What follows belongs to an exercise in optimizing a design on an open flow for small area, a short achievable clock period and few clock cycles; a production flow would make more cautious choices. At most, simulation tests tie the RTL to the original design; equivalence was not proved. Not every run is shown, and edits may drop behaviour that the tests do not exercise. For runs 2 to 7 and 9 to 11, only the layout was checked, not whether the RTL still works.

### The metal 1 layer, run 1

Drawn at 1 px/um. Cells faint in the background.
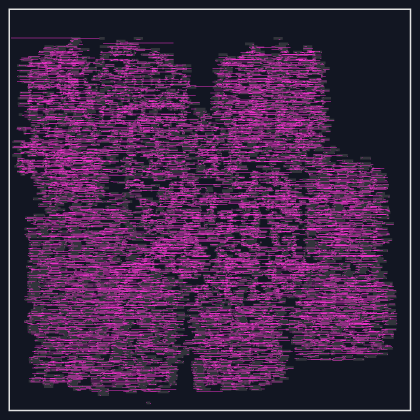
### Metal layers overlaid, run 1

Drawn at 1 px/um.
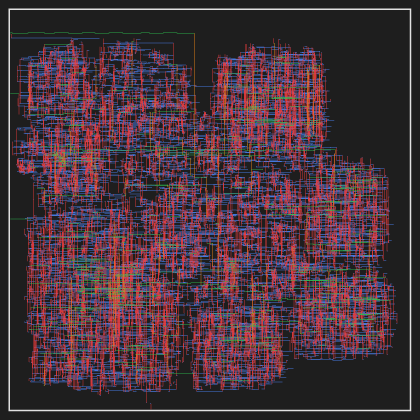
### Sequential cells colored by netlist name, run 1

Drawn at 1 px/um.
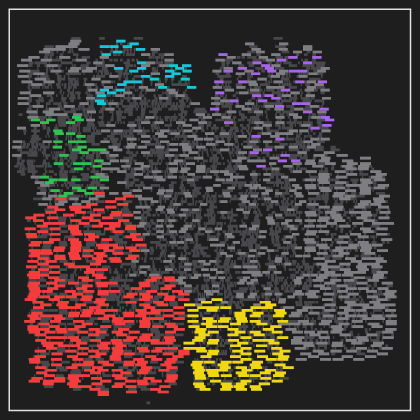
## design/flow/config.mk

```make
export PLATFORM = sky130hd
export DESIGN_NAME = nb_tx_top
export DESIGN_NICKNAME = nb_tx_top
export VERILOG_FILES = /design/flow/design.v
export SDC_FILE = /design/flow/constraint.sdc
export NUM_CORES = 4
export LEC_CHECK = 0
export CAP_MARGIN = 20
export CORE_MARGIN = 2
export CORE_UTILIZATION = 40
export PLACE_DENSITY = 0.6
export SLEW_MARGIN = 20
```

## design/flow/constraint.sdc

```tcl
create_clock -name core_clock -period 7.0 [get_ports {i_clk_crc}]
set_input_delay 1.4000 -clock core_clock [delete_from_list [all_inputs] [get_ports {i_clk_crc}]]
set_output_delay 1.4000 -clock core_clock [all_outputs]
set_load 0.01 [all_outputs]
```

## design/flow/design.v

```verilog
`timescale 1ns / 1ps
module blk_dff #(parameter WIDTH = 1)
    (
        output logic [WIDTH-1:0] q,
        input logic  [WIDTH-1:0] d,
        input logic             enable,
                                clk,
                                rst_n
    );
    always_ff @(posedge clk, negedge rst_n)
    begin
        if (~rst_n)
        begin
            q<=0;
        end
        else if(enable)
        begin
            q<=d;
        end
    end
endmodule
`timescale 1ns / 1ps
module blk_dff_wait #(parameter WIDTH = 1)
    (
        output logic [WIDTH-1:0] q,
        input logic  [WIDTH-1:0] d,
        input logic             enable,
                                clk,
                                rst_n
    );
    logic [4:0] counter;
    always_ff @(posedge clk, negedge rst_n)
    begin
        if (~rst_n)
        begin
            q <= 0;
            counter <= 0;
        end
        else if (enable)
        begin
            if (counter == 18)
            begin
                q <= d;
                counter <=0;
            end
            else
            begin
                q <= q;
           counter <= counter + 1;
            end
        end
    end
endmodule
`timescale 1ns / 1ps
module blk_mux2x1 #(parameter WIDTH = 4)
(
    output logic [WIDTH-1:0]   out,
    input  logic [WIDTH-1:0]   input1,
                               input2,
    input  logic               select
);
    always_comb 
    begin
        if (select)
            out <= input2;
        else
            out <= input1;
    end
endmodule
`timescale 1ns / 1ps
module blk_mux4x1(
    output logic        out,
    input  logic        a,
                        b,
                        c,
                        d,
    input  logic [1:0]  sel
    );
    always_comb 
    begin
        case(sel)
            2'b00: out = a;
            2'b01: out = b;
            2'b10: out = c;
            2'b11: out = d;
            default: out = 1'bx;
        endcase
    end
endmodule
`timescale 1ns / 1ps
module blk_crc_lfsr #(parameter TBS = 40)
    (
        output  logic  [TBS+24-1:0] o_data_crc,
        output logic                o_valid_crc,
        input  logic                i_data_crc,
        input  logic                i_clk_crc,
        input  logic                i_rst_crc
    );
    logic [23:0] t;
    logic t_data_out;
    logic t_i_data_crc;
    logic [$clog2(TBS+25)-1:0] count;
    logic t_q0, t_q1, t_q2, t_q3,
          t_q4, t_q5, t_q6, t_q7, 
          t_q8, t_q9, t_q10, t_q11,
          t_q12, t_q13, t_q14, t_q15,
          t_q16, t_q17, t_q18, t_q19,
          t_q20, t_q21, t_q22, t_q23,t_q24;
    blk_dff dff23(.q(t_q23),.d(t_q22^t_q23),.clk(i_clk_crc), .rst_n(i_rst_crc),.enable(1'b1));
    blk_dff dff22(.q(t_q22),.d(t_q21),.clk(i_clk_crc),       .rst_n(i_rst_crc),.enable(1'b1));
    blk_dff dff21(.q(t_q21),.d(t_q20),.clk(i_clk_crc),       .rst_n(i_rst_crc),.enable(1'b1));
    blk_dff dff20(.q(t_q20),.d(t_q19),.clk(i_clk_crc),       .rst_n(i_rst_crc),.enable(1'b1));
    blk_dff dff19(.q(t_q19),.d(t_q18),.clk(i_clk_crc),       .rst_n(i_rst_crc),.enable(1'b1));
    blk_dff dff18(.q(t_q18),.d(t_q17^t_q23),.clk(i_clk_crc), .rst_n(i_rst_crc),.enable(1'b1));
    blk_dff dff17(.q(t_q17),.d(t_q16^t_q23),.clk(i_clk_crc), .rst_n(i_rst_crc),.enable(1'b1));
    blk_dff dff16(.q(t_q16),.d(t_q15),.clk(i_clk_crc),       .rst_n(i_rst_crc),.enable(1'b1));
    blk_dff dff15(.q(t_q15),.d(t_q14),.clk(i_clk_crc),       .rst_n(i_rst_crc),.enable(1'b1));
    blk_dff dff14(.q(t_q14),.d(t_q13^t_q23),.clk(i_clk_crc), .rst_n(i_rst_crc),.enable(1'b1));
    blk_dff dff13(.q(t_q13),.d(t_q12),.clk(i_clk_crc),       .rst_n(i_rst_crc),.enable(1'b1));
    blk_dff dff12(.q(t_q12),.d(t_q11),.clk(i_clk_crc),       .rst_n(i_rst_crc),.enable(1'b1));
    blk_dff dff11(.q(t_q11),.d(t_q10^t_q23),.clk(i_clk_crc), .rst_n(i_rst_crc),.enable(1'b1));
    blk_dff dff10(.q(t_q10),.d(t_q9^t_q23),.clk(i_clk_crc),  .rst_n(i_rst_crc),.enable(1'b1));
    blk_dff dff9(.q(t_q9),.d(t_q8),.clk(i_clk_crc),          .rst_n(i_rst_crc),.enable(1'b1));
    blk_dff dff8(.q(t_q8),.d(t_q7),.clk(i_clk_crc),          .rst_n(i_rst_crc),.enable(1'b1));
    blk_dff dff7(.q(t_q7),.d(t_q6^t_q23),.clk(i_clk_crc),    .rst_n(i_rst_crc),.enable(1'b1));
    blk_dff dff6(.q(t_q6),.d(t_q5^t_q23),.clk(i_clk_crc),    .rst_n(i_rst_crc),.enable(1'b1));
    blk_dff dff5(.q(t_q5),.d(t_q4^t_q23),.clk(i_clk_crc),    .rst_n(i_rst_crc),.enable(1'b1));
    blk_dff dff4(.q(t_q4),.d(t_q3^t_q23),.clk(i_clk_crc),    .rst_n(i_rst_crc),.enable(1'b1));
    blk_dff dff3(.q(t_q3),.d(t_q2^t_q23),.clk(i_clk_crc),    .rst_n(i_rst_crc),.enable(1'b1));
    blk_dff dff2(.q(t_q2),.d(t_q1),.clk(i_clk_crc),          .rst_n(i_rst_crc),.enable(1'b1));
    blk_dff dff1(.q(t_q1),.d(t_q0^t_q23),.clk(i_clk_crc),    .rst_n(i_rst_crc),.enable(1'b1));
    blk_dff dff0(.q(t_q0),.d(i_data_crc^t_q23),.clk(i_clk_crc),.rst_n(i_rst_crc),.enable(1'b1));
assign t = {t_q23,t_q22,t_q21,t_q20,t_q19,t_q18,t_q17,t_q16,t_q15,t_q14,t_q13,t_q12,t_q11,t_q10,t_q9,t_q8,t_q7,t_q6,t_q5,t_q4,t_q3,t_q2,t_q1,t_q0};
  always_ff @(posedge i_clk_crc, negedge i_rst_crc )
    begin
        if (~i_rst_crc)
        begin
            count <= 0;
            o_data_crc <= 0;
            o_valid_crc <= 0;
        end
        else
        begin
            if (count<=TBS-1) 
            begin
               o_data_crc[TBS+24-1-count] <= i_data_crc;
                o_valid_crc <= 0;
            end 
            else if (count == TBS+24) 
            begin
                o_data_crc[23:0] <= t;
                o_valid_crc <= 1;
            end
            else if (count == TBS+25)
            begin
                o_valid_crc <= 1;
            end
            else
            begin
                o_valid_crc <= 0;
            end
            if(count <= TBS+26)
            begin
                count <= count + 1;
            end
        end
    end
endmodule
`timescale 1ns / 1ps
module blk_controller
    (
        output logic o_enable,
        input  logic i_valid,
                     i_clk,
                     i_rst
    );
    typedef enum logic { IDLE, TURBO_EN} state;
    state next_state, current_state;
    always_ff @(posedge i_clk or negedge i_rst)
    begin
        if(~i_rst)
        begin
            current_state <= IDLE;
        end
        else
        begin
            current_state <= next_state;
        end
    end
    always_comb
    begin
        case(current_state)
            IDLE: 
            begin
                next_state  <= i_valid ? TURBO_EN : IDLE;
            end
            TURBO_EN: 
            begin
                next_state  <= TURBO_EN;
            end
            default: 
            begin
                next_state  <= current_state;
            end
        endcase
    end
    assign o_enable = (current_state == TURBO_EN) ? 1'b1 : 1'b0;
endmodule
`timescale 1ns / 1ps
module const_table #(
    parameter TBS = 40                    
) 
(
    output  logic  [9:0] o_Fsum,
                         f1,
                         f2,
    input   logic        enable,clk,rst_n
);
function automatic integer f1_values (input integer i);
    case (i)
        1: f1_values = 3;  2: f1_values = 7;  3: f1_values = 19; 4: f1_values = 7;
        5: f1_values = 7;  6: f1_values = 11; 7: f1_values = 5;  8: f1_values = 11;
        default: f1_values = 0;
    endcase
endfunction
function automatic integer f2_values (input integer i);
    case (i)
        1: f2_values = 10; 2: f2_values = 12; 3: f2_values = 42; 4: f2_values = 16;
        5: f2_values = 18; 6: f2_values = 20; 7: f2_values = 22; 8: f2_values = 24;
        default: f2_values = 0;
    endcase
endfunction
localparam integer index=(((TBS+24)-40)>>>3)+1;
always @(posedge clk, negedge rst_n)
    begin
        if (~rst_n)
        begin
            f1 <= 0;
            f2 <= 0;
        end
        else if (enable)
        begin
            f1 <= f1_values(index);
            f2 <= f2_values(index);
        end
    end
assign o_Fsum=f1+f2;
endmodule
`timescale 1ns / 1ps
module blk_counter #(parameter TBS=16)
    (
        output logic    start,
                        ff_enable,
                        trellis_enable,
                        enable_rsc,
                        enable_tre_sel,
                        enable_valid,
        input  logic    enable,
                        init,
                        clk,
                        rst_n
    );
    reg   [14:0] reg_count;
    logic       t_reset;
    always_ff @(posedge clk, negedge rst_n)
    begin
        if (~rst_n) 
        begin
            enable_valid   <= 0;
            enable_tre_sel <= 0;
            enable_rsc     <= 0;
            reg_count      <= 0;
            t_reset        <= 0;
            trellis_enable <= 0;
            ff_enable      <= 1;
        end
        else if (enable)
        begin    
        reg_count <= reg_count+1;
        if(reg_count ==(TBS+24)*19)
        begin
            enable_valid <= 1;
        end
        if(reg_count ==(TBS+24)*19+2)
        begin
            enable_tre_sel <= 1;
        end
        if (reg_count<=(TBS+24)*19 && ~init)
        begin
            if(reg_count==(TBS+24)*19)
            begin
                enable_rsc <= 1;
                ff_enable <= 0;
            end
            if(reg_count< 21)
            begin
                t_reset   <= 0;
            end
            else
            begin
                t_reset <= 1;
            end
        end
        else if (reg_count>((TBS+24)*19)+(TBS+24)+1)
        begin
            trellis_enable <= 1;
            t_reset        <= 0;
        end
        end
    end
   assign start = t_reset||init;
endmodule
`timescale 1ns / 1ps
module blk_unit
    (
        output logic [ 16:0] x,
        input  logic [9:0]  i_Fsum,
                            f2,
        input  logic        ff_enable,
                            start,
                            clk,
                            rst_n
    );
    logic [16:0] R1_o,R2_o;
    logic [16:0] R1_i,R2_i;
    logic [11:0] t_o1;
    logic [16:0] t_o2;
    logic [16:0] t_o3;
    logic [16:0] t_add1;
    logic [4:0] count;
    logic [11:0] t_f2;
    assign t_f2 = f2<<1;
    blk_dff_wait     #(17) dff1(.q(R1_o),.d(R1_i),.enable(ff_enable),.clk(clk),.rst_n(rst_n));
    blk_dff_wait     #(17) dff2(.q(R2_o),.d(R2_i),.enable(ff_enable),.clk(clk),.rst_n(rst_n));
    blk_mux2x1  #(12) mux1(.out(t_o1),.input1(12'b0),.input2(t_f2),.select(start));
    blk_mux2x1  #(17) mux2(.out(t_o2),.input1(12'b0),.input2(R2_o),.select(start));
    assign t_add1={ 5'b0,t_o1}+t_o2;
    blk_mux2x1 #(17) mux3(.out(R2_i),.input1({7'b0,i_Fsum}),.input2(t_add1),.select(start));
    blk_mux2x1 #(17) mux4(.out(t_o3),.input1({7'b0,i_Fsum}),.input2(R1_o),.select(start));
    assign R1_i = t_o3+t_add1;
    assign x    = R1_o;
endmodule
`timescale 1ns / 1ps
module Raw_Addr_Gen #(parameter TBS = 16)
    (
        output logic        start_trellis,
        output logic [ 16:0] x,
        output logic        trellis_enable,
        output logic        enable_rsc,
        output logic        enable_tre_sel,
        output logic        enable_valid,
        input  logic        enable,
                            init,
                            clk,
                            rst_n
    );
    logic [9:0] t_o_Fsum,
                t_f1,
                t_f2;
    logic       t_start;
    logic       t_enable;
    const_table #(TBS)  const_table_inst(.o_Fsum(t_o_Fsum),
                                                .f1(t_f1),
                                                .f2(t_f2),
                                                .enable(enable),
                                                .clk(clk),
                                                .rst_n(rst_n)
                                                );
    blk_counter  #(TBS)                  counter_inst(.start(t_start),
                                                .ff_enable(t_enable),
                                                .trellis_enable(trellis_enable),
                                                .enable_rsc(enable_rsc),
                                                .enable_tre_sel(enable_tre_sel),
                                                .enable_valid(enable_valid),
                                                .enable(enable),
                                                .init(init),
                                                .clk(clk),
                                                .rst_n(rst_n)
                                                );
    blk_unit                          unit_inst(.x(x),
                                                .i_Fsum(t_o_Fsum),
                                                .f2(t_f2),
                                                .ff_enable(t_enable),
                                                .start(t_start),
                                                .clk(clk),
                                                .rst_n(rst_n)
                                                );
assign start_trellis = t_start;
endmodule
`timescale 1ns / 1ps
module blk_div_cu
    (
        output logic start,
        input  logic valid,
                        clk,  
                        rst_n
    );
    logic [5:0] count;
    typedef enum logic [1:0] {IDLE,SET,WAIT,START } state;
    state current_state, next_state;
    logic flag;
    always_ff @(posedge clk or negedge rst_n)
    begin
        if(!rst_n)
        begin
            count         <= 0;
            current_state <= IDLE;
        end
        else
        begin
            if(count<= 18)
            begin
                count <= count+1;
            end            
            current_state <= next_state;
        end
    end
    always_comb
    begin
        case(current_state)
            IDLE:
            begin
                next_state = SET;
            end
            SET:
            begin
                if (count == 19)
                next_state = WAIT;
                else 
                next_state = SET;
            end
            WAIT:
            begin
                if(valid)
                begin
                next_state = START;
                end
                else
                begin
                next_state = WAIT;
                end
            end
            START:
            begin
                next_state = IDLE;
            end
            default:
            begin
                next_state = IDLE;
            end
        endcase
    end
    always_comb
    begin
        flag = 0;
        case(current_state)
            IDLE:
            begin
                start = 0;
            end
            SET:
            begin
                flag = 0;
                if(count==19 && ~flag)
                begin
                    start=1;
                    flag=1;
                end
                else
                begin
                    start=0;
                end
            end
            WAIT:
            begin
                start = 0;
            end
            START:
            begin
                start = 1;
            end
            default:
            begin
                start = 0;
            end
        endcase
    end
   endmodule
module blk_restoring_division #(parameter TBS = 16)
(
    input  logic          clk,
    input  logic          rst,
    input  logic          start,
    input  logic [ 16:0]   X,
    output logic [12:0] modout,
    output logic         valid
);
logic [16:0] Y; 
logic [33:0] Z,next_Z,
             Z_temp,
             Z_temp1;
logic        next_state,
             pres_state;
logic [4:0] count,
             next_count;
logic        next_valid;
logic [16:0] quot,
             rem;
localparam  IDLE = 1'b0;
localparam  START = 1'b1;
assign Y    = TBS+24;
assign rem  = Z[33:17];
assign quot = Z[16:0];
always @ (posedge clk or negedge rst)
begin
if(!rst)
begin
  Z          <= 34'b0;
  valid      <= 1'b0;
  pres_state <= IDLE;
  count      <= 5'b0;
end
else
begin
  Z          <= next_Z;
  valid      <= next_valid;
  pres_state <= next_state;
  count      <= next_count;
end
end
always @ (*)
begin 
Z_temp  = 34'b0;
Z_temp1 = 34'b0;
case(pres_state)
IDLE:
begin
    next_count = 5'b0;
    next_valid = 1'b0;
if(start)
begin
    next_state = START;
    next_Z     = {17'b0,X};
end
else
begin
    next_state = pres_state;
    next_Z     = 33'b0;
end
end
START:
begin
    next_count = count + 1'b1;
    Z_temp     = Z << 1;
    Z_temp1    = {Z_temp[33:17]-Y,Z_temp[16:0]};
    next_Z     = Z_temp1[33] ? {Z_temp[33:17],Z_temp[16:1],1'b0} : {Z_temp1[33:17],Z_temp[16:1],1'b1} ;
    next_valid = (count==16) ? 1'b1 : 1'b0; 
    next_state = (count==16) ? IDLE : pres_state;	
end
endcase
end
assign modout=(valid)? (X-quot*Y) :(X-quot*Y);
endmodule
`timescale 1ns / 1ps
module blk_interleaver #(parameter  TBS=16)
    (   
        output logic [12:0] y,
        output logic        read_y,
        output logic        start_trellis,
        output logic        trellis_enable,
        output logic        enable_rsc,
        output logic        enable_tre_sel,
        output logic        enable_valid,
        input logic         enable,
                            init,
                            clk,
                            rst_n
    );
    logic [16 :0] t_x;
    logic        t_start,
                 t_valid_div;
    Raw_Addr_Gen    #(TBS)         Raw_Addr_Gen_inst (.start_trellis(start_trellis),
                                                      .x(t_x),
                                                      .trellis_enable(trellis_enable),
                                                      .enable_rsc(enable_rsc),
                                                      .enable_tre_sel(enable_tre_sel),
                                                      .enable_valid(enable_valid),
                                                      .enable(enable),
                                                      .init(init),
                                                      .clk(clk),
                                                      .rst_n(rst_n));
    blk_div_cu                      blk_div_cu_inst (.start(t_start),
                                                    .valid(t_valid_div),
                                                    .clk(clk),
                                                    .rst_n(rst_n));
    blk_restoring_division #(TBS)       blk_restoring_division_inst (.clk(clk),
                                                                    .rst(rst_n),
                                                                    .start(t_start),
                                                                    .X(t_x),
                                                                    .modout(y),
                                                                    .valid(t_valid_div));
    assign read_y = t_valid_div;
endmodule
`timescale 1ns / 1ps
module blk_buff #(TBS = 24)
    (
        output logic                      o_buff1,
                                          o_buff2,
        input logic [(TBS+24)-1:0]        i_buff,
        input logic [12:0]                index,
        input logic                       read_index,
        input logic                       start,
                                          enable,
                                          clk,
                                          rst_n
    );
    logic [(TBS+24)-1:0]       data2;
    logic [$clog2(TBS+24)-1:0] reg_count;
    always_ff @(posedge clk or negedge rst_n)
    begin
        if(~rst_n)
        begin
            o_buff1       <= 0;
            o_buff2       <= 0;
            reg_count     <= 0;
        end
        else if (enable) 
        begin
        if (~start && reg_count<=(TBS+24) & read_index ) 
        begin
            data2[reg_count] <= i_buff[index];
            if (reg_count < (TBS+24-1))
            begin
                reg_count <= reg_count+1;
            end
            else
            begin
                reg_count <= 0;
            end
        end 
        else if (start)
        begin
            o_buff1     <= i_buff[reg_count];
            o_buff2     <= data2[reg_count];
            if (reg_count < (TBS+24-1))
            begin
                reg_count <= reg_count+1;
            end
        end
    end
    end
endmodule
`timescale 1ns / 1ps
module blk_RSC
    (
        output logic out1,
                     out2,
                     out3,
        input logic  data_in,
        input logic  enable,
                     switch,
                     clk,
                     rst_n
    );
logic t_in;
logic t_d1,t_d2,t_d3,t_d0;
logic t_state_rst;
logic x;
assign x = (switch)? data_in : t_in;
assign t_d0=x^t_d3^t_d2;
blk_dff ddf0(.q(t_in),.d(data_in),.enable(enable),.clk(clk),.rst_n(rst_n));
blk_dff dff1(.q(t_d1),.d(t_d0),.enable(enable),.clk(clk),.rst_n(rst_n));
blk_dff dff2(.q(t_d2),.d(t_d1),.enable(enable),.clk(clk),.rst_n(rst_n));
blk_dff dff3(.q(t_d3),.d(t_d2),.enable(enable),.clk(clk),.rst_n(rst_n));
assign out1=x;
assign out2=t_d3^t_d1^t_d0;    
assign out3=t_d3^t_d2;   
endmodule
`timescale 1ns / 1ps
module blk_trellis_selector #(parameter TBS=16)
    (
        output logic [$clog2(TBS+24+4)-1:0]  index,
        output logic [1:0]                          bit_selector,
        output logic                                o_trans_enable,
        input  logic                                enable,
                                                    i_start_terllis,
                                                    i_enable_count,
                                                    i_clk_terllis,
                                                    i_rst_n_terllis
    );
    logic [2:0]  trans_count;
    always_ff @(posedge i_clk_terllis or negedge i_rst_n_terllis)
    begin
        if (~i_rst_n_terllis) 
        begin
            index          <= 0;
            bit_selector   <= 0;
            trans_count    <= 0;
            o_trans_enable <= 1;
        end
        else if (enable)
        begin
            if (~i_start_terllis) 
        begin
            if(~i_enable_count)
            begin
                index<=0;
            end
            else if(index < TBS+24+-1)
            begin
                index <= index+1;
            end
        end
        else if (i_start_terllis )
        begin
            if (trans_count>'b11) 
            begin
                if (index < TBS+24+4-1)
                begin
                    index        <= index+1;
                    bit_selector <= bit_selector+1;
                end
            end
            else if (trans_count <='b11) 
            begin
                if (trans_count==2'b11) 
                begin
                    o_trans_enable <= 0;
                end
                if (bit_selector<2'b11) 
                begin
                    bit_selector <= bit_selector+1;
                end
            end
            if (trans_count < 3'b111) 
            begin
                trans_count <= trans_count+1;
            end
        end
        end
    end 
endmodule
`timescale 1ns / 1ps
module blk_trellis_term #(parameter TBS=16)
    (
        output logic  [(TBS+24+4)-1:0]              o_stream1_trellis,
                                                    o_stream2_trellis,
                                                    o_stream3_trellis,
        output logic                                o_valid_trellis,
                                                    o_enable_P2S,
        input  logic  [$clog2(TBS+24+4)-1:0] index,
        input  logic  [1:0]                         bit_selector,
        input  logic                                enable,
                                                    enable_valid,
                                                    i_trans_enable,
                                                    i_RSC1_out1,
                                                    i_RSC1_out2,
                                                    i_RSC2_out1,
                                                    i_RSC2_out2,
        input  logic                                i_start_terllis,
                                                    i_clk_terllis,
                                                    i_rst_n_terllis   
    );
    logic [3:0] t_x1,t_x2,t_x3,t_x4;
    logic temp1,temp2,temp3;
    always_ff @(posedge i_clk_terllis or negedge i_rst_n_terllis)
    begin
        if (~i_rst_n_terllis) 
        begin
            o_stream1_trellis <= 0;
            o_stream2_trellis <= 0;
            o_stream3_trellis <= 0;
            o_valid_trellis   <= 0;
            o_enable_P2S      <= 0;
            t_x1              <= 0;
            t_x2              <= 0;
            t_x3              <= 0;
            t_x4              <= 0;
        end
        else if (enable)
        begin
            if (~i_start_terllis) 
        begin
            if (index >= 4) 
                   begin
                        o_valid_trellis <= 1'b1; 
                   end
                   if (index == 5) 
                   begin
                        o_enable_P2S <= 1'b1; 
                   end
            o_stream1_trellis [index] <= i_RSC1_out1;
            o_stream2_trellis [index] <= i_RSC1_out2;
            o_stream3_trellis [index] <= i_RSC2_out2;
        end
        else if (~i_trans_enable && index >= TBS+24) 
        begin
            o_stream1_trellis [index] <= temp1;
            o_stream2_trellis [index] <= temp2;
            o_stream3_trellis [index] <= temp3;    
        end 
        else if (i_trans_enable)
        begin
            t_x1[bit_selector] <= i_RSC1_out1;
            t_x2[bit_selector] <= i_RSC1_out2;
            t_x3[bit_selector] <= i_RSC2_out2;
            t_x4[bit_selector] <= i_RSC2_out1;
        end
        end
    end
    blk_mux4x1 blk_mux4x1_inst (.out(temp1),
                                .a(t_x1[0]),
                                .b(t_x2[1]),
                                .c(t_x4[0]),
                                .d(t_x3[1]),
                                .sel(bit_selector)
                                );
    blk_mux4x1 blk_mux4x1_inst1 (.out(temp2),
                                .a(t_x2[0]),
                                .b(t_x1[2]),
                                .c(t_x3[0]),
                                .d(t_x4[2]),
                                .sel(bit_selector)
                                );
    blk_mux4x1 blk_mux4x1_inst2 (.out(temp3),
                                .a(t_x1[1]),
                                .b(t_x2[2]),
                                .c(t_x4[1]),
                                .d(t_x3[2]),
                                .sel(bit_selector)
                                );
endmodule
`timescale 1ns / 1ps
module blk_Turbo_encoder #(
    parameter TBS = 16                      
) 
( 
    output logic [(TBS+24+4)-1:0]         o_stream1_turbo,
                                          o_stream2_turbo,
                                          o_stream3_turbo,
    output logic                          o_valid_turbo,
                                          o_enable_P2S,
    input  logic  [(TBS+24)-1:0]          i_data_turbo,
    input  logic                          i_enable_turbo,
    input  logic                          i_start_turbo,
                                          i_clk_turbo,
                                          i_rst_turbo
);
logic [12:0]                        t_index_turbo;
logic                               t_o_buff1,t_o_buff2;
logic                               t_start_trellis;
logic                               t_RSC1_out1,t_RSC1_out2,t_RSC2_out1,t_RSC2_out2;
logic                               t_count_trellis;
logic [$clog2(TBS+24+4)-1:0] t_index;
logic [1:0]                         t_bit_selector;
logic                               t_fb1,t_fb2;
logic                               t_outmux1,t_outmux2;
logic                               t_trans_enable;
logic                               t_read_index;
logic                               t_enable_rsc;
logic                               t_enable_tre_sel;
logic                               t_enable_valid;
logic                               t_enable_P2S;
blk_interleaver     #(TBS)           blk_interleaver_inst(.y(t_index_turbo),
                                                                .read_y(t_read_index), 
                                                                .start_trellis(t_count_trellis),
                                                                .trellis_enable(t_start_trellis),
                                                                .enable_rsc(t_enable_rsc),
                                                                .enable_tre_sel(t_enable_tre_sel),
                                                                .enable_valid(t_enable_valid),
                                                                .enable(i_enable_turbo),
                                                                .init(i_start_turbo),
                                                                .clk(i_clk_turbo),
                                                                .rst_n(i_rst_turbo)
                                                                );
blk_buff            #(TBS)                 blk_buff_inst(.o_buff1(t_o_buff1),
                                                                .o_buff2(t_o_buff2),
                                                                .i_buff(i_data_turbo),
                                                                .read_index(t_read_index),
                                                                .index(t_index_turbo),
                                                                .start(t_enable_rsc),
                                                                .enable(i_enable_turbo),
                                                                .clk(i_clk_turbo),
                                                                .rst_n(i_rst_turbo)
                                                                );
blk_mux2x1          #(1)                        blk_mux2x1_inst(.out(t_outmux1),
                                                                .input1(t_o_buff1),
                                                                .input2(t_fb1),
                                                                .select(t_start_trellis)
                                                                );
blk_RSC                                            blk_RSC_inst(.out1(t_RSC1_out1),
                                                                .out2(t_RSC1_out2),
                                                                .out3(t_fb1),
                                                                .data_in(t_outmux1),
                                                                .enable(t_enable_rsc),
                                                                .switch(t_start_trellis),
                                                                .clk(i_clk_turbo),
                                                                .rst_n(i_rst_turbo)
                                                                );
blk_mux2x1           #(1)                       blk_mux2x1_inst1(.out(t_outmux2),
                                                                 .input1(t_o_buff2),
                                                                 .input2(t_fb2),
                                                                 .select(t_start_trellis)
                                                                 );
blk_RSC                                            blk_RSC_inst1(.out1(t_RSC2_out1),
                                                                 .out2(t_RSC2_out2),
                                                                 .out3(t_fb2),
                                                                 .data_in(t_outmux2),
                                                                 .enable(t_enable_rsc),
                                                                 .switch(t_start_trellis),
                                                                 .clk(i_clk_turbo),
                                                                 .rst_n(i_rst_turbo)
                                                                 );
blk_trellis_selector #(TBS)     blk_trellis_selector_inst(.index(t_index),
                                                                 .bit_selector(t_bit_selector),
                                                                 .o_trans_enable(t_trans_enable),
                                                                 .enable(i_enable_turbo),
                                                                 .i_enable_count(t_enable_tre_sel),
                                                                 .i_start_terllis(t_start_trellis),
                                                                 .i_clk_terllis(i_clk_turbo),
                                                                 .i_rst_n_terllis(i_rst_turbo)
                                                                 );
blk_trellis_term     #(TBS)          blk_trellis_term_inst(.o_stream1_trellis(o_stream1_turbo),
                                                                  .o_stream2_trellis(o_stream2_turbo),
                                                                  .o_stream3_trellis(o_stream3_turbo),
                                                                  .o_valid_trellis(o_valid_turbo),
                                                                  .o_enable_P2S(t_enable_P2S),
                                                                  .index(t_index),
                                                                  .bit_selector(t_bit_selector),
                                                                  .enable(i_enable_turbo),
                                                                  .enable_valid(t_enable_valid),
                                                                  .i_trans_enable(t_trans_enable),
                                                                  .i_RSC1_out1(t_RSC1_out1),
                                                                  .i_RSC1_out2(t_RSC1_out2),
                                                                  .i_RSC2_out1(t_fb2),
                                                                  .i_RSC2_out2(t_RSC2_out2),
                                                                  .i_start_terllis(t_start_trellis),
                                                                  .i_clk_terllis(i_clk_turbo),
                                                                  .i_rst_n_terllis(i_rst_turbo)
                                                                  );
assign  o_enable_P2S = t_enable_P2S;
endmodule
`timescale 1ns / 1ps
module blk_P2S #(parameter TBS = 16)
    (
        output logic d_k0,
                     d_k1,
                     d_k2,
        input logic [(TBS+24+4)-1:0] i_stream1_turbo,
                                     i_stream2_turbo,
                                     i_stream3_turbo,
        input logic                  i_valid,
                                     i_clk_turbo,
                                     i_rst_turbo
    );
    logic [$clog2(TBS+24+4)-1:0] count;
    always_ff @(posedge i_clk_turbo, negedge i_rst_turbo)
    begin
        if (~i_rst_turbo) 
        begin
            d_k0   <= 0;
            d_k1   <= 0;
            d_k2   <= 0;
            count  <= 0;
        end
        else if (i_valid)
        begin
            d_k0  <= i_stream1_turbo[count];
            d_k1  <= i_stream2_turbo[count];
            d_k2  <= i_stream3_turbo[count];
            if(count != TBS+24+4-1)
            begin
                count <= count+1;
            end
        end
    end
endmodule
module ALU #(
          parameter CB = 1  ,  
          parameter  NL = 1  ,  
          parameter  C  = 32   
)
(
        input logic [11:0]   TBS,    
        input logic [11:0]    G,    
        input logic [1:0]     Qm,    
        input logic [1:0]    rv_idx,    
        output logic [11:0]  E  ,     
        output logic [11:0]  Ko ,
        output logic [11:0] k_pi,
        output logic [11:0] D,
        output logic [4:0 ]  dummy_position,   
        output logic [6:0 ]  no_ofRows        
);
logic [11:0] g;
logic [11:0] D_temp;
logic [6:0] temp_rows;
assign D_temp         = TBS + 24 + 4;
assign temp_rows      = (D_temp >> 5)+1;
assign no_ofRows      = temp_rows;
assign dummy_position = (temp_rows << 5) - D_temp;
assign k_pi           = temp_rows << 5;
assign D              = D_temp; 
always_comb begin
        if(Qm == 2) begin
                g = G >> 1;
                E = g << 1;
        end
        else begin
                g = G >> 2;
                E = g << 2;
        end
        if (rv_idx==0) begin
                Ko = temp_rows << 0;
        end
        else begin 
                Ko = temp_rows << 6; 
        end
end
endmodule
module ControllerRM 
(
    input  logic clk, rst, enable,
    input  logic writeDummy_done,writeData_done,
    input  logic readData_done1, readData_done2,readData_done3,  
    input  logic RM_Valid,
    input  logic [11:0] TBS,
    input  logic [11:0] G,
    input  logic [1:0]  Qm,
    input  logic [1:0] rv_idx,
    output logic writeDummy,writeData,
    output logic en_RAM,en_Buffer,weBuff,readRAM1,readRAM2,readRAM3,
    output logic [11:0] E,
    output logic [6:0]  R,
    output logic [11:0] Ko,
    output logic [11:0] D,
    output logic [11:0] k_pi,
    output logic [4:0]  dummy_position
);
logic [2:0] state;
parameter s0 = 3'b000;        
parameter s1 = 3'b001;        
parameter s2 = 3'b010;        
parameter s3 = 3'b011;        
parameter s4 = 3'b100;        
parameter s5 = 3'b101;        
parameter s6 = 3'b110;        
logic [11:0] E_temp;
logic [6:0] R_temp;
logic [11:0] Ko_temp;
logic [4:0] dummy_position_temp;
logic [11:0] temp_D;
logic [11:0] temp_k_pi;
    ALU #(.CB(1), .NL(1), .C(32)) ALU_Cont
    (
        .TBS(TBS),
        .G(G),
        .Qm(Qm),
        .rv_idx(rv_idx),
        .E(E_temp),
        .Ko(Ko_temp),
        .k_pi(temp_k_pi),
        .D(temp_D),
        .dummy_position(dummy_position_temp),
        .no_ofRows(R_temp)
    );
always_ff @(posedge clk ) begin
          if (!rst) state <= s0;
          else
            case (state)
                s0: if (rst) begin
                       state <= s1;  
                    end
                s1 : if ((writeDummy_done == 1)&& enable) begin
                        state <= s2;
                    end
                s2 : if (writeData_done) begin
                        state <= s3;
                    end
                s3 : if (readData_done1) begin
                        state <= s4;
                    end
                s4: if (readData_done2) begin
                    state <= s5;
                end
                s5: if (readData_done3) begin
                    state <= s6;
                end
                s6: if (RM_Valid) begin
                    state <= s0;
                end
                default: state <= s0;
            endcase
end
always_comb begin 
            case (state)
                s0: begin
                   E = 0; R =0; Ko =0; dummy_position=0;D=0; k_pi=0;
                   en_RAM = 0; en_Buffer=0; writeDummy=0 ; writeData =0 ;readRAM1=0;readRAM2=0;readRAM3=0;weBuff=0;
                end
                s1: begin
                   E= E_temp;R= R_temp;Ko = Ko_temp;dummy_position = dummy_position_temp;
                   D= temp_D; k_pi = temp_k_pi;
                   en_RAM = 1; en_Buffer= 0; writeDummy =1; writeData=0;readRAM1=0;readRAM2=0;readRAM3=0;weBuff=0;
                   if (writeDummy_done) begin
                        writeDummy = 0;
                   end
                   else begin
                    writeDummy = 1;
                   end
                end
                s2: begin
                    E= E_temp;R= R_temp;Ko = Ko_temp;dummy_position = dummy_position_temp;
                    D= temp_D; k_pi = temp_k_pi;
                    en_RAM=1; en_Buffer=0; writeDummy=0; readRAM1=0;readRAM2=0;readRAM3=0;weBuff=0;
                    if (writeData_done) begin
                        writeData =0;
                    end
                    else begin
                        writeData = 1;
                    end
                end
                s3: begin
                    E= E_temp;R= R_temp;Ko = Ko_temp;dummy_position = dummy_position_temp;
                    D= temp_D; k_pi = temp_k_pi;
                    en_RAM =1; en_Buffer=1; writeDummy=0;writeData=0;readRAM1=1;readRAM2=0;readRAM3=0;weBuff=1;
                    if(readData_done1)begin
                        readRAM1 = 0;
                        readRAM2 = 1;
                    end
                    else begin
                        readRAM1 =1;
                    end
                end
                s4: begin
                    E= E_temp;R= R_temp;Ko = Ko_temp;dummy_position = dummy_position_temp;
                    D= temp_D; k_pi = temp_k_pi;
                    en_RAM =1; en_Buffer=1; writeDummy=0;writeData=0;readRAM1=0;readRAM2=1;readRAM3=0;weBuff=1;
                    if(readData_done2)begin
                        readRAM2 = 0;
                        readRAM3 = 1;
                    end
                    else begin
                        readRAM2 = 1;
                    end
                end
                s5: begin
                    E= E_temp;R= R_temp;Ko = Ko_temp;dummy_position = dummy_position_temp;
                    D= temp_D; k_pi = temp_k_pi;
                    en_RAM =1; en_Buffer=1; writeDummy=0;writeData=0;readRAM1=0;readRAM2=0;readRAM3=1;weBuff=1;
                    if (readData_done3) begin
                        readRAM3 = 0; 
                    end
                    else begin
                        readRAM3 =1;
                    end
                end
                s6: begin
                    E= E_temp;R= R_temp;Ko = Ko_temp;dummy_position = dummy_position_temp;
                    D= temp_D; k_pi = temp_k_pi;
                    en_RAM =1; en_Buffer=1; writeDummy=0;writeData=0;readRAM1=0;readRAM2=0;readRAM3=0;weBuff=0;
                end
                default: begin
                    E = 0; R =0; Ko =0; dummy_position=0; D=0 ; k_pi=0;
                    en_RAM = 0; en_Buffer=0; writeDummy=0 ; writeData =0 ;readRAM1=0;readRAM2=0;readRAM3=0;weBuff<=0;
                end
            endcase 
end
endmodule
module ControllerRAM #
(
        parameter C = 32,
        parameter OP_mode=1
)
(
    input logic clk,rst,
    input logic [4:0] dummyPosition,
    input logic [11:0] D,
    input logic [11:0] k_pi,
    input logic [6:0] R,
    input logic writeDum,
    input logic write_data,read_data,
    output logic writeDummy_done,
    output logic writeData_done,readData_done, 
    output logic [11:0] addr
);
function automatic logic [4:0] P (input logic [5:0] idx);
    case (idx)
        6'd0: P = 0;   6'd1: P = 16;  6'd2: P = 8;   6'd3: P = 24;
        6'd4: P = 4;   6'd5: P = 20;  6'd6: P = 12;  6'd7: P = 28;
        6'd8: P = 2;   6'd9: P = 18;  6'd10: P = 10; 6'd11: P = 26;
        6'd12: P = 6;  6'd13: P = 22; 6'd14: P = 14; 6'd15: P = 30;
        6'd16: P = 1;  6'd17: P = 17; 6'd18: P = 9;  6'd19: P = 25;
        6'd20: P = 5;  6'd21: P = 21; 6'd22: P = 13; 6'd23: P = 29;
        6'd24: P = 3;  6'd25: P = 19; 6'd26: P = 11; 6'd27: P = 27;
        6'd28: P = 7;  6'd29: P = 23; 6'd30: P = 15; 6'd31: P = 31;
        default: P = 0;
    endcase
endfunction
logic [11:0] wait_count;
logic [11:0] data_count;
logic [4:0] dummy_count;
logic [7:0] row_count;
logic [5:0] r;
logic [7:0] row_count1;
logic [5:0] r1;
always_ff @( posedge clk ) begin 
    if(!rst)begin
        writeDummy_done <= 0;
        writeData_done <= 0;
        readData_done <=0;
        addr <= 0;
        data_count <=0;
        dummy_count <= 0;
        row_count <=0;
        r<=0;
        row_count1 <=0 ;
        r1 <= 0;
    end
    else begin          
            data_count <= dummyPosition;
            if (writeDum && (writeDummy_done ==0)) begin
                if (dummy_count < dummyPosition) begin
                    addr <= {7'b0000000,dummy_count};   
                    dummy_count <= dummy_count + 1;
                end
                else begin
                        writeDummy_done <=1;
                        dummy_count <= 0;
                        addr <= dummyPosition;
                end
            end
            if ((write_data ==1) && (writeDummy_done == 1) && (writeData_done ==0)) begin
                    if (data_count <= (D + dummyPosition)-1) begin
                        addr        <= data_count; 
                        data_count  <= data_count +1;
                    end
                    else begin
                        writeData_done <= 1; 
                        data_count <= 0;
                        if (OP_mode == 0) begin
                            addr <= 0;
                        end
                        else begin
                            addr <= 1;
                        end
                    end
            end
            if ((read_data ==1) && (writeData_done ==1) && (readData_done==0)) begin 
                if (OP_mode == 0) begin
                    if ((row_count != (R-1)) && (r<=31)) begin
                             addr <= addr +32;
                             row_count <= row_count +1; 
                        end
                    else begin
                    if ((row_count == (R-1))&& (r<=31)) begin
                        addr <= P(r+1);
                        r <= r +1;
                        row_count <= 0; 
                    end  
                    else begin
                        readData_done <=1; 
                    end
                    end
                end
             else begin
                    if ((row_count1 != (R-1)) && (r1<=31)) begin
                        addr <= addr +32;
                        row_count1 <= row_count1 +1; 
                    end
                    else begin
                    if ((row_count1 == (R-1))&& (r1<=31)) begin
                        addr <= P(r1+1)+1;
                        r1 <= r1 +1;
                        row_count1 <= 0; 
                    end  
                    else begin
                        readData_done <=1; 
                    end
                    end
               end
    end
end
end
endmodule
module RAMM (
                input logic  clk, 
                input logic  weDum,
                input logic  weData, 
                input logic en,
                input logic [11:0] addr, 
                input logic  di,
                output logic [1:0] dout
);
logic  [1:0] RAM [0:63];
always_ff @(posedge clk) begin
        if (en) begin
            if (weDum) begin
                RAM[addr[5:0]] <= 2'b11;
            end
            else if (weData) begin
                RAM[addr[5:0]] <= {1'b0,di};
            end
            else
                dout <= RAM[addr[5:0]];
         end
end
endmodule
module CtrlBuff (
            input logic clk,rst,en,
            input logic [11:0] K_PI,
            input logic [11:0] Ko,
            input logic [11:0] E,
            input logic readRAM1,readRAM2,readRAM3,v_k_Valid,
            output logic [12:0] addrBuff,
            output logic RM_Valid
);
logic writeBuff_done, writeBuff_done1,writeBuff_done2,writeBuff_done3;
logic readBuff_done;
logic [12:0] index_Counter1, index_Counter2,index_Counter3,index_CounterR;
always_ff @( posedge clk ) begin
            if (!rst || !en) begin
                RM_Valid <= 0;
                writeBuff_done <= 0;
                writeBuff_done1<=0;writeBuff_done2<=0;writeBuff_done3<=0;
                readBuff_done <= 0;
                index_Counter1 <= 0; index_Counter2<=0;index_Counter3<=0;
                index_CounterR <=0;
                addrBuff <= 0;
            end
            else begin
                if ((index_Counter1 <= (K_PI-1)) && v_k_Valid && !writeBuff_done1  && readRAM1) begin
                        addrBuff<= index_Counter1 ;
                        index_Counter1 <= index_Counter1+1;
                    end
                if(index_Counter1 == (K_PI)) begin
                        writeBuff_done1 <= 1;
                        index_Counter1 <= 0;
                end
                if ((index_Counter2 <= (K_PI-1))&& !writeBuff_done2 && readRAM2) begin
                        addrBuff <= K_PI+(index_Counter2 << 1);
                        index_Counter2 <= index_Counter2 +1;
                end
                 if (index_Counter2 == (K_PI)) begin
                        writeBuff_done2 <=1 ;
                        index_Counter2 <= 0;
                end
                if ((index_Counter3 <= (K_PI-1)) && !writeBuff_done3 && readRAM3) begin
                        addrBuff <= K_PI+(index_Counter3 << 1)+1;
                        index_Counter3 <= index_Counter3 +1;
                end
                if(index_Counter3 == K_PI) begin
                        writeBuff_done3 <=1;
                        index_Counter3<=0;
                end
                if (writeBuff_done1 && writeBuff_done2 && writeBuff_done3) begin
                            writeBuff_done <= 1;
                end
                if ((writeBuff_done == 1) && (readBuff_done == 0)) begin
                        if ((index_CounterR < E) && (index_CounterR==0)) begin
                                RM_Valid <= 1;
                                addrBuff <= Ko ; 
                                index_CounterR <= index_CounterR +1;
                        end
                        else if ((index_CounterR !=0) && (index_CounterR< E)) begin
                                addrBuff <= addrBuff + 1;
                                index_CounterR <= index_CounterR + 1;
                                RM_Valid <= 1;
                        end
                        else  begin
                            readBuff_done <= 1;
                            RM_Valid <= 0;
                        end
                    end
            end
end
endmodule
module CHB (
    input clk,en,rst,
    input logic [1:0] v_k0,v_k1,v_k2,
    input logic readRAM1,readRAM2,readRAM3,
    output logic [1:0] v_k,
    output logic v_k_Valid
);
    always_ff @( posedge clk,negedge rst ) begin
    if (!rst) begin
        v_k <= 0;
        v_k_Valid <= 0;
   end
   else begin 
        if(en) begin
            if (readRAM1 && !readRAM2 && !readRAM3) begin
                v_k <= v_k0;
                v_k_Valid <=1;
            end
            else if (!readRAM1 && readRAM2 && !readRAM3) begin
                v_k <= v_k1;
            end
            else begin
                v_k <= v_k2;
            end
        end
    end
end
endmodule
module CirBuffTest
 (
                input logic clk,rst,en,
                input logic [1:0] RAM_Out,
                input logic [12:0] addrBuff,
                input logic weBuff,
                output logic [1:0] e_k
);
logic [1:0] Cir_Buff [0:191];   
always_ff @(posedge clk) begin
        if (!rst) begin
            e_k <= 2'b00;
        end
        else if (en) begin
            if (weBuff) begin
                Cir_Buff[addrBuff] <= RAM_Out; 
            end
            else begin
                    e_k <= Cir_Buff[addrBuff];
            end
            end
end
endmodule
module BitSelect (
                input logic clk,rst,en,
                input logic [1:0] e_k,
                output logic ek
);
always_ff @( posedge clk) begin 
    if (!rst) begin
            ek <= 0;
    end
    else if (!en) begin
        if (e_k !== 2'b11)  begin 
            ek <= e_k[0];
         end
    end
end
endmodule
module RateMatcher (
    input logic clk_RM,rst_RM,en_RM,
    input logic [11:0] TBS,
    input logic [11:0] G,
    input logic [1:0] Qm,
    input logic [1:0] rv_indx,
    input logic d_k0, d_k1,d_k2,
    output logic e_k,
    output logic RM_Valid 
);
logic temp_writeDummy_done,temp_writeDummy_done1,temp_writeDummy_done2,temp_writeDummy_done3;
logic temp_writeData_done,temp_writeData_done1,temp_writeData_done2,temp_writeData_done3;
logic temp_readData_done1,temp_readData_done2,temp_readData_done3;
logic temp_RM_Valid;
assign temp_RM_Valid = 1'b0;
logic temp_writeDummy;
logic temp_writeData;
logic temp_en_RAM;
logic temp_en_buffer;
logic temp_weBuff;
logic [11:0] temp_E; 
logic [11:0] temp_D; 
logic [11:0] temp_k_pi;
logic [6:0]  temp_R;
logic [11:0] temp_Ko;
logic [4:0] temp_dummy_position;
logic [11:0] temp1_addr,temp2_addr,temp3_addr;
logic [1:0] v_k,v_k0,v_k1,v_k2;
logic temp_readRAM1,temp_readRAM2,temp_readRAM3;
logic [12:0] temp_addrBuff;
logic temp_v_k_Valid;
logic [1:0] temp_e_k;
logic       temp_wait_enable;
ControllerRM ControllerRM
(
    .clk(clk_RM),
    .rst(rst_RM),
    .enable(en_RM),
    .writeDummy_done(temp_writeDummy_done),
    .writeData_done(temp_writeData_done),
    .readData_done1(temp_readData_done1),
    .readData_done2(temp_readData_done2),
    .readData_done3(temp_readData_done3),
    .RM_Valid(temp_RM_Valid),
    .TBS(TBS),
    .G(G),
    .Qm(Qm),
    .rv_idx(rv_indx),
    .writeDummy(temp_writeDummy),
    .writeData(temp_writeData),
    .en_RAM(temp_en_RAM),
    .en_Buffer(temp_en_buffer),
    .weBuff(temp_weBuff),
    .readRAM1(temp_readRAM1),
    .readRAM2(temp_readRAM2),
    .readRAM3(temp_readRAM3),
    .E(temp_E),
    .R(temp_R),
    .Ko(temp_Ko),
    .D(temp_D),
    .k_pi(temp_k_pi),
    .dummy_position(temp_dummy_position)
);
ControllerRAM #(.C(32), .OP_mode(0)) CtrlRAM1
(
    .clk(clk_RM),
    .rst(rst_RM),
    .dummyPosition(temp_dummy_position),
    .D(temp_D),
    .k_pi(temp_k_pi),
    .R(temp_R),
    .writeDum(temp_writeDummy),
    .write_data(temp_writeData),
    .read_data(temp_readRAM1),
    .writeDummy_done(temp_writeDummy_done1),
    .writeData_done(temp_writeData_done1),
    .readData_done(temp_readData_done1),
    .addr(temp1_addr)
); 
RAMM RAM1
(
    .clk(clk_RM),
    .weDum(temp_writeDummy),
    .weData(temp_writeData),
    .en(temp_en_RAM),
    .addr(temp1_addr),
    .di(d_k0),
    .dout(v_k0)
);
ControllerRAM #(.C(32), .OP_mode(0)) CtrlRAM2
(
    .clk(clk_RM),
    .rst(rst_RM),
    .dummyPosition(temp_dummy_position),
    .D(temp_D),
    .k_pi(temp_k_pi),
    .R(temp_R),
    .writeDum(temp_writeDummy),
    .write_data(temp_writeData),
    .read_data(temp_readRAM2),
    .writeDummy_done(temp_writeDummy_done2),
    .writeData_done(temp_writeData_done2),
    .readData_done(temp_readData_done2),
    .addr(temp2_addr)
); 
RAMM RAM2
(
    .clk(clk_RM),
    .weDum(temp_writeDummy),
    .weData(temp_writeData),
    .en(temp_en_RAM),
    .addr(temp2_addr),
    .di(d_k1),
    .dout(v_k1)
);
ControllerRAM #(.C(32), .OP_mode(1)) CtrlRAM3
(
    .clk(clk_RM),
    .rst(rst_RM),
    .dummyPosition(temp_dummy_position),
    .D(temp_D),
    .k_pi(temp_k_pi),
    .R(temp_R),
    .writeDum(temp_writeDummy),
    .write_data(temp_writeData),
    .read_data(temp_readRAM3),
    .writeDummy_done(temp_writeDummy_done3),
    .writeData_done(temp_writeData_done3),
    .readData_done(temp_readData_done3),
    .addr(temp3_addr)
); 
RAMM RAM3
(
    .clk(clk_RM),
    .weDum(temp_writeDummy),
    .weData(temp_writeData),
    .en(temp_en_RAM),
    .addr(temp3_addr),
    .di(d_k2),
    .dout(v_k2)
);
assign temp_writeDummy_done = temp_writeDummy_done1;
assign temp_writeData_done = temp_writeData_done1 ;
CtrlBuff CtrlBuffer 
(
    .clk(clk_RM),
    .rst(rst_RM),
    .en(temp_en_buffer),
    .K_PI(temp_k_pi),
    .Ko(temp_Ko),
    .E(temp_E),
    .readRAM1(temp_readRAM1),
    .readRAM2(temp_readRAM2),
    .readRAM3(temp_readRAM3),
    .v_k_Valid(temp_v_k_Valid),
    .addrBuff(temp_addrBuff),
    .RM_Valid(RM_Valid)
);
CHB choiceBlock
(
    .clk(clk_RM),
    .en(temp_en_buffer),
    .rst(rst_RM),
    .v_k0(v_k0),
    .v_k1(v_k1),
    .v_k2(v_k2),
    .readRAM1(temp_readRAM1),
    .readRAM2(temp_readRAM2),
    .readRAM3(temp_readRAM3),
    .v_k(v_k),
    .v_k_Valid(temp_v_k_Valid)
);
CirBuffTest CircBuffer
(
    .clk(clk_RM),
    .rst(rst_RM),
    .en(temp_en_buffer),
    .RAM_Out(v_k),
    .addrBuff(temp_addrBuff),
    .weBuff(temp_weBuff),
    .e_k(temp_e_k)
); 
BitSelect BitSelect
(
    .clk(clk_RM),
    .rst(rst_RM),
    .en(temp_weBuff),
    .e_k(temp_e_k),
    .ek(e_k)
);
endmodule
`timescale 1ns / 1ps
module nb_tx_top #(parameter TBS = 16 , parameter G = 132, parameter Qm = 2, parameter rv_indx = 0)
    (
        output logic                  e_k,
        output logic                  RM_Valid,
        input logic       i_data_crc,
        input logic                    
                                      i_clk_crc,
                                      i_rst_crc
    );
    logic [(TBS+24)-1:0]   t_data_crc;
    logic                  t_valid_crc;
    logic                  t_enable_turbo;
    logic [(TBS+24+4)-1:0] t_o_stream1_turbo,
                           t_o_stream2_turbo,
                           t_o_stream3_turbo;
   logic                   t_o_valid_turbo;
   logic                   t_dk0,
                           t_dk1,
                           t_dk2;
    logic                   t_enable_P2S;
    blk_crc_lfsr #(.TBS(TBS))                    blk_crc_lfsr_inst(.o_data_crc(t_data_crc),
                                                                    .o_valid_crc(t_valid_crc),
                                                                    .i_data_crc(i_data_crc),
                                                                    .i_clk_crc(i_clk_crc),
                                                                    .i_rst_crc(i_rst_crc)
                                                                     );
    blk_controller                                blk_controller_inst(.o_enable(t_enable_turbo),
                                                                      .i_valid(t_valid_crc),
                                                                      .i_clk(i_clk_crc),
                                                                      .i_rst(i_rst_crc)
                                                                      );
    blk_Turbo_encoder #(.TBS(TBS))                 blk_Turbo_encoder_inst(.o_stream1_turbo(t_o_stream1_turbo),
                                                                       .o_stream2_turbo(t_o_stream2_turbo),
                                                                       .o_stream3_turbo(t_o_stream3_turbo),
                                                                       .o_valid_turbo(t_o_valid_turbo),
                                                                        .o_enable_P2S(t_enable_P2S),
                                                                       .i_data_turbo(t_data_crc),
                                                                       .i_enable_turbo(t_enable_turbo),
                                                                       .i_start_turbo(t_valid_crc),
                                                                       .i_clk_turbo(i_clk_crc),
                                                                       .i_rst_turbo(i_rst_crc)
                                                                       );
    blk_P2S         #(TBS)                         blk_P2S_inst(.d_k0(t_dk0),
                                                                .d_k1(t_dk1),
                                                                .d_k2(t_dk2),
                                                                .i_stream1_turbo(t_o_stream1_turbo),
                                                                .i_stream2_turbo(t_o_stream2_turbo),
                                                                .i_stream3_turbo(t_o_stream3_turbo),
                                                                .i_valid(t_enable_P2S),
                                                                .i_clk_turbo(i_clk_crc),
                                                                .i_rst_turbo(i_rst_crc)
                                                                );    
    RateMatcher                                         RateMatcher_inst(.clk_RM(i_clk_crc),
                                                                         .rst_RM(i_rst_crc),
                                                                         .en_RM(t_o_valid_turbo),
                                                                         .TBS(TBS),
                                                                         .G(G),
                                                                         .Qm(Qm),
                                                                         .rv_indx(rv_indx),
                                                                         .d_k0(t_dk0),
                                                                         .d_k1(t_dk1),
                                                                         .d_k2(t_dk2),
                                                                         .e_k(e_k),
                                                                         .RM_Valid(RM_Valid)
                                                                        );
endmodule
```

## design/flow/run.sh

```bash
#!/bin/bash
# synth_recipe.tcl (not shown) runs the flow's synth.tcl, then flattens the netlist and writes it again
# the make line also repeats each setting of config.mk as NAME=value (left out here)
make -C /OpenROAD-flow-scripts/flow DESIGN_CONFIG=/design/flow/config.mk WORK_HOME=/design/flow/orfs CLKGATE_MAP_FILE= SYNTH_SCRIPT=/design/flow/synth_recipe.tcl finish
```

==> impl_metrics.tcl, run 1 <==
set metrics [dict create \
    status "no timing/DRC/antenna violations" \
    fin_setup_tns_ns 0 \
    grt_overflow_total 0 \
    instances_no_fill 7225 \
    fp.dieH_um 400 \
    antenna_found_initial 0 \
    ys_seq_area_share_pct 60.0 \
    setup_viol 0 \
    area_growth_pct 11.0 \
    yosysWarnings 29 \
    netlist_area_um2 62600 \
    initial_core_util_pct 40.2 \
    seq_area_um2 37600 \
    hold-worst-slack_ns 0.372 \
    finalNetCount 5184 \
    critPathRequiredTime_ns 7.59 \
    min_path_type "reg -> reg" \
    fin_ws_ns 2.08 \
    nFillCells 14100 \
    period_share_pct 70.3 \
    cts_sinks 1377 \
    cts_setup_buffers 0 \
    gp_congestion 0.824 \
    cts_tree "done" \
    yosysMostFrequentCell "edfxtp_1" \
    crit_family "compound AO/OA/AOI/OAI gates" \
    row_count 145 \
    drtIter0Drc 3372 \
    grt_pass1_vias 40900 \
    numCtsBuffers 149 \
    holdBufCountCts 0 \
    synth_top_area_share_pct 39.0 \
    syn-num-nets 5242 \
    yosysTopAreaCell "edfxtp_1" \
    dr.pass1.iters 5 \
    top_usage_layer "met2" \
    postSynthAreaPerCell_um2 12.3 \
]
Testbench counts for the RTL of run 1, summed over its fixed seeds: cycles 114,144.
-- 'The metal 1 layer' (at the start) --
longest straight run	108 um
main direction	horizontal
wire length on this layer	66.9 mm
share of all routed wire	46%
nets with wire on the layer	5000

-- 'Metal layers overlaid' (at the start) --
color	layer	wire length
green	M3	7120 um
red	M2	69.3 mm
orange	M4	3060 um
blue	M1	66.9 mm
Avg WL per Cell: 20.3 um
DR vias: 40800

-- 'Sequential cells colored by netlist name' (at the start) --
color	netlist name	placed flops
green	blk_crc_lfsr_inst.o_data_crc	40
yellow	RateMatcher_inst.RAM1.RAM	128
red	RateMatcher_inst.CircBuffer.Cir_Buff	384
purple	blk_Turbo_encoder_inst.blk_trellis_term_inst.o_stream3_trellis	44
cyan	blk_Turbo_encoder_inst.blk_interleaver_inst.blk_restoring_division_inst.Z	33
not colored	748

-- run 1: layer usage --
layer / wire, um / share of wire [%] / up-vias
met4: 3060 / 2.1 / 0
li1: - / - / 19000
met5: 0 / 0 / -
met3: 7120 / 4.9 / 220
met2: 69300 / 47 / 1016
met1: 66900 / 46 / 20500
-- run 1: layout make-up --
class                   instances  area share (%)
multi-input cells            3367            34.2
inverters                      89           0.484
well taps                    2058            3.70
flip-flops and latches       1377            54.1
repair buffers                 60           0.745
clock inverters                67           0.819
clock buffers                 207            6.00
-- run 1: worst paths after layout --
| check | startpoint | end | slack, ns | depth (start not counted) |
|---|---|---|---|---|
| worst max-delay path | blk_crc_lfsr_inst.o_valid_crc$_DFF_PN0_ | flop | 2.08 | 16 |
| worst min-delay path | blk_crc_lfsr_inst.dff11.q$_DFF_PN0_ | blk_crc_lfsr_inst.dff12.q$_DFF_PN0_ | 0.37 | 0 |
| worst max register to register | blk_crc_lfsr_inst.o_valid_crc$_DFF_PN0_ | flop | 2.08 | 16 |
| worst min register to register | blk_crc_lfsr_inst.dff11.q$_DFF_PN0_ | blk_crc_lfsr_inst.dff12.q$_DFF_PN0_ | 0.37 | 0 |
| max in group asynchronous | i_rst_crc | blk_P2S_inst.count[0]$_DFFE_PN0P_ | 4.56 | 3 |
| min in group asynchronous | i_rst_crc | asynchronous set/reset pin | 0.51 | 1 |
-- run 1: cell usage in the layout (no fill, tap or decap), types with 121 or more instances in the layout --
cell type,count
xor2_1,126
edfxtp_1,814
nand2_1,445
mux4_2,198
nor2_1,738
a22oi_1,121
nand3_1,149
o21ai_0,207
dfxtp_1,188
clkbuf_16,152
dfrtp_1,366
ha_1,135
-- run 1: cell families after synthesis --
kind of cell,after synthesis,synth area share (%)
and+or+nand+nor,1830,13.4
muxes,282,8.58
xor gates and xnor gates,238,3.34
AOI/OAI and AO/OA,880,9.74
buffers and inverters,358,2.23
DFF,1377,60.0
adders and majority gates,137,2.76
### The clock network, run 1

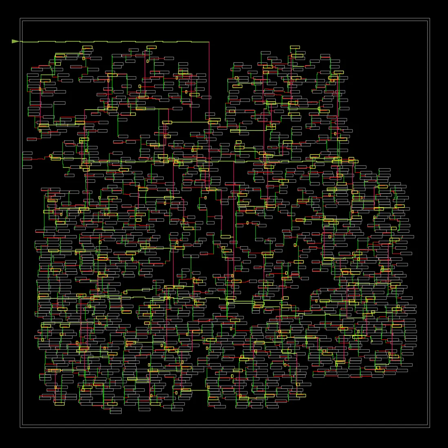

## Run 2: files that changed since run 1, shown whole
==> design/flow/design.v <==
module nb_tx_top #(parameter TBS = 16 , parameter G = 132, parameter Qm = 2, parameter rv_indx = 0)
    (
        output logic                  e_k,
        output logic                  RM_Valid,
        input logic                   i_data_crc,
        input logic                   i_clk_crc,
                                      i_rst_crc
    );
    logic [7:0]  t;
    logic [15:0] d;
    logic [16:0] m, mq;
    logic        din, e_en, enq;
    assign din = i_data_crc;
    always_ff @(posedge i_clk_crc, negedge i_rst_crc)
        if (!i_rst_crc) t <= 8'd0;
        else if (t != 8'd143) t <= t + 8'd1;
    always_ff @(posedge i_clk_crc)
        d <= {d[14:0], (t < 8'd16) ? din : d[15]};
    always_ff @(posedge i_clk_crc, negedge i_rst_crc)
        if (!i_rst_crc) RM_Valid <= 1'b0;
        else RM_Valid <= (t >= 8'd9) && (t < 8'd141);
    always_ff @(posedge i_clk_crc)
        mq <= m;
    always_ff @(posedge i_clk_crc, negedge i_rst_crc)
        if (!i_rst_crc) enq <= 1'b0;
        else enq <= e_en;
    always_ff @(posedge i_clk_crc, negedge i_rst_crc)
        if (!i_rst_crc) e_k <= 1'b0;
        else if (enq) e_k <= ^({din, d} & mq);
    assign e_en = (t == 8'd11) | (t == 8'd13) | (t == 8'd14) | (t == 8'd15) | (t == 8'd17) | (t == 8'd18) | (t == 8'd19) | (t == 8'd21) | (t == 8'd22) | (t == 8'd23) | (t == 8'd25) | (t == 8'd27) | (t == 8'd29) | (t == 8'd30) | (t == 8'd31) | (t == 8'd33) | (t == 8'd34) | (t == 8'd35) | (t == 8'd37) | (t == 8'd38) | (t == 8'd39) | (t == 8'd41) | (t == 8'd43) | (t == 8'd45) | (t == 8'd46) | (t == 8'd47) | (t == 8'd49) | (t == 8'd50) | (t == 8'd51) | (t == 8'd53) | (t == 8'd54) | (t == 8'd55) | (t == 8'd57) | (t == 8'd59) | (t == 8'd61) | (t == 8'd62) | (t == 8'd63) | (t == 8'd65) | (t == 8'd66) | (t == 8'd67) | (t == 8'd69) | (t == 8'd70) | (t == 8'd71) | (t == 8'd76) | (t == 8'd77) | (t == 8'd80) | (t == 8'd81) | (t == 8'd84) | (t == 8'd85) | (t == 8'd86) | (t == 8'd87) | (t == 8'd88) | (t == 8'd89) | (t == 8'd92) | (t == 8'd93) | (t == 8'd94) | (t == 8'd95) | (t == 8'd96) | (t == 8'd97) | (t == 8'd100) | (t == 8'd101) | (t == 8'd102) | (t == 8'd103) | (t == 8'd104) | (t == 8'd105) | (t == 8'd108) | (t == 8'd109) | (t == 8'd112) | (t == 8'd113) | (t == 8'd116) | (t == 8'd117) | (t == 8'd118) | (t == 8'd119) | (t == 8'd120) | (t == 8'd121) | (t == 8'd124) | (t == 8'd125) | (t == 8'd126) | (t == 8'd127) | (t == 8'd128) | (t == 8'd129) | (t == 8'd132) | (t == 8'd133) | (t == 8'd134) | (t == 8'd135) | (t == 8'd136) | (t == 8'd137) | (t == 8'd140) | (t == 8'd141);
    assign m[0] = (t == 8'd11) | (t == 8'd13) | (t == 8'd17) | (t == 8'd23) | (t == 8'd38) | (t == 8'd39) | (t == 8'd41) | (t == 8'd54) | (t == 8'd57) | (t == 8'd61) | (t == 8'd66) | (t == 8'd70) | (t == 8'd86) | (t == 8'd87) | (t == 8'd92) | (t == 8'd94) | (t == 8'd95) | (t == 8'd100) | (t == 8'd102) | (t == 8'd103) | (t == 8'd104) | (t == 8'd108) | (t == 8'd112) | (t == 8'd116) | (t == 8'd117) | (t == 8'd118) | (t == 8'd119) | (t == 8'd120) | (t == 8'd124) | (t == 8'd125) | (t == 8'd128) | (t == 8'd132) | (t == 8'd133) | (t == 8'd136);
    assign m[1] = (t == 8'd18) | (t == 8'd22) | (t == 8'd25) | (t == 8'd30) | (t == 8'd39) | (t == 8'd43) | (t == 8'd45) | (t == 8'd46) | (t == 8'd49) | (t == 8'd50) | (t == 8'd55) | (t == 8'd61) | (t == 8'd62) | (t == 8'd66) | (t == 8'd81) | (t == 8'd84) | (t == 8'd85) | (t == 8'd86) | (t == 8'd88) | (t == 8'd93) | (t == 8'd94) | (t == 8'd95) | (t == 8'd96) | (t == 8'd97) | (t == 8'd104) | (t == 8'd105) | (t == 8'd112) | (t == 8'd113) | (t == 8'd116) | (t == 8'd117) | (t == 8'd121) | (t == 8'd124) | (t == 8'd126) | (t == 8'd128) | (t == 8'd132) | (t == 8'd133) | (t == 8'd134) | (t == 8'd135) | (t == 8'd136) | (t == 8'd137) | (t == 8'd140) | (t == 8'd141);
    assign m[2] = (t == 8'd14) | (t == 8'd22) | (t == 8'd23) | (t == 8'd27) | (t == 8'd29) | (t == 8'd33) | (t == 8'd34) | (t == 8'd46) | (t == 8'd49) | (t == 8'd50) | (t == 8'd54) | (t == 8'd57) | (t == 8'd61) | (t == 8'd71) | (t == 8'd76) | (t == 8'd77) | (t == 8'd80) | (t == 8'd86) | (t == 8'd87) | (t == 8'd88) | (t == 8'd92) | (t == 8'd94) | (t == 8'd96) | (t == 8'd100) | (t == 8'd104) | (t == 8'd108) | (t == 8'd109) | (t == 8'd112) | (t == 8'd117) | (t == 8'd119) | (t == 8'd121) | (t == 8'd126) | (t == 8'd127) | (t == 8'd129) | (t == 8'd132) | (t == 8'd136) | (t == 8'd140) | (t == 8'd141);
    assign m[3] = (t == 8'd18) | (t == 8'd22) | (t == 8'd23) | (t == 8'd38) | (t == 8'd49) | (t == 8'd50) | (t == 8'd54) | (t == 8'd55) | (t == 8'd59) | (t == 8'd62) | (t == 8'd65) | (t == 8'd66) | (t == 8'd71) | (t == 8'd76) | (t == 8'd81) | (t == 8'd85) | (t == 8'd87) | (t == 8'd88) | (t == 8'd92) | (t == 8'd94) | (t == 8'd95) | (t == 8'd97) | (t == 8'd108) | (t == 8'd112) | (t == 8'd117) | (t == 8'd118) | (t == 8'd119) | (t == 8'd120) | (t == 8'd124) | (t == 8'd125) | (t == 8'd126) | (t == 8'd127) | (t == 8'd128) | (t == 8'd132) | (t == 8'd133) | (t == 8'd136) | (t == 8'd140) | (t == 8'd141);
    assign m[4] = (t == 8'd13) | (t == 8'd17) | (t == 8'd18) | (t == 8'd25) | (t == 8'd30) | (t == 8'd34) | (t == 8'd38) | (t == 8'd41) | (t == 8'd46) | (t == 8'd49) | (t == 8'd54) | (t == 8'd62) | (t == 8'd66) | (t == 8'd70) | (t == 8'd76) | (t == 8'd77) | (t == 8'd80) | (t == 8'd81) | (t == 8'd84) | (t == 8'd85) | (t == 8'd87) | (t == 8'd89) | (t == 8'd92) | (t == 8'd94) | (t == 8'd95) | (t == 8'd100) | (t == 8'd105) | (t == 8'd108) | (t == 8'd109) | (t == 8'd117) | (t == 8'd118) | (t == 8'd121) | (t == 8'd124) | (t == 8'd125) | (t == 8'd126) | (t == 8'd127) | (t == 8'd128) | (t == 8'd129) | (t == 8'd133) | (t == 8'd136) | (t == 8'd140);
    assign m[5] = (t == 8'd13) | (t == 8'd14) | (t == 8'd17) | (t == 8'd18) | (t == 8'd22) | (t == 8'd23) | (t == 8'd25) | (t == 8'd30) | (t == 8'd39) | (t == 8'd41) | (t == 8'd45) | (t == 8'd57) | (t == 8'd62) | (t == 8'd76) | (t == 8'd85) | (t == 8'd87) | (t == 8'd88) | (t == 8'd92) | (t == 8'd95) | (t == 8'd100) | (t == 8'd101) | (t == 8'd102) | (t == 8'd103) | (t == 8'd104) | (t == 8'd108) | (t == 8'd109) | (t == 8'd112) | (t == 8'd113) | (t == 8'd116) | (t == 8'd117) | (t == 8'd118) | (t == 8'd120) | (t == 8'd121) | (t == 8'd124) | (t == 8'd126) | (t == 8'd127) | (t == 8'd129) | (t == 8'd132) | (t == 8'd133) | (t == 8'd134) | (t == 8'd135) | (t == 8'd136) | (t == 8'd140);
    assign m[6] = (t == 8'd17) | (t == 8'd18) | (t == 8'd21) | (t == 8'd23) | (t == 8'd25) | (t == 8'd29) | (t == 8'd33) | (t == 8'd45) | (t == 8'd46) | (t == 8'd54) | (t == 8'd57) | (t == 8'd62) | (t == 8'd66) | (t == 8'd76) | (t == 8'd80) | (t == 8'd84) | (t == 8'd86) | (t == 8'd92) | (t == 8'd93) | (t == 8'd95) | (t == 8'd96) | (t == 8'd101) | (t == 8'd103) | (t == 8'd104) | (t == 8'd105) | (t == 8'd108) | (t == 8'd113) | (t == 8'd116) | (t == 8'd117) | (t == 8'd118) | (t == 8'd119) | (t == 8'd124) | (t == 8'd126) | (t == 8'd127) | (t == 8'd129) | (t == 8'd133) | (t == 8'd134) | (t == 8'd137) | (t == 8'd140) | (t == 8'd141);
    assign m[7] = (t == 8'd18) | (t == 8'd29) | (t == 8'd30) | (t == 8'd33) | (t == 8'd38) | (t == 8'd53) | (t == 8'd55) | (t == 8'd57) | (t == 8'd61) | (t == 8'd65) | (t == 8'd66) | (t == 8'd70) | (t == 8'd71) | (t == 8'd77) | (t == 8'd84) | (t == 8'd85) | (t == 8'd86) | (t == 8'd88) | (t == 8'd93) | (t == 8'd96) | (t == 8'd97) | (t == 8'd100) | (t == 8'd103) | (t == 8'd104) | (t == 8'd108) | (t == 8'd116) | (t == 8'd118) | (t == 8'd119) | (t == 8'd120) | (t == 8'd124) | (t == 8'd128) | (t == 8'd129) | (t == 8'd132) | (t == 8'd133) | (t == 8'd134) | (t == 8'd135) | (t == 8'd137) | (t == 8'd141);
    assign m[8] = (t == 8'd13) | (t == 8'd14) | (t == 8'd17) | (t == 8'd18) | (t == 8'd22) | (t == 8'd23) | (t == 8'd25) | (t == 8'd37) | (t == 8'd38) | (t == 8'd55) | (t == 8'd62) | (t == 8'd65) | (t == 8'd66) | (t == 8'd71) | (t == 8'd76) | (t == 8'd80) | (t == 8'd81) | (t == 8'd85) | (t == 8'd87) | (t == 8'd88) | (t == 8'd89) | (t == 8'd97) | (t == 8'd100) | (t == 8'd101) | (t == 8'd102) | (t == 8'd103) | (t == 8'd104) | (t == 8'd109) | (t == 8'd112) | (t == 8'd113) | (t == 8'd119) | (t == 8'd120) | (t == 8'd125) | (t == 8'd127) | (t == 8'd128) | (t == 8'd129) | (t == 8'd133) | (t == 8'd135) | (t == 8'd136);
    assign m[9] = (t == 8'd13) | (t == 8'd14) | (t == 8'd17) | (t == 8'd23) | (t == 8'd30) | (t == 8'd38) | (t == 8'd39) | (t == 8'd41) | (t == 8'd45) | (t == 8'd49) | (t == 8'd50) | (t == 8'd54) | (t == 8'd55) | (t == 8'd57) | (t == 8'd62) | (t == 8'd69) | (t == 8'd76) | (t == 8'd84) | (t == 8'd85) | (t == 8'd87) | (t == 8'd92) | (t == 8'd93) | (t == 8'd94) | (t == 8'd100) | (t == 8'd101) | (t == 8'd109) | (t == 8'd113) | (t == 8'd117) | (t == 8'd118) | (t == 8'd121) | (t == 8'd125) | (t == 8'd127) | (t == 8'd128) | (t == 8'd132) | (t == 8'd133) | (t == 8'd135) | (t == 8'd140) | (t == 8'd141);
    assign m[10] = (t == 8'd13) | (t == 8'd14) | (t == 8'd22) | (t == 8'd25) | (t == 8'd29) | (t == 8'd33) | (t == 8'd34) | (t == 8'd39) | (t == 8'd45) | (t == 8'd46) | (t == 8'd49) | (t == 8'd55) | (t == 8'd62) | (t == 8'd77) | (t == 8'd87) | (t == 8'd96) | (t == 8'd97) | (t == 8'd102) | (t == 8'd104) | (t == 8'd108) | (t == 8'd109) | (t == 8'd112) | (t == 8'd116) | (t == 8'd117) | (t == 8'd119) | (t == 8'd120) | (t == 8'd121) | (t == 8'd129) | (t == 8'd132) | (t == 8'd134) | (t == 8'd137) | (t == 8'd140);
    assign m[11] = (t == 8'd17) | (t == 8'd25) | (t == 8'd29) | (t == 8'd30) | (t == 8'd33) | (t == 8'd38) | (t == 8'd39) | (t == 8'd45) | (t == 8'd46) | (t == 8'd54) | (t == 8'd57) | (t == 8'd61) | (t == 8'd65) | (t == 8'd66) | (t == 8'd70) | (t == 8'd71) | (t == 8'd76) | (t == 8'd80) | (t == 8'd81) | (t == 8'd85) | (t == 8'd86) | (t == 8'd88) | (t == 8'd92) | (t == 8'd93) | (t == 8'd95) | (t == 8'd96) | (t == 8'd100) | (t == 8'd101) | (t == 8'd103) | (t == 8'd105) | (t == 8'd108) | (t == 8'd112) | (t == 8'd113) | (t == 8'd116) | (t == 8'd120) | (t == 8'd121) | (t == 8'd124) | (t == 8'd125) | (t == 8'd126) | (t == 8'd128) | (t == 8'd135) | (t == 8'd137) | (t == 8'd140);
    assign m[12] = (t == 8'd14) | (t == 8'd15) | (t == 8'd19) | (t == 8'd22) | (t == 8'd25) | (t == 8'd29) | (t == 8'd30) | (t == 8'd33) | (t == 8'd39) | (t == 8'd41) | (t == 8'd55) | (t == 8'd57) | (t == 8'd62) | (t == 8'd65) | (t == 8'd71) | (t == 8'd76) | (t == 8'd77) | (t == 8'd86) | (t == 8'd93) | (t == 8'd96) | (t == 8'd100) | (t == 8'd102) | (t == 8'd104) | (t == 8'd105) | (t == 8'd108) | (t == 8'd119) | (t == 8'd120) | (t == 8'd124) | (t == 8'd125) | (t == 8'd127) | (t == 8'd134) | (t == 8'd135) | (t == 8'd136) | (t == 8'd137) | (t == 8'd140);
    assign m[13] = (t == 8'd18) | (t == 8'd22) | (t == 8'd23) | (t == 8'd30) | (t == 8'd39) | (t == 8'd47) | (t == 8'd50) | (t == 8'd51) | (t == 8'd54) | (t == 8'd57) | (t == 8'd61) | (t == 8'd65) | (t == 8'd66) | (t == 8'd76) | (t == 8'd77) | (t == 8'd81) | (t == 8'd84) | (t == 8'd85) | (t == 8'd87) | (t == 8'd88) | (t == 8'd89) | (t == 8'd92) | (t == 8'd93) | (t == 8'd94) | (t == 8'd96) | (t == 8'd97) | (t == 8'd100) | (t == 8'd101) | (t == 8'd102) | (t == 8'd103) | (t == 8'd104) | (t == 8'd105) | (t == 8'd109) | (t == 8'd112) | (t == 8'd113) | (t == 8'd117) | (t == 8'd121) | (t == 8'd125) | (t == 8'd127) | (t == 8'd128) | (t == 8'd129) | (t == 8'd132) | (t == 8'd133) | (t == 8'd134) | (t == 8'd135) | (t == 8'd136) | (t == 8'd137) | (t == 8'd140) | (t == 8'd141);
    assign m[14] = (t == 8'd14) | (t == 8'd17) | (t == 8'd22) | (t == 8'd23) | (t == 8'd25) | (t == 8'd31) | (t == 8'd34) | (t == 8'd35) | (t == 8'd38) | (t == 8'd39) | (t == 8'd50) | (t == 8'd54) | (t == 8'd55) | (t == 8'd61) | (t == 8'd62) | (t == 8'd71) | (t == 8'd80) | (t == 8'd84) | (t == 8'd86) | (t == 8'd88) | (t == 8'd89) | (t == 8'd95) | (t == 8'd101) | (t == 8'd108) | (t == 8'd109) | (t == 8'd118) | (t == 8'd119) | (t == 8'd120) | (t == 8'd124) | (t == 8'd128) | (t == 8'd129) | (t == 8'd132) | (t == 8'd134) | (t == 8'd137) | (t == 8'd141);
    assign m[15] = (t == 8'd17) | (t == 8'd22) | (t == 8'd25) | (t == 8'd30) | (t == 8'd34) | (t == 8'd38) | (t == 8'd46) | (t == 8'd49) | (t == 8'd54) | (t == 8'd57) | (t == 8'd61) | (t == 8'd62) | (t == 8'd63) | (t == 8'd66) | (t == 8'd67) | (t == 8'd70) | (t == 8'd76) | (t == 8'd77) | (t == 8'd80) | (t == 8'd84) | (t == 8'd86) | (t == 8'd94) | (t == 8'd95) | (t == 8'd97) | (t == 8'd100) | (t == 8'd101) | (t == 8'd103) | (t == 8'd105) | (t == 8'd112) | (t == 8'd119) | (t == 8'd125) | (t == 8'd127) | (t == 8'd129) | (t == 8'd134) | (t == 8'd137) | (t == 8'd140);
    assign m[16] = (t == 8'd14);
endmodule
==> design/flow/config.mk <==
export PLATFORM = sky130hd
export DESIGN_NAME = nb_tx_top
export DESIGN_NICKNAME = nb_tx_top
export VERILOG_FILES = /design/flow/design.v
export SDC_FILE = /design/flow/constraint.sdc
export NUM_CORES = 4
export LEC_CHECK = 0
export CAP_MARGIN = 20
export CORE_MARGIN = 2
export CORE_UTILIZATION = 40
export PLACE_DENSITY = 0.6
export SETUP_SLACK_MARGIN = 5
export SLEW_MARGIN = 20
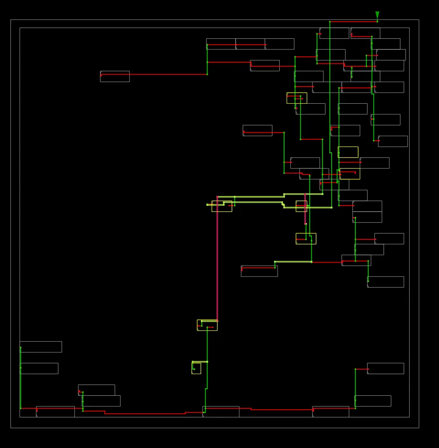
*The clock network, run 2*
total CTS buffers: 5
clock buffer count: 6
Seq cells: 44

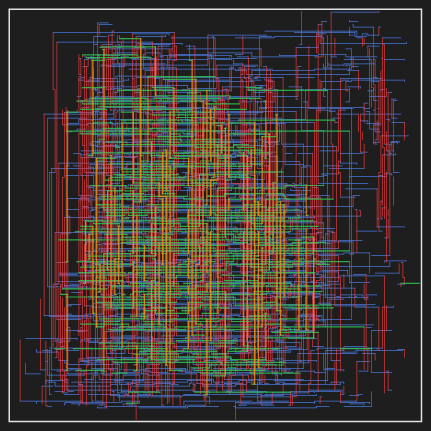
*Metal layers overlaid, run 2*
Drawn at 4 px/um.
color	layer	wire length
green	M3	3050 um
orange	M4	1840 um
blue	M1	7310 um
red	M2	8680 um
overall routing resource usage: 40.6%
Avg WL per Cell: 28.2 um
DR vias: 5319

==> run 2 against run 1 <==
Utilization is 14 points higher. Worst setup slack better by 2.5 ns. Sequential share of layout area is 37 points lower. Die area is 93% lower.
==> impl_metrics.tcl, run 2 <==
set metrics [dict create \
    status "no timing/DRC/antenna violations" \
    postSynthAreaPerCell_um2 7.24 \
    r2r_slack_ns 4.55 \
    yosysTopAreaCell "dfxtp_1" \
    final_common_cell "buf_4" \
    netlist_area_um2 3900 \
    nFillCells 842 \
    initial_core_util_pct 40.6 \
    setup_viol 0 \
    wl_met2_um 8680 \
    r2r-start "t[1]$_DFFE_PN0P_" \
    period_share_pct 35.0 \
    crit_family "simple AND/OR/NAND/NOR gates" \
    syn-num-nets 546 \
    antenna_cells 0 \
    fin_setup_tns_ns 0 \
    drtIter0Drc 1071 \
    yosysMostFrequentCell "nand2_1" \
    layout.cells.most_common_list "89 x buf_4, 54 x nand2_1, 37 x a21oi_1, 33 x nor2_1, 33 x dfxtp_1" \
    dr.pass1.iters 9 \
    highest_layer "met4" \
    hold_end "d[9]$_DFF_P_" \
    port_buffers 4 \
    wl_met3_um 3050 \
    cts_tree "done" \
    gp_congestion 1.14 \
    instances_no_fill 741 \
    rr_worst_depth 8 \
    reg2reg_to "mq[13]$_DFF_P_" \
    antenna_found_initial 0 \
    critPathRequiredTime_ns 7.20 \
    yosysWarnings 1 \
    grt_overflow_total 0 \
    grt_pass1_vias 4908 \
    ys_seq_area_share_pct 24.0 \
    finalNetCount 615 \
    synth_top_area_share_pct 17.0 \
    min_path_type "reg -> reg" \
    min_from "d[8]$_DFF_P_" \
    holdPathStages 0 \
    drt-met1-wl_um 7310 \
    fp.dieH_um 103 \
    skew_ns 0.0154 \
    hold-worst-slack_ns 0.355 \
    seq_area_um2 943 \
    cts_sinks 44 \
    row_count 36 \
    area_growth_pct 44.5 \
    cts_root_buffer "clkbuf_8" \
]
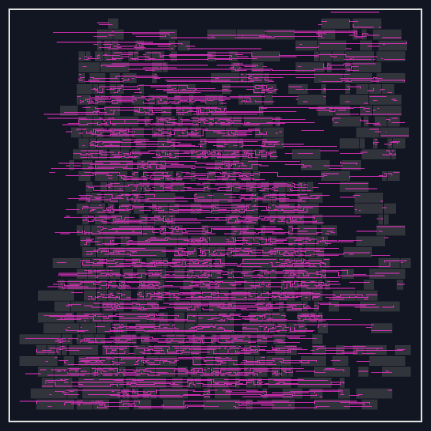
*The metal 1 layer, run 2*
Drawn at 4 px/um. Cells faint in the background.
wire length on this layer	7310 um
main direction	horizontal
share of all routed wire	35%
longest straight run	35.4 um
met1 Use GR: 50.9%
final wirelength: 20900 um

==> run 2: final cells by class <==
class                      count  area share (%)
timing repair buffer         116            18.8
clock buffer                   6            1.47
inverter                       6           0.400
sequential                    44            16.8
tap                          133            2.96
clock inverter                 2           0.244
multi-input combinational    434            59.4
==> run 2: worst max path at each step <==
stage	from	endpoint	cells after the start
5_1_grt	t[1]$_DFFE_PN0P_	mq[12]$_DFF_P_	8
3_5_place_dp	t[3]$_DFFE_PN0P_	enq$_DFF_PN0_	6
6_report	t[1]$_DFFE_PN0P_	mq[13]$_DFF_P_	8
2_1_floorplan	i_data_crc	e_k$_DFFE_PN0P_	6
3_3_place_gp	t[3]$_DFFE_PN0P_	enq$_DFF_PN0_	6
4_1_cts	t[1]$_DFFE_PN0P_	mq[12]$_DFF_P_	8
==> run 2: timing repair <==
item	in CTS	in global routing
hold buffers	0	0
pin swaps	46	30
gates resized for setup	155	30
setup buffers	80	19
gates cloned	1	0
endpoints found under the setup margin	27	27
==> run 2: layer usage <==
| layer | vias to the layer above | global-route usage, % |
|---|---|---|
| li1 | 2151 | - |
| met1 | 2392 | 50.9 |
| met4 | 0 | 24.4 |
| met5 | - | 0.962 |
| met3 | 203 | 13.7 |
| met2 | 573 | 60.1 |
==> run 2: cells by family after synthesis <==
logic type	count (synthesis)	share of synthesized area [%]
and+or+nand+nor	233	32.5
AOI/OAI and AO/OA	172	28.1
buffers and inverters	60	7.84
DFF	44	24.0
xor gates and xnor gates	20	4.85
adders and majority gates	5	1.61
muxes	4	1.12
==> run 2: stage by stage <==
step           area [um^2]  setup slack, ns  utilization [%]
2_1_floorplan         4090             4.69                -
3_3_place_gp          4070             3.96             42.4
4_1_cts               5350             4.66             55.8
3_5_place_dp          4070             3.95             42.4
5_1_grt               5630             4.53             58.7
6_report              5630             4.55             58.7
### Sequential cells colored by netlist name, run 2

Drawn at 4 px/um.
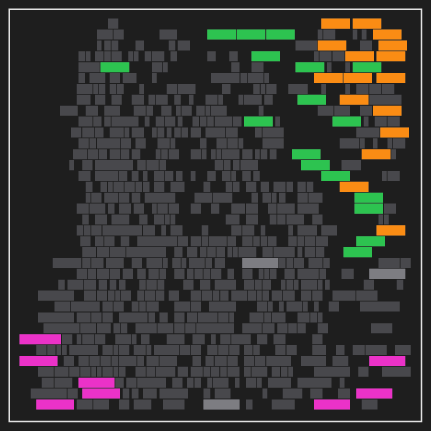

## Run 3: what changed since run 2
--- a/design/flow/config.mk
+++ b/design/flow/config.mk
@@ -8,6 +8,6 @@
 export CAP_MARGIN = 20
 export CORE_MARGIN = 2
-export CORE_UTILIZATION = 40
-export PLACE_DENSITY = 0.6
-export SETUP_SLACK_MARGIN = 5
+export CORE_UTILIZATION = 30
+export PLACE_DENSITY = 0.5
+export SETUP_SLACK_MARGIN = 4.0
 export SLEW_MARGIN = 20
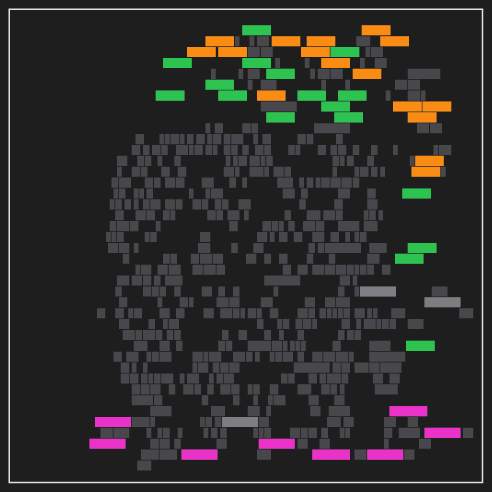
*Sequential cells colored by netlist name, run 3*
Drawn at 4 px/um.
color	netlist name	placed flops
magenta	t	8
orange	d	16
green	mq	17
not colored	3

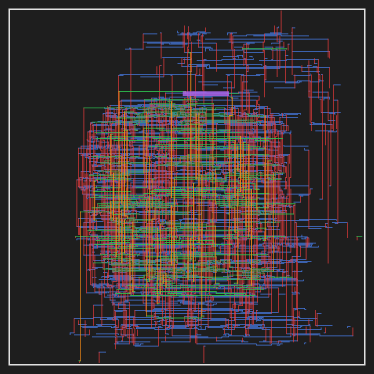
*Metal layers overlaid, run 3*
Drawn at 3 px/um.
color	layer	wire length
orange	M4	1250 um
purple	M5	13.8 um
red	M2	7160 um
green	M3	2400 um
blue	M1	7100 um

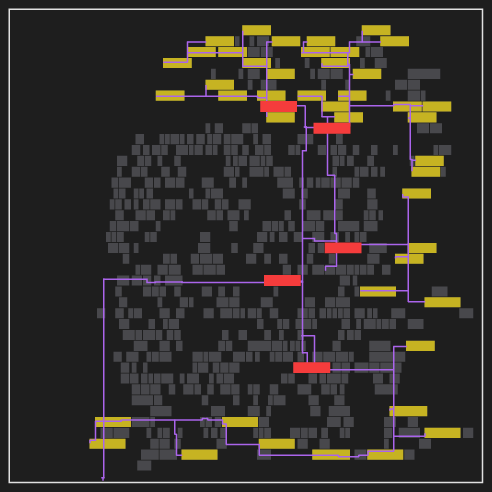
*Clock network drawn from the DEF, run 3*
Drawn at 4 px/um.
[yellow] flip-flops | count: 44
[red] clock-net drivers | count: 5
[purple] clock wires | length: 689 um
routed clock nets	6
clk latency of the worst-skew pair: 0.30 ns
clock skew: 0.0125 ns

==> run 3 against run 2 <==
Worst setup slack got worse by 0.50 ns. Highest routed layer is now met5. Via count down 14%. Worst hold slack got worse by 0.0049 ns. Register-to-register slack worse by 0.50 ns. Sequential share of layout area is 5.8 points higher. Wire length fell by 14%. Fmax down 17%. Cell count fell by 8.0%. Synthesized cell count is the same.
==> impl_metrics.tcl, run 3 <==
set metrics [dict create \
    synth_compound_area_share_pct 28.1 \
    synth_top_area_share_pct 17.0 \
    synth_top_family_by_area "simple AND/OR/NAND/NOR gates" \
    ant_nets 0 \
    critPathRequiredTime_ns 7.16 \
    grt_overflow_total 0 \
    routed_wirelength_um 17900 \
    synth-xor-area-share_pct 4.85 \
    gr-usage-all-layers_pct 25.4 \
    slew_headroom_pct 19.9 \
    period_share_pct 42.1 \
    fp.dieH_um 118 \
    vias 4562 \
    min_path_type "reg -> reg" \
    finalNetCount 518 \
    yosysTopAreaCell "dfxtp_1" \
    holdBufCountCts 0 \
    final_common_cell "nand2_1" \
    ys_top_cells_by_area "dfxtp_1 17%, dfrtp_1 7.1%, nand2_1 6.2%" \
    period_minus_slack_ns 2.95 \
    nFillCells 1343 \
    drtIter0Drc 945 \
    port_buffers 4 \
    yosysMostFrequentCell "nand2_1" \
    synth-simple-area-share_pct 32.5 \
    cts_root_buffer "clkbuf_16" \
    die_w_um 118 \
    wl_per_cell_um 26.3 \
    initial_core_util_pct 30.7 \
    row_count 41 \
    synth_edf_count 0 \
    setup_viol 0 \
    viasPerCell 6.69 \
    postSynthAreaPerCell_um2 7.24 \
    hold-worst-slack_ns 0.350 \
    area_growth_pct 6.97 \
    yosysWarnings 1 \
    syn-num-nets 546 \
    antenna_found_initial 1 \
    synth.area.mux_share_pct 1.12 \
    synthAdderAreaFrac_pct 1.61 \
    cts_tree "done" \
    layout.cells.most_common_list "64 x nand2_1, 44 x o21ai_0, 43 x nor2_1, 43 x a21oi_1, 33 x dfxtp_1" \
    numCtsBuffers 5 \
    gp_congestion 1.09 \
    crit_family "simple AND/OR/NAND/NOR gates" \
    grt_pass1_vias 4264 \
    netlist_area_um2 3900 \
    status "no timing/DRC/antenna violations" \
    cts_sinks 44 \
    fin_setup_tns_ns 0 \
]
run 3: routing by layer:
layer  track usage [%]  vias up  wire length (um)
met2              36.0      437              7160
met4              14.3        2              1250
met5                 0        -                13
li1                  -     1949                 -
met3              6.73      111              2400
met1              34.5     2063              7100
run 3: final cells by class:
class	instances	area [um^2]	share of cell area, %
clock buffers	5	125	3.00
clock inverters	2	12.5	0.300
inverters	6	22.5	0.540
multi-input cells	434	2700	64.8
flip-flops and latches	44	938	22.5
well taps	172	215	5.16
repair buffers	19	153	3.66
run 3: cell families after synthesis:
| family | count (synthesis) |
|---|---|
| and+or+nand+nor | 233 |
| DFF | 44 |
| adders and majority gates | 5 |
| muxes | 4 |
| buffers and inverters | 60 |
| AOI/OAI and AO/OA | 172 |
| xor gates and xnor gates | 20 |
run 3: worst paths after layout:
check | start | endpoint | depth (start not counted) | slack [ns]
setup / recovery | t[1]$_DFFE_PN0P_ | mq[5]$_DFF_P_ | 8 | 4.05
hold / removal | d[11]$_DFF_P_ | d[12]$_DFF_P_ | 0 | 0.35
setup reg to reg | t[1]$_DFFE_PN0P_ | mq[5]$_DFF_P_ | 8 | 4.05
hold reg to reg | d[11]$_DFF_P_ | d[12]$_DFF_P_ | 0 | 0.35
max in group asynchronous | i_rst_crc | t[7]$_DFFE_PN0P_ | 1 | 5.11
min in group asynchronous | i_rst_crc | t[1]$_DFFE_PN0P_ | 1 | 1.47
run 3: repair_timing:
action	in CTS	in global routing
setup buffers	3	0
pin swaps	0	0
endpoints found under the setup margin	2	11
resized for setup	4	6
run 3: metrics by stage:
stage	cell area [um^2]	instances	utilization [%]	setup slack [ns]
3_5_place_dp	3990	672	31.5	3.88
2_1_floorplan	3900	538	-	4.60
3_3_place_gp	3990	672	31.5	3.71
6_report	4170	682	32.9	4.05
4_1_cts	4150	682	32.8	4.02
5_1_grt	4170	682	32.9	3.92
### The clock network, run 3

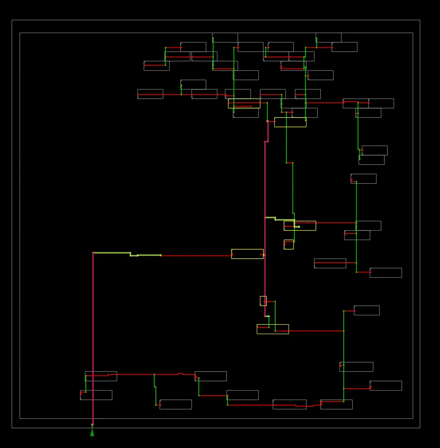

## Run 4: what changed since run 3
--- a/design/flow/config.mk
+++ b/design/flow/config.mk
@@ -10,4 +10,4 @@
 export CORE_UTILIZATION = 30
 export PLACE_DENSITY = 0.5
-export SETUP_SLACK_MARGIN = 4.0
+export SETUP_SLACK_MARGIN = 4.5
 export SLEW_MARGIN = 20
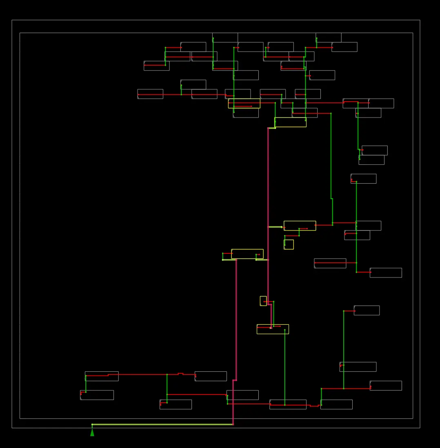
*The clock network, run 4*
clock buffer count: 5
clock sink count: 44

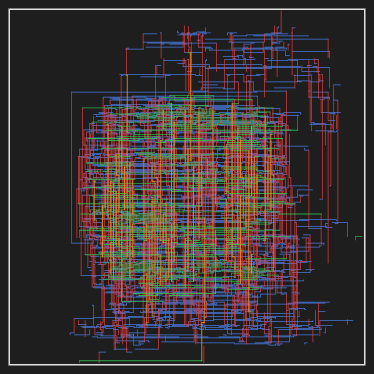
*Metal layers overlaid, run 4*
Drawn at 3 px/um.
Avg WL per Cell: 26.4 um
overall routing resource usage: 25.8%
final wirelength: 18800 um

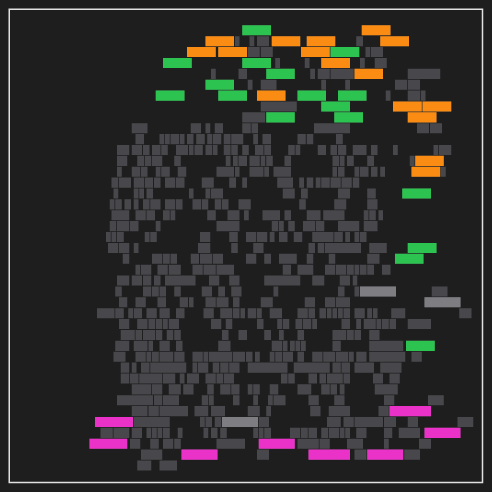
*Sequential cells colored by netlist name, run 4*
Drawn at 4 px/um.
sequential cell area share: 20.1%
fin util: 37.1%
Register Area: 946 um^2

==> run 4 against run 3 <==
Final area increased by 13%. Highest routed layer is now met4. Sequential cell count unchanged. Still clean. Fmax is 17% higher. Critical path depth unchanged.
==> impl_metrics.tcl, run 4 <==
set metrics [dict create \
    slew_headroom_pct 44.7 \
    dr.pass1.iters 9 \
    skew_ns 0.0119 \
    post_dp_cell_area_um2 3990 \
    cts_tree "done" \
    period_minus_slack_ns 2.53 \
    status "no timing/DRC/antenna violations" \
    ant_nets 0 \
    synth-simple-area-share_pct 32.5 \
    yosysMostFrequentCell "nand2_1" \
    dp.cells 672 \
    die_w_um 118 \
    port_buffers 4 \
    synth_top_area_share_pct 17.0 \
    fin_ws_ns 4.47 \
    synth.area.mux_share_pct 1.12 \
    drtIter0Drc 991 \
    critPathRequiredTime_ns 7.16 \
    synth-xor-area-share_pct 4.85 \
    viasPerCell 6.80 \
    grt_overflow_total 0 \
    postSynthAreaPerCell_um2 7.24 \
    initial_core_util_pct 30.7 \
    netlist_area_um2 3900 \
    row_count 41 \
    area_growth_pct 20.5 \
]
-- run 4: cell families (layout without fill, tap and decap cells) --
| logic type | after synthesis | in the layout |
|---|---|---|
| and+or+nand+nor | 233 | 233 |
| AOI/OAI and AO/OA | 172 | 172 |
| buffers and inverters | 60 | 62 |
| DFF | 44 | 44 |
| xor gates and xnor gates | 20 | 20 |
| adders and majority gates | 5 | 5 |
| muxes | 4 | 4 |
-- run 4: path summary, 6_finish.rpt --
kind	end	slack, ns	depth (start not counted)	startpoint
setup / recovery	enq$_DFF_PN0_	4.47	8	t[1]$_DFFE_PN0P_
hold / removal	d[12]$_DFF_P_	0.35	0	d[11]$_DFF_P_
setup reg to reg	enq$_DFF_PN0_	4.47	8	t[1]$_DFFE_PN0P_
hold reg to reg	d[12]$_DFF_P_	0.35	0	d[11]$_DFF_P_
max in group asynchronous	t[7]$_DFFE_PN0P_	5.07	1	i_rst_crc
min in group asynchronous	t[1]$_DFFE_PN0P_	1.48	1	i_rst_crc
-- run 4: final cells by class --
type	instances	share of cell area, %
Sequential cell	44	20.1
Timing Repair Buffer	49	9.25
Clock inverter	2	0.266
Tap cell	172	4.58
Multi-Input combinational cell	434	62.6
Clock buffer	5	2.66
Inverter	6	0.480
-- run 4: through the flow --
step                hold WS, ns  util (%)
finish                    0.350      37.1
global route              0.357      37.1
CTS                       0.350      34.7
detailed placement        0.337      31.5
global placement          0.338      31.5
floorplan                 0.331         -
-- run 4: critical path, cell delays in order (launching register included) --
cell and delay (ns):
dfrtp_2 0.41, inv_2 0.08, ha_2 0.19, buf_12 0.18, or2_2 0.37, a21o_1 0.22, a31oi_1 0.25, nand4_1 0.13
or4_4 0.55
-- run 4: routing by layer --
layer,up-vias,routed length (um),GRT usage [%]
li1,2008,-,-
met1,2208,7160,35.5
met2,487,7420,36.3
met3,142,2640,5.96
met4,0,1540,15.1
met5,-,0,0
-- run 4: timing repair --
action | 4_1_cts | 5_1_grt
resized for setup | 53 | 38
gates cloned | 0 | 0
pin swaps | 7 | 14
hold buffers | 0 | 0
setup endpoints to repair | 21 | 14
setup buffers | 15 | 18
### Clock network drawn from the DEF, run 4

Drawn at 4 px/um.
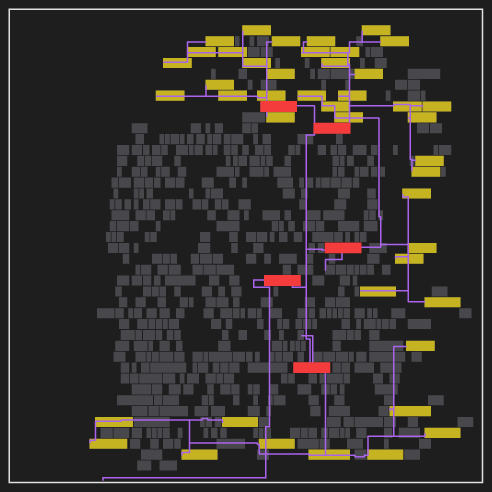

## Run 5: what changed since run 4
--- a/design/flow/config.mk
+++ b/design/flow/config.mk
@@ -6,4 +6,5 @@
 export NUM_CORES = 4
 export LEC_CHECK = 0
+export ABC_AREA = 1
 export CAP_MARGIN = 20
 export CORE_MARGIN = 2
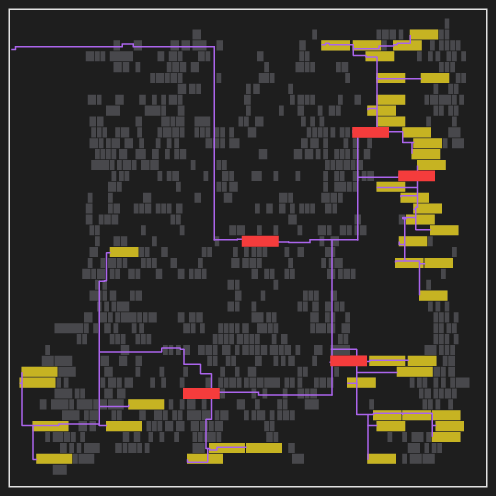
*Clock network drawn from the DEF, run 5*
Drawn at 4 px/um.
clock skew: 0.0160 ns

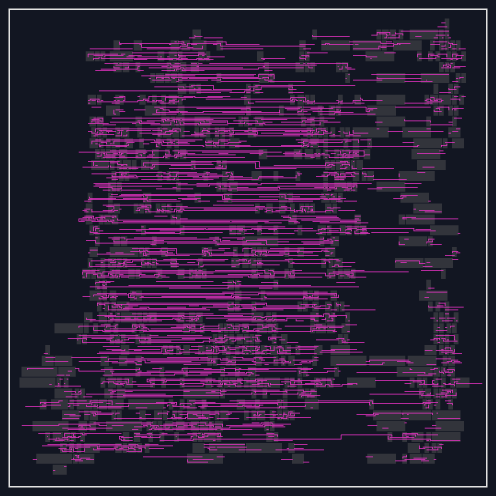
*The metal 1 layer, run 5*
Drawn at 4 px/um. Cells faint in the background.
main direction	horizontal
share of all routed wire	40%
met1 Use GR: 36.8%
DR vias: 4960
final wirelength: 20500 um

==> run 5 against run 4 <==
Clock skew increased by 0.0042 ns. Worst setup slack improved by 0.058 ns. Die area grew 1.8%. Non-clock buffer count shrank 45. Sequential share of layout area increased by 1.1 points. Cell count is 24% higher. Worst hold slack better by 0.00064 ns. First-iteration DRC count down 28%. Utilization fell by 3.4 points. Wire length grew 9.2%.
==> impl_metrics.tcl, run 5 <==
set metrics [dict create \
    port_buffers 4 \
    ys_seq_area_share_pct 23.6 \
    min_path_type "reg -> reg" \
    cts_setup_buffers 0 \
    drtIter0Drc 710 \
    viasPerCell 5.62 \
    crit_chain "inv_1 -> ha_1 -> inv_1 -> nor2_2 -> nand2_2 -> nand2_1 -> nor3_2 -> nor3b_1 -> nand4_1" \
    period_share_pct 35.3 \
    antenna_cells 0 \
    wl_per_cell_um 23.2 \
    layout.cells.most_common_list "180 x nand2_1, 138 x nor2_1, 76 x inv_1, 58 x nand3_1, 35 x nor3_1" \
    area_growth_pct 10.9 \
    critPathMaxStageDelay_ns 0.40 \
    largest_reg_flops 17 \
    row_count 42 \
    gr-usage-all-layers_pct 29.6 \
    ant_nets 0 \
    setup_viol 0 \
    status "no timing/DRC/antenna violations" \
    cts_sinks 44 \
    initial_core_util_pct 30.3 \
    clock_latency_ns 0.30 \
    synth_edf_count 0 \
    yosysMostFrequentCell "nand2_1" \
    synth_top_area_share_pct 17.3 \
    cts_root_buffer "clkbuf_16" \
    postSynthAreaPerCell_um2 5.68 \
    fp.dieH_um 119 \
    post_dp_cell_area_um2 4200 \
    yosysTopAreaCell "nand2_1" \
    final_common_cell "nand2_1" \
    critPathRequiredTime_ns 7.14 \
    cp_common_cell "inv_1" \
    numCtsBuffers 5 \
    period_minus_slack_ns 2.47 \
    antenna_found_initial 0 \
    cts_tree "done" \
    slowest_stage "dfrtp_1" \
    yosysWarnings 1 \
    grt_pass1_vias 4856 \
    gp_congestion 1.07 \
    die_w_um 119 \
    finalNetCount 713 \
    syn-num-nets 706 \
    slew_headroom_pct 57.1 \
    dr.pass1.iters 5 \
    hold-worst-slack_ns 0.350 \
    clk_pin_slew_ns 0.07 \
    netlist_area_um2 3970 \
    grt_overflow_total 0 \
    ys_top_cells_by_area "nand2_1 17%, dfxtp_1 17%, nor2_1 14%" \
    cp_num_buf_inv 2 \
    crit_family "simple AND/OR/NAND/NOR gates" \
]
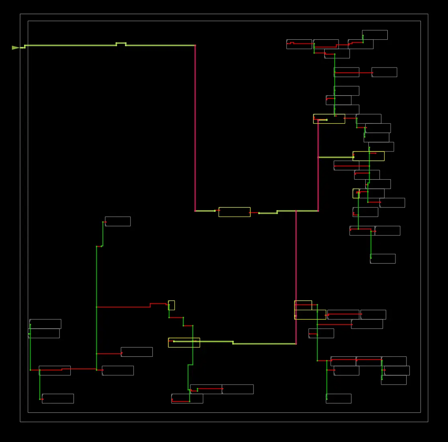
*The clock network, run 5*
clock buffer count: 6

==> run 5: cells by family after synthesis <==
logic type	count (synthesis)	share of synthesized area [%]
adders and majority gates	5	1.58
buffers and inverters	94	9.30
xor gates and xnor gates	10	2.21
AOI/OAI and AO/OA	32	4.32
and+or+nand+nor	513	59.0
DFF	44	23.6
==> run 5: metrics by stage <==
stage,util [%],setup slack (ns),cells
final,33.6,4.53,882
after global routing,33.6,4.49,882
after CTS,33.2,4.50,882
after detailed placement,32.1,4.44,874
after global placement,32.1,4.38,874
after floorplan,-,5.02,698
==> run 5: area by class of cell <==
type	instances	area (um^2)
Fill cell	1518	8680
Timing Repair Buffer	4	37.5
Clock inverter	2	10.0
Inverter	90	338
Tap cell	176	220
Sequential cell	44	936
Multi-Input combinational cell	560	2720
Clock buffer	6	139
==> run 5: what timing repair did <==
item	in CTS	in global routing
hold buffers	0	0
endpoints found under the hold margin	0	0
gates resized for setup	4	18
endpoints found under the setup margin	4	13
gates cloned	0	0
==> run 5: path summary, 6_finish.rpt <==
path	start	to	slack (ns)	cells past startpoint
setup / recovery	t[1]$_DFFE_PN0P_	mq[3]$_DFF_P_	4.53	9
hold / removal	d[14]$_DFF_P_	d[15]$_DFF_P_	0.35	0
setup reg to reg	t[1]$_DFFE_PN0P_	mq[3]$_DFF_P_	4.53	9
hold reg to reg	d[14]$_DFF_P_	d[15]$_DFF_P_	0.35	0
max in group asynchronous	i_rst_crc	enq$_DFF_PN0_	5.15	1
min in group asynchronous	i_rst_crc	t[2]$_DFFE_PN0P_	1.46	1
==> run 5: worst reg2reg max path, cell delays in order (launching register included) <==
cell     delay (ns)
dfrtp_1        0.40
inv_1          0.10
ha_1           0.28
inv_1          0.16
nor2_2         0.11
nand2_2        0.18
nand2_1        0.24
nor3_2         0.41
nor3b_1        0.25
nand4_1        0.17
==> run 5: per-layer routing <==
metal | up-vias | track usage, % | share of wire [%]
met1 | 2316 | 36.8 | 40
li1 | 2257 | - | -
met3 | 86 | 7.09 | 8.6
met5 | - | 0 | 0
met4 | 0 | 18.5 | 7.4
met2 | 301 | 45.9 | 44
### Metal layers overlaid, run 5

Drawn at 3 px/um.
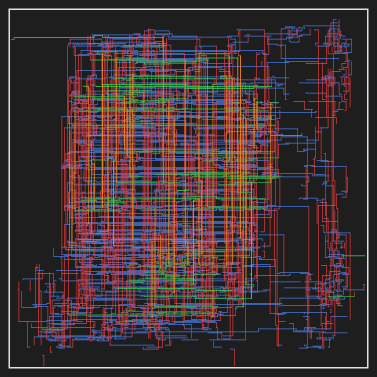

## Run 6: what changed since run 5
--- a/design/flow/config.mk
+++ b/design/flow/config.mk
@@ -6,9 +6,8 @@
 export NUM_CORES = 4
 export LEC_CHECK = 0
-export ABC_AREA = 1
 export CAP_MARGIN = 20
 export CORE_MARGIN = 2
 export CORE_UTILIZATION = 30
 export PLACE_DENSITY = 0.5
-export SETUP_SLACK_MARGIN = 4.5
+export SETUP_SLACK_MARGIN = 3.5
 export SLEW_MARGIN = 20
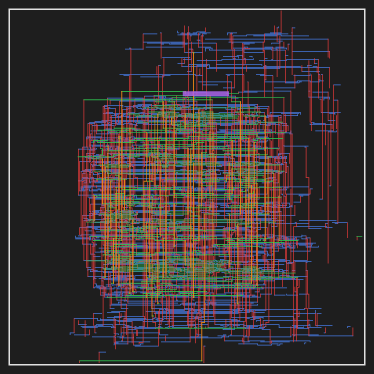
*Metal layers overlaid, run 6*
Drawn at 3 px/um.
color	layer	wire length
green	M3	2600 um
blue	M1	6920 um
purple	M5	13.8 um
red	M2	7000 um
orange	M4	1400 um

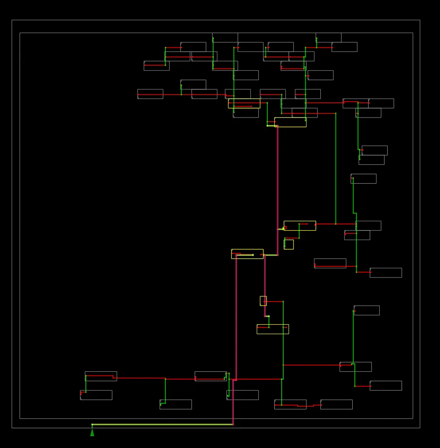
*The clock network, run 6*
clock skew: 0.0125 ns
clock buffer count: 5
clk latency of the worst-skew pair: 0.29 ns

==> run 6 against run 5 <==
First-iteration DRC count increased by 43%. Critical path depth shrank 2. Sequential share of layout area is 1.4 points higher. Area after synthesis is 1.8% lower. Worst setup slack worse by 0.84 ns. Critical path type unchanged. Utilization down 1.1 points.
==> impl_metrics.tcl, run 6 <==
set metrics [dict create \
    status "no timing/DRC/antenna violations" \
    r2r_slack_ns 3.69 \
    ys_seq_area_share_pct 24.0 \
    grt_pass1_vias 4271 \
    postLayoutCoreUtil_pct 32.5 \
    holdBufCountCts 0 \
    clk_pin_slew_ns 0.07 \
    ant_nets 0 \
    row_count 41 \
    cts_sinks 44 \
    ys_top_cells_by_area "dfxtp_1 17%, dfrtp_1 7.1%, nand2_1 6.2%" \
    hold-worst-slack_ns 0.350 \
    die_w_um 118 \
    numCtsBuffers 5 \
    initial_core_util_pct 30.7 \
    cp_num_cells 7 \
    antenna_cells 0 \
    drtIter0Drc 1017 \
    port_buffers 4 \
    finalNetCount 515 \
    crit_family "compound AO/OA/AOI/OAI gates" \
    gp_congestion 1.09 \
    slew_headroom_pct 19.4 \
    viasPerCell 6.84 \
    min_path_type "reg -> reg" \
    grt_overflow_total 0 \
    dp_slack_ns 3.88 \
    crit_chain "inv_1 -> ha_1 -> o21ai_0 -> o221ai_1 -> nor4_1 -> nand4_1 -> or4_1" \
    fp.dieH_um 118 \
    dr.pass1.iters 7 \
    period_share_pct 47.2 \
    wl_per_cell_um 26.4 \
    area_growth_pct 5.84 \
    postSynthAreaPerCell_um2 7.24 \
    final_common_cell "nand2_1" \
    synth_edf_count 0 \
    netlist_area_um2 3900 \
    yosysWarnings 1 \
    cts_setup_buffers 0 \
]
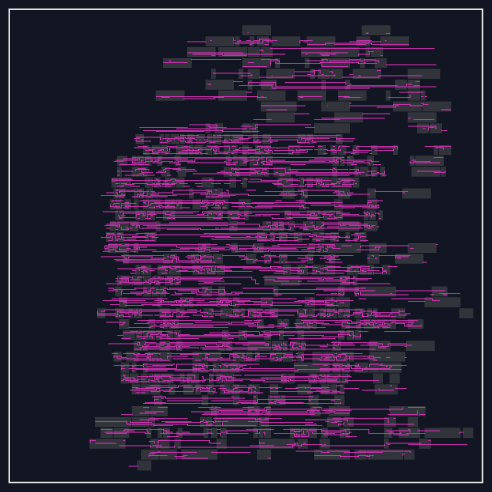
*The metal 1 layer, run 6*
Drawn at 4 px/um. Cells faint in the background.
met1 Use GR: 33.8%
DR vias: 4641
final wirelength: 17900 um

==> run 6: layer usage <==
layer / track usage (%) / routed length, um / up-vias
met5: 0 / 13 / -
met4: 15.7 / 1400 / 2
li1: - / - / 1941
met2: 35.3 / 7000 / 453
met1: 33.8 / 6920 / 2119
met3: 7.41 / 2600 / 126
==> run 6: through the flow <==
step | std cells | area, um^2
CTS | 679 | 4120
global route | 679 | 4120
global placement | 672 | 3990
floorplan | 538 | 3900
finish | 679 | 4120
detailed placement | 672 | 3990
==> run 6: cells by family (layout without fill, tap and decap cells) <==
family	count (synthesis)	after routing	synth area share, %
DFF	44	44	24.0
and+or+nand+nor	233	233	32.5
buffers and inverters	60	29	7.84
xor gates and xnor gates	20	20	4.85
AOI/OAI and AO/OA	172	172	28.1
muxes	4	4	1.12
adders and majority gates	5	5	1.61
==> run 6: how the worst min path moves through the flow <==
| stage | depth (start not counted) | end | slack [ns] | startpoint |
|---|---|---|---|---|
| after global routing | 0 | d[9]$_DFF_P_ | 0.36 | d[8]$_DFF_P_ |
| final | 0 | d[12]$_DFF_P_ | 0.35 | d[11]$_DFF_P_ |
| after global placement | 0 | d[10]$_DFF_P_ | 0.34 | d[9]$_DFF_P_ |
| after detailed placement | 0 | d[12]$_DFF_P_ | 0.34 | d[11]$_DFF_P_ |
| after floorplan | 0 | d[10]$_DFF_P_ | 0.33 | d[9]$_DFF_P_ |
| after CTS | 0 | d[12]$_DFF_P_ | 0.35 | d[11]$_DFF_P_ |
==> run 6: final cells by class <==
type	count	area [um^2]
fill	1347	8550
multi-input combinational	434	2680
sequential	44	936
tap	172	215
timing repair buffer	16	130
clock buffer	5	125
inverter	6	22.5
clock inverter	2	12.5
==> run 6: worst reg2reg max path: stages (launching register included) <==
cell      delay [ns]
dfrtp_1         0.44
inv_1           0.12
ha_1            0.53
o21ai_0         0.82
o221ai_1        0.26
nor4_1          0.32
nand4_1         0.12
or4_1           0.56
### Clock network drawn from the DEF, run 6

Drawn at 4 px/um.
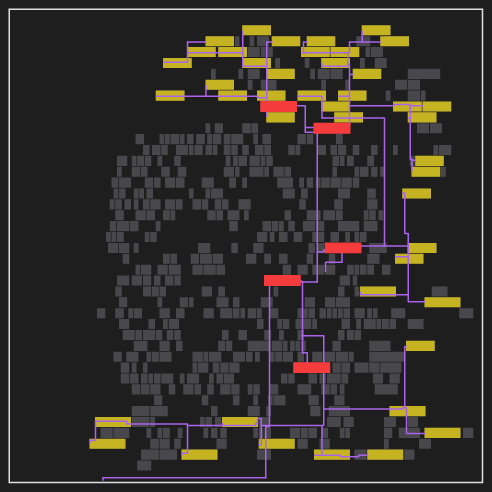

## Run 7: what changed since run 6
--- a/design/flow/config.mk
+++ b/design/flow/config.mk
@@ -6,8 +6,9 @@
 export NUM_CORES = 4
 export LEC_CHECK = 0
+export ABC_AREA = 1
 export CAP_MARGIN = 20
 export CORE_MARGIN = 2
 export CORE_UTILIZATION = 30
 export PLACE_DENSITY = 0.5
-export SETUP_SLACK_MARGIN = 3.5
+export SETUP_SLACK_MARGIN = 5
 export SLEW_MARGIN = 20
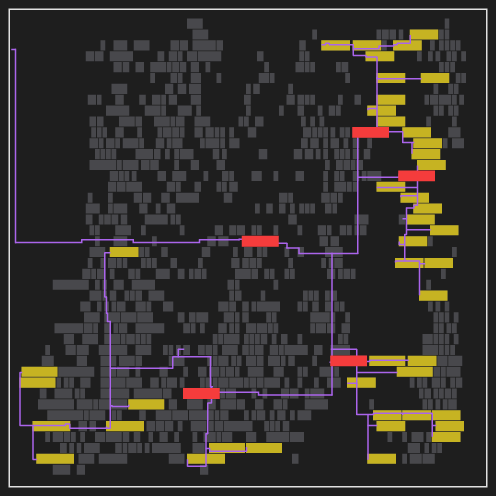
*Clock network drawn from the DEF, run 7*
Drawn at 4 px/um.
[yellow] flip-flops | count: 44
[purple] clock wires | length: 671 um
[red] clock-net drivers | count: 5
routed clock nets	6

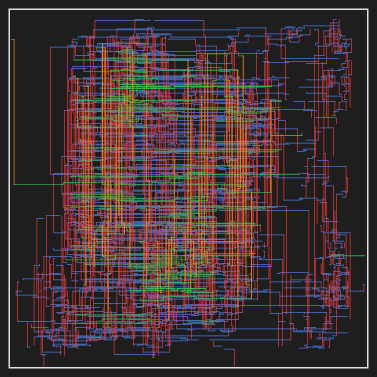
*Metal layers overlaid, run 7*
Drawn at 3 px/um.
color	layer	wire length
orange	M4	1790 um
blue	M1	8030 um
green	M3	2040 um
red	M2	9420 um

==> run 7 against run 6 <==
Clock-buffer cell count rose by 1. Critical path depth fell by 6. Critical path type is now reg -> out. Utilization is 8.5 points higher. Worst setup slack improved by 1.1 ns. Area after synthesis increased by 1.8%. Largest cell class unchanged. Clock skew is 0.0052 ns higher. Final area is 30% higher. Non-clock buffer count increased by 18.
==> impl_metrics.tcl, run 7 <==
set metrics [dict create \
    drtIter0Drc 588 \
    antenna_cells 0 \
    yosysMostFrequentCell "nand2_1" \
    fin_area_um2 5370 \
    die_w_um 119 \
    crit_chain "buf_6" \
    row_count 42 \
    finalNetCount 743 \
    yosysWarnings 1 \
    ys_seq_area_share_pct 23.6 \
    vias 5215 \
    status "no timing/DRC/antenna violations" \
    yosysTopAreaCell "nand2_1" \
    routed_wirelength_um 21300 \
    dp_slack_ns 4.44 \
    post_dp_cell_area_um2 4200 \
    ys_top_cells_by_area "nand2_1 17%, dfxtp_1 17%, nor2_1 14%" \
    final_common_cell "nand2_1" \
    grt_pass1_vias 5017 \
    fin_ws_ns 4.80 \
    holdBufCountCts 0 \
    syn-num-nets 706 \
    clk_pin_slew_ns 0.06 \
    synth_top_area_share_pct 17.3 \
    setup_viol 0 \
    clock_latency_ns 0.31 \
    netlist_area_um2 3970 \
    skew_ns 0.0177 \
    grt_overflow_total 0 \
    postSynthAreaPerCell_um2 5.68 \
    slowest_stage "dfrtp_1" \
    gr-usage-all-layers_pct 30.1 \
    critPathRequiredTime_ns 5.60 \
    min_path_type "reg -> reg" \
    crit_family "flip-flops" \
    numCtsBuffers 5 \
    port_buffers 4 \
    ant_nets 0 \
]
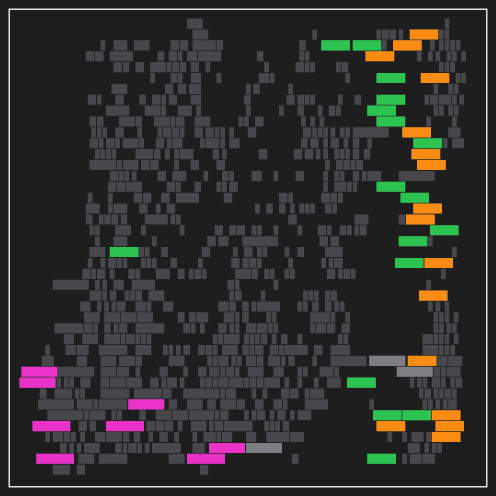
*Sequential cells colored by netlist name, run 7*
Drawn at 4 px/um.
color	netlist name	placed flops
green	mq	17
magenta	t	8
orange	d	16
not colored	3
Register Area: 941 um^2
fin util: 41.0%

[run 7: per-stage QoR]
step	instances	hold slack (ns)
2_1_floorplan	698	0.331
3_3_place_gp	874	0.336
3_5_place_dp	874	0.341
4_1_cts	891	0.353
5_1_grt	912	0.363
6_report	912	0.350
[run 7: path summary, 6_finish.rpt]
path / from / to / slack, ns / cells after the start
min in group asynchronous: i_rst_crc / t[1]$_DFFE_PN0P_ / 1.07 / 1
min: d[14]$_DFF_P_ / d[15]$_DFF_P_ / 0.35 / 0
max: e_k$_DFFE_PN0P_ / e_k / 4.80 / 1
max in group asynchronous: i_rst_crc / t[7]$_DFFE_PN0P_ / 5.51 / 1
max reg2reg: t[0]$_DFFE_PN0P_ / enq$_DFF_PN0_ / 4.95 / 10
min reg2reg: d[14]$_DFF_P_ / d[15]$_DFF_P_ / 0.35 / 0
[run 7: cell type report]
| cell class | count | area, um^2 |
|---|---|---|
| clock buffers | 6 | 139 |
| clock inverters | 2 | 10.0 |
| fillers | 1426 | 7720 |
| inverters | 90 | 362 |
| multi-input cells | 560 | 3400 |
| flip-flops and latches | 44 | 941 |
| well taps | 176 | 220 |
| repair buffers | 34 | 297 |
[run 7: kinds of logic after synthesis]
family / after synthesis / share of synthesized area, %
AND/OR/NAND/NOR: 513 / 59.0
buffers and inverters: 94 / 9.30
flip-flops: 44 / 23.6
AO/OA/AOI/OAI: 32 / 4.32
XOR/XNOR: 10 / 2.21
adder cells (fa/ha/maj): 5 / 1.58
[run 7: per-layer routing]
| layer | part of all wire (%) | GRT usage (%) |
|---|---|---|
| met3 | 9.6 | 6.27 |
| met4 | 8.4 | 18.2 |
| met5 | 0 | 0 |
| met2 | 44 | 48.2 |
| met1 | 38 | 37.1 |
[run 7: timing repair]
item / CTS / global route
buffers inserted: 9 / 21
pin swaps: 12 / 31
endpoints found under the setup margin: 20 / 32
hold endpoints to repair: 0 / 0
resized for setup: 121 / 102
==> run 8: a larger rewrite; changed files in full <==
==> design/flow/design.v <==
module nb_tx_top #(parameter TBS = 16 , parameter G = 132, parameter Qm = 2, parameter rv_indx = 0)
    (
        output logic                  e_k,
        output logic                  RM_Valid,
        input logic                   i_data_crc,
        input logic                   i_clk_crc,
                                      i_rst_crc
    );
    logic [7:0]  t;
    logic [15:0] d;
    logic [16:0] m;
    logic        din, e_en;
    assign din = i_data_crc;
    always_ff @(posedge i_clk_crc, negedge i_rst_crc)
        if (!i_rst_crc) t <= 8'd0;
        else if (t != 8'd143) t <= t + 8'd1;
    always_ff @(posedge i_clk_crc)
        d <= {d[14:0], (t < 8'd16) ? din : d[15]};
    always_ff @(posedge i_clk_crc, negedge i_rst_crc)
        if (!i_rst_crc) RM_Valid <= 1'b0;
        else RM_Valid <= (t >= 8'd9) && (t < 8'd141);
    always_ff @(posedge i_clk_crc, negedge i_rst_crc)
        if (!i_rst_crc) e_k <= 1'b0;
        else if (e_en) e_k <= ^({din, d} & m);
    always_comb begin
        e_en = 1'b1;
        m = 17'b00000000000000000;
        case (t)
            8'd12: m = 17'b00000000000000001;
            8'd14: m = 17'b00000011100110001;
            8'd15: m = 17'b10101011100100100;
            8'd16: m = 17'b00001000000000000;
            8'd18: m = 17'b01100101101110001;
            8'd19: m = 17'b00010000111111010;
            8'd20: m = 17'b00001000000000000;
            8'd22: m = 17'b00000000001000000;
            8'd23: m = 17'b01111010100101110;
            8'd24: m = 17'b00110001101101101;
            8'd26: m = 17'b01101110101110010;
            8'd28: m = 17'b00000000000000100;
            8'd30: m = 17'b00001110011000100;
            8'd31: m = 17'b01011101010110010;
            8'd32: m = 17'b00100000000000000;
            8'd34: m = 17'b00001110011000100;
            8'd35: m = 17'b01100010000010100;
            8'd36: m = 17'b00100000000000000;
            8'd38: m = 17'b00000000100000000;
            8'd39: m = 17'b01100101110011001;
            8'd40: m = 17'b00111111000100011;
            8'd42: m = 17'b00001001000110001;
            8'd44: m = 17'b00000000000000010;
            8'd46: m = 17'b00000111001100010;
            8'd47: m = 17'b01000110001010110;
            8'd48: m = 17'b00010000000000000;
            8'd50: m = 17'b01000011000011110;
            8'd51: m = 17'b00110001000001110;
            8'd52: m = 17'b00010000000000000;
            8'd54: m = 17'b00000000010000000;
            8'd55: m = 17'b01110101001011101;
            8'd56: m = 17'b00101011110001010;
            8'd58: m = 17'b01011101011100101;
            8'd60: m = 17'b00000000000001000;
            8'd62: m = 17'b01110100010000111;
            8'd63: m = 17'b01101011101111010;
            8'd64: m = 17'b01000000000000000;
            8'd66: m = 17'b00011100110001000;
            8'd67: m = 17'b01010100111011011;
            8'd68: m = 17'b01000000000000000;
            8'd70: m = 17'b00000001000000000;
            8'd71: m = 17'b01000100010010001;
            8'd72: m = 17'b00101100110001100;
            8'd77: m = 17'b01011101101111100;
            8'd78: m = 17'b01011010010010100;
            8'd81: m = 17'b01100100101010100;
            8'd82: m = 17'b00010100100011010;
            8'd85: m = 17'b01110001011010010;
            8'd86: m = 17'b00010101110111010;
            8'd87: m = 17'b01101100011000111;
            8'd88: m = 17'b00010011100111101;
            8'd89: m = 17'b00110100110101110;
            8'd90: m = 17'b00110000100010000;
            8'd93: m = 17'b00010101001111101;
            8'd94: m = 17'b00011101011000010;
            8'd95: m = 17'b01010001000011111;
            8'd96: m = 17'b01100100001111011;
            8'd97: m = 17'b00011110011000110;
            8'd98: m = 17'b01010010110001010;
            8'd101: m = 17'b01011101110110101;
            8'd102: m = 17'b01110101101100000;
            8'd103: m = 17'b00011010100100001;
            8'd104: m = 17'b01010100111100001;
            8'd105: m = 17'b00011010111100111;
            8'd106: m = 17'b01011100001010010;
            8'd109: m = 17'b00101110011111101;
            8'd110: m = 17'b00110011100110100;
            8'd113: m = 17'b01010110100101111;
            8'd114: m = 17'b00010101101100010;
            8'd117: m = 17'b00000110011100011;
            8'd118: m = 17'b00010011001111111;
            8'd119: m = 17'b00100001011111001;
            8'd120: m = 17'b01101010111001101;
            8'd121: m = 17'b00101110110101001;
            8'd122: m = 17'b00010111000110110;
            8'd125: m = 17'b00101100011111011;
            8'd126: m = 17'b01011101100011001;
            8'd127: m = 17'b00000100001111110;
            8'd128: m = 17'b01011001101111100;
            8'd129: m = 17'b00110101110011011;
            8'd130: m = 17'b01110010111110100;
            8'd133: m = 17'b00110011010101111;
            8'd134: m = 17'b00010001111111011;
            8'd135: m = 17'b01111010011100010;
            8'd136: m = 17'b00011101110100010;
            8'd137: m = 17'b00011000100111111;
            8'd138: m = 17'b01111110011000010;
            8'd141: m = 17'b01011111001111110;
            8'd142: m = 17'b00110001011001110;
            default: e_en = 1'b0;
        endcase
    end
endmodule
==> design/flow/config.mk <==
export PLATFORM = sky130hd
export DESIGN_NAME = nb_tx_top
export DESIGN_NICKNAME = nb_tx_top
export VERILOG_FILES = /design/flow/design.v
export SDC_FILE = /design/flow/constraint.sdc
export NUM_CORES = 4
export LEC_CHECK = 0
export CAP_MARGIN = 20
export CORE_MARGIN = 2
export CORE_UTILIZATION = 40
export PLACE_DENSITY = 0.6
export SLEW_MARGIN = 20
==> run 8 against run 7 <==
The run now fails in synthesis (1_2_yosys).
==> impl_metrics.tcl, run 8 <==
set metrics [dict create \
    status "aborted with a tool error" \
    lastStage "synthesis (1_2_yosys)" \
    firstError "ERROR: TCL interpreter returned an error: Source files actually used in the design:" \
    yosysWarnings 1 \
]
Testbench counts for the RTL of run 8, summed over its fixed seeds: cycles 13,920.
==> run 9: a larger rewrite; changed files in full <==
==> design/flow/design.v <==
module nb_tx_top #(parameter TBS = 16 , parameter G = 132, parameter Qm = 2, parameter rv_indx = 0)
    (
        output logic                  e_k,
        output logic                  RM_Valid,
        input logic                   i_data_crc,
        input logic                   i_clk_crc,
                                      i_rst_crc
    );
    logic [7:0]  t, t2;
    logic [15:0] d;
    logic [16:0] m, mq;
    logic [8:0]  hq;
    logic        din, e_en, enq;
    assign din = i_data_crc;
    assign t2 = t + 8'd2;
    always_ff @(posedge i_clk_crc, negedge i_rst_crc)
        if (!i_rst_crc) t <= 8'd0;
        else if (t != 8'd143) t <= t + 8'd1;
    always_ff @(posedge i_clk_crc)
        d <= {d[14:0], (t < 8'd16) ? din : d[15]};
    always_ff @(posedge i_clk_crc, negedge i_rst_crc)
        if (!i_rst_crc) RM_Valid <= 1'b0;
        else RM_Valid <= (t >= 8'd9) && (t < 8'd141);
    always_ff @(posedge i_clk_crc)
        for (int h = 0; h < 9; h++)
            hq[h] <= (t != 8'd143) && (t2[7:4] == h);
    always_ff @(posedge i_clk_crc)
        mq <= m;
    always_ff @(posedge i_clk_crc, negedge i_rst_crc)
        if (!i_rst_crc) enq <= 1'b0;
        else enq <= e_en;
    always_ff @(posedge i_clk_crc, negedge i_rst_crc)
        if (!i_rst_crc) e_k <= 1'b0;
        else if (enq) e_k <= ^({din, d} & mq);
    assign e_en = (hq[0] & ((t[3:0] == 4'd11) | (t[3:0] == 4'd13) | (t[3:0] == 4'd14)))
        | (hq[1] & ((t[3:0] == 4'd1) | (t[3:0] == 4'd2) | (t[3:0] == 4'd3) | (t[3:0] == 4'd5) | (t[3:0] == 4'd6) | (t[3:0] == 4'd7) | (t[3:0] == 4'd9) | (t[3:0] == 4'd11) | (t[3:0] == 4'd13) | (t[3:0] == 4'd14) | (t[3:0] == 4'd15)))
        | (hq[2] & ((t[3:0] == 4'd1) | (t[3:0] == 4'd2) | (t[3:0] == 4'd3) | (t[3:0] == 4'd5) | (t[3:0] == 4'd6) | (t[3:0] == 4'd7) | (t[3:0] == 4'd9) | (t[3:0] == 4'd11) | (t[3:0] == 4'd13) | (t[3:0] == 4'd14) | (t[3:0] == 4'd15)))
        | (hq[3] & ((t[3:0] == 4'd1) | (t[3:0] == 4'd2) | (t[3:0] == 4'd3) | (t[3:0] == 4'd5) | (t[3:0] == 4'd6) | (t[3:0] == 4'd7) | (t[3:0] == 4'd9) | (t[3:0] == 4'd11) | (t[3:0] == 4'd13) | (t[3:0] == 4'd14) | (t[3:0] == 4'd15)))
        | (hq[4] & ((t[3:0] == 4'd1) | (t[3:0] == 4'd2) | (t[3:0] == 4'd3) | (t[3:0] == 4'd5) | (t[3:0] == 4'd6) | (t[3:0] == 4'd7) | (t[3:0] == 4'd12) | (t[3:0] == 4'd13) | (t[3:0] == 4'd15)))
        | (hq[5] & ((t[3:0] == 4'd0) | (t[3:0] == 4'd1) | (t[3:0] == 4'd4) | (t[3:0] == 4'd5) | (t[3:0] == 4'd6) | (t[3:0] == 4'd7) | (t[3:0] == 4'd8) | (t[3:0] == 4'd9) | (t[3:0] == 4'd12) | (t[3:0] == 4'd13) | (t[3:0] == 4'd14)))
        | (hq[6] & ((t[3:0] == 4'd0) | (t[3:0] == 4'd1) | (t[3:0] == 4'd4) | (t[3:0] == 4'd5) | (t[3:0] == 4'd6) | (t[3:0] == 4'd7) | (t[3:0] == 4'd8) | (t[3:0] == 4'd9) | (t[3:0] == 4'd12) | (t[3:0] == 4'd13) | (t[3:0] == 4'd15)))
        | (hq[7] & ((t[3:0] == 4'd0) | (t[3:0] == 4'd1) | (t[3:0] == 4'd4) | (t[3:0] == 4'd5) | (t[3:0] == 4'd6) | (t[3:0] == 4'd7) | (t[3:0] == 4'd8) | (t[3:0] == 4'd9) | (t[3:0] == 4'd12) | (t[3:0] == 4'd13) | (t[3:0] == 4'd14)))
        | (hq[8] & ((t[3:0] == 4'd0) | (t[3:0] == 4'd1) | (t[3:0] == 4'd4) | (t[3:0] == 4'd5) | (t[3:0] == 4'd6) | (t[3:0] == 4'd7) | (t[3:0] == 4'd8) | (t[3:0] == 4'd9) | (t[3:0] == 4'd12) | (t[3:0] == 4'd13) | (t[3:0] == 4'd15)));
    assign m[0] = (hq[0] & ((t[3:0] == 4'd11) | (t[3:0] == 4'd13)))
        | (hq[1] & ((t[3:0] == 4'd1) | (t[3:0] == 4'd7)))
        | (hq[2] & ((t[3:0] == 4'd6) | (t[3:0] == 4'd7) | (t[3:0] == 4'd9)))
        | (hq[3] & ((t[3:0] == 4'd6) | (t[3:0] == 4'd9) | (t[3:0] == 4'd13)))
        | (hq[4] & ((t[3:0] == 4'd2) | (t[3:0] == 4'd6)))
        | (hq[5] & ((t[3:0] == 4'd6) | (t[3:0] == 4'd7) | (t[3:0] == 4'd12) | (t[3:0] == 4'd14)))
        | (hq[6] & ((t[3:0] == 4'd4) | (t[3:0] == 4'd6) | (t[3:0] == 4'd7) | (t[3:0] == 4'd8) | (t[3:0] == 4'd12) | (t[3:0] == 4'd15)))
        | (hq[7] & ((t[3:0] == 4'd0) | (t[3:0] == 4'd4) | (t[3:0] == 4'd5) | (t[3:0] == 4'd6) | (t[3:0] == 4'd7) | (t[3:0] == 4'd8) | (t[3:0] == 4'd12) | (t[3:0] == 4'd13)))
        | (hq[8] & ((t[3:0] == 4'd0) | (t[3:0] == 4'd4) | (t[3:0] == 4'd5) | (t[3:0] == 4'd8)));
    assign m[1] = (hq[1] & ((t[3:0] == 4'd2) | (t[3:0] == 4'd6) | (t[3:0] == 4'd9) | (t[3:0] == 4'd14)))
        | (hq[2] & ((t[3:0] == 4'd7) | (t[3:0] == 4'd11) | (t[3:0] == 4'd13) | (t[3:0] == 4'd14)))
        | (hq[3] & ((t[3:0] == 4'd1) | (t[3:0] == 4'd2) | (t[3:0] == 4'd7) | (t[3:0] == 4'd13) | (t[3:0] == 4'd14)))
        | (hq[4] & ((t[3:0] == 4'd2)))
        | (hq[5] & ((t[3:0] == 4'd1) | (t[3:0] == 4'd4) | (t[3:0] == 4'd5) | (t[3:0] == 4'd6) | (t[3:0] == 4'd8) | (t[3:0] == 4'd13) | (t[3:0] == 4'd14)))
        | (hq[6] & ((t[3:0] == 4'd0) | (t[3:0] == 4'd1) | (t[3:0] == 4'd8) | (t[3:0] == 4'd9) | (t[3:0] == 4'd15)))
        | (hq[7] & ((t[3:0] == 4'd0) | (t[3:0] == 4'd1) | (t[3:0] == 4'd4) | (t[3:0] == 4'd5) | (t[3:0] == 4'd9) | (t[3:0] == 4'd12) | (t[3:0] == 4'd14)))
        | (hq[8] & ((t[3:0] == 4'd0) | (t[3:0] == 4'd4) | (t[3:0] == 4'd5) | (t[3:0] == 4'd6) | (t[3:0] == 4'd7) | (t[3:0] == 4'd8) | (t[3:0] == 4'd9) | (t[3:0] == 4'd12) | (t[3:0] == 4'd13)));
    assign m[2] = (hq[0] & ((t[3:0] == 4'd14)))
        | (hq[1] & ((t[3:0] == 4'd6) | (t[3:0] == 4'd7) | (t[3:0] == 4'd11) | (t[3:0] == 4'd13)))
        | (hq[2] & ((t[3:0] == 4'd1) | (t[3:0] == 4'd2) | (t[3:0] == 4'd14)))
        | (hq[3] & ((t[3:0] == 4'd1) | (t[3:0] == 4'd2) | (t[3:0] == 4'd6) | (t[3:0] == 4'd9) | (t[3:0] == 4'd13)))
        | (hq[4] & ((t[3:0] == 4'd7) | (t[3:0] == 4'd12) | (t[3:0] == 4'd13)))
        | (hq[5] & ((t[3:0] == 4'd0) | (t[3:0] == 4'd6) | (t[3:0] == 4'd7) | (t[3:0] == 4'd8) | (t[3:0] == 4'd12) | (t[3:0] == 4'd14)))
        | (hq[6] & ((t[3:0] == 4'd0) | (t[3:0] == 4'd4) | (t[3:0] == 4'd8) | (t[3:0] == 4'd12) | (t[3:0] == 4'd13)))
        | (hq[7] & ((t[3:0] == 4'd0) | (t[3:0] == 4'd5) | (t[3:0] == 4'd7) | (t[3:0] == 4'd9) | (t[3:0] == 4'd14)))
        | (hq[8] & ((t[3:0] == 4'd1) | (t[3:0] == 4'd4) | (t[3:0] == 4'd8) | (t[3:0] == 4'd12) | (t[3:0] == 4'd13) | (t[3:0] == 4'd15)));
    assign m[3] = (hq[1] & ((t[3:0] == 4'd2) | (t[3:0] == 4'd6) | (t[3:0] == 4'd7)))
        | (hq[2] & ((t[3:0] == 4'd6)))
        | (hq[3] & ((t[3:0] == 4'd1) | (t[3:0] == 4'd2) | (t[3:0] == 4'd6) | (t[3:0] == 4'd7) | (t[3:0] == 4'd11) | (t[3:0] == 4'd14)))
        | (hq[4] & ((t[3:0] == 4'd1) | (t[3:0] == 4'd2) | (t[3:0] == 4'd7) | (t[3:0] == 4'd12)))
        | (hq[5] & ((t[3:0] == 4'd1) | (t[3:0] == 4'd5) | (t[3:0] == 4'd7) | (t[3:0] == 4'd8) | (t[3:0] == 4'd12) | (t[3:0] == 4'd14)))
        | (hq[6] & ((t[3:0] == 4'd1) | (t[3:0] == 4'd12) | (t[3:0] == 4'd15)))
        | (hq[7] & ((t[3:0] == 4'd0) | (t[3:0] == 4'd5) | (t[3:0] == 4'd6) | (t[3:0] == 4'd7) | (t[3:0] == 4'd8) | (t[3:0] == 4'd12) | (t[3:0] == 4'd13) | (t[3:0] == 4'd14)))
        | (hq[8] & ((t[3:0] == 4'd0) | (t[3:0] == 4'd4) | (t[3:0] == 4'd5) | (t[3:0] == 4'd8) | (t[3:0] == 4'd12) | (t[3:0] == 4'd13) | (t[3:0] == 4'd15)));
    assign m[4] = (hq[0] & ((t[3:0] == 4'd13)))
        | (hq[1] & ((t[3:0] == 4'd1) | (t[3:0] == 4'd2) | (t[3:0] == 4'd9) | (t[3:0] == 4'd14)))
        | (hq[2] & ((t[3:0] == 4'd2) | (t[3:0] == 4'd6) | (t[3:0] == 4'd9) | (t[3:0] == 4'd14)))
        | (hq[3] & ((t[3:0] == 4'd1) | (t[3:0] == 4'd6) | (t[3:0] == 4'd14)))
        | (hq[4] & ((t[3:0] == 4'd2) | (t[3:0] == 4'd6) | (t[3:0] == 4'd12) | (t[3:0] == 4'd13)))
        | (hq[5] & ((t[3:0] == 4'd0) | (t[3:0] == 4'd1) | (t[3:0] == 4'd4) | (t[3:0] == 4'd5) | (t[3:0] == 4'd7) | (t[3:0] == 4'd9) | (t[3:0] == 4'd12) | (t[3:0] == 4'd14)))
        | (hq[6] & ((t[3:0] == 4'd4) | (t[3:0] == 4'd9) | (t[3:0] == 4'd12) | (t[3:0] == 4'd13) | (t[3:0] == 4'd15)))
        | (hq[7] & ((t[3:0] == 4'd5) | (t[3:0] == 4'd6) | (t[3:0] == 4'd9) | (t[3:0] == 4'd12) | (t[3:0] == 4'd13) | (t[3:0] == 4'd14)))
        | (hq[8] & ((t[3:0] == 4'd0) | (t[3:0] == 4'd1) | (t[3:0] == 4'd5) | (t[3:0] == 4'd8) | (t[3:0] == 4'd12) | (t[3:0] == 4'd15)));
    assign m[5] = (hq[0] & ((t[3:0] == 4'd13) | (t[3:0] == 4'd14)))
        | (hq[1] & ((t[3:0] == 4'd1) | (t[3:0] == 4'd2) | (t[3:0] == 4'd6) | (t[3:0] == 4'd7) | (t[3:0] == 4'd9) | (t[3:0] == 4'd14)))
        | (hq[2] & ((t[3:0] == 4'd7) | (t[3:0] == 4'd9) | (t[3:0] == 4'd13)))
        | (hq[3] & ((t[3:0] == 4'd9) | (t[3:0] == 4'd14)))
        | (hq[4] & ((t[3:0] == 4'd12)))
        | (hq[5] & ((t[3:0] == 4'd5) | (t[3:0] == 4'd7) | (t[3:0] == 4'd8) | (t[3:0] == 4'd12)))
        | (hq[6] & ((t[3:0] == 4'd4) | (t[3:0] == 4'd5) | (t[3:0] == 4'd6) | (t[3:0] == 4'd7) | (t[3:0] == 4'd8) | (t[3:0] == 4'd12) | (t[3:0] == 4'd13) | (t[3:0] == 4'd15)))
        | (hq[7] & ((t[3:0] == 4'd0) | (t[3:0] == 4'd1) | (t[3:0] == 4'd4) | (t[3:0] == 4'd5) | (t[3:0] == 4'd6) | (t[3:0] == 4'd8) | (t[3:0] == 4'd9) | (t[3:0] == 4'd12) | (t[3:0] == 4'd14)))
        | (hq[8] & ((t[3:0] == 4'd1) | (t[3:0] == 4'd4) | (t[3:0] == 4'd5) | (t[3:0] == 4'd6) | (t[3:0] == 4'd7) | (t[3:0] == 4'd8) | (t[3:0] == 4'd12) | (t[3:0] == 4'd15)));
    assign m[6] = (hq[1] & ((t[3:0] == 4'd1) | (t[3:0] == 4'd2) | (t[3:0] == 4'd5) | (t[3:0] == 4'd7) | (t[3:0] == 4'd9) | (t[3:0] == 4'd13)))
        | (hq[2] & ((t[3:0] == 4'd1) | (t[3:0] == 4'd13) | (t[3:0] == 4'd14)))
        | (hq[3] & ((t[3:0] == 4'd6) | (t[3:0] == 4'd9) | (t[3:0] == 4'd14)))
        | (hq[4] & ((t[3:0] == 4'd2) | (t[3:0] == 4'd12)))
        | (hq[5] & ((t[3:0] == 4'd0) | (t[3:0] == 4'd4) | (t[3:0] == 4'd6) | (t[3:0] == 4'd12) | (t[3:0] == 4'd13)))
        | (hq[6] & ((t[3:0] == 4'd0) | (t[3:0] == 4'd5) | (t[3:0] == 4'd7) | (t[3:0] == 4'd8) | (t[3:0] == 4'd9) | (t[3:0] == 4'd12) | (t[3:0] == 4'd15)))
        | (hq[7] & ((t[3:0] == 4'd1) | (t[3:0] == 4'd4) | (t[3:0] == 4'd5) | (t[3:0] == 4'd6) | (t[3:0] == 4'd7) | (t[3:0] == 4'd12) | (t[3:0] == 4'd14)))
        | (hq[8] & ((t[3:0] == 4'd1) | (t[3:0] == 4'd5) | (t[3:0] == 4'd6) | (t[3:0] == 4'd9) | (t[3:0] == 4'd12) | (t[3:0] == 4'd13) | (t[3:0] == 4'd15)));
    assign m[7] = (hq[1] & ((t[3:0] == 4'd2) | (t[3:0] == 4'd13) | (t[3:0] == 4'd14)))
        | (hq[2] & ((t[3:0] == 4'd1) | (t[3:0] == 4'd6)))
        | (hq[3] & ((t[3:0] == 4'd5) | (t[3:0] == 4'd7) | (t[3:0] == 4'd9) | (t[3:0] == 4'd13)))
        | (hq[4] & ((t[3:0] == 4'd1) | (t[3:0] == 4'd2) | (t[3:0] == 4'd6) | (t[3:0] == 4'd7) | (t[3:0] == 4'd13)))
        | (hq[5] & ((t[3:0] == 4'd4) | (t[3:0] == 4'd5) | (t[3:0] == 4'd6) | (t[3:0] == 4'd8) | (t[3:0] == 4'd13)))
        | (hq[6] & ((t[3:0] == 4'd0) | (t[3:0] == 4'd1) | (t[3:0] == 4'd4) | (t[3:0] == 4'd7) | (t[3:0] == 4'd8) | (t[3:0] == 4'd12)))
        | (hq[7] & ((t[3:0] == 4'd4) | (t[3:0] == 4'd6) | (t[3:0] == 4'd7) | (t[3:0] == 4'd8) | (t[3:0] == 4'd12)))
        | (hq[8] & ((t[3:0] == 4'd0) | (t[3:0] == 4'd1) | (t[3:0] == 4'd4) | (t[3:0] == 4'd5) | (t[3:0] == 4'd6) | (t[3:0] == 4'd7) | (t[3:0] == 4'd9) | (t[3:0] == 4'd13)));
    assign m[8] = (hq[0] & ((t[3:0] == 4'd13) | (t[3:0] == 4'd14)))
        | (hq[1] & ((t[3:0] == 4'd1) | (t[3:0] == 4'd2) | (t[3:0] == 4'd6) | (t[3:0] == 4'd7) | (t[3:0] == 4'd9)))
        | (hq[2] & ((t[3:0] == 4'd5) | (t[3:0] == 4'd6)))
        | (hq[3] & ((t[3:0] == 4'd7) | (t[3:0] == 4'd14)))
        | (hq[4] & ((t[3:0] == 4'd1) | (t[3:0] == 4'd2) | (t[3:0] == 4'd7) | (t[3:0] == 4'd12)))
        | (hq[5] & ((t[3:0] == 4'd0) | (t[3:0] == 4'd1) | (t[3:0] == 4'd5) | (t[3:0] == 4'd7) | (t[3:0] == 4'd8) | (t[3:0] == 4'd9)))
        | (hq[6] & ((t[3:0] == 4'd1) | (t[3:0] == 4'd4) | (t[3:0] == 4'd5) | (t[3:0] == 4'd6) | (t[3:0] == 4'd7) | (t[3:0] == 4'd8) | (t[3:0] == 4'd13)))
        | (hq[7] & ((t[3:0] == 4'd0) | (t[3:0] == 4'd1) | (t[3:0] == 4'd7) | (t[3:0] == 4'd8) | (t[3:0] == 4'd13)))
        | (hq[8] & ((t[3:0] == 4'd0) | (t[3:0] == 4'd1) | (t[3:0] == 4'd5) | (t[3:0] == 4'd7) | (t[3:0] == 4'd8) | (t[3:0] == 4'd15)));
    assign m[9] = (hq[0] & ((t[3:0] == 4'd13) | (t[3:0] == 4'd14)))
        | (hq[1] & ((t[3:0] == 4'd1) | (t[3:0] == 4'd7) | (t[3:0] == 4'd14)))
        | (hq[2] & ((t[3:0] == 4'd6) | (t[3:0] == 4'd7) | (t[3:0] == 4'd9) | (t[3:0] == 4'd13)))
        | (hq[3] & ((t[3:0] == 4'd1) | (t[3:0] == 4'd2) | (t[3:0] == 4'd6) | (t[3:0] == 4'd7) | (t[3:0] == 4'd9) | (t[3:0] == 4'd14)))
        | (hq[4] & ((t[3:0] == 4'd5) | (t[3:0] == 4'd12)))
        | (hq[5] & ((t[3:0] == 4'd4) | (t[3:0] == 4'd5) | (t[3:0] == 4'd7) | (t[3:0] == 4'd12) | (t[3:0] == 4'd13) | (t[3:0] == 4'd14)))
        | (hq[6] & ((t[3:0] == 4'd4) | (t[3:0] == 4'd5) | (t[3:0] == 4'd13)))
        | (hq[7] & ((t[3:0] == 4'd1) | (t[3:0] == 4'd5) | (t[3:0] == 4'd6) | (t[3:0] == 4'd9) | (t[3:0] == 4'd13)))
        | (hq[8] & ((t[3:0] == 4'd0) | (t[3:0] == 4'd4) | (t[3:0] == 4'd5) | (t[3:0] == 4'd7) | (t[3:0] == 4'd12) | (t[3:0] == 4'd13) | (t[3:0] == 4'd15)));
    assign m[10] = (hq[0] & ((t[3:0] == 4'd13) | (t[3:0] == 4'd14)))
        | (hq[1] & ((t[3:0] == 4'd6) | (t[3:0] == 4'd9) | (t[3:0] == 4'd13)))
        | (hq[2] & ((t[3:0] == 4'd1) | (t[3:0] == 4'd2) | (t[3:0] == 4'd7) | (t[3:0] == 4'd13) | (t[3:0] == 4'd14)))
        | (hq[3] & ((t[3:0] == 4'd1) | (t[3:0] == 4'd7) | (t[3:0] == 4'd14)))
        | (hq[4] & ((t[3:0] == 4'd13)))
        | (hq[5] & ((t[3:0] == 4'd7)))
        | (hq[6] & ((t[3:0] == 4'd0) | (t[3:0] == 4'd1) | (t[3:0] == 4'd6) | (t[3:0] == 4'd8) | (t[3:0] == 4'd12) | (t[3:0] == 4'd13)))
        | (hq[7] & ((t[3:0] == 4'd0) | (t[3:0] == 4'd4) | (t[3:0] == 4'd5) | (t[3:0] == 4'd7) | (t[3:0] == 4'd8) | (t[3:0] == 4'd9)))
        | (hq[8] & ((t[3:0] == 4'd1) | (t[3:0] == 4'd4) | (t[3:0] == 4'd6) | (t[3:0] == 4'd9) | (t[3:0] == 4'd12)));
    assign m[11] = (hq[1] & ((t[3:0] == 4'd1) | (t[3:0] == 4'd9) | (t[3:0] == 4'd13) | (t[3:0] == 4'd14)))
        | (hq[2] & ((t[3:0] == 4'd1) | (t[3:0] == 4'd6) | (t[3:0] == 4'd7) | (t[3:0] == 4'd13) | (t[3:0] == 4'd14)))
        | (hq[3] & ((t[3:0] == 4'd6) | (t[3:0] == 4'd9) | (t[3:0] == 4'd13)))
        | (hq[4] & ((t[3:0] == 4'd1) | (t[3:0] == 4'd2) | (t[3:0] == 4'd6) | (t[3:0] == 4'd7) | (t[3:0] == 4'd12)))
        | (hq[5] & ((t[3:0] == 4'd0) | (t[3:0] == 4'd1) | (t[3:0] == 4'd5) | (t[3:0] == 4'd6) | (t[3:0] == 4'd8) | (t[3:0] == 4'd12) | (t[3:0] == 4'd13)))
        | (hq[6] & ((t[3:0] == 4'd0) | (t[3:0] == 4'd4) | (t[3:0] == 4'd5) | (t[3:0] == 4'd7) | (t[3:0] == 4'd9) | (t[3:0] == 4'd12) | (t[3:0] == 4'd15)))
        | (hq[7] & ((t[3:0] == 4'd0) | (t[3:0] == 4'd1) | (t[3:0] == 4'd4) | (t[3:0] == 4'd8) | (t[3:0] == 4'd9) | (t[3:0] == 4'd12) | (t[3:0] == 4'd13) | (t[3:0] == 4'd14)))
        | (hq[8] & ((t[3:0] == 4'd0) | (t[3:0] == 4'd7) | (t[3:0] == 4'd9) | (t[3:0] == 4'd12)));
    assign m[12] = (hq[0] & ((t[3:0] == 4'd14)))
        | (hq[1] & ((t[3:0] == 4'd3) | (t[3:0] == 4'd6) | (t[3:0] == 4'd9) | (t[3:0] == 4'd13) | (t[3:0] == 4'd14) | (t[3:0] == 4'd15)))
        | (hq[2] & ((t[3:0] == 4'd1) | (t[3:0] == 4'd7) | (t[3:0] == 4'd9)))
        | (hq[3] & ((t[3:0] == 4'd7) | (t[3:0] == 4'd9) | (t[3:0] == 4'd14)))
        | (hq[4] & ((t[3:0] == 4'd1) | (t[3:0] == 4'd7) | (t[3:0] == 4'd12) | (t[3:0] == 4'd13)))
        | (hq[5] & ((t[3:0] == 4'd6) | (t[3:0] == 4'd13)))
        | (hq[6] & ((t[3:0] == 4'd0) | (t[3:0] == 4'd4) | (t[3:0] == 4'd6) | (t[3:0] == 4'd8) | (t[3:0] == 4'd9) | (t[3:0] == 4'd12)))
        | (hq[7] & ((t[3:0] == 4'd7) | (t[3:0] == 4'd8) | (t[3:0] == 4'd12) | (t[3:0] == 4'd13)))
        | (hq[8] & ((t[3:0] == 4'd6) | (t[3:0] == 4'd7) | (t[3:0] == 4'd8) | (t[3:0] == 4'd9) | (t[3:0] == 4'd12) | (t[3:0] == 4'd15)));
    assign m[13] = (hq[1] & ((t[3:0] == 4'd2) | (t[3:0] == 4'd6) | (t[3:0] == 4'd7) | (t[3:0] == 4'd14)))
        | (hq[2] & ((t[3:0] == 4'd7)))
        | (hq[3] & ((t[3:0] == 4'd2) | (t[3:0] == 4'd3) | (t[3:0] == 4'd6) | (t[3:0] == 4'd9) | (t[3:0] == 4'd13) | (t[3:0] == 4'd15)))
        | (hq[4] & ((t[3:0] == 4'd1) | (t[3:0] == 4'd2) | (t[3:0] == 4'd12) | (t[3:0] == 4'd13)))
        | (hq[5] & ((t[3:0] == 4'd1) | (t[3:0] == 4'd4) | (t[3:0] == 4'd5) | (t[3:0] == 4'd7) | (t[3:0] == 4'd8) | (t[3:0] == 4'd9) | (t[3:0] == 4'd12) | (t[3:0] == 4'd13) | (t[3:0] == 4'd14)))
        | (hq[6] & ((t[3:0] == 4'd0) | (t[3:0] == 4'd1) | (t[3:0] == 4'd4) | (t[3:0] == 4'd5) | (t[3:0] == 4'd6) | (t[3:0] == 4'd7) | (t[3:0] == 4'd8) | (t[3:0] == 4'd9) | (t[3:0] == 4'd13)))
        | (hq[7] & ((t[3:0] == 4'd0) | (t[3:0] == 4'd1) | (t[3:0] == 4'd5) | (t[3:0] == 4'd9) | (t[3:0] == 4'd13)))
        | (hq[8] & ((t[3:0] == 4'd0) | (t[3:0] == 4'd1) | (t[3:0] == 4'd4) | (t[3:0] == 4'd5) | (t[3:0] == 4'd6) | (t[3:0] == 4'd7) | (t[3:0] == 4'd8) | (t[3:0] == 4'd9) | (t[3:0] == 4'd12) | (t[3:0] == 4'd13) | (t[3:0] == 4'd15)));
    assign m[14] = (hq[0] & ((t[3:0] == 4'd14)))
        | (hq[1] & ((t[3:0] == 4'd1) | (t[3:0] == 4'd6) | (t[3:0] == 4'd7) | (t[3:0] == 4'd9)))
        | (hq[2] & ((t[3:0] == 4'd2) | (t[3:0] == 4'd3) | (t[3:0] == 4'd6) | (t[3:0] == 4'd7) | (t[3:0] == 4'd15)))
        | (hq[3] & ((t[3:0] == 4'd2) | (t[3:0] == 4'd6) | (t[3:0] == 4'd7) | (t[3:0] == 4'd13) | (t[3:0] == 4'd14)))
        | (hq[4] & ((t[3:0] == 4'd7)))
        | (hq[5] & ((t[3:0] == 4'd0) | (t[3:0] == 4'd4) | (t[3:0] == 4'd6) | (t[3:0] == 4'd8) | (t[3:0] == 4'd9)))
        | (hq[6] & ((t[3:0] == 4'd5) | (t[3:0] == 4'd12) | (t[3:0] == 4'd13) | (t[3:0] == 4'd15)))
        | (hq[7] & ((t[3:0] == 4'd6) | (t[3:0] == 4'd7) | (t[3:0] == 4'd8) | (t[3:0] == 4'd12)))
        | (hq[8] & ((t[3:0] == 4'd0) | (t[3:0] == 4'd1) | (t[3:0] == 4'd4) | (t[3:0] == 4'd6) | (t[3:0] == 4'd9) | (t[3:0] == 4'd13)));
    assign m[15] = (hq[1] & ((t[3:0] == 4'd1) | (t[3:0] == 4'd6) | (t[3:0] == 4'd9) | (t[3:0] == 4'd14)))
        | (hq[2] & ((t[3:0] == 4'd2) | (t[3:0] == 4'd6) | (t[3:0] == 4'd14)))
        | (hq[3] & ((t[3:0] == 4'd1) | (t[3:0] == 4'd6) | (t[3:0] == 4'd9) | (t[3:0] == 4'd13) | (t[3:0] == 4'd14)))
        | (hq[4] & ((t[3:0] == 4'd2) | (t[3:0] == 4'd3) | (t[3:0] == 4'd6) | (t[3:0] == 4'd12) | (t[3:0] == 4'd13) | (t[3:0] == 4'd15)))
        | (hq[5] & ((t[3:0] == 4'd0) | (t[3:0] == 4'd4) | (t[3:0] == 4'd6) | (t[3:0] == 4'd14)))
        | (hq[6] & ((t[3:0] == 4'd1) | (t[3:0] == 4'd4) | (t[3:0] == 4'd5) | (t[3:0] == 4'd7) | (t[3:0] == 4'd9) | (t[3:0] == 4'd15)))
        | (hq[7] & ((t[3:0] == 4'd0) | (t[3:0] == 4'd7) | (t[3:0] == 4'd13)))
        | (hq[8] & ((t[3:0] == 4'd1) | (t[3:0] == 4'd6) | (t[3:0] == 4'd9) | (t[3:0] == 4'd12) | (t[3:0] == 4'd15)));
    assign m[16] = (hq[0] & ((t[3:0] == 4'd14)));
endmodule
==> design/flow/config.mk <==
export PLATFORM = sky130hd
export DESIGN_NAME = nb_tx_top
export DESIGN_NICKNAME = nb_tx_top
export VERILOG_FILES = /design/flow/design.v
export SDC_FILE = /design/flow/constraint.sdc
export NUM_CORES = 4
export LEC_CHECK = 0
export ABC_AREA = 1
export CAP_MARGIN = 20
export CORE_MARGIN = 2
export CORE_UTILIZATION = 30
export PLACE_DENSITY = 0.5
export SETUP_SLACK_MARGIN = 4.5
export SLEW_MARGIN = 20
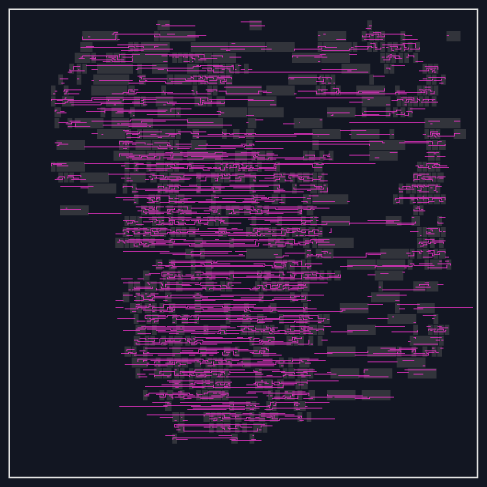
*The metal 1 layer, run 9*
Drawn at 4 px/um. Cells faint in the background.
DR vias: 4289
final wirelength: 14500 um

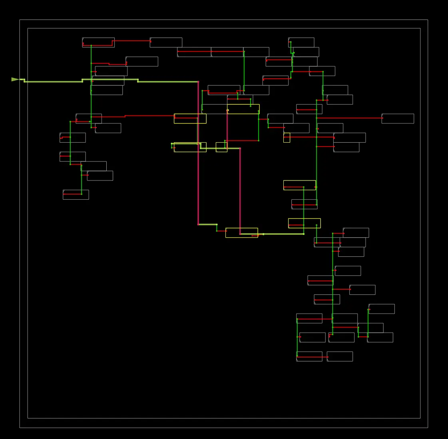
*The clock network, run 9*
Seq cells: 53
clock skew: 0.00992 ns
clock buffer count: 6

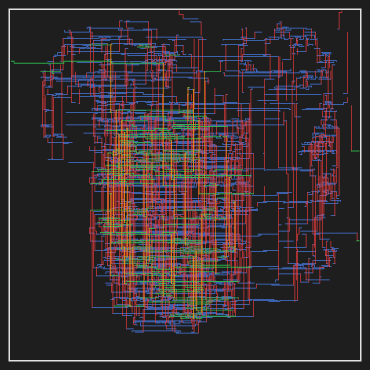
*Metal layers overlaid, run 9*
Drawn at 3 px/um.
color	layer	wire length
green	M3	1350 um
red	M2	6410 um
orange	M4	900 um
blue	M1	5890 um

==> run 9 against run 8 <==
The run now finishes clean.
==> impl_metrics.tcl, run 9 <==
set metrics [dict create \
    status "no timing/DRC/antenna violations" \
    wl_per_cell_um 18.4 \
    layout.cells.most_common_list "195 x nand2_1, 66 x inv_1, 57 x o21ai_0, 52 x nor2_1, 42 x dfxtp_1" \
    period_share_pct 34.3 \
    clk_pin_slew_ns 0.07 \
    fin_setup_tns_ns 0 \
    r2r_slack_ns 4.60 \
    die_w_um 117 \
    cp_common_cell "inv_1" \
    row_count 41 \
    ys_seq_area_share_pct 29.3 \
    critPathMaxStageDelay_ns 0.48 \
    yosysWarnings 1 \
    ctsResizeCount 2 \
    ys_top_cells_by_area "dfxtp_1 22%, nand2_1 19%, o21ai_0 7.5%" \
    critPathRequiredTime_ns 7.14 \
    viasPerCell 5.43 \
    gr-usage-all-layers_pct 21.7 \
    grt_overflow_total 0 \
    port_buffers 4 \
    post_dp_cell_area_um2 4010 \
    largest_reg_flops 17 \
    slowest_stage "dfrtp_1" \
    ant_nets 0 \
    min_path_type "reg -> reg" \
    hold-worst-slack_ns 0.351 \
    reg2reg_to "mq[15]$_DFF_P_" \
    synth_edf_count 0 \
    slew_headroom_pct 54.9 \
    initial_core_util_pct 30.4 \
]
-- run 9: cells by family (layout without fill, tap and decap cells) --
family                   Yosys count  in the layout  synth area share [%]
flip-flops                        53             53                  29.3
AND/OR/NAND/NOR                  340            340                  40.3
multiplexers                       1              1                 0.296
XOR/XNOR                           8              8                  1.84
AO/OA/AOI/OAI                    118            118                  17.0
buffers and inverters             92             93                  9.69
adder cells (fa/ha/maj)            5              5                  1.64
-- run 9: cell type report --
class,count,share of cell area (%)
inverter,81,7.50
tap,172,5.14
clock buffer,6,3.59
timing repair buffer,4,0.957
clock inverter,2,0.329
multi-input combinational,472,55.8
sequential,53,26.7
-- run 9: how the worst max path moves through the flow --
stage / endpoint / cells after the start / from / slack (ns)
after floorplan: e_k$_DFFE_PN0P_ / 10 / i_data_crc / 4.89
after global placement: e_k$_DFFE_PN0P_ / 12 / i_data_crc / 4.29
after detailed placement: e_k$_DFFE_PN0P_ / 12 / i_data_crc / 4.27
after CTS: mq[14]$_DFF_P_ / 11 / t[1]$_DFFE_PN0P_ / 4.52
after global routing: mq[11]$_DFF_P_ / 12 / t[1]$_DFFE_PN0P_ / 4.48
final: mq[15]$_DFF_P_ / 8 / t[1]$_DFFE_PN0P_ / 4.60
-- run 9: critical path: cells and delay by family, from the launching register on --
family	cells	cell delay, ns
adder cells (fa/ha/maj)	1	0.35
buffers and inverters	3	0.36
AND/OR/NAND/NOR	3	0.84
flip-flops	1	0.48
AO/OA/AOI/OAI	1	0.22
-- run 9: metal layers --
layer / vias to the layer above / global-route usage [%] / wire length [um]
met1: 1903 / 27.7 / 5890
met2: 289 / 34.5 / 6410
met4: 0 / 11.3 / 899
met5: - / 0 / 0
li1: 2015 / - / -
met3: 82 / 4.51 / 1350
-- run 9: stage by stage --
stage	setup WS [ns]	std cells	utilization (%)
2_1_floorplan	4.89	617	-
3_3_place_gp	4.29	782	32.0
3_5_place_dp	4.27	782	32.0
4_1_cts	4.52	790	33.3
5_1_grt	4.48	790	33.4
6_report	4.60	790	33.4
### Sequential cells colored by netlist name, run 9

Drawn at 4 px/um.
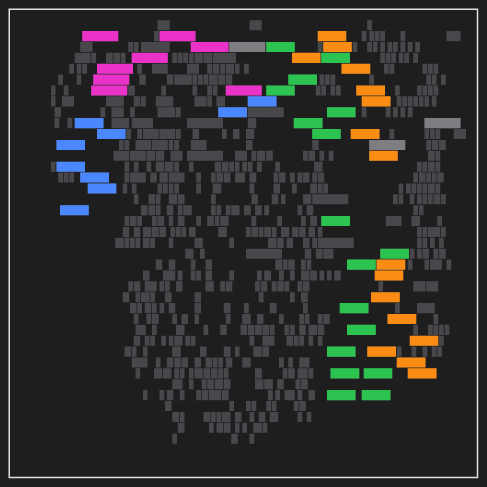

## Run 10: what changed since run 9
--- a/design/flow/config.mk
+++ b/design/flow/config.mk
@@ -11,4 +11,4 @@
 export CORE_UTILIZATION = 30
 export PLACE_DENSITY = 0.5
-export SETUP_SLACK_MARGIN = 4.5
+export SETUP_SLACK_MARGIN = 5
 export SLEW_MARGIN = 20
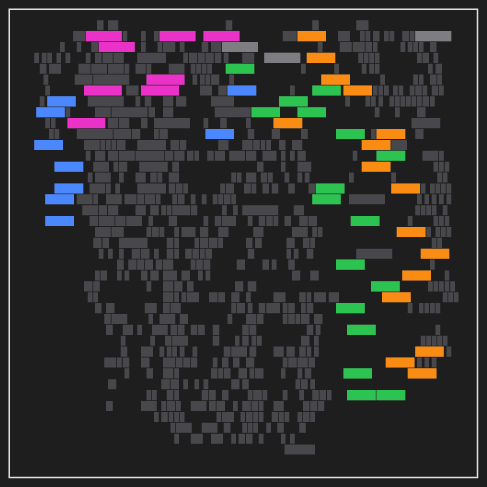
*Sequential cells colored by netlist name, run 10*
Drawn at 4 px/um.
color	netlist name	placed flops
green	mq	17
orange	d	16
blue	hq	9
magenta	t	8
not colored	3

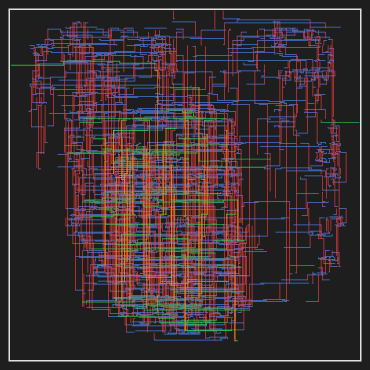
*Metal layers overlaid, run 10*
Drawn at 3 px/um.
overall routing resource usage: 23.4%
Avg WL per Cell: 19.1 um
DR vias: 4485
final wirelength: 15800 um

==> run 10 against run 9 <==
Area after synthesis unchanged. Synthesized cell count stayed put. Worst hold slack worse by 0.0072 ns. Clock skew rose by 0.0014 ns. Cell count rose by 4.6%. Wire length increased by 8.4%. Via count is 4.6% higher. First-iteration DRC count decreased by 20%. Fmax is 7.6% higher. Critical path depth down 7.
==> impl_metrics.tcl, run 10 <==
set metrics [dict create \
    postLayoutCoreUtil_pct 38.2 \
    grt_pass1_vias 4117 \
    final_common_cell "nand2_1" \
    synth_edf_count 0 \
    use_met2_pct 37.9 \
    grt_overflow_total 0 \
    fp.dieH_um 117 \
    gp_congestion 1.02 \
    period_minus_slack_ns 2.23 \
    holdBufCountCts 0 \
    dr.pass1.iters 5 \
    seq_area_um2 1120 \
    row_count 41 \
    syn-num-nets 625 \
    die_w_um 117 \
    nFillCells 1403 \
    area_growth_pct 25.6 \
    fin_ws_ns 4.77 \
    cts_tree "done" \
    min_path_type "reg -> reg" \
    postSynthAreaPerCell_um2 6.17 \
    multi_input_area_um2 2650 \
    numCtsBuffers 5 \
    cts_sinks 53 \
    yosysMostFrequentCell "nand2_1" \
    ys_seq_area_share_pct 29.3 \
    dp_slack_ns 4.26 \
    crit_chain "buf_2" \
    synth_top_area_share_pct 22.1 \
    cp_num_buf_inv 1 \
    initial_core_util_pct 30.4 \
    yosysTopAreaCell "dfxtp_1" \
    antenna_cells 0 \
    finalNetCount 661 \
    status "no timing/DRC/antenna violations" \
    largest_reg_flops 17 \
    ctsResizeCount 50 \
    fin_setup_tns_ns 0 \
    netlist_area_um2 3810 \
    drtIter0Drc 513 \
    dp.cells 782 \
    ant_nets 0 \
    top_usage_layer "met2" \
    gr-usage-met3_pct 4.62 \
    critPathMaxStageDelay_ns 0.40 \
    slowest_stage "dfrtp_1" \
    cts_root_buffer "clkbuf_16" \
]
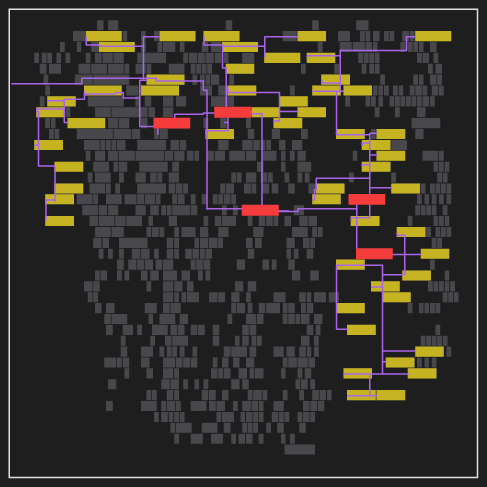
*Clock network drawn from the DEF, run 10*
Drawn at 4 px/um.
[red] clock-net drivers | count: 5
[purple] clock wires | length: 677 um
[yellow] flip-flops | count: 53
routed clock nets	6
flops lie	widely spread
clock skew: 0.0113 ns

## run 10: cell counts after synthesis
Identical to the previous run, type by type.
## run 10: layout make-up
cell class	instances	share of cell area, %
Clock buffer	7	2.77
Clock inverter	1	0.105
Inverter	81	7.34
Multi-Input combinational cell	472	55.4
Sequential cell	53	23.4
Tap cell	172	4.50
Timing Repair Buffer	39	6.38
Timing Repair inverter	1	0.105
## run 10: per-layer routing
| layer | wire length (um) | vias up |
|---|---|---|
| li1 | - | 2082 |
| met1 | 6270 | 2082 |
| met2 | 7230 | 247 |
| met3 | 1330 | 74 |
| met4 | 943 | 0 |
| met5 | 0 | - |
## run 10: logic make-up after synthesis
| logic type | synth area share (%) |
|---|---|
| flops | 29.3 |
| buf+inv | 9.69 |
| compound gates | 17.0 |
| simple gates | 40.3 |
| xor+xnor | 1.84 |
| mux | 0.296 |
| fa+ha+maj | 1.64 |
## run 10: worst reg2reg max path: cells and delay by family (launching register included)
kind | cells | cell delay, ns
fa+ha+maj | 1 | 0.22
buf+inv | 3 | 0.37
simple gates | 5 | 0.65
flops | 1 | 0.46
compound gates | 1 | 0.17
## run 10: metrics by stage
stage	hold slack, ns	cell area, um^2
CTS	0.344	4300
finish	0.344	4790
global placement	0.335	4030
global route	0.350	4790
detailed placement	0.337	4030
floorplan	0.331	3830
## run 10: worst paths after layout
check                                  from                to  slack [ns]  cells after the start
max                         e_k$_DFFE_PN0P_               e_k        4.77                      1
min                            d[2]$_DFF_P_      d[3]$_DFF_P_        0.34                      0
max reg2reg                t[0]$_DFFE_PN0P_     mq[1]$_DFF_P_        5.00                     10
min reg2reg                    d[2]$_DFF_P_      d[3]$_DFF_P_        0.34                      0
max in group asynchronous         i_rst_crc  t[0]$_DFFE_PN0P_        5.16                      1
min in group asynchronous         i_rst_crc   e_k$_DFFE_PN0P_        1.46                      1
### The metal 1 layer, run 10

Drawn at 4 px/um. Cells faint in the background.
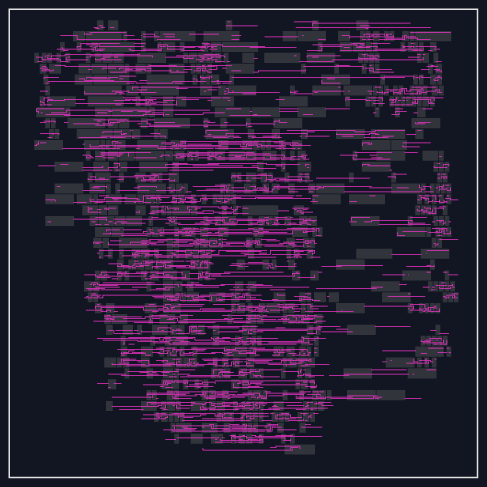

## Run 11: files that changed since run 10, shown whole
==> design/flow/design.v <==
module nb_tx_top #(parameter TBS = 16 , parameter G = 132, parameter Qm = 2, parameter rv_indx = 0)
    (
        output logic                  e_k,
        output logic                  RM_Valid,
        input logic                   i_data_crc,
        input logic                   i_clk_crc,
                                      i_rst_crc
    );
    logic [3:0]  lo;
    logic [9:0]  hi;
    logic [15:0] d;
    logic [16:0] m, mq;
    logic        din, load, e_en, enq, v_nxt;
    assign din = i_data_crc;
    always_ff @(posedge i_clk_crc, negedge i_rst_crc)
        if (!i_rst_crc) begin
            lo <= 4'd0;
            hi <= 10'd1;
        end else begin
            lo <= (lo == 4'd8) ? 4'd0 : {lo[2:0], ~(lo[3] ^ lo[2])};
            if (lo == 4'd8) hi <= {hi[8:0], 1'b0};
        end
    always_ff @(posedge i_clk_crc)
        d <= {d[14:0], load ? din : d[15]};
    always_ff @(posedge i_clk_crc, negedge i_rst_crc)
        if (!i_rst_crc) RM_Valid <= 1'b0;
        else RM_Valid <= v_nxt;
    always_ff @(posedge i_clk_crc)
        mq <= m;
    always_ff @(posedge i_clk_crc, negedge i_rst_crc)
        if (!i_rst_crc) enq <= 1'b0;
        else enq <= e_en;
    always_ff @(posedge i_clk_crc, negedge i_rst_crc)
        if (!i_rst_crc) e_k <= 1'b0;
        else if (enq) e_k <= ^({din, d} & mq);
    assign load = hi[0]
        | (hi[1] & ((lo == 4'd0)));
    assign v_nxt = (hi[0] & ((lo == 4'd2) | (lo == 4'd4) | (lo == 4'd5) | (lo == 4'd8) | (lo == 4'd9) | (lo == 4'd10)))
        | hi[1]
        | hi[2]
        | hi[3]
        | hi[4]
        | hi[5]
        | hi[6]
        | hi[7]
        | hi[8]
        | (hi[9] & ((lo == 4'd0) | (lo == 4'd1) | (lo == 4'd3) | (lo == 4'd7) | (lo == 4'd13) | (lo == 4'd14)));
    assign e_en = (hi[0] & ((lo == 4'd4) | (lo == 4'd5) | (lo == 4'd8)))
        | (hi[1] & ((lo == 4'd0) | (lo == 4'd2) | (lo == 4'd3) | (lo == 4'd6) | (lo == 4'd7) | (lo == 4'd8) | (lo == 4'd10) | (lo == 4'd11) | (lo == 4'd12) | (lo == 4'd14)))
        | (hi[2] & ((lo == 4'd0) | (lo == 4'd1) | (lo == 4'd4) | (lo == 4'd5) | (lo == 4'd6) | (lo == 4'd7) | (lo == 4'd9) | (lo == 4'd12) | (lo == 4'd13) | (lo == 4'd14)))
        | (hi[3] & ((lo == 4'd0) | (lo == 4'd1) | (lo == 4'd2) | (lo == 4'd3) | (lo == 4'd8) | (lo == 4'd9) | (lo == 4'd10) | (lo == 4'd11) | (lo == 4'd12) | (lo == 4'd13) | (lo == 4'd14)))
        | (hi[4] & ((lo == 4'd1) | (lo == 4'd2) | (lo == 4'd3) | (lo == 4'd5) | (lo == 4'd6) | (lo == 4'd7) | (lo == 4'd9) | (lo == 4'd11) | (lo == 4'd13)))
        | (hi[5] & ((lo == 4'd1) | (lo == 4'd2) | (lo == 4'd3) | (lo == 4'd4) | (lo == 4'd5) | (lo == 4'd8) | (lo == 4'd9) | (lo == 4'd10) | (lo == 4'd11) | (lo == 4'd13)))
        | (hi[6] & ((lo == 4'd2) | (lo == 4'd3) | (lo == 4'd4) | (lo == 4'd5) | (lo == 4'd6) | (lo == 4'd7) | (lo == 4'd8) | (lo == 4'd10) | (lo == 4'd11) | (lo == 4'd13) | (lo == 4'd14)))
        | (hi[7] & ((lo == 4'd0) | (lo == 4'd4) | (lo == 4'd5) | (lo == 4'd6) | (lo == 4'd7) | (lo == 4'd8) | (lo == 4'd10) | (lo == 4'd12) | (lo == 4'd14)))
        | (hi[8] & ((lo == 4'd0) | (lo == 4'd1) | (lo == 4'd4) | (lo == 4'd6) | (lo == 4'd8) | (lo == 4'd9) | (lo == 4'd10) | (lo == 4'd11) | (lo == 4'd12) | (lo == 4'd13) | (lo == 4'd14)))
        | (hi[9] & ((lo == 4'd0) | (lo == 4'd1) | (lo == 4'd3) | (lo == 4'd11) | (lo == 4'd13)));
    assign m[0] = (hi[0] & ((lo == 4'd4) | (lo == 4'd5)))
        | (hi[1] & ((lo == 4'd3) | (lo == 4'd12)))
        | (hi[2] & ((lo == 4'd5) | (lo == 4'd9) | (lo == 4'd12)))
        | (hi[3] & ((lo == 4'd9) | (lo == 4'd10)))
        | (hi[4] & ((lo == 4'd1) | (lo == 4'd2) | (lo == 4'd11)))
        | (hi[5] & ((lo == 4'd5) | (lo == 4'd10)))
        | (hi[6] & ((lo == 4'd2) | (lo == 4'd3) | (lo == 4'd4) | (lo == 4'd8) | (lo == 4'd10) | (lo == 4'd13) | (lo == 4'd14)))
        | (hi[7] & ((lo == 4'd4) | (lo == 4'd5) | (lo == 4'd6) | (lo == 4'd7) | (lo == 4'd8) | (lo == 4'd10)))
        | (hi[8] & ((lo == 4'd0) | (lo == 4'd4) | (lo == 4'd10) | (lo == 4'd12) | (lo == 4'd13) | (lo == 4'd14)))
        | (hi[9] & ((lo == 4'd1)));
    assign m[1] = (hi[1] & ((lo == 4'd2) | (lo == 4'd6) | (lo == 4'd7)))
        | (hi[2] & ((lo == 4'd0) | (lo == 4'd4) | (lo == 4'd9)))
        | (hi[3] & ((lo == 4'd0) | (lo == 4'd1) | (lo == 4'd2) | (lo == 4'd13) | (lo == 4'd14)))
        | (hi[4] & ((lo == 4'd1) | (lo == 4'd3) | (lo == 4'd11)))
        | (hi[5] & ((lo == 4'd2) | (lo == 4'd4) | (lo == 4'd5) | (lo == 4'd9) | (lo == 4'd11)))
        | (hi[6] & ((lo == 4'd6) | (lo == 4'd7) | (lo == 4'd8) | (lo == 4'd11) | (lo == 4'd13) | (lo == 4'd14)))
        | (hi[7] & ((lo == 4'd0) | (lo == 4'd5) | (lo == 4'd6) | (lo == 4'd10) | (lo == 4'd12)))
        | (hi[8] & ((lo == 4'd1) | (lo == 4'd4) | (lo == 4'd8) | (lo == 4'd10) | (lo == 4'd11) | (lo == 4'd12) | (lo == 4'd14)))
        | (hi[9] & ((lo == 4'd0) | (lo == 4'd1) | (lo == 4'd3) | (lo == 4'd11) | (lo == 4'd13)));
    assign m[2] = (hi[0] & ((lo == 4'd8)))
        | (hi[1] & ((lo == 4'd6) | (lo == 4'd8) | (lo == 4'd10) | (lo == 4'd12)))
        | (hi[2] & ((lo == 4'd7) | (lo == 4'd14)))
        | (hi[3] & ((lo == 4'd1) | (lo == 4'd9) | (lo == 4'd10) | (lo == 4'd13) | (lo == 4'd14)))
        | (hi[4] & ((lo == 4'd1) | (lo == 4'd5)))
        | (hi[5] & ((lo == 4'd1) | (lo == 4'd3) | (lo == 4'd4) | (lo == 4'd5) | (lo == 4'd10) | (lo == 4'd13)))
        | (hi[6] & ((lo == 4'd2) | (lo == 4'd3) | (lo == 4'd8) | (lo == 4'd11) | (lo == 4'd14)))
        | (hi[7] & ((lo == 4'd6) | (lo == 4'd7) | (lo == 4'd8) | (lo == 4'd10) | (lo == 4'd14)))
        | (hi[8] & ((lo == 4'd1) | (lo == 4'd6) | (lo == 4'd9) | (lo == 4'd10) | (lo == 4'd11)))
        | (hi[9] & ((lo == 4'd1) | (lo == 4'd11) | (lo == 4'd13)));
    assign m[3] = (hi[1] & ((lo == 4'd6) | (lo == 4'd7) | (lo == 4'd12)))
        | (hi[2] & ((lo == 4'd12)))
        | (hi[3] & ((lo == 4'd2) | (lo == 4'd8) | (lo == 4'd9) | (lo == 4'd13) | (lo == 4'd14)))
        | (hi[4] & ((lo == 4'd3) | (lo == 4'd5) | (lo == 4'd11) | (lo == 4'd13)))
        | (hi[5] & ((lo == 4'd1) | (lo == 4'd2) | (lo == 4'd4) | (lo == 4'd10) | (lo == 4'd11)))
        | (hi[6] & ((lo == 4'd3) | (lo == 4'd6) | (lo == 4'd13) | (lo == 4'd14)))
        | (hi[7] & ((lo == 4'd4) | (lo == 4'd6) | (lo == 4'd7) | (lo == 4'd8) | (lo == 4'd10)))
        | (hi[8] & ((lo == 4'd0) | (lo == 4'd4) | (lo == 4'd6) | (lo == 4'd10) | (lo == 4'd11) | (lo == 4'd12) | (lo == 4'd13) | (lo == 4'd14)))
        | (hi[9] & ((lo == 4'd1) | (lo == 4'd11) | (lo == 4'd13)));
    assign m[4] = (hi[0] & ((lo == 4'd4)))
        | (hi[1] & ((lo == 4'd2) | (lo == 4'd3) | (lo == 4'd7)))
        | (hi[2] & ((lo == 4'd0) | (lo == 4'd5) | (lo == 4'd12) | (lo == 4'd14)))
        | (hi[3] & ((lo == 4'd1) | (lo == 4'd9) | (lo == 4'd14)))
        | (hi[4] & ((lo == 4'd2) | (lo == 4'd3) | (lo == 4'd11)))
        | (hi[5] & ((lo == 4'd1) | (lo == 4'd2) | (lo == 4'd3) | (lo == 4'd8) | (lo == 4'd9) | (lo == 4'd10) | (lo == 4'd11) | (lo == 4'd13)))
        | (hi[6] & ((lo == 4'd2) | (lo == 4'd3) | (lo == 4'd13) | (lo == 4'd14)))
        | (hi[7] & ((lo == 4'd0) | (lo == 4'd4) | (lo == 4'd7) | (lo == 4'd10) | (lo == 4'd14)))
        | (hi[8] & ((lo == 4'd1) | (lo == 4'd4) | (lo == 4'd6) | (lo == 4'd9) | (lo == 4'd11) | (lo == 4'd12) | (lo == 4'd13) | (lo == 4'd14)))
        | (hi[9] & ((lo == 4'd1) | (lo == 4'd13)));
    assign m[5] = (hi[0] & ((lo == 4'd4) | (lo == 4'd8)))
        | (hi[1] & ((lo == 4'd2) | (lo == 4'd3) | (lo == 4'd6) | (lo == 4'd7) | (lo == 4'd12)))
        | (hi[2] & ((lo == 4'd0) | (lo == 4'd5) | (lo == 4'd9)))
        | (hi[3] & ((lo == 4'd0) | (lo == 4'd10)))
        | (hi[4] & ((lo == 4'd3)))
        | (hi[5] & ((lo == 4'd1) | (lo == 4'd2) | (lo == 4'd4) | (lo == 4'd10)))
        | (hi[6] & ((lo == 4'd2) | (lo == 4'd3) | (lo == 4'd4) | (lo == 4'd5) | (lo == 4'd8) | (lo == 4'd10) | (lo == 4'd13)))
        | (hi[7] & ((lo == 4'd4) | (lo == 4'd5) | (lo == 4'd6) | (lo == 4'd7) | (lo == 4'd10) | (lo == 4'd12) | (lo == 4'd14)))
        | (hi[8] & ((lo == 4'd0) | (lo == 4'd1) | (lo == 4'd4) | (lo == 4'd6) | (lo == 4'd8) | (lo == 4'd9) | (lo == 4'd10) | (lo == 4'd11) | (lo == 4'd14)))
        | (hi[9] & ((lo == 4'd0) | (lo == 4'd1) | (lo == 4'd13)));
    assign m[6] = (hi[1] & ((lo == 4'd2) | (lo == 4'd3) | (lo == 4'd7) | (lo == 4'd8) | (lo == 4'd11) | (lo == 4'd12)))
        | (hi[2] & ((lo == 4'd7)))
        | (hi[3] & ((lo == 4'd0) | (lo == 4'd1) | (lo == 4'd9) | (lo == 4'd10)))
        | (hi[4] & ((lo == 4'd3) | (lo == 4'd11)))
        | (hi[5] & ((lo == 4'd1) | (lo == 4'd5) | (lo == 4'd9) | (lo == 4'd13)))
        | (hi[6] & ((lo == 4'd3) | (lo == 4'd4) | (lo == 4'd5) | (lo == 4'd7) | (lo == 4'd8) | (lo == 4'd11) | (lo == 4'd13)))
        | (hi[7] & ((lo == 4'd0) | (lo == 4'd4) | (lo == 4'd5) | (lo == 4'd7) | (lo == 4'd8) | (lo == 4'd10) | (lo == 4'd12)))
        | (hi[8] & ((lo == 4'd4) | (lo == 4'd6) | (lo == 4'd8) | (lo == 4'd9) | (lo == 4'd11) | (lo == 4'd14)))
        | (hi[9] & ((lo == 4'd3) | (lo == 4'd11) | (lo == 4'd13)));
    assign m[7] = (hi[1] & ((lo == 4'd7) | (lo == 4'd8)))
        | (hi[2] & ((lo == 4'd0) | (lo == 4'd7) | (lo == 4'd12)))
        | (hi[3] & ((lo == 4'd2) | (lo == 4'd10) | (lo == 4'd12)))
        | (hi[4] & ((lo == 4'd1) | (lo == 4'd2) | (lo == 4'd5) | (lo == 4'd11) | (lo == 4'd13)))
        | (hi[5] & ((lo == 4'd2) | (lo == 4'd3) | (lo == 4'd4) | (lo == 4'd5) | (lo == 4'd9)))
        | (hi[6] & ((lo == 4'd2) | (lo == 4'd4) | (lo == 4'd6) | (lo == 4'd7) | (lo == 4'd8) | (lo == 4'd11)))
        | (hi[7] & ((lo == 4'd4) | (lo == 4'd5) | (lo == 4'd7) | (lo == 4'd8)))
        | (hi[8] & ((lo == 4'd0) | (lo == 4'd4) | (lo == 4'd8) | (lo == 4'd9) | (lo == 4'd10) | (lo == 4'd12) | (lo == 4'd14)))
        | (hi[9] & ((lo == 4'd0) | (lo == 4'd3) | (lo == 4'd11)));
    assign m[8] = (hi[0] & ((lo == 4'd4) | (lo == 4'd8)))
        | (hi[1] & ((lo == 4'd2) | (lo == 4'd3) | (lo == 4'd6) | (lo == 4'd7) | (lo == 4'd12)))
        | (hi[2] & ((lo == 4'd6) | (lo == 4'd12)))
        | (hi[3] & ((lo == 4'd2)))
        | (hi[4] & ((lo == 4'd3) | (lo == 4'd5) | (lo == 4'd11) | (lo == 4'd13)))
        | (hi[5] & ((lo == 4'd1) | (lo == 4'd2) | (lo == 4'd4) | (lo == 4'd8) | (lo == 4'd10) | (lo == 4'd11) | (lo == 4'd13)))
        | (hi[6] & ((lo == 4'd2) | (lo == 4'd4) | (lo == 4'd5) | (lo == 4'd6) | (lo == 4'd8) | (lo == 4'd10)))
        | (hi[7] & ((lo == 4'd6) | (lo == 4'd8) | (lo == 4'd12) | (lo == 4'd14)))
        | (hi[8] & ((lo == 4'd0) | (lo == 4'd4) | (lo == 4'd6) | (lo == 4'd9) | (lo == 4'd12) | (lo == 4'd13)))
        | (hi[9] & ((lo == 4'd0) | (lo == 4'd1)));
    assign m[9] = (hi[0] & ((lo == 4'd4) | (lo == 4'd8)))
        | (hi[1] & ((lo == 4'd3) | (lo == 4'd12)))
        | (hi[2] & ((lo == 4'd0) | (lo == 4'd5) | (lo == 4'd9) | (lo == 4'd12)))
        | (hi[3] & ((lo == 4'd0) | (lo == 4'd2) | (lo == 4'd9) | (lo == 4'd10) | (lo == 4'd13) | (lo == 4'd14)))
        | (hi[4] & ((lo == 4'd3) | (lo == 4'd9)))
        | (hi[5] & ((lo == 4'd1) | (lo == 4'd2) | (lo == 4'd9) | (lo == 4'd10)))
        | (hi[6] & ((lo == 4'd2) | (lo == 4'd3) | (lo == 4'd5) | (lo == 4'd7) | (lo == 4'd14)))
        | (hi[7] & ((lo == 4'd4) | (lo == 4'd10) | (lo == 4'd12) | (lo == 4'd14)))
        | (hi[8] & ((lo == 4'd1) | (lo == 4'd4) | (lo == 4'd6) | (lo == 4'd10) | (lo == 4'd12) | (lo == 4'd13)))
        | (hi[9] & ((lo == 4'd0) | (lo == 4'd11) | (lo == 4'd13)));
    assign m[10] = (hi[0] & ((lo == 4'd4) | (lo == 4'd8)))
        | (hi[1] & ((lo == 4'd2) | (lo == 4'd6) | (lo == 4'd8)))
        | (hi[2] & ((lo == 4'd7) | (lo == 4'd9) | (lo == 4'd14)))
        | (hi[3] & ((lo == 4'd0) | (lo == 4'd1) | (lo == 4'd2) | (lo == 4'd14)))
        | (hi[4] & ((lo == 4'd3)))
        | (hi[5] & ((lo == 4'd3) | (lo == 4'd10)))
        | (hi[6] & ((lo == 4'd6) | (lo == 4'd8) | (lo == 4'd10) | (lo == 4'd11)))
        | (hi[7] & ((lo == 4'd5) | (lo == 4'd6) | (lo == 4'd7) | (lo == 4'd8) | (lo == 4'd10) | (lo == 4'd14)))
        | (hi[8] & ((lo == 4'd0) | (lo == 4'd1) | (lo == 4'd8) | (lo == 4'd9) | (lo == 4'd10)))
        | (hi[9] & ((lo == 4'd3) | (lo == 4'd13)));
    assign m[11] = (hi[1] & ((lo == 4'd2) | (lo == 4'd3) | (lo == 4'd8)))
        | (hi[2] & ((lo == 4'd0) | (lo == 4'd7) | (lo == 4'd9) | (lo == 4'd12)))
        | (hi[3] & ((lo == 4'd0) | (lo == 4'd1) | (lo == 4'd9) | (lo == 4'd10)))
        | (hi[4] & ((lo == 4'd1) | (lo == 4'd2) | (lo == 4'd5) | (lo == 4'd11) | (lo == 4'd13)))
        | (hi[5] & ((lo == 4'd1) | (lo == 4'd2) | (lo == 4'd4) | (lo == 4'd5) | (lo == 4'd11) | (lo == 4'd13)))
        | (hi[6] & ((lo == 4'd2) | (lo == 4'd3) | (lo == 4'd4) | (lo == 4'd5) | (lo == 4'd7) | (lo == 4'd11) | (lo == 4'd13)))
        | (hi[7] & ((lo == 4'd0) | (lo == 4'd5) | (lo == 4'd6) | (lo == 4'd7) | (lo == 4'd12)))
        | (hi[8] & ((lo == 4'd0) | (lo == 4'd1) | (lo == 4'd11) | (lo == 4'd12) | (lo == 4'd13) | (lo == 4'd14)))
        | (hi[9] & ((lo == 4'd0) | (lo == 4'd3) | (lo == 4'd13)));
    assign m[12] = (hi[0] & ((lo == 4'd8)))
        | (hi[1] & ((lo == 4'd0) | (lo == 4'd2) | (lo == 4'd6) | (lo == 4'd8) | (lo == 4'd14)))
        | (hi[2] & ((lo == 4'd0) | (lo == 4'd5) | (lo == 4'd7) | (lo == 4'd9)))
        | (hi[3] & ((lo == 4'd2) | (lo == 4'd10)))
        | (hi[4] & ((lo == 4'd3) | (lo == 4'd5) | (lo == 4'd13)))
        | (hi[5] & ((lo == 4'd1) | (lo == 4'd3) | (lo == 4'd5)))
        | (hi[6] & ((lo == 4'd2) | (lo == 4'd7) | (lo == 4'd8) | (lo == 4'd10) | (lo == 4'd11)))
        | (hi[7] & ((lo == 4'd0) | (lo == 4'd7) | (lo == 4'd8)))
        | (hi[8] & ((lo == 4'd0) | (lo == 4'd6) | (lo == 4'd8) | (lo == 4'd13) | (lo == 4'd14)))
        | (hi[9] & ((lo == 4'd0) | (lo == 4'd1) | (lo == 4'd3) | (lo == 4'd13)));
    assign m[13] = (hi[1] & ((lo == 4'd6) | (lo == 4'd7) | (lo == 4'd12)))
        | (hi[2] & ((lo == 4'd0) | (lo == 4'd9)))
        | (hi[3] & ((lo == 4'd3) | (lo == 4'd9) | (lo == 4'd10) | (lo == 4'd11) | (lo == 4'd13)))
        | (hi[4] & ((lo == 4'd1) | (lo == 4'd11) | (lo == 4'd13)))
        | (hi[5] & ((lo == 4'd1) | (lo == 4'd2) | (lo == 4'd3) | (lo == 4'd4) | (lo == 4'd8) | (lo == 4'd9) | (lo == 4'd10) | (lo == 4'd11)))
        | (hi[6] & ((lo == 4'd2) | (lo == 4'd3) | (lo == 4'd4) | (lo == 4'd5) | (lo == 4'd6) | (lo == 4'd7) | (lo == 4'd8) | (lo == 4'd10) | (lo == 4'd11) | (lo == 4'd14)))
        | (hi[7] & ((lo == 4'd0) | (lo == 4'd6) | (lo == 4'd10) | (lo == 4'd12) | (lo == 4'd14)))
        | (hi[8] & ((lo == 4'd1) | (lo == 4'd4) | (lo == 4'd6) | (lo == 4'd8) | (lo == 4'd9) | (lo == 4'd10) | (lo == 4'd12) | (lo == 4'd13)))
        | (hi[9] & ((lo == 4'd0) | (lo == 4'd1) | (lo == 4'd3) | (lo == 4'd11) | (lo == 4'd13)));
    assign m[14] = (hi[0] & ((lo == 4'd8)))
        | (hi[1] & ((lo == 4'd2) | (lo == 4'd3) | (lo == 4'd6) | (lo == 4'd12)))
        | (hi[2] & ((lo == 4'd1) | (lo == 4'd9) | (lo == 4'd12) | (lo == 4'd13) | (lo == 4'd14)))
        | (hi[3] & ((lo == 4'd2) | (lo == 4'd9) | (lo == 4'd13)))
        | (hi[4] & ((lo == 4'd1) | (lo == 4'd3) | (lo == 4'd5)))
        | (hi[5] & ((lo == 4'd4) | (lo == 4'd5) | (lo == 4'd8) | (lo == 4'd9) | (lo == 4'd13)))
        | (hi[6] & ((lo == 4'd5) | (lo == 4'd13)))
        | (hi[7] & ((lo == 4'd4) | (lo == 4'd7) | (lo == 4'd8) | (lo == 4'd14)))
        | (hi[8] & ((lo == 4'd0) | (lo == 4'd8) | (lo == 4'd9) | (lo == 4'd10) | (lo == 4'd12) | (lo == 4'd14)))
        | (hi[9] & ((lo == 4'd3) | (lo == 4'd11)));
    assign m[15] = (hi[1] & ((lo == 4'd2) | (lo == 4'd3) | (lo == 4'd6)))
        | (hi[2] & ((lo == 4'd0) | (lo == 4'd12) | (lo == 4'd14)))
        | (hi[3] & ((lo == 4'd1) | (lo == 4'd9) | (lo == 4'd10) | (lo == 4'd14)))
        | (hi[4] & ((lo == 4'd1) | (lo == 4'd2) | (lo == 4'd3) | (lo == 4'd6) | (lo == 4'd7) | (lo == 4'd11)))
        | (hi[5] & ((lo == 4'd1) | (lo == 4'd3) | (lo == 4'd5) | (lo == 4'd9) | (lo == 4'd13)))
        | (hi[6] & ((lo == 4'd2) | (lo == 4'd4) | (lo == 4'd5) | (lo == 4'd6) | (lo == 4'd13) | (lo == 4'd14)))
        | (hi[7] & ((lo == 4'd0) | (lo == 4'd6) | (lo == 4'd8)))
        | (hi[8] & ((lo == 4'd6) | (lo == 4'd8) | (lo == 4'd9) | (lo == 4'd13)))
        | (hi[9] & ((lo == 4'd3) | (lo == 4'd13)));
    assign m[16] = (hi[0] & ((lo == 4'd8)));
endmodule
==> design/flow/config.mk <==
export PLATFORM = sky130hd
export DESIGN_NAME = nb_tx_top
export DESIGN_NICKNAME = nb_tx_top
export VERILOG_FILES = /design/flow/design.v
export SDC_FILE = /design/flow/constraint.sdc
export NUM_CORES = 4
export LEC_CHECK = 0
export ABC_AREA = 1
export CAP_MARGIN = 20
export CORE_MARGIN = 2
export CORE_UTILIZATION = 30
export PLACE_DENSITY = 0.5
export SETUP_SLACK_MARGIN = 4.5
export SLEW_MARGIN = 20
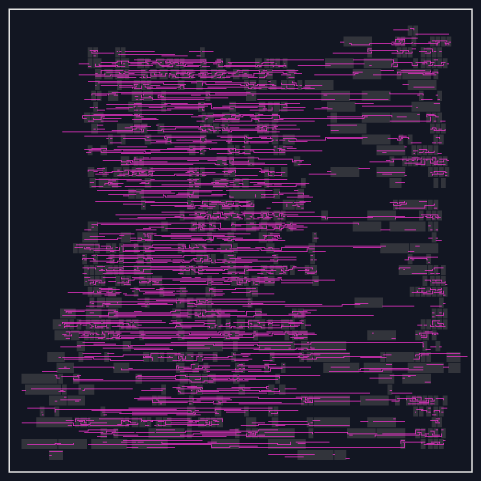
*The metal 1 layer, run 11*
Drawn at 4 px/um. Cells faint in the background.
nets with wire on the layer	561
main direction	horizontal
final wirelength: 18500 um
met1 Use GR: 35.3%
DR vias: 4454

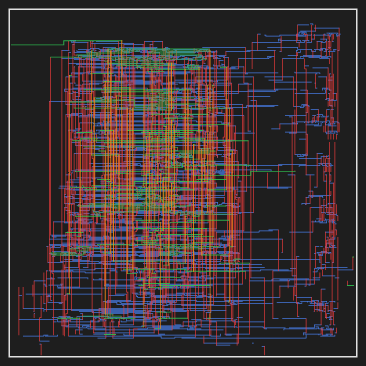
*Metal layers overlaid, run 11*
Drawn at 3 px/um.
overall routing resource usage: 28.4%
Avg WL per Cell: 24.3 um

==> run 11 against run 10 <==
Sequential cell count is 3 lower. Final area fell by 15%. Global-route usage rose by 5.0 points. Utilization decreased by 4.7 points. Worst hold slack gained 0.0070 ns.
==> impl_metrics.tcl, run 11 <==
set metrics [dict create \
    status "no timing/DRC/antenna violations" \
    hold-worst-slack_ns 0.351 \
    yosysTopAreaCell "nand2_1" \
    hold_end "d[3]$_DFF_P_" \
    gp_congestion 1.08 \
    yosysMostFrequentCell "nand2_1" \
    viasPerCell 5.83 \
    synth_edf_count 0 \
    crit_chain "inv_1 -> ha_1 -> nand2_4 -> nand2_2 -> o21ai_1 -> and2_1 -> nand2_1 -> nor3_1 -> nand2_1" \
    netlist_area_um2 3720 \
    area_growth_pct 8.92 \
    cp_num_buf_inv 1 \
    layout.cells.most_common_list "205 x nand2_1, 63 x inv_1, 39 x o21ai_0, 34 x a21oi_1, 33 x dfxtp_1" \
    final_common_cell "nand2_1" \
    slew_headroom_pct 46.2 \
    min_path_type "reg -> reg" \
    fin_ws_ns 4.54 \
    row_count 40 \
    r2r-start "lo[2]$_DFF_PN0_" \
    finalNetCount 602 \
    fp.dieH_um 115 \
    reg2reg_to "mq[1]$_DFF_P_" \
    numCtsBuffers 5 \
    antenna_cells 0 \
    grt_pass1_vias 4140 \
]
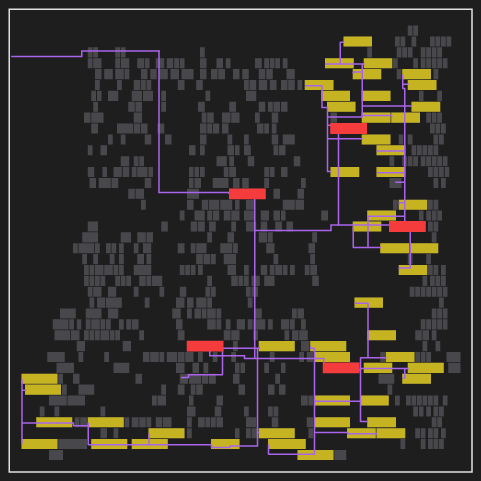
*Clock network drawn from the DEF, run 11*
Drawn at 4 px/um.
[yellow] flip-flops | count: 50
[red] clock-net drivers | count: 5
[purple] clock wires | length: 711 um
routed clock nets	6
flops lie	widely spread

[run 11: changes by cell type after synthesis, moves of 6 or more]
cell | previous run | this run
clkbuf_1 | 7 | 13
nand3_1 | 30 | 21
nor2_1 | 54 | 29
nor3_1 | 17 | 24
inv_2 | 12 | 6
a21oi_1 | 28 | 34
o21ai_0 | 57 | 40
nand2_1 | 196 | 205
dfxtp_1 | 42 | 33
o2111ai_1 | 2 | 8
[run 11: cell type report]
class | instances | area (um^2)
Fill cell | 1353 | 8010
Tap cell | 168 | 210
Inverter | 75 | 287
Sequential cell | 50 | 1090
Clock inverter | 3 | 20.0
Clock buffer | 5 | 125
Timing Repair Buffer | 10 | 82.6
Multi-Input combinational cell | 453 | 2240
[run 11: worst max path at each step]
stage | start | end | slack, ns
after global routing | lo[2]$_DFF_PN0_ | mq[6]$_DFF_P_ | 4.47
after global placement | lo[3]$_DFF_PN0_ | mq[10]$_DFF_P_ | 4.52
after floorplan | e_k$_DFFE_PN0P_ | e_k | 5.22
after detailed placement | i_rst_crc | e_k$_DFFE_PN0P_ | 4.54
after CTS | lo[2]$_DFF_PN0_ | mq[12]$_DFF_P_ | 4.60
final | lo[2]$_DFF_PN0_ | mq[1]$_DFF_P_ | 4.54
[run 11: logic make-up (layout without fill, tap and decap cells)]
logic type	after synthesis	count (layout)	share of synthesized area, %
multiplexers	1	1	0.303
buffers and inverters	96	93	10.9
flip-flops	50	50	29.2
AO/OA/AOI/OAI	121	121	18.9
adder cells (fa/ha/maj)	4	4	1.35
AND/OR/NAND/NOR	326	327	39.2
[run 11: metal layers]
metal	up-vias	global-route usage (%)	part of all wire (%)
li1	1957	-	-
met1	2031	35.3	39
met2	356	43.8	43
met3	110	6.27	9.8
met4	0	19.3	8.7
met5	-	0	0
[run 11: per-stage QoR]
step,cells,area (um^2),util [%]
finish,764,4050,33.6
global placement,749,3850,31.9
CTS,757,3990,33.1
floorplan,598,3720,-
detailed placement,749,3850,31.9
global route,764,4050,33.6
[run 11: repair_timing]
action | in CTS | in global routing
setup endpoints to repair | 2 | 10
gates cloned | 0 | 1
pin swaps | 0 | 2
buffers inserted | 0 | 6
endpoints found under the hold margin | 0 | 0
resized for setup | 2 | 5
### The clock network, run 11

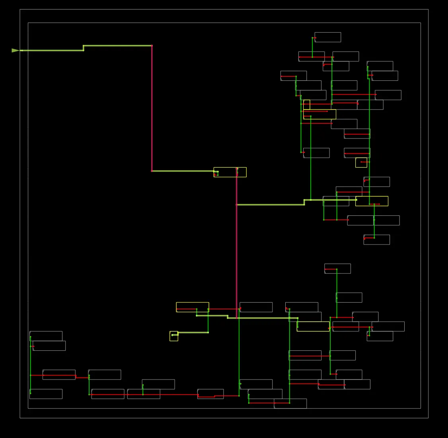

--- run 12 (changed files replaced; the others as in run 11) ---
==> design/flow/design.v <==
module nb_tx_top #(parameter TBS = 16 , parameter G = 132, parameter Qm = 2, parameter rv_indx = 0)
    (
        output logic                  e_k,
        output logic                  RM_Valid,
        input logic                   i_data_crc,
        input logic                   i_clk_crc,
                                      i_rst_crc
    );
    logic [7:0]  t;
    logic [15:0] d;
    logic [16:0] m;
    logic        din, e_en;
    assign din = i_data_crc;
    always_ff @(posedge i_clk_crc, negedge i_rst_crc)
        if (!i_rst_crc) t <= 8'd0;
        else if (t != 8'd143) t <= t + 8'd1;
    always_ff @(posedge i_clk_crc)
        d <= {d[14:0], (t < 8'd16) ? din : d[15]};
    always_ff @(posedge i_clk_crc, negedge i_rst_crc)
        if (!i_rst_crc) RM_Valid <= 1'b0;
        else RM_Valid <= (t >= 8'd9) && (t < 8'd141);
    always_ff @(posedge i_clk_crc, negedge i_rst_crc)
        if (!i_rst_crc) e_k <= 1'b0;
        else if (e_en) e_k <= ^({din, d} & m);
    assign e_en = (t == 8'd12) | (t == 8'd14) | (t == 8'd15) | (t == 8'd16) | (t == 8'd18) | (t == 8'd19) | (t == 8'd20) | (t == 8'd22) | (t == 8'd23) | (t == 8'd24) | (t == 8'd26) | (t == 8'd28) | (t == 8'd30) | (t == 8'd31) | (t == 8'd32) | (t == 8'd34) | (t == 8'd35) | (t == 8'd36) | (t == 8'd38) | (t == 8'd39) | (t == 8'd40) | (t == 8'd42) | (t == 8'd44) | (t == 8'd46) | (t == 8'd47) | (t == 8'd48) | (t == 8'd50) | (t == 8'd51) | (t == 8'd52) | (t == 8'd54) | (t == 8'd55) | (t == 8'd56) | (t == 8'd58) | (t == 8'd60) | (t == 8'd62) | (t == 8'd63) | (t == 8'd64) | (t == 8'd66) | (t == 8'd67) | (t == 8'd68) | (t == 8'd70) | (t == 8'd71) | (t == 8'd72) | (t == 8'd77) | (t == 8'd78) | (t == 8'd81) | (t == 8'd82) | (t == 8'd85) | (t == 8'd86) | (t == 8'd87) | (t == 8'd88) | (t == 8'd89) | (t == 8'd90) | (t == 8'd93) | (t == 8'd94) | (t == 8'd95) | (t == 8'd96) | (t == 8'd97) | (t == 8'd98) | (t == 8'd101) | (t == 8'd102) | (t == 8'd103) | (t == 8'd104) | (t == 8'd105) | (t == 8'd106) | (t == 8'd109) | (t == 8'd110) | (t == 8'd113) | (t == 8'd114) | (t == 8'd117) | (t == 8'd118) | (t == 8'd119) | (t == 8'd120) | (t == 8'd121) | (t == 8'd122) | (t == 8'd125) | (t == 8'd126) | (t == 8'd127) | (t == 8'd128) | (t == 8'd129) | (t == 8'd130) | (t == 8'd133) | (t == 8'd134) | (t == 8'd135) | (t == 8'd136) | (t == 8'd137) | (t == 8'd138) | (t == 8'd141) | (t == 8'd142);
    assign m[0] = (t == 8'd12) | (t == 8'd14) | (t == 8'd18) | (t == 8'd24) | (t == 8'd39) | (t == 8'd40) | (t == 8'd42) | (t == 8'd55) | (t == 8'd58) | (t == 8'd62) | (t == 8'd67) | (t == 8'd71) | (t == 8'd87) | (t == 8'd88) | (t == 8'd93) | (t == 8'd95) | (t == 8'd96) | (t == 8'd101) | (t == 8'd103) | (t == 8'd104) | (t == 8'd105) | (t == 8'd109) | (t == 8'd113) | (t == 8'd117) | (t == 8'd118) | (t == 8'd119) | (t == 8'd120) | (t == 8'd121) | (t == 8'd125) | (t == 8'd126) | (t == 8'd129) | (t == 8'd133) | (t == 8'd134) | (t == 8'd137);
    assign m[1] = (t == 8'd19) | (t == 8'd23) | (t == 8'd26) | (t == 8'd31) | (t == 8'd40) | (t == 8'd44) | (t == 8'd46) | (t == 8'd47) | (t == 8'd50) | (t == 8'd51) | (t == 8'd56) | (t == 8'd62) | (t == 8'd63) | (t == 8'd67) | (t == 8'd82) | (t == 8'd85) | (t == 8'd86) | (t == 8'd87) | (t == 8'd89) | (t == 8'd94) | (t == 8'd95) | (t == 8'd96) | (t == 8'd97) | (t == 8'd98) | (t == 8'd105) | (t == 8'd106) | (t == 8'd113) | (t == 8'd114) | (t == 8'd117) | (t == 8'd118) | (t == 8'd122) | (t == 8'd125) | (t == 8'd127) | (t == 8'd129) | (t == 8'd133) | (t == 8'd134) | (t == 8'd135) | (t == 8'd136) | (t == 8'd137) | (t == 8'd138) | (t == 8'd141) | (t == 8'd142);
    assign m[2] = (t == 8'd15) | (t == 8'd23) | (t == 8'd24) | (t == 8'd28) | (t == 8'd30) | (t == 8'd34) | (t == 8'd35) | (t == 8'd47) | (t == 8'd50) | (t == 8'd51) | (t == 8'd55) | (t == 8'd58) | (t == 8'd62) | (t == 8'd72) | (t == 8'd77) | (t == 8'd78) | (t == 8'd81) | (t == 8'd87) | (t == 8'd88) | (t == 8'd89) | (t == 8'd93) | (t == 8'd95) | (t == 8'd97) | (t == 8'd101) | (t == 8'd105) | (t == 8'd109) | (t == 8'd110) | (t == 8'd113) | (t == 8'd118) | (t == 8'd120) | (t == 8'd122) | (t == 8'd127) | (t == 8'd128) | (t == 8'd130) | (t == 8'd133) | (t == 8'd137) | (t == 8'd141) | (t == 8'd142);
    assign m[3] = (t == 8'd19) | (t == 8'd23) | (t == 8'd24) | (t == 8'd39) | (t == 8'd50) | (t == 8'd51) | (t == 8'd55) | (t == 8'd56) | (t == 8'd60) | (t == 8'd63) | (t == 8'd66) | (t == 8'd67) | (t == 8'd72) | (t == 8'd77) | (t == 8'd82) | (t == 8'd86) | (t == 8'd88) | (t == 8'd89) | (t == 8'd93) | (t == 8'd95) | (t == 8'd96) | (t == 8'd98) | (t == 8'd109) | (t == 8'd113) | (t == 8'd118) | (t == 8'd119) | (t == 8'd120) | (t == 8'd121) | (t == 8'd125) | (t == 8'd126) | (t == 8'd127) | (t == 8'd128) | (t == 8'd129) | (t == 8'd133) | (t == 8'd134) | (t == 8'd137) | (t == 8'd141) | (t == 8'd142);
    assign m[4] = (t == 8'd14) | (t == 8'd18) | (t == 8'd19) | (t == 8'd26) | (t == 8'd31) | (t == 8'd35) | (t == 8'd39) | (t == 8'd42) | (t == 8'd47) | (t == 8'd50) | (t == 8'd55) | (t == 8'd63) | (t == 8'd67) | (t == 8'd71) | (t == 8'd77) | (t == 8'd78) | (t == 8'd81) | (t == 8'd82) | (t == 8'd85) | (t == 8'd86) | (t == 8'd88) | (t == 8'd90) | (t == 8'd93) | (t == 8'd95) | (t == 8'd96) | (t == 8'd101) | (t == 8'd106) | (t == 8'd109) | (t == 8'd110) | (t == 8'd118) | (t == 8'd119) | (t == 8'd122) | (t == 8'd125) | (t == 8'd126) | (t == 8'd127) | (t == 8'd128) | (t == 8'd129) | (t == 8'd130) | (t == 8'd134) | (t == 8'd137) | (t == 8'd141);
    assign m[5] = (t == 8'd14) | (t == 8'd15) | (t == 8'd18) | (t == 8'd19) | (t == 8'd23) | (t == 8'd24) | (t == 8'd26) | (t == 8'd31) | (t == 8'd40) | (t == 8'd42) | (t == 8'd46) | (t == 8'd58) | (t == 8'd63) | (t == 8'd77) | (t == 8'd86) | (t == 8'd88) | (t == 8'd89) | (t == 8'd93) | (t == 8'd96) | (t == 8'd101) | (t == 8'd102) | (t == 8'd103) | (t == 8'd104) | (t == 8'd105) | (t == 8'd109) | (t == 8'd110) | (t == 8'd113) | (t == 8'd114) | (t == 8'd117) | (t == 8'd118) | (t == 8'd119) | (t == 8'd121) | (t == 8'd122) | (t == 8'd125) | (t == 8'd127) | (t == 8'd128) | (t == 8'd130) | (t == 8'd133) | (t == 8'd134) | (t == 8'd135) | (t == 8'd136) | (t == 8'd137) | (t == 8'd141);
    assign m[6] = (t == 8'd18) | (t == 8'd19) | (t == 8'd22) | (t == 8'd24) | (t == 8'd26) | (t == 8'd30) | (t == 8'd34) | (t == 8'd46) | (t == 8'd47) | (t == 8'd55) | (t == 8'd58) | (t == 8'd63) | (t == 8'd67) | (t == 8'd77) | (t == 8'd81) | (t == 8'd85) | (t == 8'd87) | (t == 8'd93) | (t == 8'd94) | (t == 8'd96) | (t == 8'd97) | (t == 8'd102) | (t == 8'd104) | (t == 8'd105) | (t == 8'd106) | (t == 8'd109) | (t == 8'd114) | (t == 8'd117) | (t == 8'd118) | (t == 8'd119) | (t == 8'd120) | (t == 8'd125) | (t == 8'd127) | (t == 8'd128) | (t == 8'd130) | (t == 8'd134) | (t == 8'd135) | (t == 8'd138) | (t == 8'd141) | (t == 8'd142);
    assign m[7] = (t == 8'd19) | (t == 8'd30) | (t == 8'd31) | (t == 8'd34) | (t == 8'd39) | (t == 8'd54) | (t == 8'd56) | (t == 8'd58) | (t == 8'd62) | (t == 8'd66) | (t == 8'd67) | (t == 8'd71) | (t == 8'd72) | (t == 8'd78) | (t == 8'd85) | (t == 8'd86) | (t == 8'd87) | (t == 8'd89) | (t == 8'd94) | (t == 8'd97) | (t == 8'd98) | (t == 8'd101) | (t == 8'd104) | (t == 8'd105) | (t == 8'd109) | (t == 8'd117) | (t == 8'd119) | (t == 8'd120) | (t == 8'd121) | (t == 8'd125) | (t == 8'd129) | (t == 8'd130) | (t == 8'd133) | (t == 8'd134) | (t == 8'd135) | (t == 8'd136) | (t == 8'd138) | (t == 8'd142);
    assign m[8] = (t == 8'd14) | (t == 8'd15) | (t == 8'd18) | (t == 8'd19) | (t == 8'd23) | (t == 8'd24) | (t == 8'd26) | (t == 8'd38) | (t == 8'd39) | (t == 8'd56) | (t == 8'd63) | (t == 8'd66) | (t == 8'd67) | (t == 8'd72) | (t == 8'd77) | (t == 8'd81) | (t == 8'd82) | (t == 8'd86) | (t == 8'd88) | (t == 8'd89) | (t == 8'd90) | (t == 8'd98) | (t == 8'd101) | (t == 8'd102) | (t == 8'd103) | (t == 8'd104) | (t == 8'd105) | (t == 8'd110) | (t == 8'd113) | (t == 8'd114) | (t == 8'd120) | (t == 8'd121) | (t == 8'd126) | (t == 8'd128) | (t == 8'd129) | (t == 8'd130) | (t == 8'd134) | (t == 8'd136) | (t == 8'd137);
    assign m[9] = (t == 8'd14) | (t == 8'd15) | (t == 8'd18) | (t == 8'd24) | (t == 8'd31) | (t == 8'd39) | (t == 8'd40) | (t == 8'd42) | (t == 8'd46) | (t == 8'd50) | (t == 8'd51) | (t == 8'd55) | (t == 8'd56) | (t == 8'd58) | (t == 8'd63) | (t == 8'd70) | (t == 8'd77) | (t == 8'd85) | (t == 8'd86) | (t == 8'd88) | (t == 8'd93) | (t == 8'd94) | (t == 8'd95) | (t == 8'd101) | (t == 8'd102) | (t == 8'd110) | (t == 8'd114) | (t == 8'd118) | (t == 8'd119) | (t == 8'd122) | (t == 8'd126) | (t == 8'd128) | (t == 8'd129) | (t == 8'd133) | (t == 8'd134) | (t == 8'd136) | (t == 8'd141) | (t == 8'd142);
    assign m[10] = (t == 8'd14) | (t == 8'd15) | (t == 8'd23) | (t == 8'd26) | (t == 8'd30) | (t == 8'd34) | (t == 8'd35) | (t == 8'd40) | (t == 8'd46) | (t == 8'd47) | (t == 8'd50) | (t == 8'd56) | (t == 8'd63) | (t == 8'd78) | (t == 8'd88) | (t == 8'd97) | (t == 8'd98) | (t == 8'd103) | (t == 8'd105) | (t == 8'd109) | (t == 8'd110) | (t == 8'd113) | (t == 8'd117) | (t == 8'd118) | (t == 8'd120) | (t == 8'd121) | (t == 8'd122) | (t == 8'd130) | (t == 8'd133) | (t == 8'd135) | (t == 8'd138) | (t == 8'd141);
    assign m[11] = (t == 8'd18) | (t == 8'd26) | (t == 8'd30) | (t == 8'd31) | (t == 8'd34) | (t == 8'd39) | (t == 8'd40) | (t == 8'd46) | (t == 8'd47) | (t == 8'd55) | (t == 8'd58) | (t == 8'd62) | (t == 8'd66) | (t == 8'd67) | (t == 8'd71) | (t == 8'd72) | (t == 8'd77) | (t == 8'd81) | (t == 8'd82) | (t == 8'd86) | (t == 8'd87) | (t == 8'd89) | (t == 8'd93) | (t == 8'd94) | (t == 8'd96) | (t == 8'd97) | (t == 8'd101) | (t == 8'd102) | (t == 8'd104) | (t == 8'd106) | (t == 8'd109) | (t == 8'd113) | (t == 8'd114) | (t == 8'd117) | (t == 8'd121) | (t == 8'd122) | (t == 8'd125) | (t == 8'd126) | (t == 8'd127) | (t == 8'd129) | (t == 8'd136) | (t == 8'd138) | (t == 8'd141);
    assign m[12] = (t == 8'd15) | (t == 8'd16) | (t == 8'd20) | (t == 8'd23) | (t == 8'd26) | (t == 8'd30) | (t == 8'd31) | (t == 8'd34) | (t == 8'd40) | (t == 8'd42) | (t == 8'd56) | (t == 8'd58) | (t == 8'd63) | (t == 8'd66) | (t == 8'd72) | (t == 8'd77) | (t == 8'd78) | (t == 8'd87) | (t == 8'd94) | (t == 8'd97) | (t == 8'd101) | (t == 8'd103) | (t == 8'd105) | (t == 8'd106) | (t == 8'd109) | (t == 8'd120) | (t == 8'd121) | (t == 8'd125) | (t == 8'd126) | (t == 8'd128) | (t == 8'd135) | (t == 8'd136) | (t == 8'd137) | (t == 8'd138) | (t == 8'd141);
    assign m[13] = (t == 8'd19) | (t == 8'd23) | (t == 8'd24) | (t == 8'd31) | (t == 8'd40) | (t == 8'd48) | (t == 8'd51) | (t == 8'd52) | (t == 8'd55) | (t == 8'd58) | (t == 8'd62) | (t == 8'd66) | (t == 8'd67) | (t == 8'd77) | (t == 8'd78) | (t == 8'd82) | (t == 8'd85) | (t == 8'd86) | (t == 8'd88) | (t == 8'd89) | (t == 8'd90) | (t == 8'd93) | (t == 8'd94) | (t == 8'd95) | (t == 8'd97) | (t == 8'd98) | (t == 8'd101) | (t == 8'd102) | (t == 8'd103) | (t == 8'd104) | (t == 8'd105) | (t == 8'd106) | (t == 8'd110) | (t == 8'd113) | (t == 8'd114) | (t == 8'd118) | (t == 8'd122) | (t == 8'd126) | (t == 8'd128) | (t == 8'd129) | (t == 8'd130) | (t == 8'd133) | (t == 8'd134) | (t == 8'd135) | (t == 8'd136) | (t == 8'd137) | (t == 8'd138) | (t == 8'd141) | (t == 8'd142);
    assign m[14] = (t == 8'd15) | (t == 8'd18) | (t == 8'd23) | (t == 8'd24) | (t == 8'd26) | (t == 8'd32) | (t == 8'd35) | (t == 8'd36) | (t == 8'd39) | (t == 8'd40) | (t == 8'd51) | (t == 8'd55) | (t == 8'd56) | (t == 8'd62) | (t == 8'd63) | (t == 8'd72) | (t == 8'd81) | (t == 8'd85) | (t == 8'd87) | (t == 8'd89) | (t == 8'd90) | (t == 8'd96) | (t == 8'd102) | (t == 8'd109) | (t == 8'd110) | (t == 8'd119) | (t == 8'd120) | (t == 8'd121) | (t == 8'd125) | (t == 8'd129) | (t == 8'd130) | (t == 8'd133) | (t == 8'd135) | (t == 8'd138) | (t == 8'd142);
    assign m[15] = (t == 8'd18) | (t == 8'd23) | (t == 8'd26) | (t == 8'd31) | (t == 8'd35) | (t == 8'd39) | (t == 8'd47) | (t == 8'd50) | (t == 8'd55) | (t == 8'd58) | (t == 8'd62) | (t == 8'd63) | (t == 8'd64) | (t == 8'd67) | (t == 8'd68) | (t == 8'd71) | (t == 8'd77) | (t == 8'd78) | (t == 8'd81) | (t == 8'd85) | (t == 8'd87) | (t == 8'd95) | (t == 8'd96) | (t == 8'd98) | (t == 8'd101) | (t == 8'd102) | (t == 8'd104) | (t == 8'd106) | (t == 8'd113) | (t == 8'd120) | (t == 8'd126) | (t == 8'd128) | (t == 8'd130) | (t == 8'd135) | (t == 8'd138) | (t == 8'd141);
    assign m[16] = (t == 8'd15);
endmodule
==> design/flow/config.mk <==
export PLATFORM = sky130hd
export DESIGN_NAME = nb_tx_top
export DESIGN_NICKNAME = nb_tx_top
export VERILOG_FILES = /design/flow/design.v
export SDC_FILE = /design/flow/constraint.sdc
export NUM_CORES = 4
export LEC_CHECK = 0
export CAP_MARGIN = 20
export CORE_MARGIN = 2
export CORE_UTILIZATION = 40
export PLACE_DENSITY = 0.6
export SETUP_SLACK_MARGIN = 5
export SLEW_MARGIN = 20
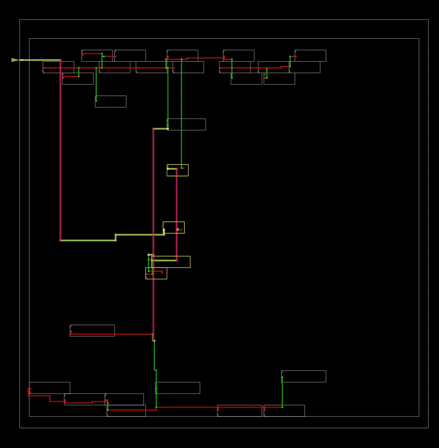
*The clock network, run 12*
Seq cells: 26
clock sink count: 26

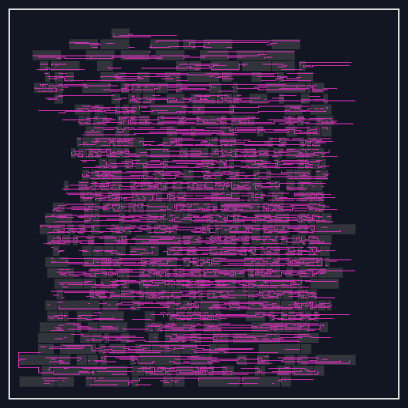
*The metal 1 layer, run 12*
Drawn at 4 px/um. Cells faint in the background.
main direction	horizontal
longest straight run	40.0 um
wire length on this layer	6360 um
share of all routed wire	37%
final wirelength: 17400 um
DR vias: 4760
met1 Use GR: 49.4%

==> run 12 against run 11 <==
Cell count decreased by 20%. Worst hold slack improved by 0.0055 ns. Synthesized cell count fell by 18%. Register-to-register slack got worse by 1.1 ns. Critical endpoint is now e_k$_DFFE_PN0P_. Worst setup slack got worse by 1.1 ns. Final area is 7.7% higher. Clock skew rose by 0.011 ns. Sequential cell count fell by 24. Wire length shrank 6.1%. Fmax down 30%.
==> impl_metrics.tcl, run 12 <==
set metrics [dict create \
    status "no timing/DRC/antenna violations" \
    min_from "d[1]$_DFF_P_" \
    cp_common_cell "xnor2_1" \
    syn-num-nets 500 \
    r2r_slack_ns 3.48 \
    yosysMostFrequentCell "nor2_1" \
    netlist_area_um2 3460 \
    clk_pin_slew_ns 0.12 \
    dp_slack_ns 2.74 \
    yosysWarnings 1 \
    drt-met1-wl_um 6360 \
    wl_per_cell_um 28.3 \
    min_path_type "reg -> reg" \
    crit_family "XOR/XNOR gates" \
    numCtsBuffers 3 \
    final_common_cell "nor2_1" \
    holdPathStages 0 \
    ys_seq_area_share_pct 16.5 \
    cts_root_buffer "clkbuf_8" \
    gr-usage-all-layers_pct 36.7 \
    row_count 33 \
    ys_top_cells_by_area "dfxtp_1 9.3%, dfrtp_1 7.2%, a21oi_1 6.8%" \
    crit_chain "buf_4 -> inv_2 -> ha_4 -> buf_4 -> nor2_2 -> nor2_1 -> a22oi_1 -> nand4_1 -> o41ai_2 -> xnor2_1 -> xnor2_1 -> xnor2_1 -> xnor3_1 -> mux2_2" \
    wl_met3_um 2570 \
    holdBufCountCts 0 \
    yosysTopAreaCell "dfxtp_1" \
    dr.pass1.iters 9 \
    reg2reg_to "e_k$_DFFE_PN0P_" \
    wl_met2_um 6720 \
    period_share_pct 50.2 \
    viasPerCell 7.74 \
    antenna_found_initial 0 \
    dp.cells 552 \
    fin_ws_ns 3.48 \
]
Testbench counts for the RTL of run 12, summed over its fixed seeds: cycles 13,920.
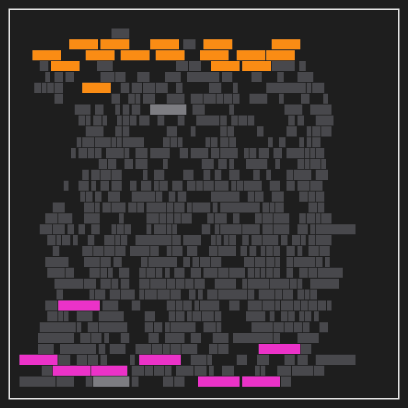
*Sequential cells colored by netlist name, run 12*
Drawn at 4 px/um.
color	netlist name	placed flops
magenta	t	8
orange	d	16
not colored	2
Register Area: 589 um^2
fin util: 52.5%
sequential cell area share: 13.5%

==> run 12: cell types whose count changed after synthesis, moves of 14 or more <==
cell / delta
buf_2: +20
dfxtp_1: -17
inv_1: -60
nand2_1: -173
nor2_1: +30
o21ai_0: -14
o22ai_1: +24
==> run 12: how the worst max path moves through the flow <==
stage	endpoint	slack [ns]	cells past startpoint
after global placement	e_k$_DFFE_PN0P_	2.71	11
final	e_k$_DFFE_PN0P_	3.48	14
after CTS	e_k$_DFFE_PN0P_	3.61	13
after global routing	e_k$_DFFE_PN0P_	3.41	14
after floorplan	e_k$_DFFE_PN0P_	3.92	13
after detailed placement	e_k$_DFFE_PN0P_	2.74	11
==> run 12: kinds of logic (layout without fill, tap and decap cells) <==
family / after synthesis / after routing / share of synthesized area (%)
AO/OA/AOI/OAI: 163 / 163 / 31.3
XOR/XNOR: 19 / 19 / 5.21
adder cells (fa/ha/maj): 5 / 5 / 1.81
buffers and inverters: 60 / 76 / 9.44
flip-flops: 26 / 26 / 16.5
multiplexers: 5 / 5 / 1.56
AND/OR/NAND/NOR: 214 / 216 / 34.2
==> run 12: stage by stage <==
stage	utilization (%)	area [um^2]	hold slack, ns
2_1_floorplan	-	3610	0.325
3_3_place_gp	41.9	3480	0.337
3_5_place_dp	41.9	3480	0.340
4_1_cts	52.2	4340	0.358
5_1_grt	52.5	4360	0.363
6_report	52.5	4360	0.356
==> run 12: final cells by class <==
type,instances,area [um^2]
Inverter,5,18.8
Tap cell,105,131
Sequential cell,26,589
Clock buffer,4,66.3
Fill cell,768,3940
Timing Repair Buffer,67,572
Multi-Input combinational cell,408,2980
==> run 12: timing repair <==
action | CTS | global route
hold endpoints to repair | 0 | 0
endpoints found under the setup margin | 9 | 8
gates resized for setup | 79 | 5
pin swaps | 25 | 5
buffers inserted | 56 | 1
cloned | 2 | 0
### Metal layers overlaid, run 12

Drawn at 4 px/um.
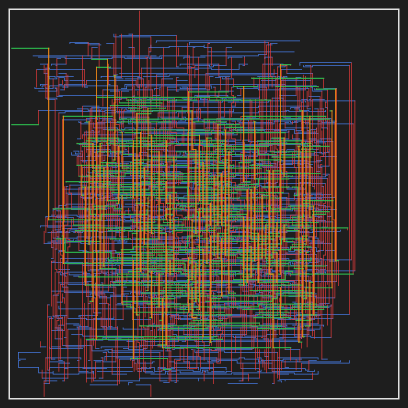

## Run 13: what changed since run 12
--- a/design/flow/config.mk
+++ b/design/flow/config.mk
@@ -10,4 +10,3 @@
 export CORE_UTILIZATION = 40
 export PLACE_DENSITY = 0.6
-export SETUP_SLACK_MARGIN = 5
 export SLEW_MARGIN = 20
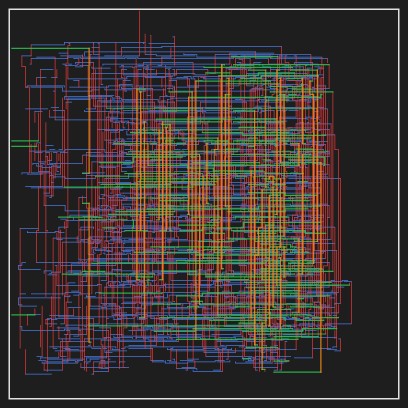
*Metal layers overlaid, run 13*
Drawn at 4 px/um.
color	layer	wire length
blue	M1	6040 um
red	M2	6430 um
orange	M4	1320 um
green	M3	2190 um
Avg WL per Cell: 28.6 um
overall routing resource usage: 32.4%
final wirelength: 16000 um
DR vias: 4231

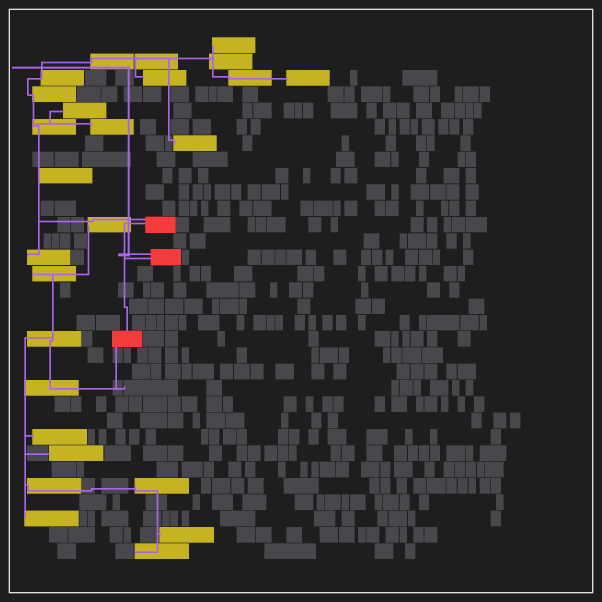
*Clock network drawn from the DEF, run 13*
Drawn at 6 px/um.
clock skew: 0.00210 ns
clk latency of the worst-skew pair: 0.27 ns

==> run 13 against run 12 <==
Synthesized cell count stayed put. Worst hold slack better by 0.0012 ns. Clock skew is 0.016 ns lower. Global-route usage is 4.3 points lower. Non-clock buffer count is 54 lower. Worst setup slack worse by 1.1 ns. First-iteration DRC count is 41% lower. Area after synthesis stayed put. Wire length is 8.2% lower. Via count is 11% lower. Largest cell class unchanged. Highest routed layer unchanged.
==> impl_metrics.tcl, run 13 <==
set metrics [dict create \
    largest_reg_flops 16 \
    port_buffers 4 \
    fp.dieH_um 97.0 \
    final_common_cell "nor2_1" \
    ant_nets 0 \
    postSynthAreaPerCell_um2 7.03 \
    critPathRequiredTime_ns 7.17 \
    drtIter0Drc 785 \
    netlist_area_um2 3460 \
    grt_pass1_vias 3811 \
    r2r-start "t[0]$_DFFE_PN0P_" \
    syn-num-nets 500 \
    holdBufCountCts 0 \
    synth_top_area_share_pct 9.26 \
    layout.cells.most_common_list "59 x nor2_1, 47 x a21oi_1, 32 x nand2_1, 26 x o21ai_0, 24 x o22ai_1" \
    startpoint "t[0]$_DFFE_PN0P_" \
    viasPerCell 7.57 \
    min_path_type "reg -> reg" \
    dp.cells 555 \
    cts_tree "done" \
    cts_sinks 26 \
    yosysWarnings 1 \
    status "no timing/DRC/antenna violations" \
    cts_root_buffer "clkbuf_8" \
    ys_seq_area_share_pct 16.5 \
    period_minus_slack_ns 4.65 \
    grt_overflow_total 0 \
    gp_congestion 1.05 \
    clk_pin_slew_ns 0.09 \
    cts_setup_buffers 0 \
    reg2reg_to "e_k$_DFFE_PN0P_" \
    ctsResizeCount 0 \
    area_growth_pct 0.181 \
    synth_edf_count 0 \
    slew_headroom_pct 33.2 \
    antenna_found_initial 0 \
    yosysTopAreaCell "dfxtp_1" \
]
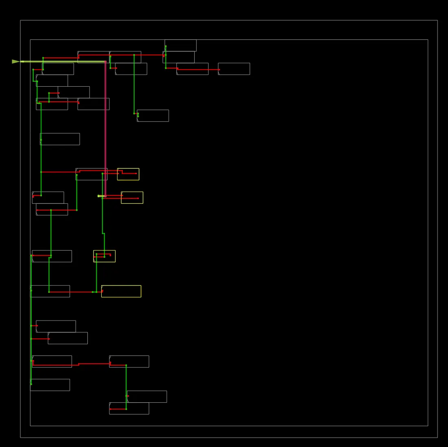
*The clock network, run 13*
clock buffer count: 4
total CTS buffers: 3

-- run 13: cell types whose count changed in the layout (fill, tap and decap cells not counted), moves of 5 or more --
| cell | before | now |
|---|---|---|
| buf_4 | 54 | 9 |
| buf_6 | 7 | 0 |
| dfrtp_1 | 3 | 10 |
| o22ai_1 | 18 | 24 |
| o22ai_2 | 7 | 1 |
| a2111oi_0 | 2 | 7 |
| o21ai_0 | 21 | 26 |
| o21ai_1 | 6 | 1 |
| or3b_4 | 5 | 0 |
-- run 13: metrics by stage --
stage               util [%]  area, um^2  hold slack (ns)  setup slack, ns
floorplan                  -        3460            0.325             3.69
global placement        40.9        3400            0.346             2.44
detailed placement      40.9        3400            0.344             2.55
CTS                     41.7        3460            0.360             2.52
global route            41.7        3460            0.364             2.25
finish                  41.7        3460            0.357             2.35
-- run 13: cell type report --
cell class / instances / area (um^2)
timing repair buffer: 13 / 108
multi-input combinational: 406 / 2570
tap: 105 / 131
inverter: 5 / 18.8
fill: 887 / 4830
sequential: 26 / 571
clock buffer: 4 / 66.3
-- run 13: how the worst min path moves through the flow --
stage / start / endpoint
2_1_floorplan: d[1]$_DFF_P_ / d[2]$_DFF_P_
3_3_place_gp: d[3]$_DFF_P_ / d[4]$_DFF_P_
3_5_place_dp: d[1]$_DFF_P_ / d[2]$_DFF_P_
4_1_cts: d[3]$_DFF_P_ / d[4]$_DFF_P_
5_1_grt: d[9]$_DFF_P_ / d[10]$_DFF_P_
6_report: d[3]$_DFF_P_ / d[4]$_DFF_P_
-- run 13: kinds of logic (layout without fill, tap and decap cells) --
group           count (synthesis)  after routing  synth area share (%)
compound gates                163            163                  31.3
xor+xnor                       19             19                  5.21
fa+ha+maj                       5              5                  1.81
buf+inv                        60             22                  9.44
flops                          26             26                  16.5
mux                             5              5                  1.56
simple gates                  214            214                  34.2
-- run 13: critical path, cell delays in order (launching register included) --
cell	delay [ns]
dfrtp_1	0.47
ha_1	0.49
nand3_1	0.78
o22ai_1	0.31
a2111oi_2	0.48
nand3_1	0.17
or4_1	0.45
o41ai_2	0.36
xor2_1	0.21
xnor2_1	0.15
xnor3_1	0.39
mux2_2	0.26
-- run 13: layer usage --
| metal | GRT usage [%] | wire [um] |
|---|---|---|
| met5 | 0 | 0 |
| met3 | 7.23 | 2190 |
| met4 | 20.7 | 1320 |
| met2 | 46.4 | 6430 |
| met1 | 43.7 | 6040 |
### Sequential cells colored by netlist name, run 13

Drawn at 4 px/um.
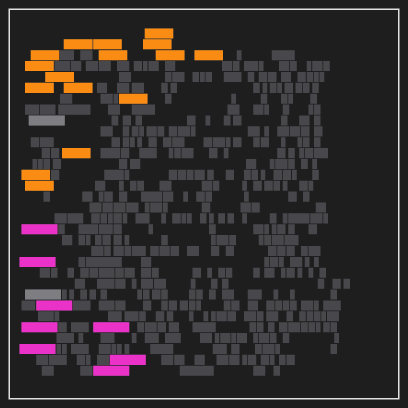

## Run 14: large edit since run 13, in outline
design/flow/design.v: 43 -> 193 lines; modules unchanged: 0
  nb_tx_top: edited, 43 -> 193 lines
--- a/design/flow/config.mk
+++ b/design/flow/config.mk
@@ -6,7 +6,10 @@
 export NUM_CORES = 4
 export LEC_CHECK = 0
+export ABC_AREA = 1
 export CAP_MARGIN = 20
 export CORE_MARGIN = 2
-export CORE_UTILIZATION = 40
-export PLACE_DENSITY = 0.6
+export CORE_UTILIZATION = 30
+export CTS_BUF_LIST = sky130_fd_sc_hd__clkbuf_8
+export PLACE_DENSITY = 0.5
+export SETUP_SLACK_MARGIN = 4.5
 export SLEW_MARGIN = 20
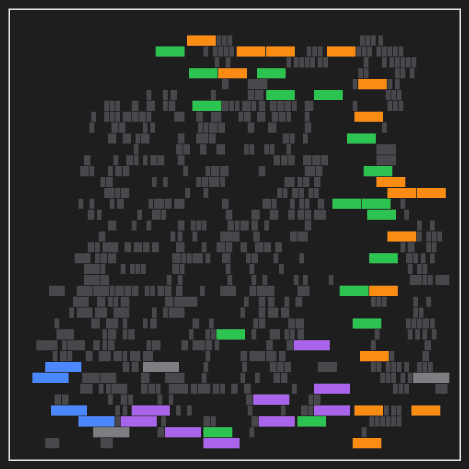
*Sequential cells colored by netlist name, run 14*
Drawn at 4 px/um.
color	netlist name	placed flops
orange	d	16
green	mq	17
blue	lo	4
purple	hi	9

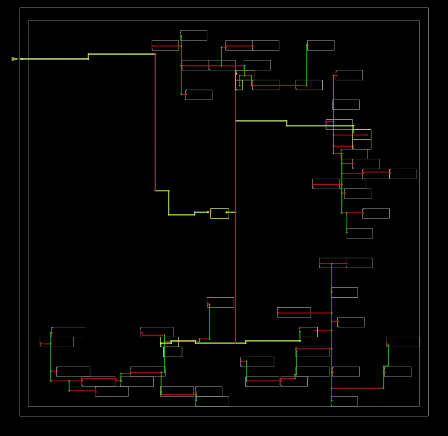
*The clock network, run 14*
clock sink count: 49
total CTS buffers: 5
clock skew: 0.0109 ns

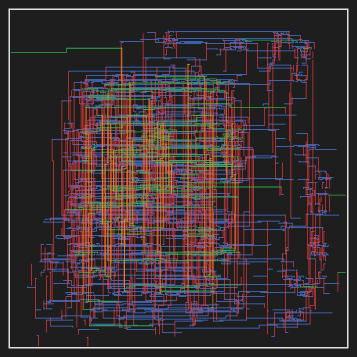
*Metal layers overlaid, run 14*
Drawn at 3 px/um.
color	layer	wire length
red	M2	6770 um
orange	M4	1180 um
green	M3	1470 um
blue	M1	6170 um
overall routing resource usage: 25.3%
final wirelength: 15600 um
DR vias: 4003

==> run 14 against run 13 <==
Non-clock buffer count down 9. Critical path depth shrank 3. Sequential share of layout area increased by 12 points. Final area is 8.7% higher. Wire length shrank 2.4%. Via count is 5.4% lower. Critical endpoint is now mq[8]$_DFF_P_. Largest cell class unchanged.
==> impl_metrics.tcl, run 14 <==
set metrics [dict create \
    port_buffers 4 \
    cts_tree "done" \
    synthAdderAreaFrac_pct 1.42 \
    yosysMostFrequentCell "nand2_1" \
    synth-simple-area-share_pct 38.9 \
    grt_pass1_vias 3980 \
    synth_compound_area_share_pct 19.3 \
    grt_overflow_total 0 \
    viasPerCell 5.75 \
    ys_seq_area_share_pct 30.1 \
    clk_pin_slew_ns 0.09 \
    cts_root_buffer "clkbuf_8" \
    final_common_cell "nand2_1" \
    area_growth_pct 6.92 \
    synth_top_area_share_pct 19.2 \
    synth-xor-area-share_pct 0.497 \
    min_path_type "reg -> reg" \
    status "no timing/DRC/antenna violations" \
    clock_latency_ns 0.33 \
    dr.pass1.iters 5 \
    largest_reg_flops 17 \
    dp.cells 688 \
    layout.cells.most_common_list "180 x nand2_1, 57 x inv_1, 48 x o21ai_0, 34 x nor2_1, 33 x dfxtp_1" \
    cts_setup_buffers 0 \
    period_minus_slack_ns 2.45 \
    row_count 39 \
    ys_top_cells_by_area "nand2_1 19%, dfxtp_1 19%, dfrtp_1 11%" \
    yosysWarnings 1 \
]
Testbench counts for the RTL of run 14, summed over its fixed seeds: cycles 13,920.
-- run 14: changes by cell type after synthesis, moves of 21 or more --
cell | previous run | this run
nor2_1 | 59 | 34
inv_1 | 5 | 57
o21ai_0 | 26 | 48
nand2_1 | 32 | 180
o22ai_1 | 24 | 3
buf_2 | 23 | 1
-- run 14: layer usage --
| metal | vias up | global-route usage [%] | wire length, um |
|---|---|---|---|
| li1 | 1828 | - | - |
| met4 | 0 | 15.1 | 1180 |
| met5 | - | 0 | 0 |
| met1 | 1827 | 31.9 | 6170 |
| met3 | 88 | 6.64 | 1470 |
| met2 | 260 | 39.0 | 6760 |
-- run 14: final cells by class --
type | instances | area, um^2 | area share (%)
repair buffers | 4 | 37.5 | 0.996
clock inverters | 1 | 5.00 | 0.133
inverters | 66 | 250 | 6.64
clock buffers | 7 | 96.3 | 2.56
flip-flops and latches | 49 | 1060 | 28.2
well taps | 143 | 179 | 4.75
multi-input cells | 426 | 2140 | 56.7
-- run 14: worst paths after layout --
check                                    endpoint  depth (start not counted)
worst max-delay path                mq[8]$_DFF_P_                          8
worst min-delay path                 d[4]$_DFF_P_                          0
worst max register to register      mq[8]$_DFF_P_                          8
worst min register to register       d[4]$_DFF_P_                          0
max in group asynchronous       hi[8]$_DFFE_PN0P_                          1
min in group asynchronous         lo[3]$_DFF_PN0_                          1
-- run 14: worst max-delay path, stage by stage (launching register included) --
cell and delay [ns]:
dfrtp_1 0.42, inv_1 0.08, ha_1 0.38, nand2_2 0.35, inv_1 0.24, nor2_1 0.34
nor2_1 0.08, a211oi_1 0.23, nand4_1 0.18
-- run 14: what timing repair did --
item                                    in CTS  in global routing
gates resized for setup                      3                  3
endpoints found under the setup margin       6                  6
hold buffers                                 0                  0
-- run 14: per-stage QoR --
step | worst slack (ns) | hold WS [ns] | utilization [%]
5_1_grt | 4.47 | 0.365 | 33.0
4_1_cts | 4.59 | 0.360 | 32.9
6_report | 4.55 | 0.357 | 33.0
3_3_place_gp | 4.38 | 0.336 | 32.0
2_1_floorplan | 5.20 | 0.331 | -
3_5_place_dp | 4.46 | 0.346 | 32.0
### The metal 1 layer, run 14

Drawn at 4 px/um. Cells faint in the background.
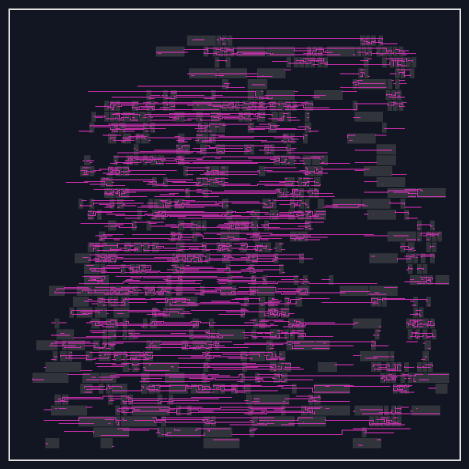

## Run 15: what changed since run 14
--- a/design/flow/config.mk
+++ b/design/flow/config.mk
@@ -10,5 +10,4 @@
 export CORE_MARGIN = 2
 export CORE_UTILIZATION = 30
-export CTS_BUF_LIST = sky130_fd_sc_hd__clkbuf_8
 export PLACE_DENSITY = 0.5
 export SETUP_SLACK_MARGIN = 4.5
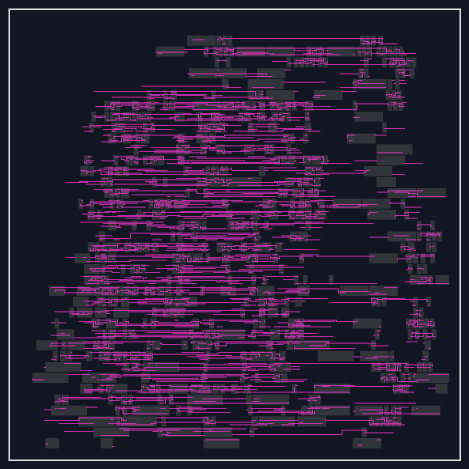
*The metal 1 layer, run 15*
Drawn at 4 px/um. Cells faint in the background.
wire length on this layer	6110 um
main direction	horizontal
final wirelength: 15500 um
DR vias: 4037

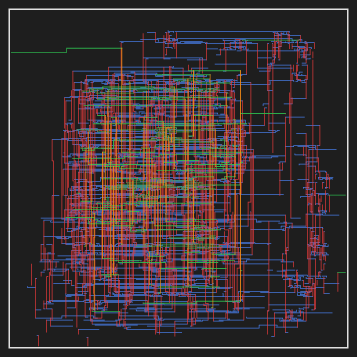
*Metal layers overlaid, run 15*
Drawn at 3 px/um.
color	layer	wire length
red	M2	6740 um
green	M3	1440 um
orange	M4	1200 um
blue	M1	6110 um

==> run 15 against run 14 <==
Still clean. Fmax up 2.6%. Global-route usage barely moved. Cell count stayed put. Worst hold slack got worse by 0.0029 ns. Sequential share of layout area is 0.42 points lower. Register-to-register slack gained 0.06 ns.
==> impl_metrics.tcl, run 15 <==
set metrics [dict create \
    clk_pin_slew_ns 0.07 \
    synth-xor-area-share_pct 0.497 \
    period_share_pct 34.2 \
    cts_sinks 49 \
    netlist_area_um2 3520 \
    grt_pass1_vias 4005 \
    antenna_found_initial 0 \
    cts_setup_buffers 0 \
    synth_top_family_by_area "simple AND/OR/NAND/NOR gates" \
    antenna_cells 0 \
    numCtsBuffers 5 \
    synth_edf_count 0 \
    fin_area_um2 3820 \
    cts_root_buffer "clkbuf_16" \
    largest_reg_flops 17 \
    r2r-start "lo[2]$_DFF_PN0_" \
    synth_compound_area_share_pct 19.3 \
    synth_top_area_share_pct 19.2 \
    gp_congestion 1.04 \
    initial_core_util_pct 30.9 \
    period_minus_slack_ns 2.39 \
    ctsResizeCount 3 \
    yosysMostFrequentCell "nand2_1" \
    synth-simple-area-share_pct 38.9 \
    rr_worst_depth 8 \
    layout.cells.most_common_list "180 x nand2_1, 57 x inv_1, 48 x o21ai_0, 34 x nor2_1, 33 x dfxtp_1" \
    dr.pass1.iters 5 \
    row_count 39 \
    viasPerCell 5.80 \
    dp_slack_ns 4.46 \
    area_growth_pct 8.52 \
    status "no timing/DRC/antenna violations" \
    fp.dieH_um 112 \
    critPathRequiredTime_ns 7.16 \
    slew_headroom_pct 48.3 \
    postSynthAreaPerCell_um2 6.33 \
    wl_per_cell_um 22.3 \
    holdPathStages 0 \
    ys_top_cells_by_area "nand2_1 19%, dfxtp_1 19%, dfrtp_1 11%" \
    final_common_cell "nand2_1" \
    fin_setup_tns_ns 0 \
    drtIter0Drc 469 \
    reg2reg_to "mq[3]$_DFF_P_" \
    yosysWarnings 1 \
    hold_end "d[4]$_DFF_P_" \
    r2r_slack_ns 4.61 \
    die_w_um 112 \
    fin_ws_ns 4.61 \
    synthAdderAreaFrac_pct 1.42 \
]
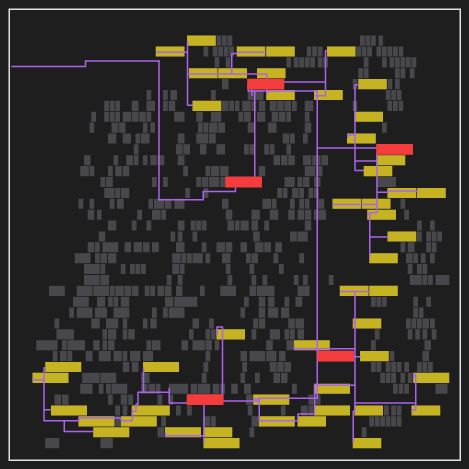
*Clock network drawn from the DEF, run 15*
Drawn at 4 px/um.
[yellow] flip-flops | count: 49
[red] clock-net drivers | count: 5
[purple] clock wires | length: 721 um
routed clock nets	6
clk latency of the worst-skew pair: 0.30 ns

## run 15: worst max-delay path by stage
stage,startpoint,cells after the start,to,slack [ns]
after floorplan,lo[0]$_DFF_PN0_,8,enq$_DFF_PN0_,5.20
after global placement,lo[1]$_DFF_PN0_,9,mq[5]$_DFF_P_,4.38
after detailed placement,lo[1]$_DFF_PN0_,9,mq[5]$_DFF_P_,4.46
after CTS,lo[0]$_DFF_PN0_,8,mq[2]$_DFF_P_,4.60
after global routing,lo[1]$_DFF_PN0_,8,mq[8]$_DFF_P_,4.49
final,lo[2]$_DFF_PN0_,8,mq[3]$_DFF_P_,4.61
## run 15: per-layer routing
metal,global-route usage (%),vias up,wire length [um]
met5,0,-,0
met4,15.5,0,1200
met3,5.99,93,1440
met2,38.9,256,6740
met1,32.1,1854,6110
li1,-,1834,-
## run 15: cell type report
type                       count  area, um^2
timing repair buffer           4        37.5
sequential                    49        1060
tap                          143         179
fill                        1290        7590
clock inverter                 1        5.00
inverter                      66         250
multi-input combinational    426        2140
clock buffer                   7         153
## run 15: metrics by stage
stage	hold WS, ns	cells
after floorplan	0.331	557
after global placement	0.336	688
after detailed placement	0.346	688
after CTS	0.357	696
after global routing	0.362	696
final	0.354	696
## run 15: worst max-delay path: stages (launching register included)
cell and delay (ns):
dfrtp_1 0.53, inv_1 0.19, nor2_4 0.08, nand2_4 0.24, nand2_2 0.19, nor2_1 0.36, inv_1 0.13, o41ai_2 0.38
nand3b_1 0.13
## run 15: cells by family (layout without fill, tap and decap cells)
logic type | Yosys count | in the layout
DFF | 49 | 49
and+or+nand+nor | 302 | 302
buffers and inverters | 82 | 78
AOI/OAI and AO/OA | 118 | 118
adders and majority gates | 4 | 4
xor gates and xnor gates | 2 | 2
### Sequential cells colored by netlist name, run 15

Drawn at 4 px/um.
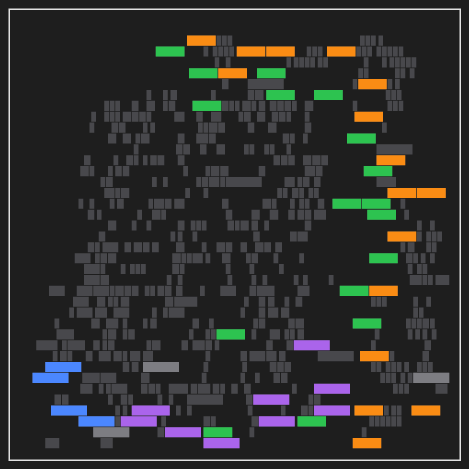

## Run 16: what changed since run 15
==> design/flow/flow/run.sh (new file) <==
#!/bin/bash
set -euo pipefail
rm -rf myscripts
cp -r "$FLOW_HOME/scripts" myscripts
cp flow/abc_area.script myscripts/abc_area.script
bash standard.sh SCRIPTS_DIR="$PWD/myscripts" finish > make_finish.log 2>&1
==> design/flow/flow/abc_area.script (new file) <==
strash
&get -n
&fraig -x
&dc2
&put
dch -f
map -a
strash
dch -f
map -a
strash
dch -f
map -a
topo
==> design/flow/standard.sh (new file) <==
#!/bin/bash
# synth_recipe.tcl (not shown) runs the flow's synth.tcl, then flattens the netlist and writes it again
# the make line also repeats each setting of config.mk as NAME=value (left out here)
make -C /OpenROAD-flow-scripts/flow DESIGN_CONFIG=/design/flow/config.mk WORK_HOME=/design/flow/orfs CLKGATE_MAP_FILE= SYNTH_SCRIPT=/design/flow/synth_recipe.tcl "${@:-finish}"
removed: design/flow/run.sh
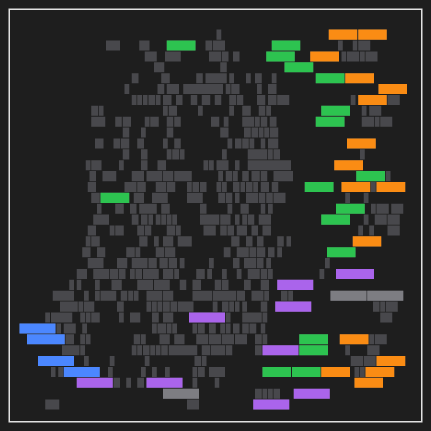
*Sequential cells colored by netlist name, run 16*
Drawn at 4 px/um.
color	netlist name	placed flops
purple	hi	9
orange	d	16
blue	lo	4
green	mq	17
not colored	3

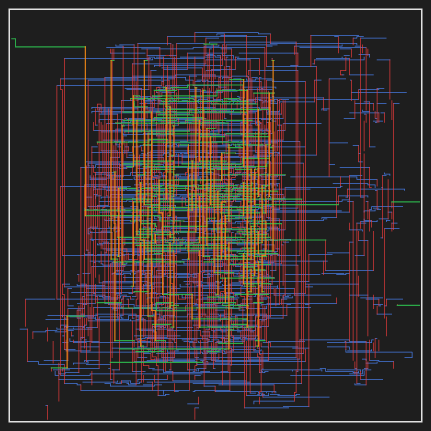
*Metal layers overlaid, run 16*
Drawn at 4 px/um.
color	layer	wire length
blue	M1	5730 um
red	M2	6190 um
orange	M4	1270 um
green	M3	1440 um

==> run 16 against run 15 <==
Sequential cell count did not move. Largest cell class unchanged. Register-to-register slack got worse by 0.11 ns. Worst setup slack got worse by 0.11 ns. Critical endpoint is now mq[5]$_DFF_P_. Cell count fell by 17%. Still clean on timing, DRC and antenna.
==> impl_metrics.tcl, run 16 <==
set metrics [dict create \
    period_share_pct 35.8 \
    rr_worst_depth 8 \
    cts_setup_buffers 2 \
    synth_top_area_share_pct 22.6 \
    fin_area_um2 3600 \
    hold_end "d[10]$_DFF_P_" \
    reg2reg_to "mq[5]$_DFF_P_" \
    wl_per_cell_um 25.2 \
    post_dp_cell_area_um2 3160 \
    drtIter0Drc 603 \
    status "no timing/DRC/antenna violations" \
    vias 3692 \
    postSynthAreaPerCell_um2 6.95 \
    syn-num-nets 428 \
    antenna_found_initial 0 \
    antenna_cells 0 \
    cts_sinks 49 \
    min_path_type "reg -> reg" \
    port_buffers 4 \
    holdPathStages 0 \
    r2r-start "lo[1]$_DFF_PN0_" \
    holdBufCountCts 0 \
    r2r_slack_ns 4.50 \
    netlist_area_um2 2920 \
    routed_wirelength_um 14600 \
    yosysWarnings 1 \
    cts_root_buffer "clkbuf_8" \
    ys_seq_area_share_pct 36.3 \
    final_common_cell "nand2_1" \
    period_minus_slack_ns 2.50 \
    grt_pass1_vias 3412 \
    largest_reg_flops 17 \
    finalNetCount 453 \
    initial_core_util_pct 30.5 \
    postLayoutCoreUtil_pct 37.6 \
    yosysTopAreaCell "dfxtp_1" \
    startpoint "lo[1]$_DFF_PN0_" \
    dp.cells 562 \
    ant_nets 0 \
    layout.cells.most_common_list "52 x nand2_1, 49 x nor2_1, 45 x clkinv_1, 45 x a21oi_1, 33 x dfxtp_1" \
    clk_pin_slew_ns 0.11 \
    ys_top_cells_by_area "dfxtp_1 23%, dfrtp_1 13%, nor2_1 11%" \
    row_count 36 \
]
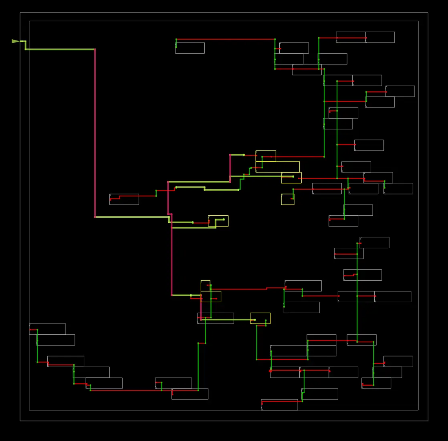
*The clock network, run 16*
clock skew: 0.0202 ns
clk latency of the worst-skew pair: 0.34 ns
Seq cells: 49

run 16: cell count changes in the layout (fill, tap and decap cells not counted), sizes merged, moves of 5 or more:
cell / previous run / this run
o22ai: 3 / 8
buf: 0 / 14
clkinv: 2 / 48
o21ai: 55 / 26
inv: 65 / 5
a31oi: 8 / 13
nand3: 24 / 14
nand4: 12 / 4
nand2: 198 / 52
xor2: 1 / 6
a2111oi: 0 / 6
xnor2: 1 / 10
a21oi: 31 / 46
nor2: 46 / 82
run 16: critical path: stages, from the launching register on:
cell and delay (ns):
dfrtp_1 0.41, clkinv_1 0.14, ha_2 0.27, clkinv_2 0.15, nor2_2 0.15, nor3_2 0.45
nand3_1 0.23, o32ai_1 0.34, nand4_1 0.20
run 16: stage by stage:
step,hold slack (ns),setup slack [ns]
after floorplan,0.331,4.72
after global placement,0.334,3.66
after detailed placement,0.337,3.78
after CTS,0.340,4.48
after global routing,0.354,4.49
final,0.336,4.50
run 16: how the worst max path moves through the flow:
stage | to | slack (ns) | depth (start not counted)
finish | mq[5]$_DFF_P_ | 4.50 | 8
CTS | mq[13]$_DFF_P_ | 4.48 | 11
floorplan | mq[3]$_DFF_P_ | 4.72 | 10
global route | mq[15]$_DFF_P_ | 4.49 | 11
global placement | mq[15]$_DFF_P_ | 3.66 | 10
detailed placement | mq[15]$_DFF_P_ | 3.78 | 10
run 16: metal layers:
metal / vias up / track usage (%) / share of wire [%]
met3: 133 / 5.56 / 9.9
met4: 0 / 15.8 / 8.7
met5: - / 0 / 0
li1: 1540 / - / -
met2: 322 / 45.1 / 42
met1: 1697 / 37.7 / 39
run 16: cells by family after synthesis:
kind of cell             Yosys count  synth area share [%]
XOR/XNOR                          16                  4.79
AND/OR/NAND/NOR                  176                  24.9
AO/OA/AOI/OAI                    123                  25.5
adder cells (fa/ha/maj)            4                  1.71
flip-flops                        49                  36.3
buffers and inverters             53                  6.80
run 16: cell type report:
cell class,instances,area (um^2)
fill,1046,5990
timing repair buffer,18,154
clock inverter,3,45.0
inverter,53,209
tap,133,166
multi-input combinational,319,1900
sequential,49,1060
clock buffer,5,68.8
## Run 17: what changed since run 16
--- a/design/flow/config.mk
+++ b/design/flow/config.mk
@@ -10,4 +10,5 @@
 export CORE_MARGIN = 2
 export CORE_UTILIZATION = 30
+export CTS_CLUSTER_SIZE = 10
 export PLACE_DENSITY = 0.5
 export SETUP_SLACK_MARGIN = 4.5
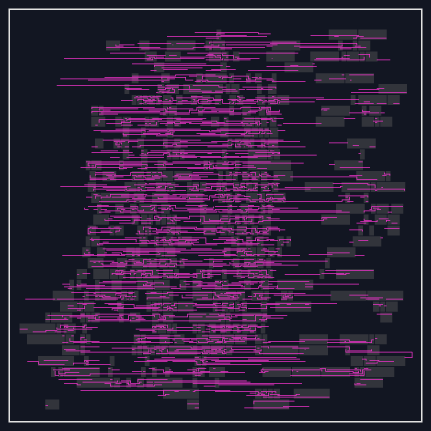
*The metal 1 layer, run 17*
Drawn at 4 px/um. Cells faint in the background.
met1 Use GR: 37.7%
DR vias: 3692
final wirelength: 14600 um

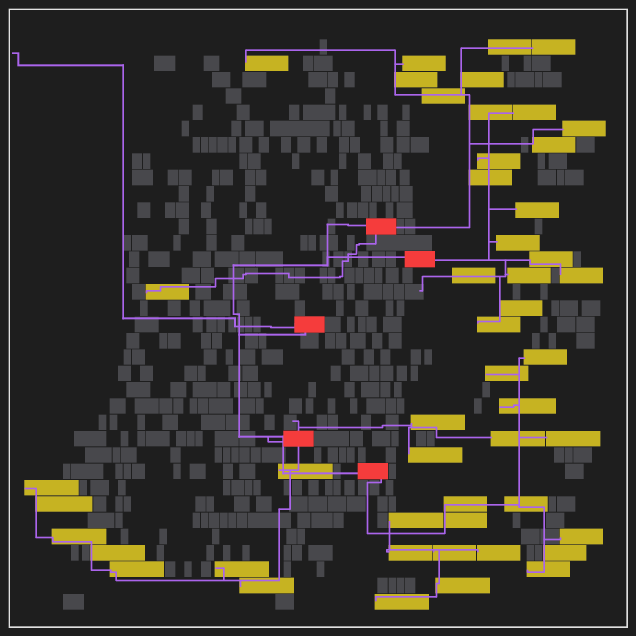
*Clock network drawn from the DEF, run 17*
Drawn at 6 px/um.

==> run 17 against run 16 <==
Still clean. Non-clock buffer count stayed put. Worst hold slack unchanged. Die area did not move. Critical path depth unchanged. Utilization unchanged. Wire length did not move. Critical endpoint unchanged.
==> impl_metrics.tcl, run 17 <==
set metrics [dict create \
    drtIter0Drc 603 \
    numCtsBuffers 5 \
    grt_pass1_vias 3412 \
    viasPerCell 6.37 \
    final_common_cell "nand2_1" \
    min_from "d[9]$_DFF_P_" \
    holdBufCountCts 0 \
    reg2reg_to "mq[5]$_DFF_P_" \
    die_w_um 103 \
    synth_top_area_share_pct 22.6 \
    layout.cells.most_common_list "52 x nand2_1, 49 x nor2_1, 45 x clkinv_1, 45 x a21oi_1, 33 x dfxtp_1" \
    postSynthAreaPerCell_um2 6.95 \
    skew_ns 0.0202 \
    yosysTopAreaCell "dfxtp_1" \
    critPathCapture "mq[5]$_DFF_P_" \
    port_buffers 4 \
    gr-usage-all-layers_pct 28.9 \
    fp.dieH_um 103 \
    r2r-start "lo[1]$_DFF_PN0_" \
    dr.pass1.iters 9 \
    wl_per_cell_um 25.2 \
    largest_reg_flops 17 \
    period_share_pct 35.8 \
    status "no timing/DRC/antenna violations" \
    antenna_found_initial 0 \
    cts_tree "done" \
    slew_headroom_pct 47.1 \
    cts_sinks 49 \
    initial_core_util_pct 30.5 \
    row_count 36 \
    setup_viol 0 \
    cts_root_buffer "clkbuf_8" \
    min_path_type "reg -> reg" \
    antenna_cells 0 \
    multi_input_area_um2 1900 \
    dp_slack_ns 3.78 \
    startpoint "lo[1]$_DFF_PN0_" \
    clock_latency_ns 0.34 \
    ys_top_cells_by_area "dfxtp_1 23%, dfrtp_1 13%, nor2_1 11%" \
    yosysWarnings 1 \
    yosysMostFrequentCell "nor2_1" \
    clk_pin_slew_ns 0.11 \
    finalNetCount 453 \
    fin_ws_ns 4.50 \
    area_growth_pct 23.3 \
    period_minus_slack_ns 2.50 \
    nFillCells 1046 \
    synth_edf_count 0 \
    syn-num-nets 428 \
]
[run 17: cells by family after synthesis]
kind of cell | Yosys count | share of synthesized area (%)
xor gates and xnor gates | 16 | 4.79
adders and majority gates | 4 | 1.71
buffers and inverters | 53 | 6.80
and+or+nand+nor | 176 | 24.9
AOI/OAI and AO/OA | 123 | 25.5
DFF | 49 | 36.3
[run 17: routing by layer]
metal  wire [um]  track usage, %  share of wire (%)  vias to the layer above
met3        1440            5.56                9.9                      133
met4        1270            15.8                8.7                        0
met2        6190            45.1                 42                      322
li1            -               -                  -                     1540
met5           0               0                  0                        -
met1        5730            37.7                 39                     1697
[run 17: repair_timing]
item | 4_1_cts | 5_1_grt
endpoints found under the setup margin | 20 | 18
resized for setup | 31 | 53
buffers inserted | 2 | 8
pin swaps | 5 | 6
[run 17: worst max-delay path, stage by stage, from the launching register on]
cell      delay, ns
dfrtp_1        0.41
clkinv_1       0.14
ha_2           0.27
clkinv_2       0.15
nor2_2         0.15
nor3_2         0.45
nand3_1        0.23
o32ai_1        0.34
nand4_1        0.20
[run 17: through the flow]
stage,instance area (um^2),hold WS (ns),utilization (%),std cells
after detailed placement,3160,0.337,32.9,562
final,3600,0.336,37.6,580
after CTS,3360,0.340,35.1,572
after global routing,3600,0.354,37.6,580
after global placement,3160,0.334,32.9,562
after floorplan,2920,0.331,-,421
[run 17: cell type report]
| cell class | instances | share of cell area (%) |
|---|---|---|
| flip-flops and latches | 49 | 29.5 |
| clock inverters | 3 | 1.25 |
| multi-input cells | 319 | 52.7 |
| inverters | 53 | 5.80 |
| clock buffers | 5 | 1.91 |
| well taps | 133 | 4.62 |
| repair buffers | 18 | 4.27 |
[run 17: worst min-delay path by stage]
stage | end | cells after the start
after floorplan | d[10]$_DFF_P_ | 0
after global placement | d[15]$_DFF_P_ | 0
after detailed placement | d[15]$_DFF_P_ | 0
after CTS | d[10]$_DFF_P_ | 0
after global routing | d[10]$_DFF_P_ | 0
final | d[10]$_DFF_P_ | 0
## Run 18: what changed since run 17
--- a/design/flow/config.mk
+++ b/design/flow/config.mk
@@ -10,5 +10,5 @@
 export CORE_MARGIN = 2
 export CORE_UTILIZATION = 30
-export CTS_CLUSTER_SIZE = 10
+export CTS_BUF_LIST = sky130_fd_sc_hd__clkbuf_16
 export PLACE_DENSITY = 0.5
 export SETUP_SLACK_MARGIN = 4.5
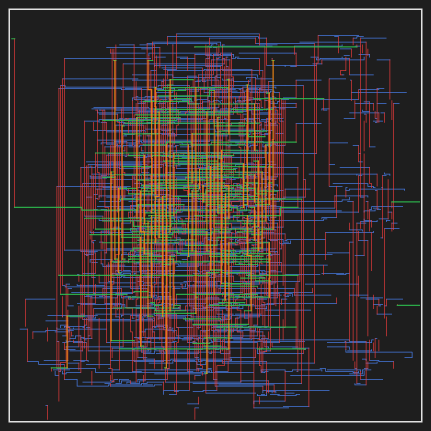
*Metal layers overlaid, run 18*
Drawn at 4 px/um.
Avg WL per Cell: 25.2 um
final wirelength: 14600 um
overall routing resource usage: 29.0%
DR vias: 3597

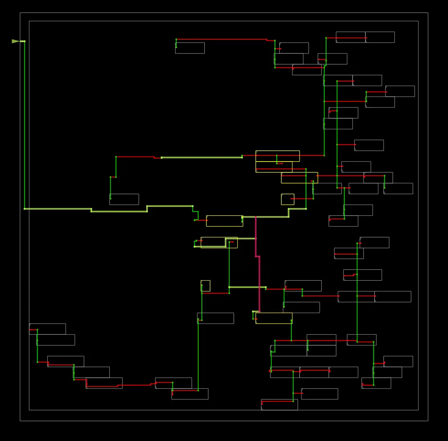
*The clock network, run 18*
clock buffer count: 5
clk latency of the worst-skew pair: 0.30 ns
clock skew: 0.0156 ns

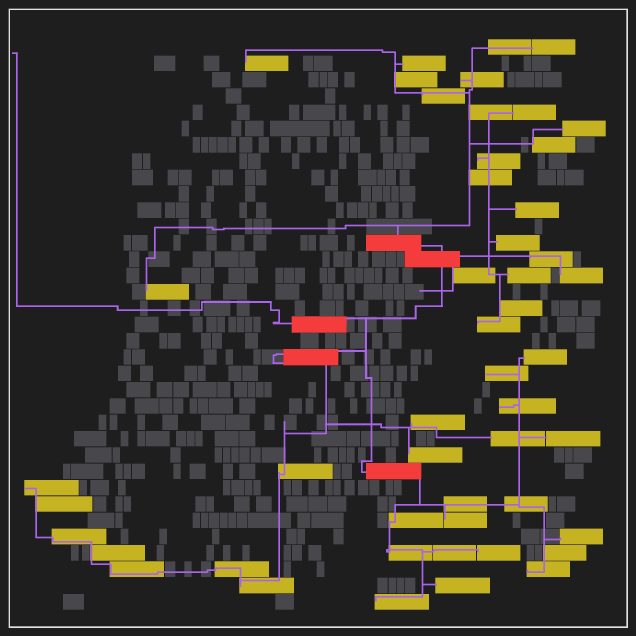
*Clock network drawn from the DEF, run 18*
Drawn at 6 px/um.
[red] clock-net drivers | count: 5
[purple] clock wires | length: 734 um
[yellow] flip-flops | count: 49
flops lie	widely spread
routed clock nets	6

==> run 18 against run 17 <==
Synthesized cell count stayed put. Critical path type unchanged. Clock-buffer cell count unchanged.
==> impl_metrics.tcl, run 18 <==
set metrics [dict create \
    status "no timing/DRC/antenna violations" \
    largest_reg_flops 17 \
    yosysTopAreaCell "dfxtp_1" \
    slew_headroom_pct 47.6 \
    startpoint "lo[1]$_DFF_PN0_" \
    layout.cells.most_common_list "51 x nand2_1, 50 x nor2_1, 46 x clkinv_1, 45 x a21oi_1, 33 x dfxtp_1" \
    nFillCells 1035 \
    final_common_cell "nand2_1" \
    ys_top_cells_by_area "dfxtp_1 23%, dfrtp_1 13%, nor2_1 11%" \
    reg_top3 "mq: 17 flops, d: 16 flops, hi: 9 flops" \
    fin_area_um2 3650 \
    holdBufCountCts 0 \
    clk_pin_slew_ns 0.08 \
    yosys-top-cells-count "82 x nor2_1, 53 x clkinv_1, 52 x nand2_1, 46 x a21oi_1, 33 x dfxtp_1" \
    numCtsBuffers 5 \
    cts_sinks 49 \
    synth_top_area_share_pct 22.6 \
    r2r-start "lo[1]$_DFF_PN0_" \
    fp.dieH_um 103 \
    postSynthAreaPerCell_um2 6.95 \
    ant_nets 0 \
    cts_tree "done" \
    antenna_found_initial 0 \
    post_dp_cell_area_um2 3160 \
    cts_root_buffer "clkbuf_16" \
    critPathCaptureType "flop" \
    ys_seq_area_share_pct 36.3 \
    largest-register "mq" \
    syn-num-nets 428 \
    reg2reg_to "mq[5]$_DFF_P_" \
    period_minus_slack_ns 2.47 \
    dr.pass1.iters 9 \
    port_buffers 4 \
    yosysMostFrequentCell "nor2_1" \
    start_kind "flop" \
    holdPathStages 0 \
    grt_overflow_total 0 \
    netlist_area_um2 2920 \
    rr_worst_depth 8 \
    row_count 36 \
    min_path_type "reg -> reg" \
    drtIter0Drc 670 \
    antenna_cells 0 \
    viasPerCell 6.21 \
    grt_pass1_vias 3376 \
    finalNetCount 452 \
    synth_edf_count 0 \
    initial_core_util_pct 30.5 \
    critPathRequiredTime_ns 7.13 \
    min_from "d[9]$_DFF_P_" \
    area_growth_pct 24.7 \
    setup_viol 0 \
]
run 18: cell types whose count changed in the layout (fill, tap and decap cells not counted), moves of 2 or more:
cell / delta
o21ai_1: +2
clkbuf_16: +5
o21ai_2: -2
clkbuf_8: -5
run 18: area by class of cell:
type | count | area, um^2 | share of cell area [%]
clock buffers | 5 | 125 | 3.43
clock inverters | 3 | 45.0 | 1.24
inverters | 53 | 209 | 5.73
multi-input cells | 319 | 1890 | 51.9
flip-flops and latches | 49 | 1060 | 29.2
well taps | 133 | 166 | 4.56
repair buffers | 17 | 146 | 4.02
run 18: critical path: stages (launching register included):
cell	delay, ns
dfrtp_1	0.43
clkinv_1	0.15
ha_2	0.27
clkinv_2	0.15
nor2_2	0.14
nor3_2	0.44
nand3_1	0.20
o32ai_1	0.32
nand4_1	0.20
run 18: logic make-up after synthesis:
group                    Yosys count  share of synthesized area, %
flip-flops                        49                          36.3
adder cells (fa/ha/maj)            4                          1.71
AO/OA/AOI/OAI                    123                          25.5
AND/OR/NAND/NOR                  176                          24.9
buffers and inverters             53                          6.80
XOR/XNOR                          16                          4.79
run 18: per-layer routing:
| metal | GRT usage [%] | share of wire (%) | routed length [um] |
|---|---|---|---|
| met1 | 37.7 | 38 | 5530 |
| met2 | 45.3 | 43 | 6220 |
| met3 | 6.85 | 11 | 1620 |
| met4 | 14.1 | 8.2 | 1190 |
| met5 | 0 | 0 | 0 |
run 18: timing repair:
item	in CTS	in global routing
endpoints found under the setup margin	20	18
gates resized for setup	31	51
buffers inserted	2	7
pin swaps	5	3
hold endpoints to repair	0	0
run 18: through the flow:
step | utilization [%] | instances | setup WS, ns | hold slack [ns]
after floorplan | - | 421 | 4.72 | 0.331
after global placement | 32.9 | 562 | 3.66 | 0.334
after detailed placement | 32.9 | 562 | 3.78 | 0.337
after CTS | 35.7 | 572 | 4.48 | 0.348
after global routing | 38.0 | 579 | 4.48 | 0.357
final | 38.0 | 579 | 4.53 | 0.339

==> re-timing with driven ports <==
The results above use ideal ports. As a check the final layouts listed here were re-extracted and re-timed, cells and wires unchanged. Step 1: set_driving_cell puts a clkbuf_16 on i_clk_crc and a buf_2 on each other input, an assumption about the parent block. Step 2 moves the port delays by t, midway between the first and last clock arrival at a register: inputs arrive t later, outputs are due t later. That takes back most of the time a late clock gives input paths. Three values: ideal, step 1, step 2; two values: the first two.
| run | shift t [ns] | slack for setup (ns) | slew at the worst register clock pin (ns) |
|---|---|---|---|
| run 1 | 0.839 | 2.082 / 2.082 / 2.082 | 0.07 / 0.07 |
| run 2 | 0.348 | 4.553 / 4.553 / 4.484 | 0.10 / 0.10 |
| run 3 | 0.328 | 4.055 / 4.055 / 3.895 | 0.07 / 0.07 |
| run 4 | 0.325 | 4.475 / 4.475 / 4.349 | 0.07 / 0.07 |
| run 5 | 0.338 | 4.532 / 4.532 / 4.406 | 0.07 / 0.07 |
| run 6 | 0.326 | 3.694 / 3.694 / 3.694 | 0.07 / 0.07 |
| run 7 | 0.336 | 4.798 / 4.760 / 4.825 | 0.07 / 0.07 |
| run 9 | 0.332 | 4.599 / 4.599 / 4.599 | 0.07 / 0.07 |
| run 10 | 0.325 | 4.769 / 4.730 / 4.766 | 0.07 / 0.07 |
| run 11 | 0.337 | 4.538 / 4.538 / 4.538 | 0.07 / 0.07 |
| run 12 | 0.316 | 3.484 / 3.484 / 3.484 | 0.12 / 0.12 |
| run 13 | 0.299 | 2.352 / 2.352 / 2.352 | 0.09 / 0.09 |
| run 14 | 0.356 | 4.546 / 4.546 / 4.546 | 0.09 / 0.09 |
| run 15 | 0.337 | 4.608 / 4.603 / 4.608 | 0.07 / 0.07 |
| run 16 | 0.361 | 4.497 / 4.497 / 4.420 | 0.11 / 0.11 |
| run 17 | 0.361 | 4.497 / 4.497 / 4.420 | 0.11 / 0.11 |
| run 18 | 0.330 | 4.531 / 4.531 / 4.408 | 0.08 / 0.08 |
After both steps setup and hold are still met in every run listed. The setup slack of run 3, which loses most, moves by 0.000 ns with the drivers and by -0.160 ns with both steps.
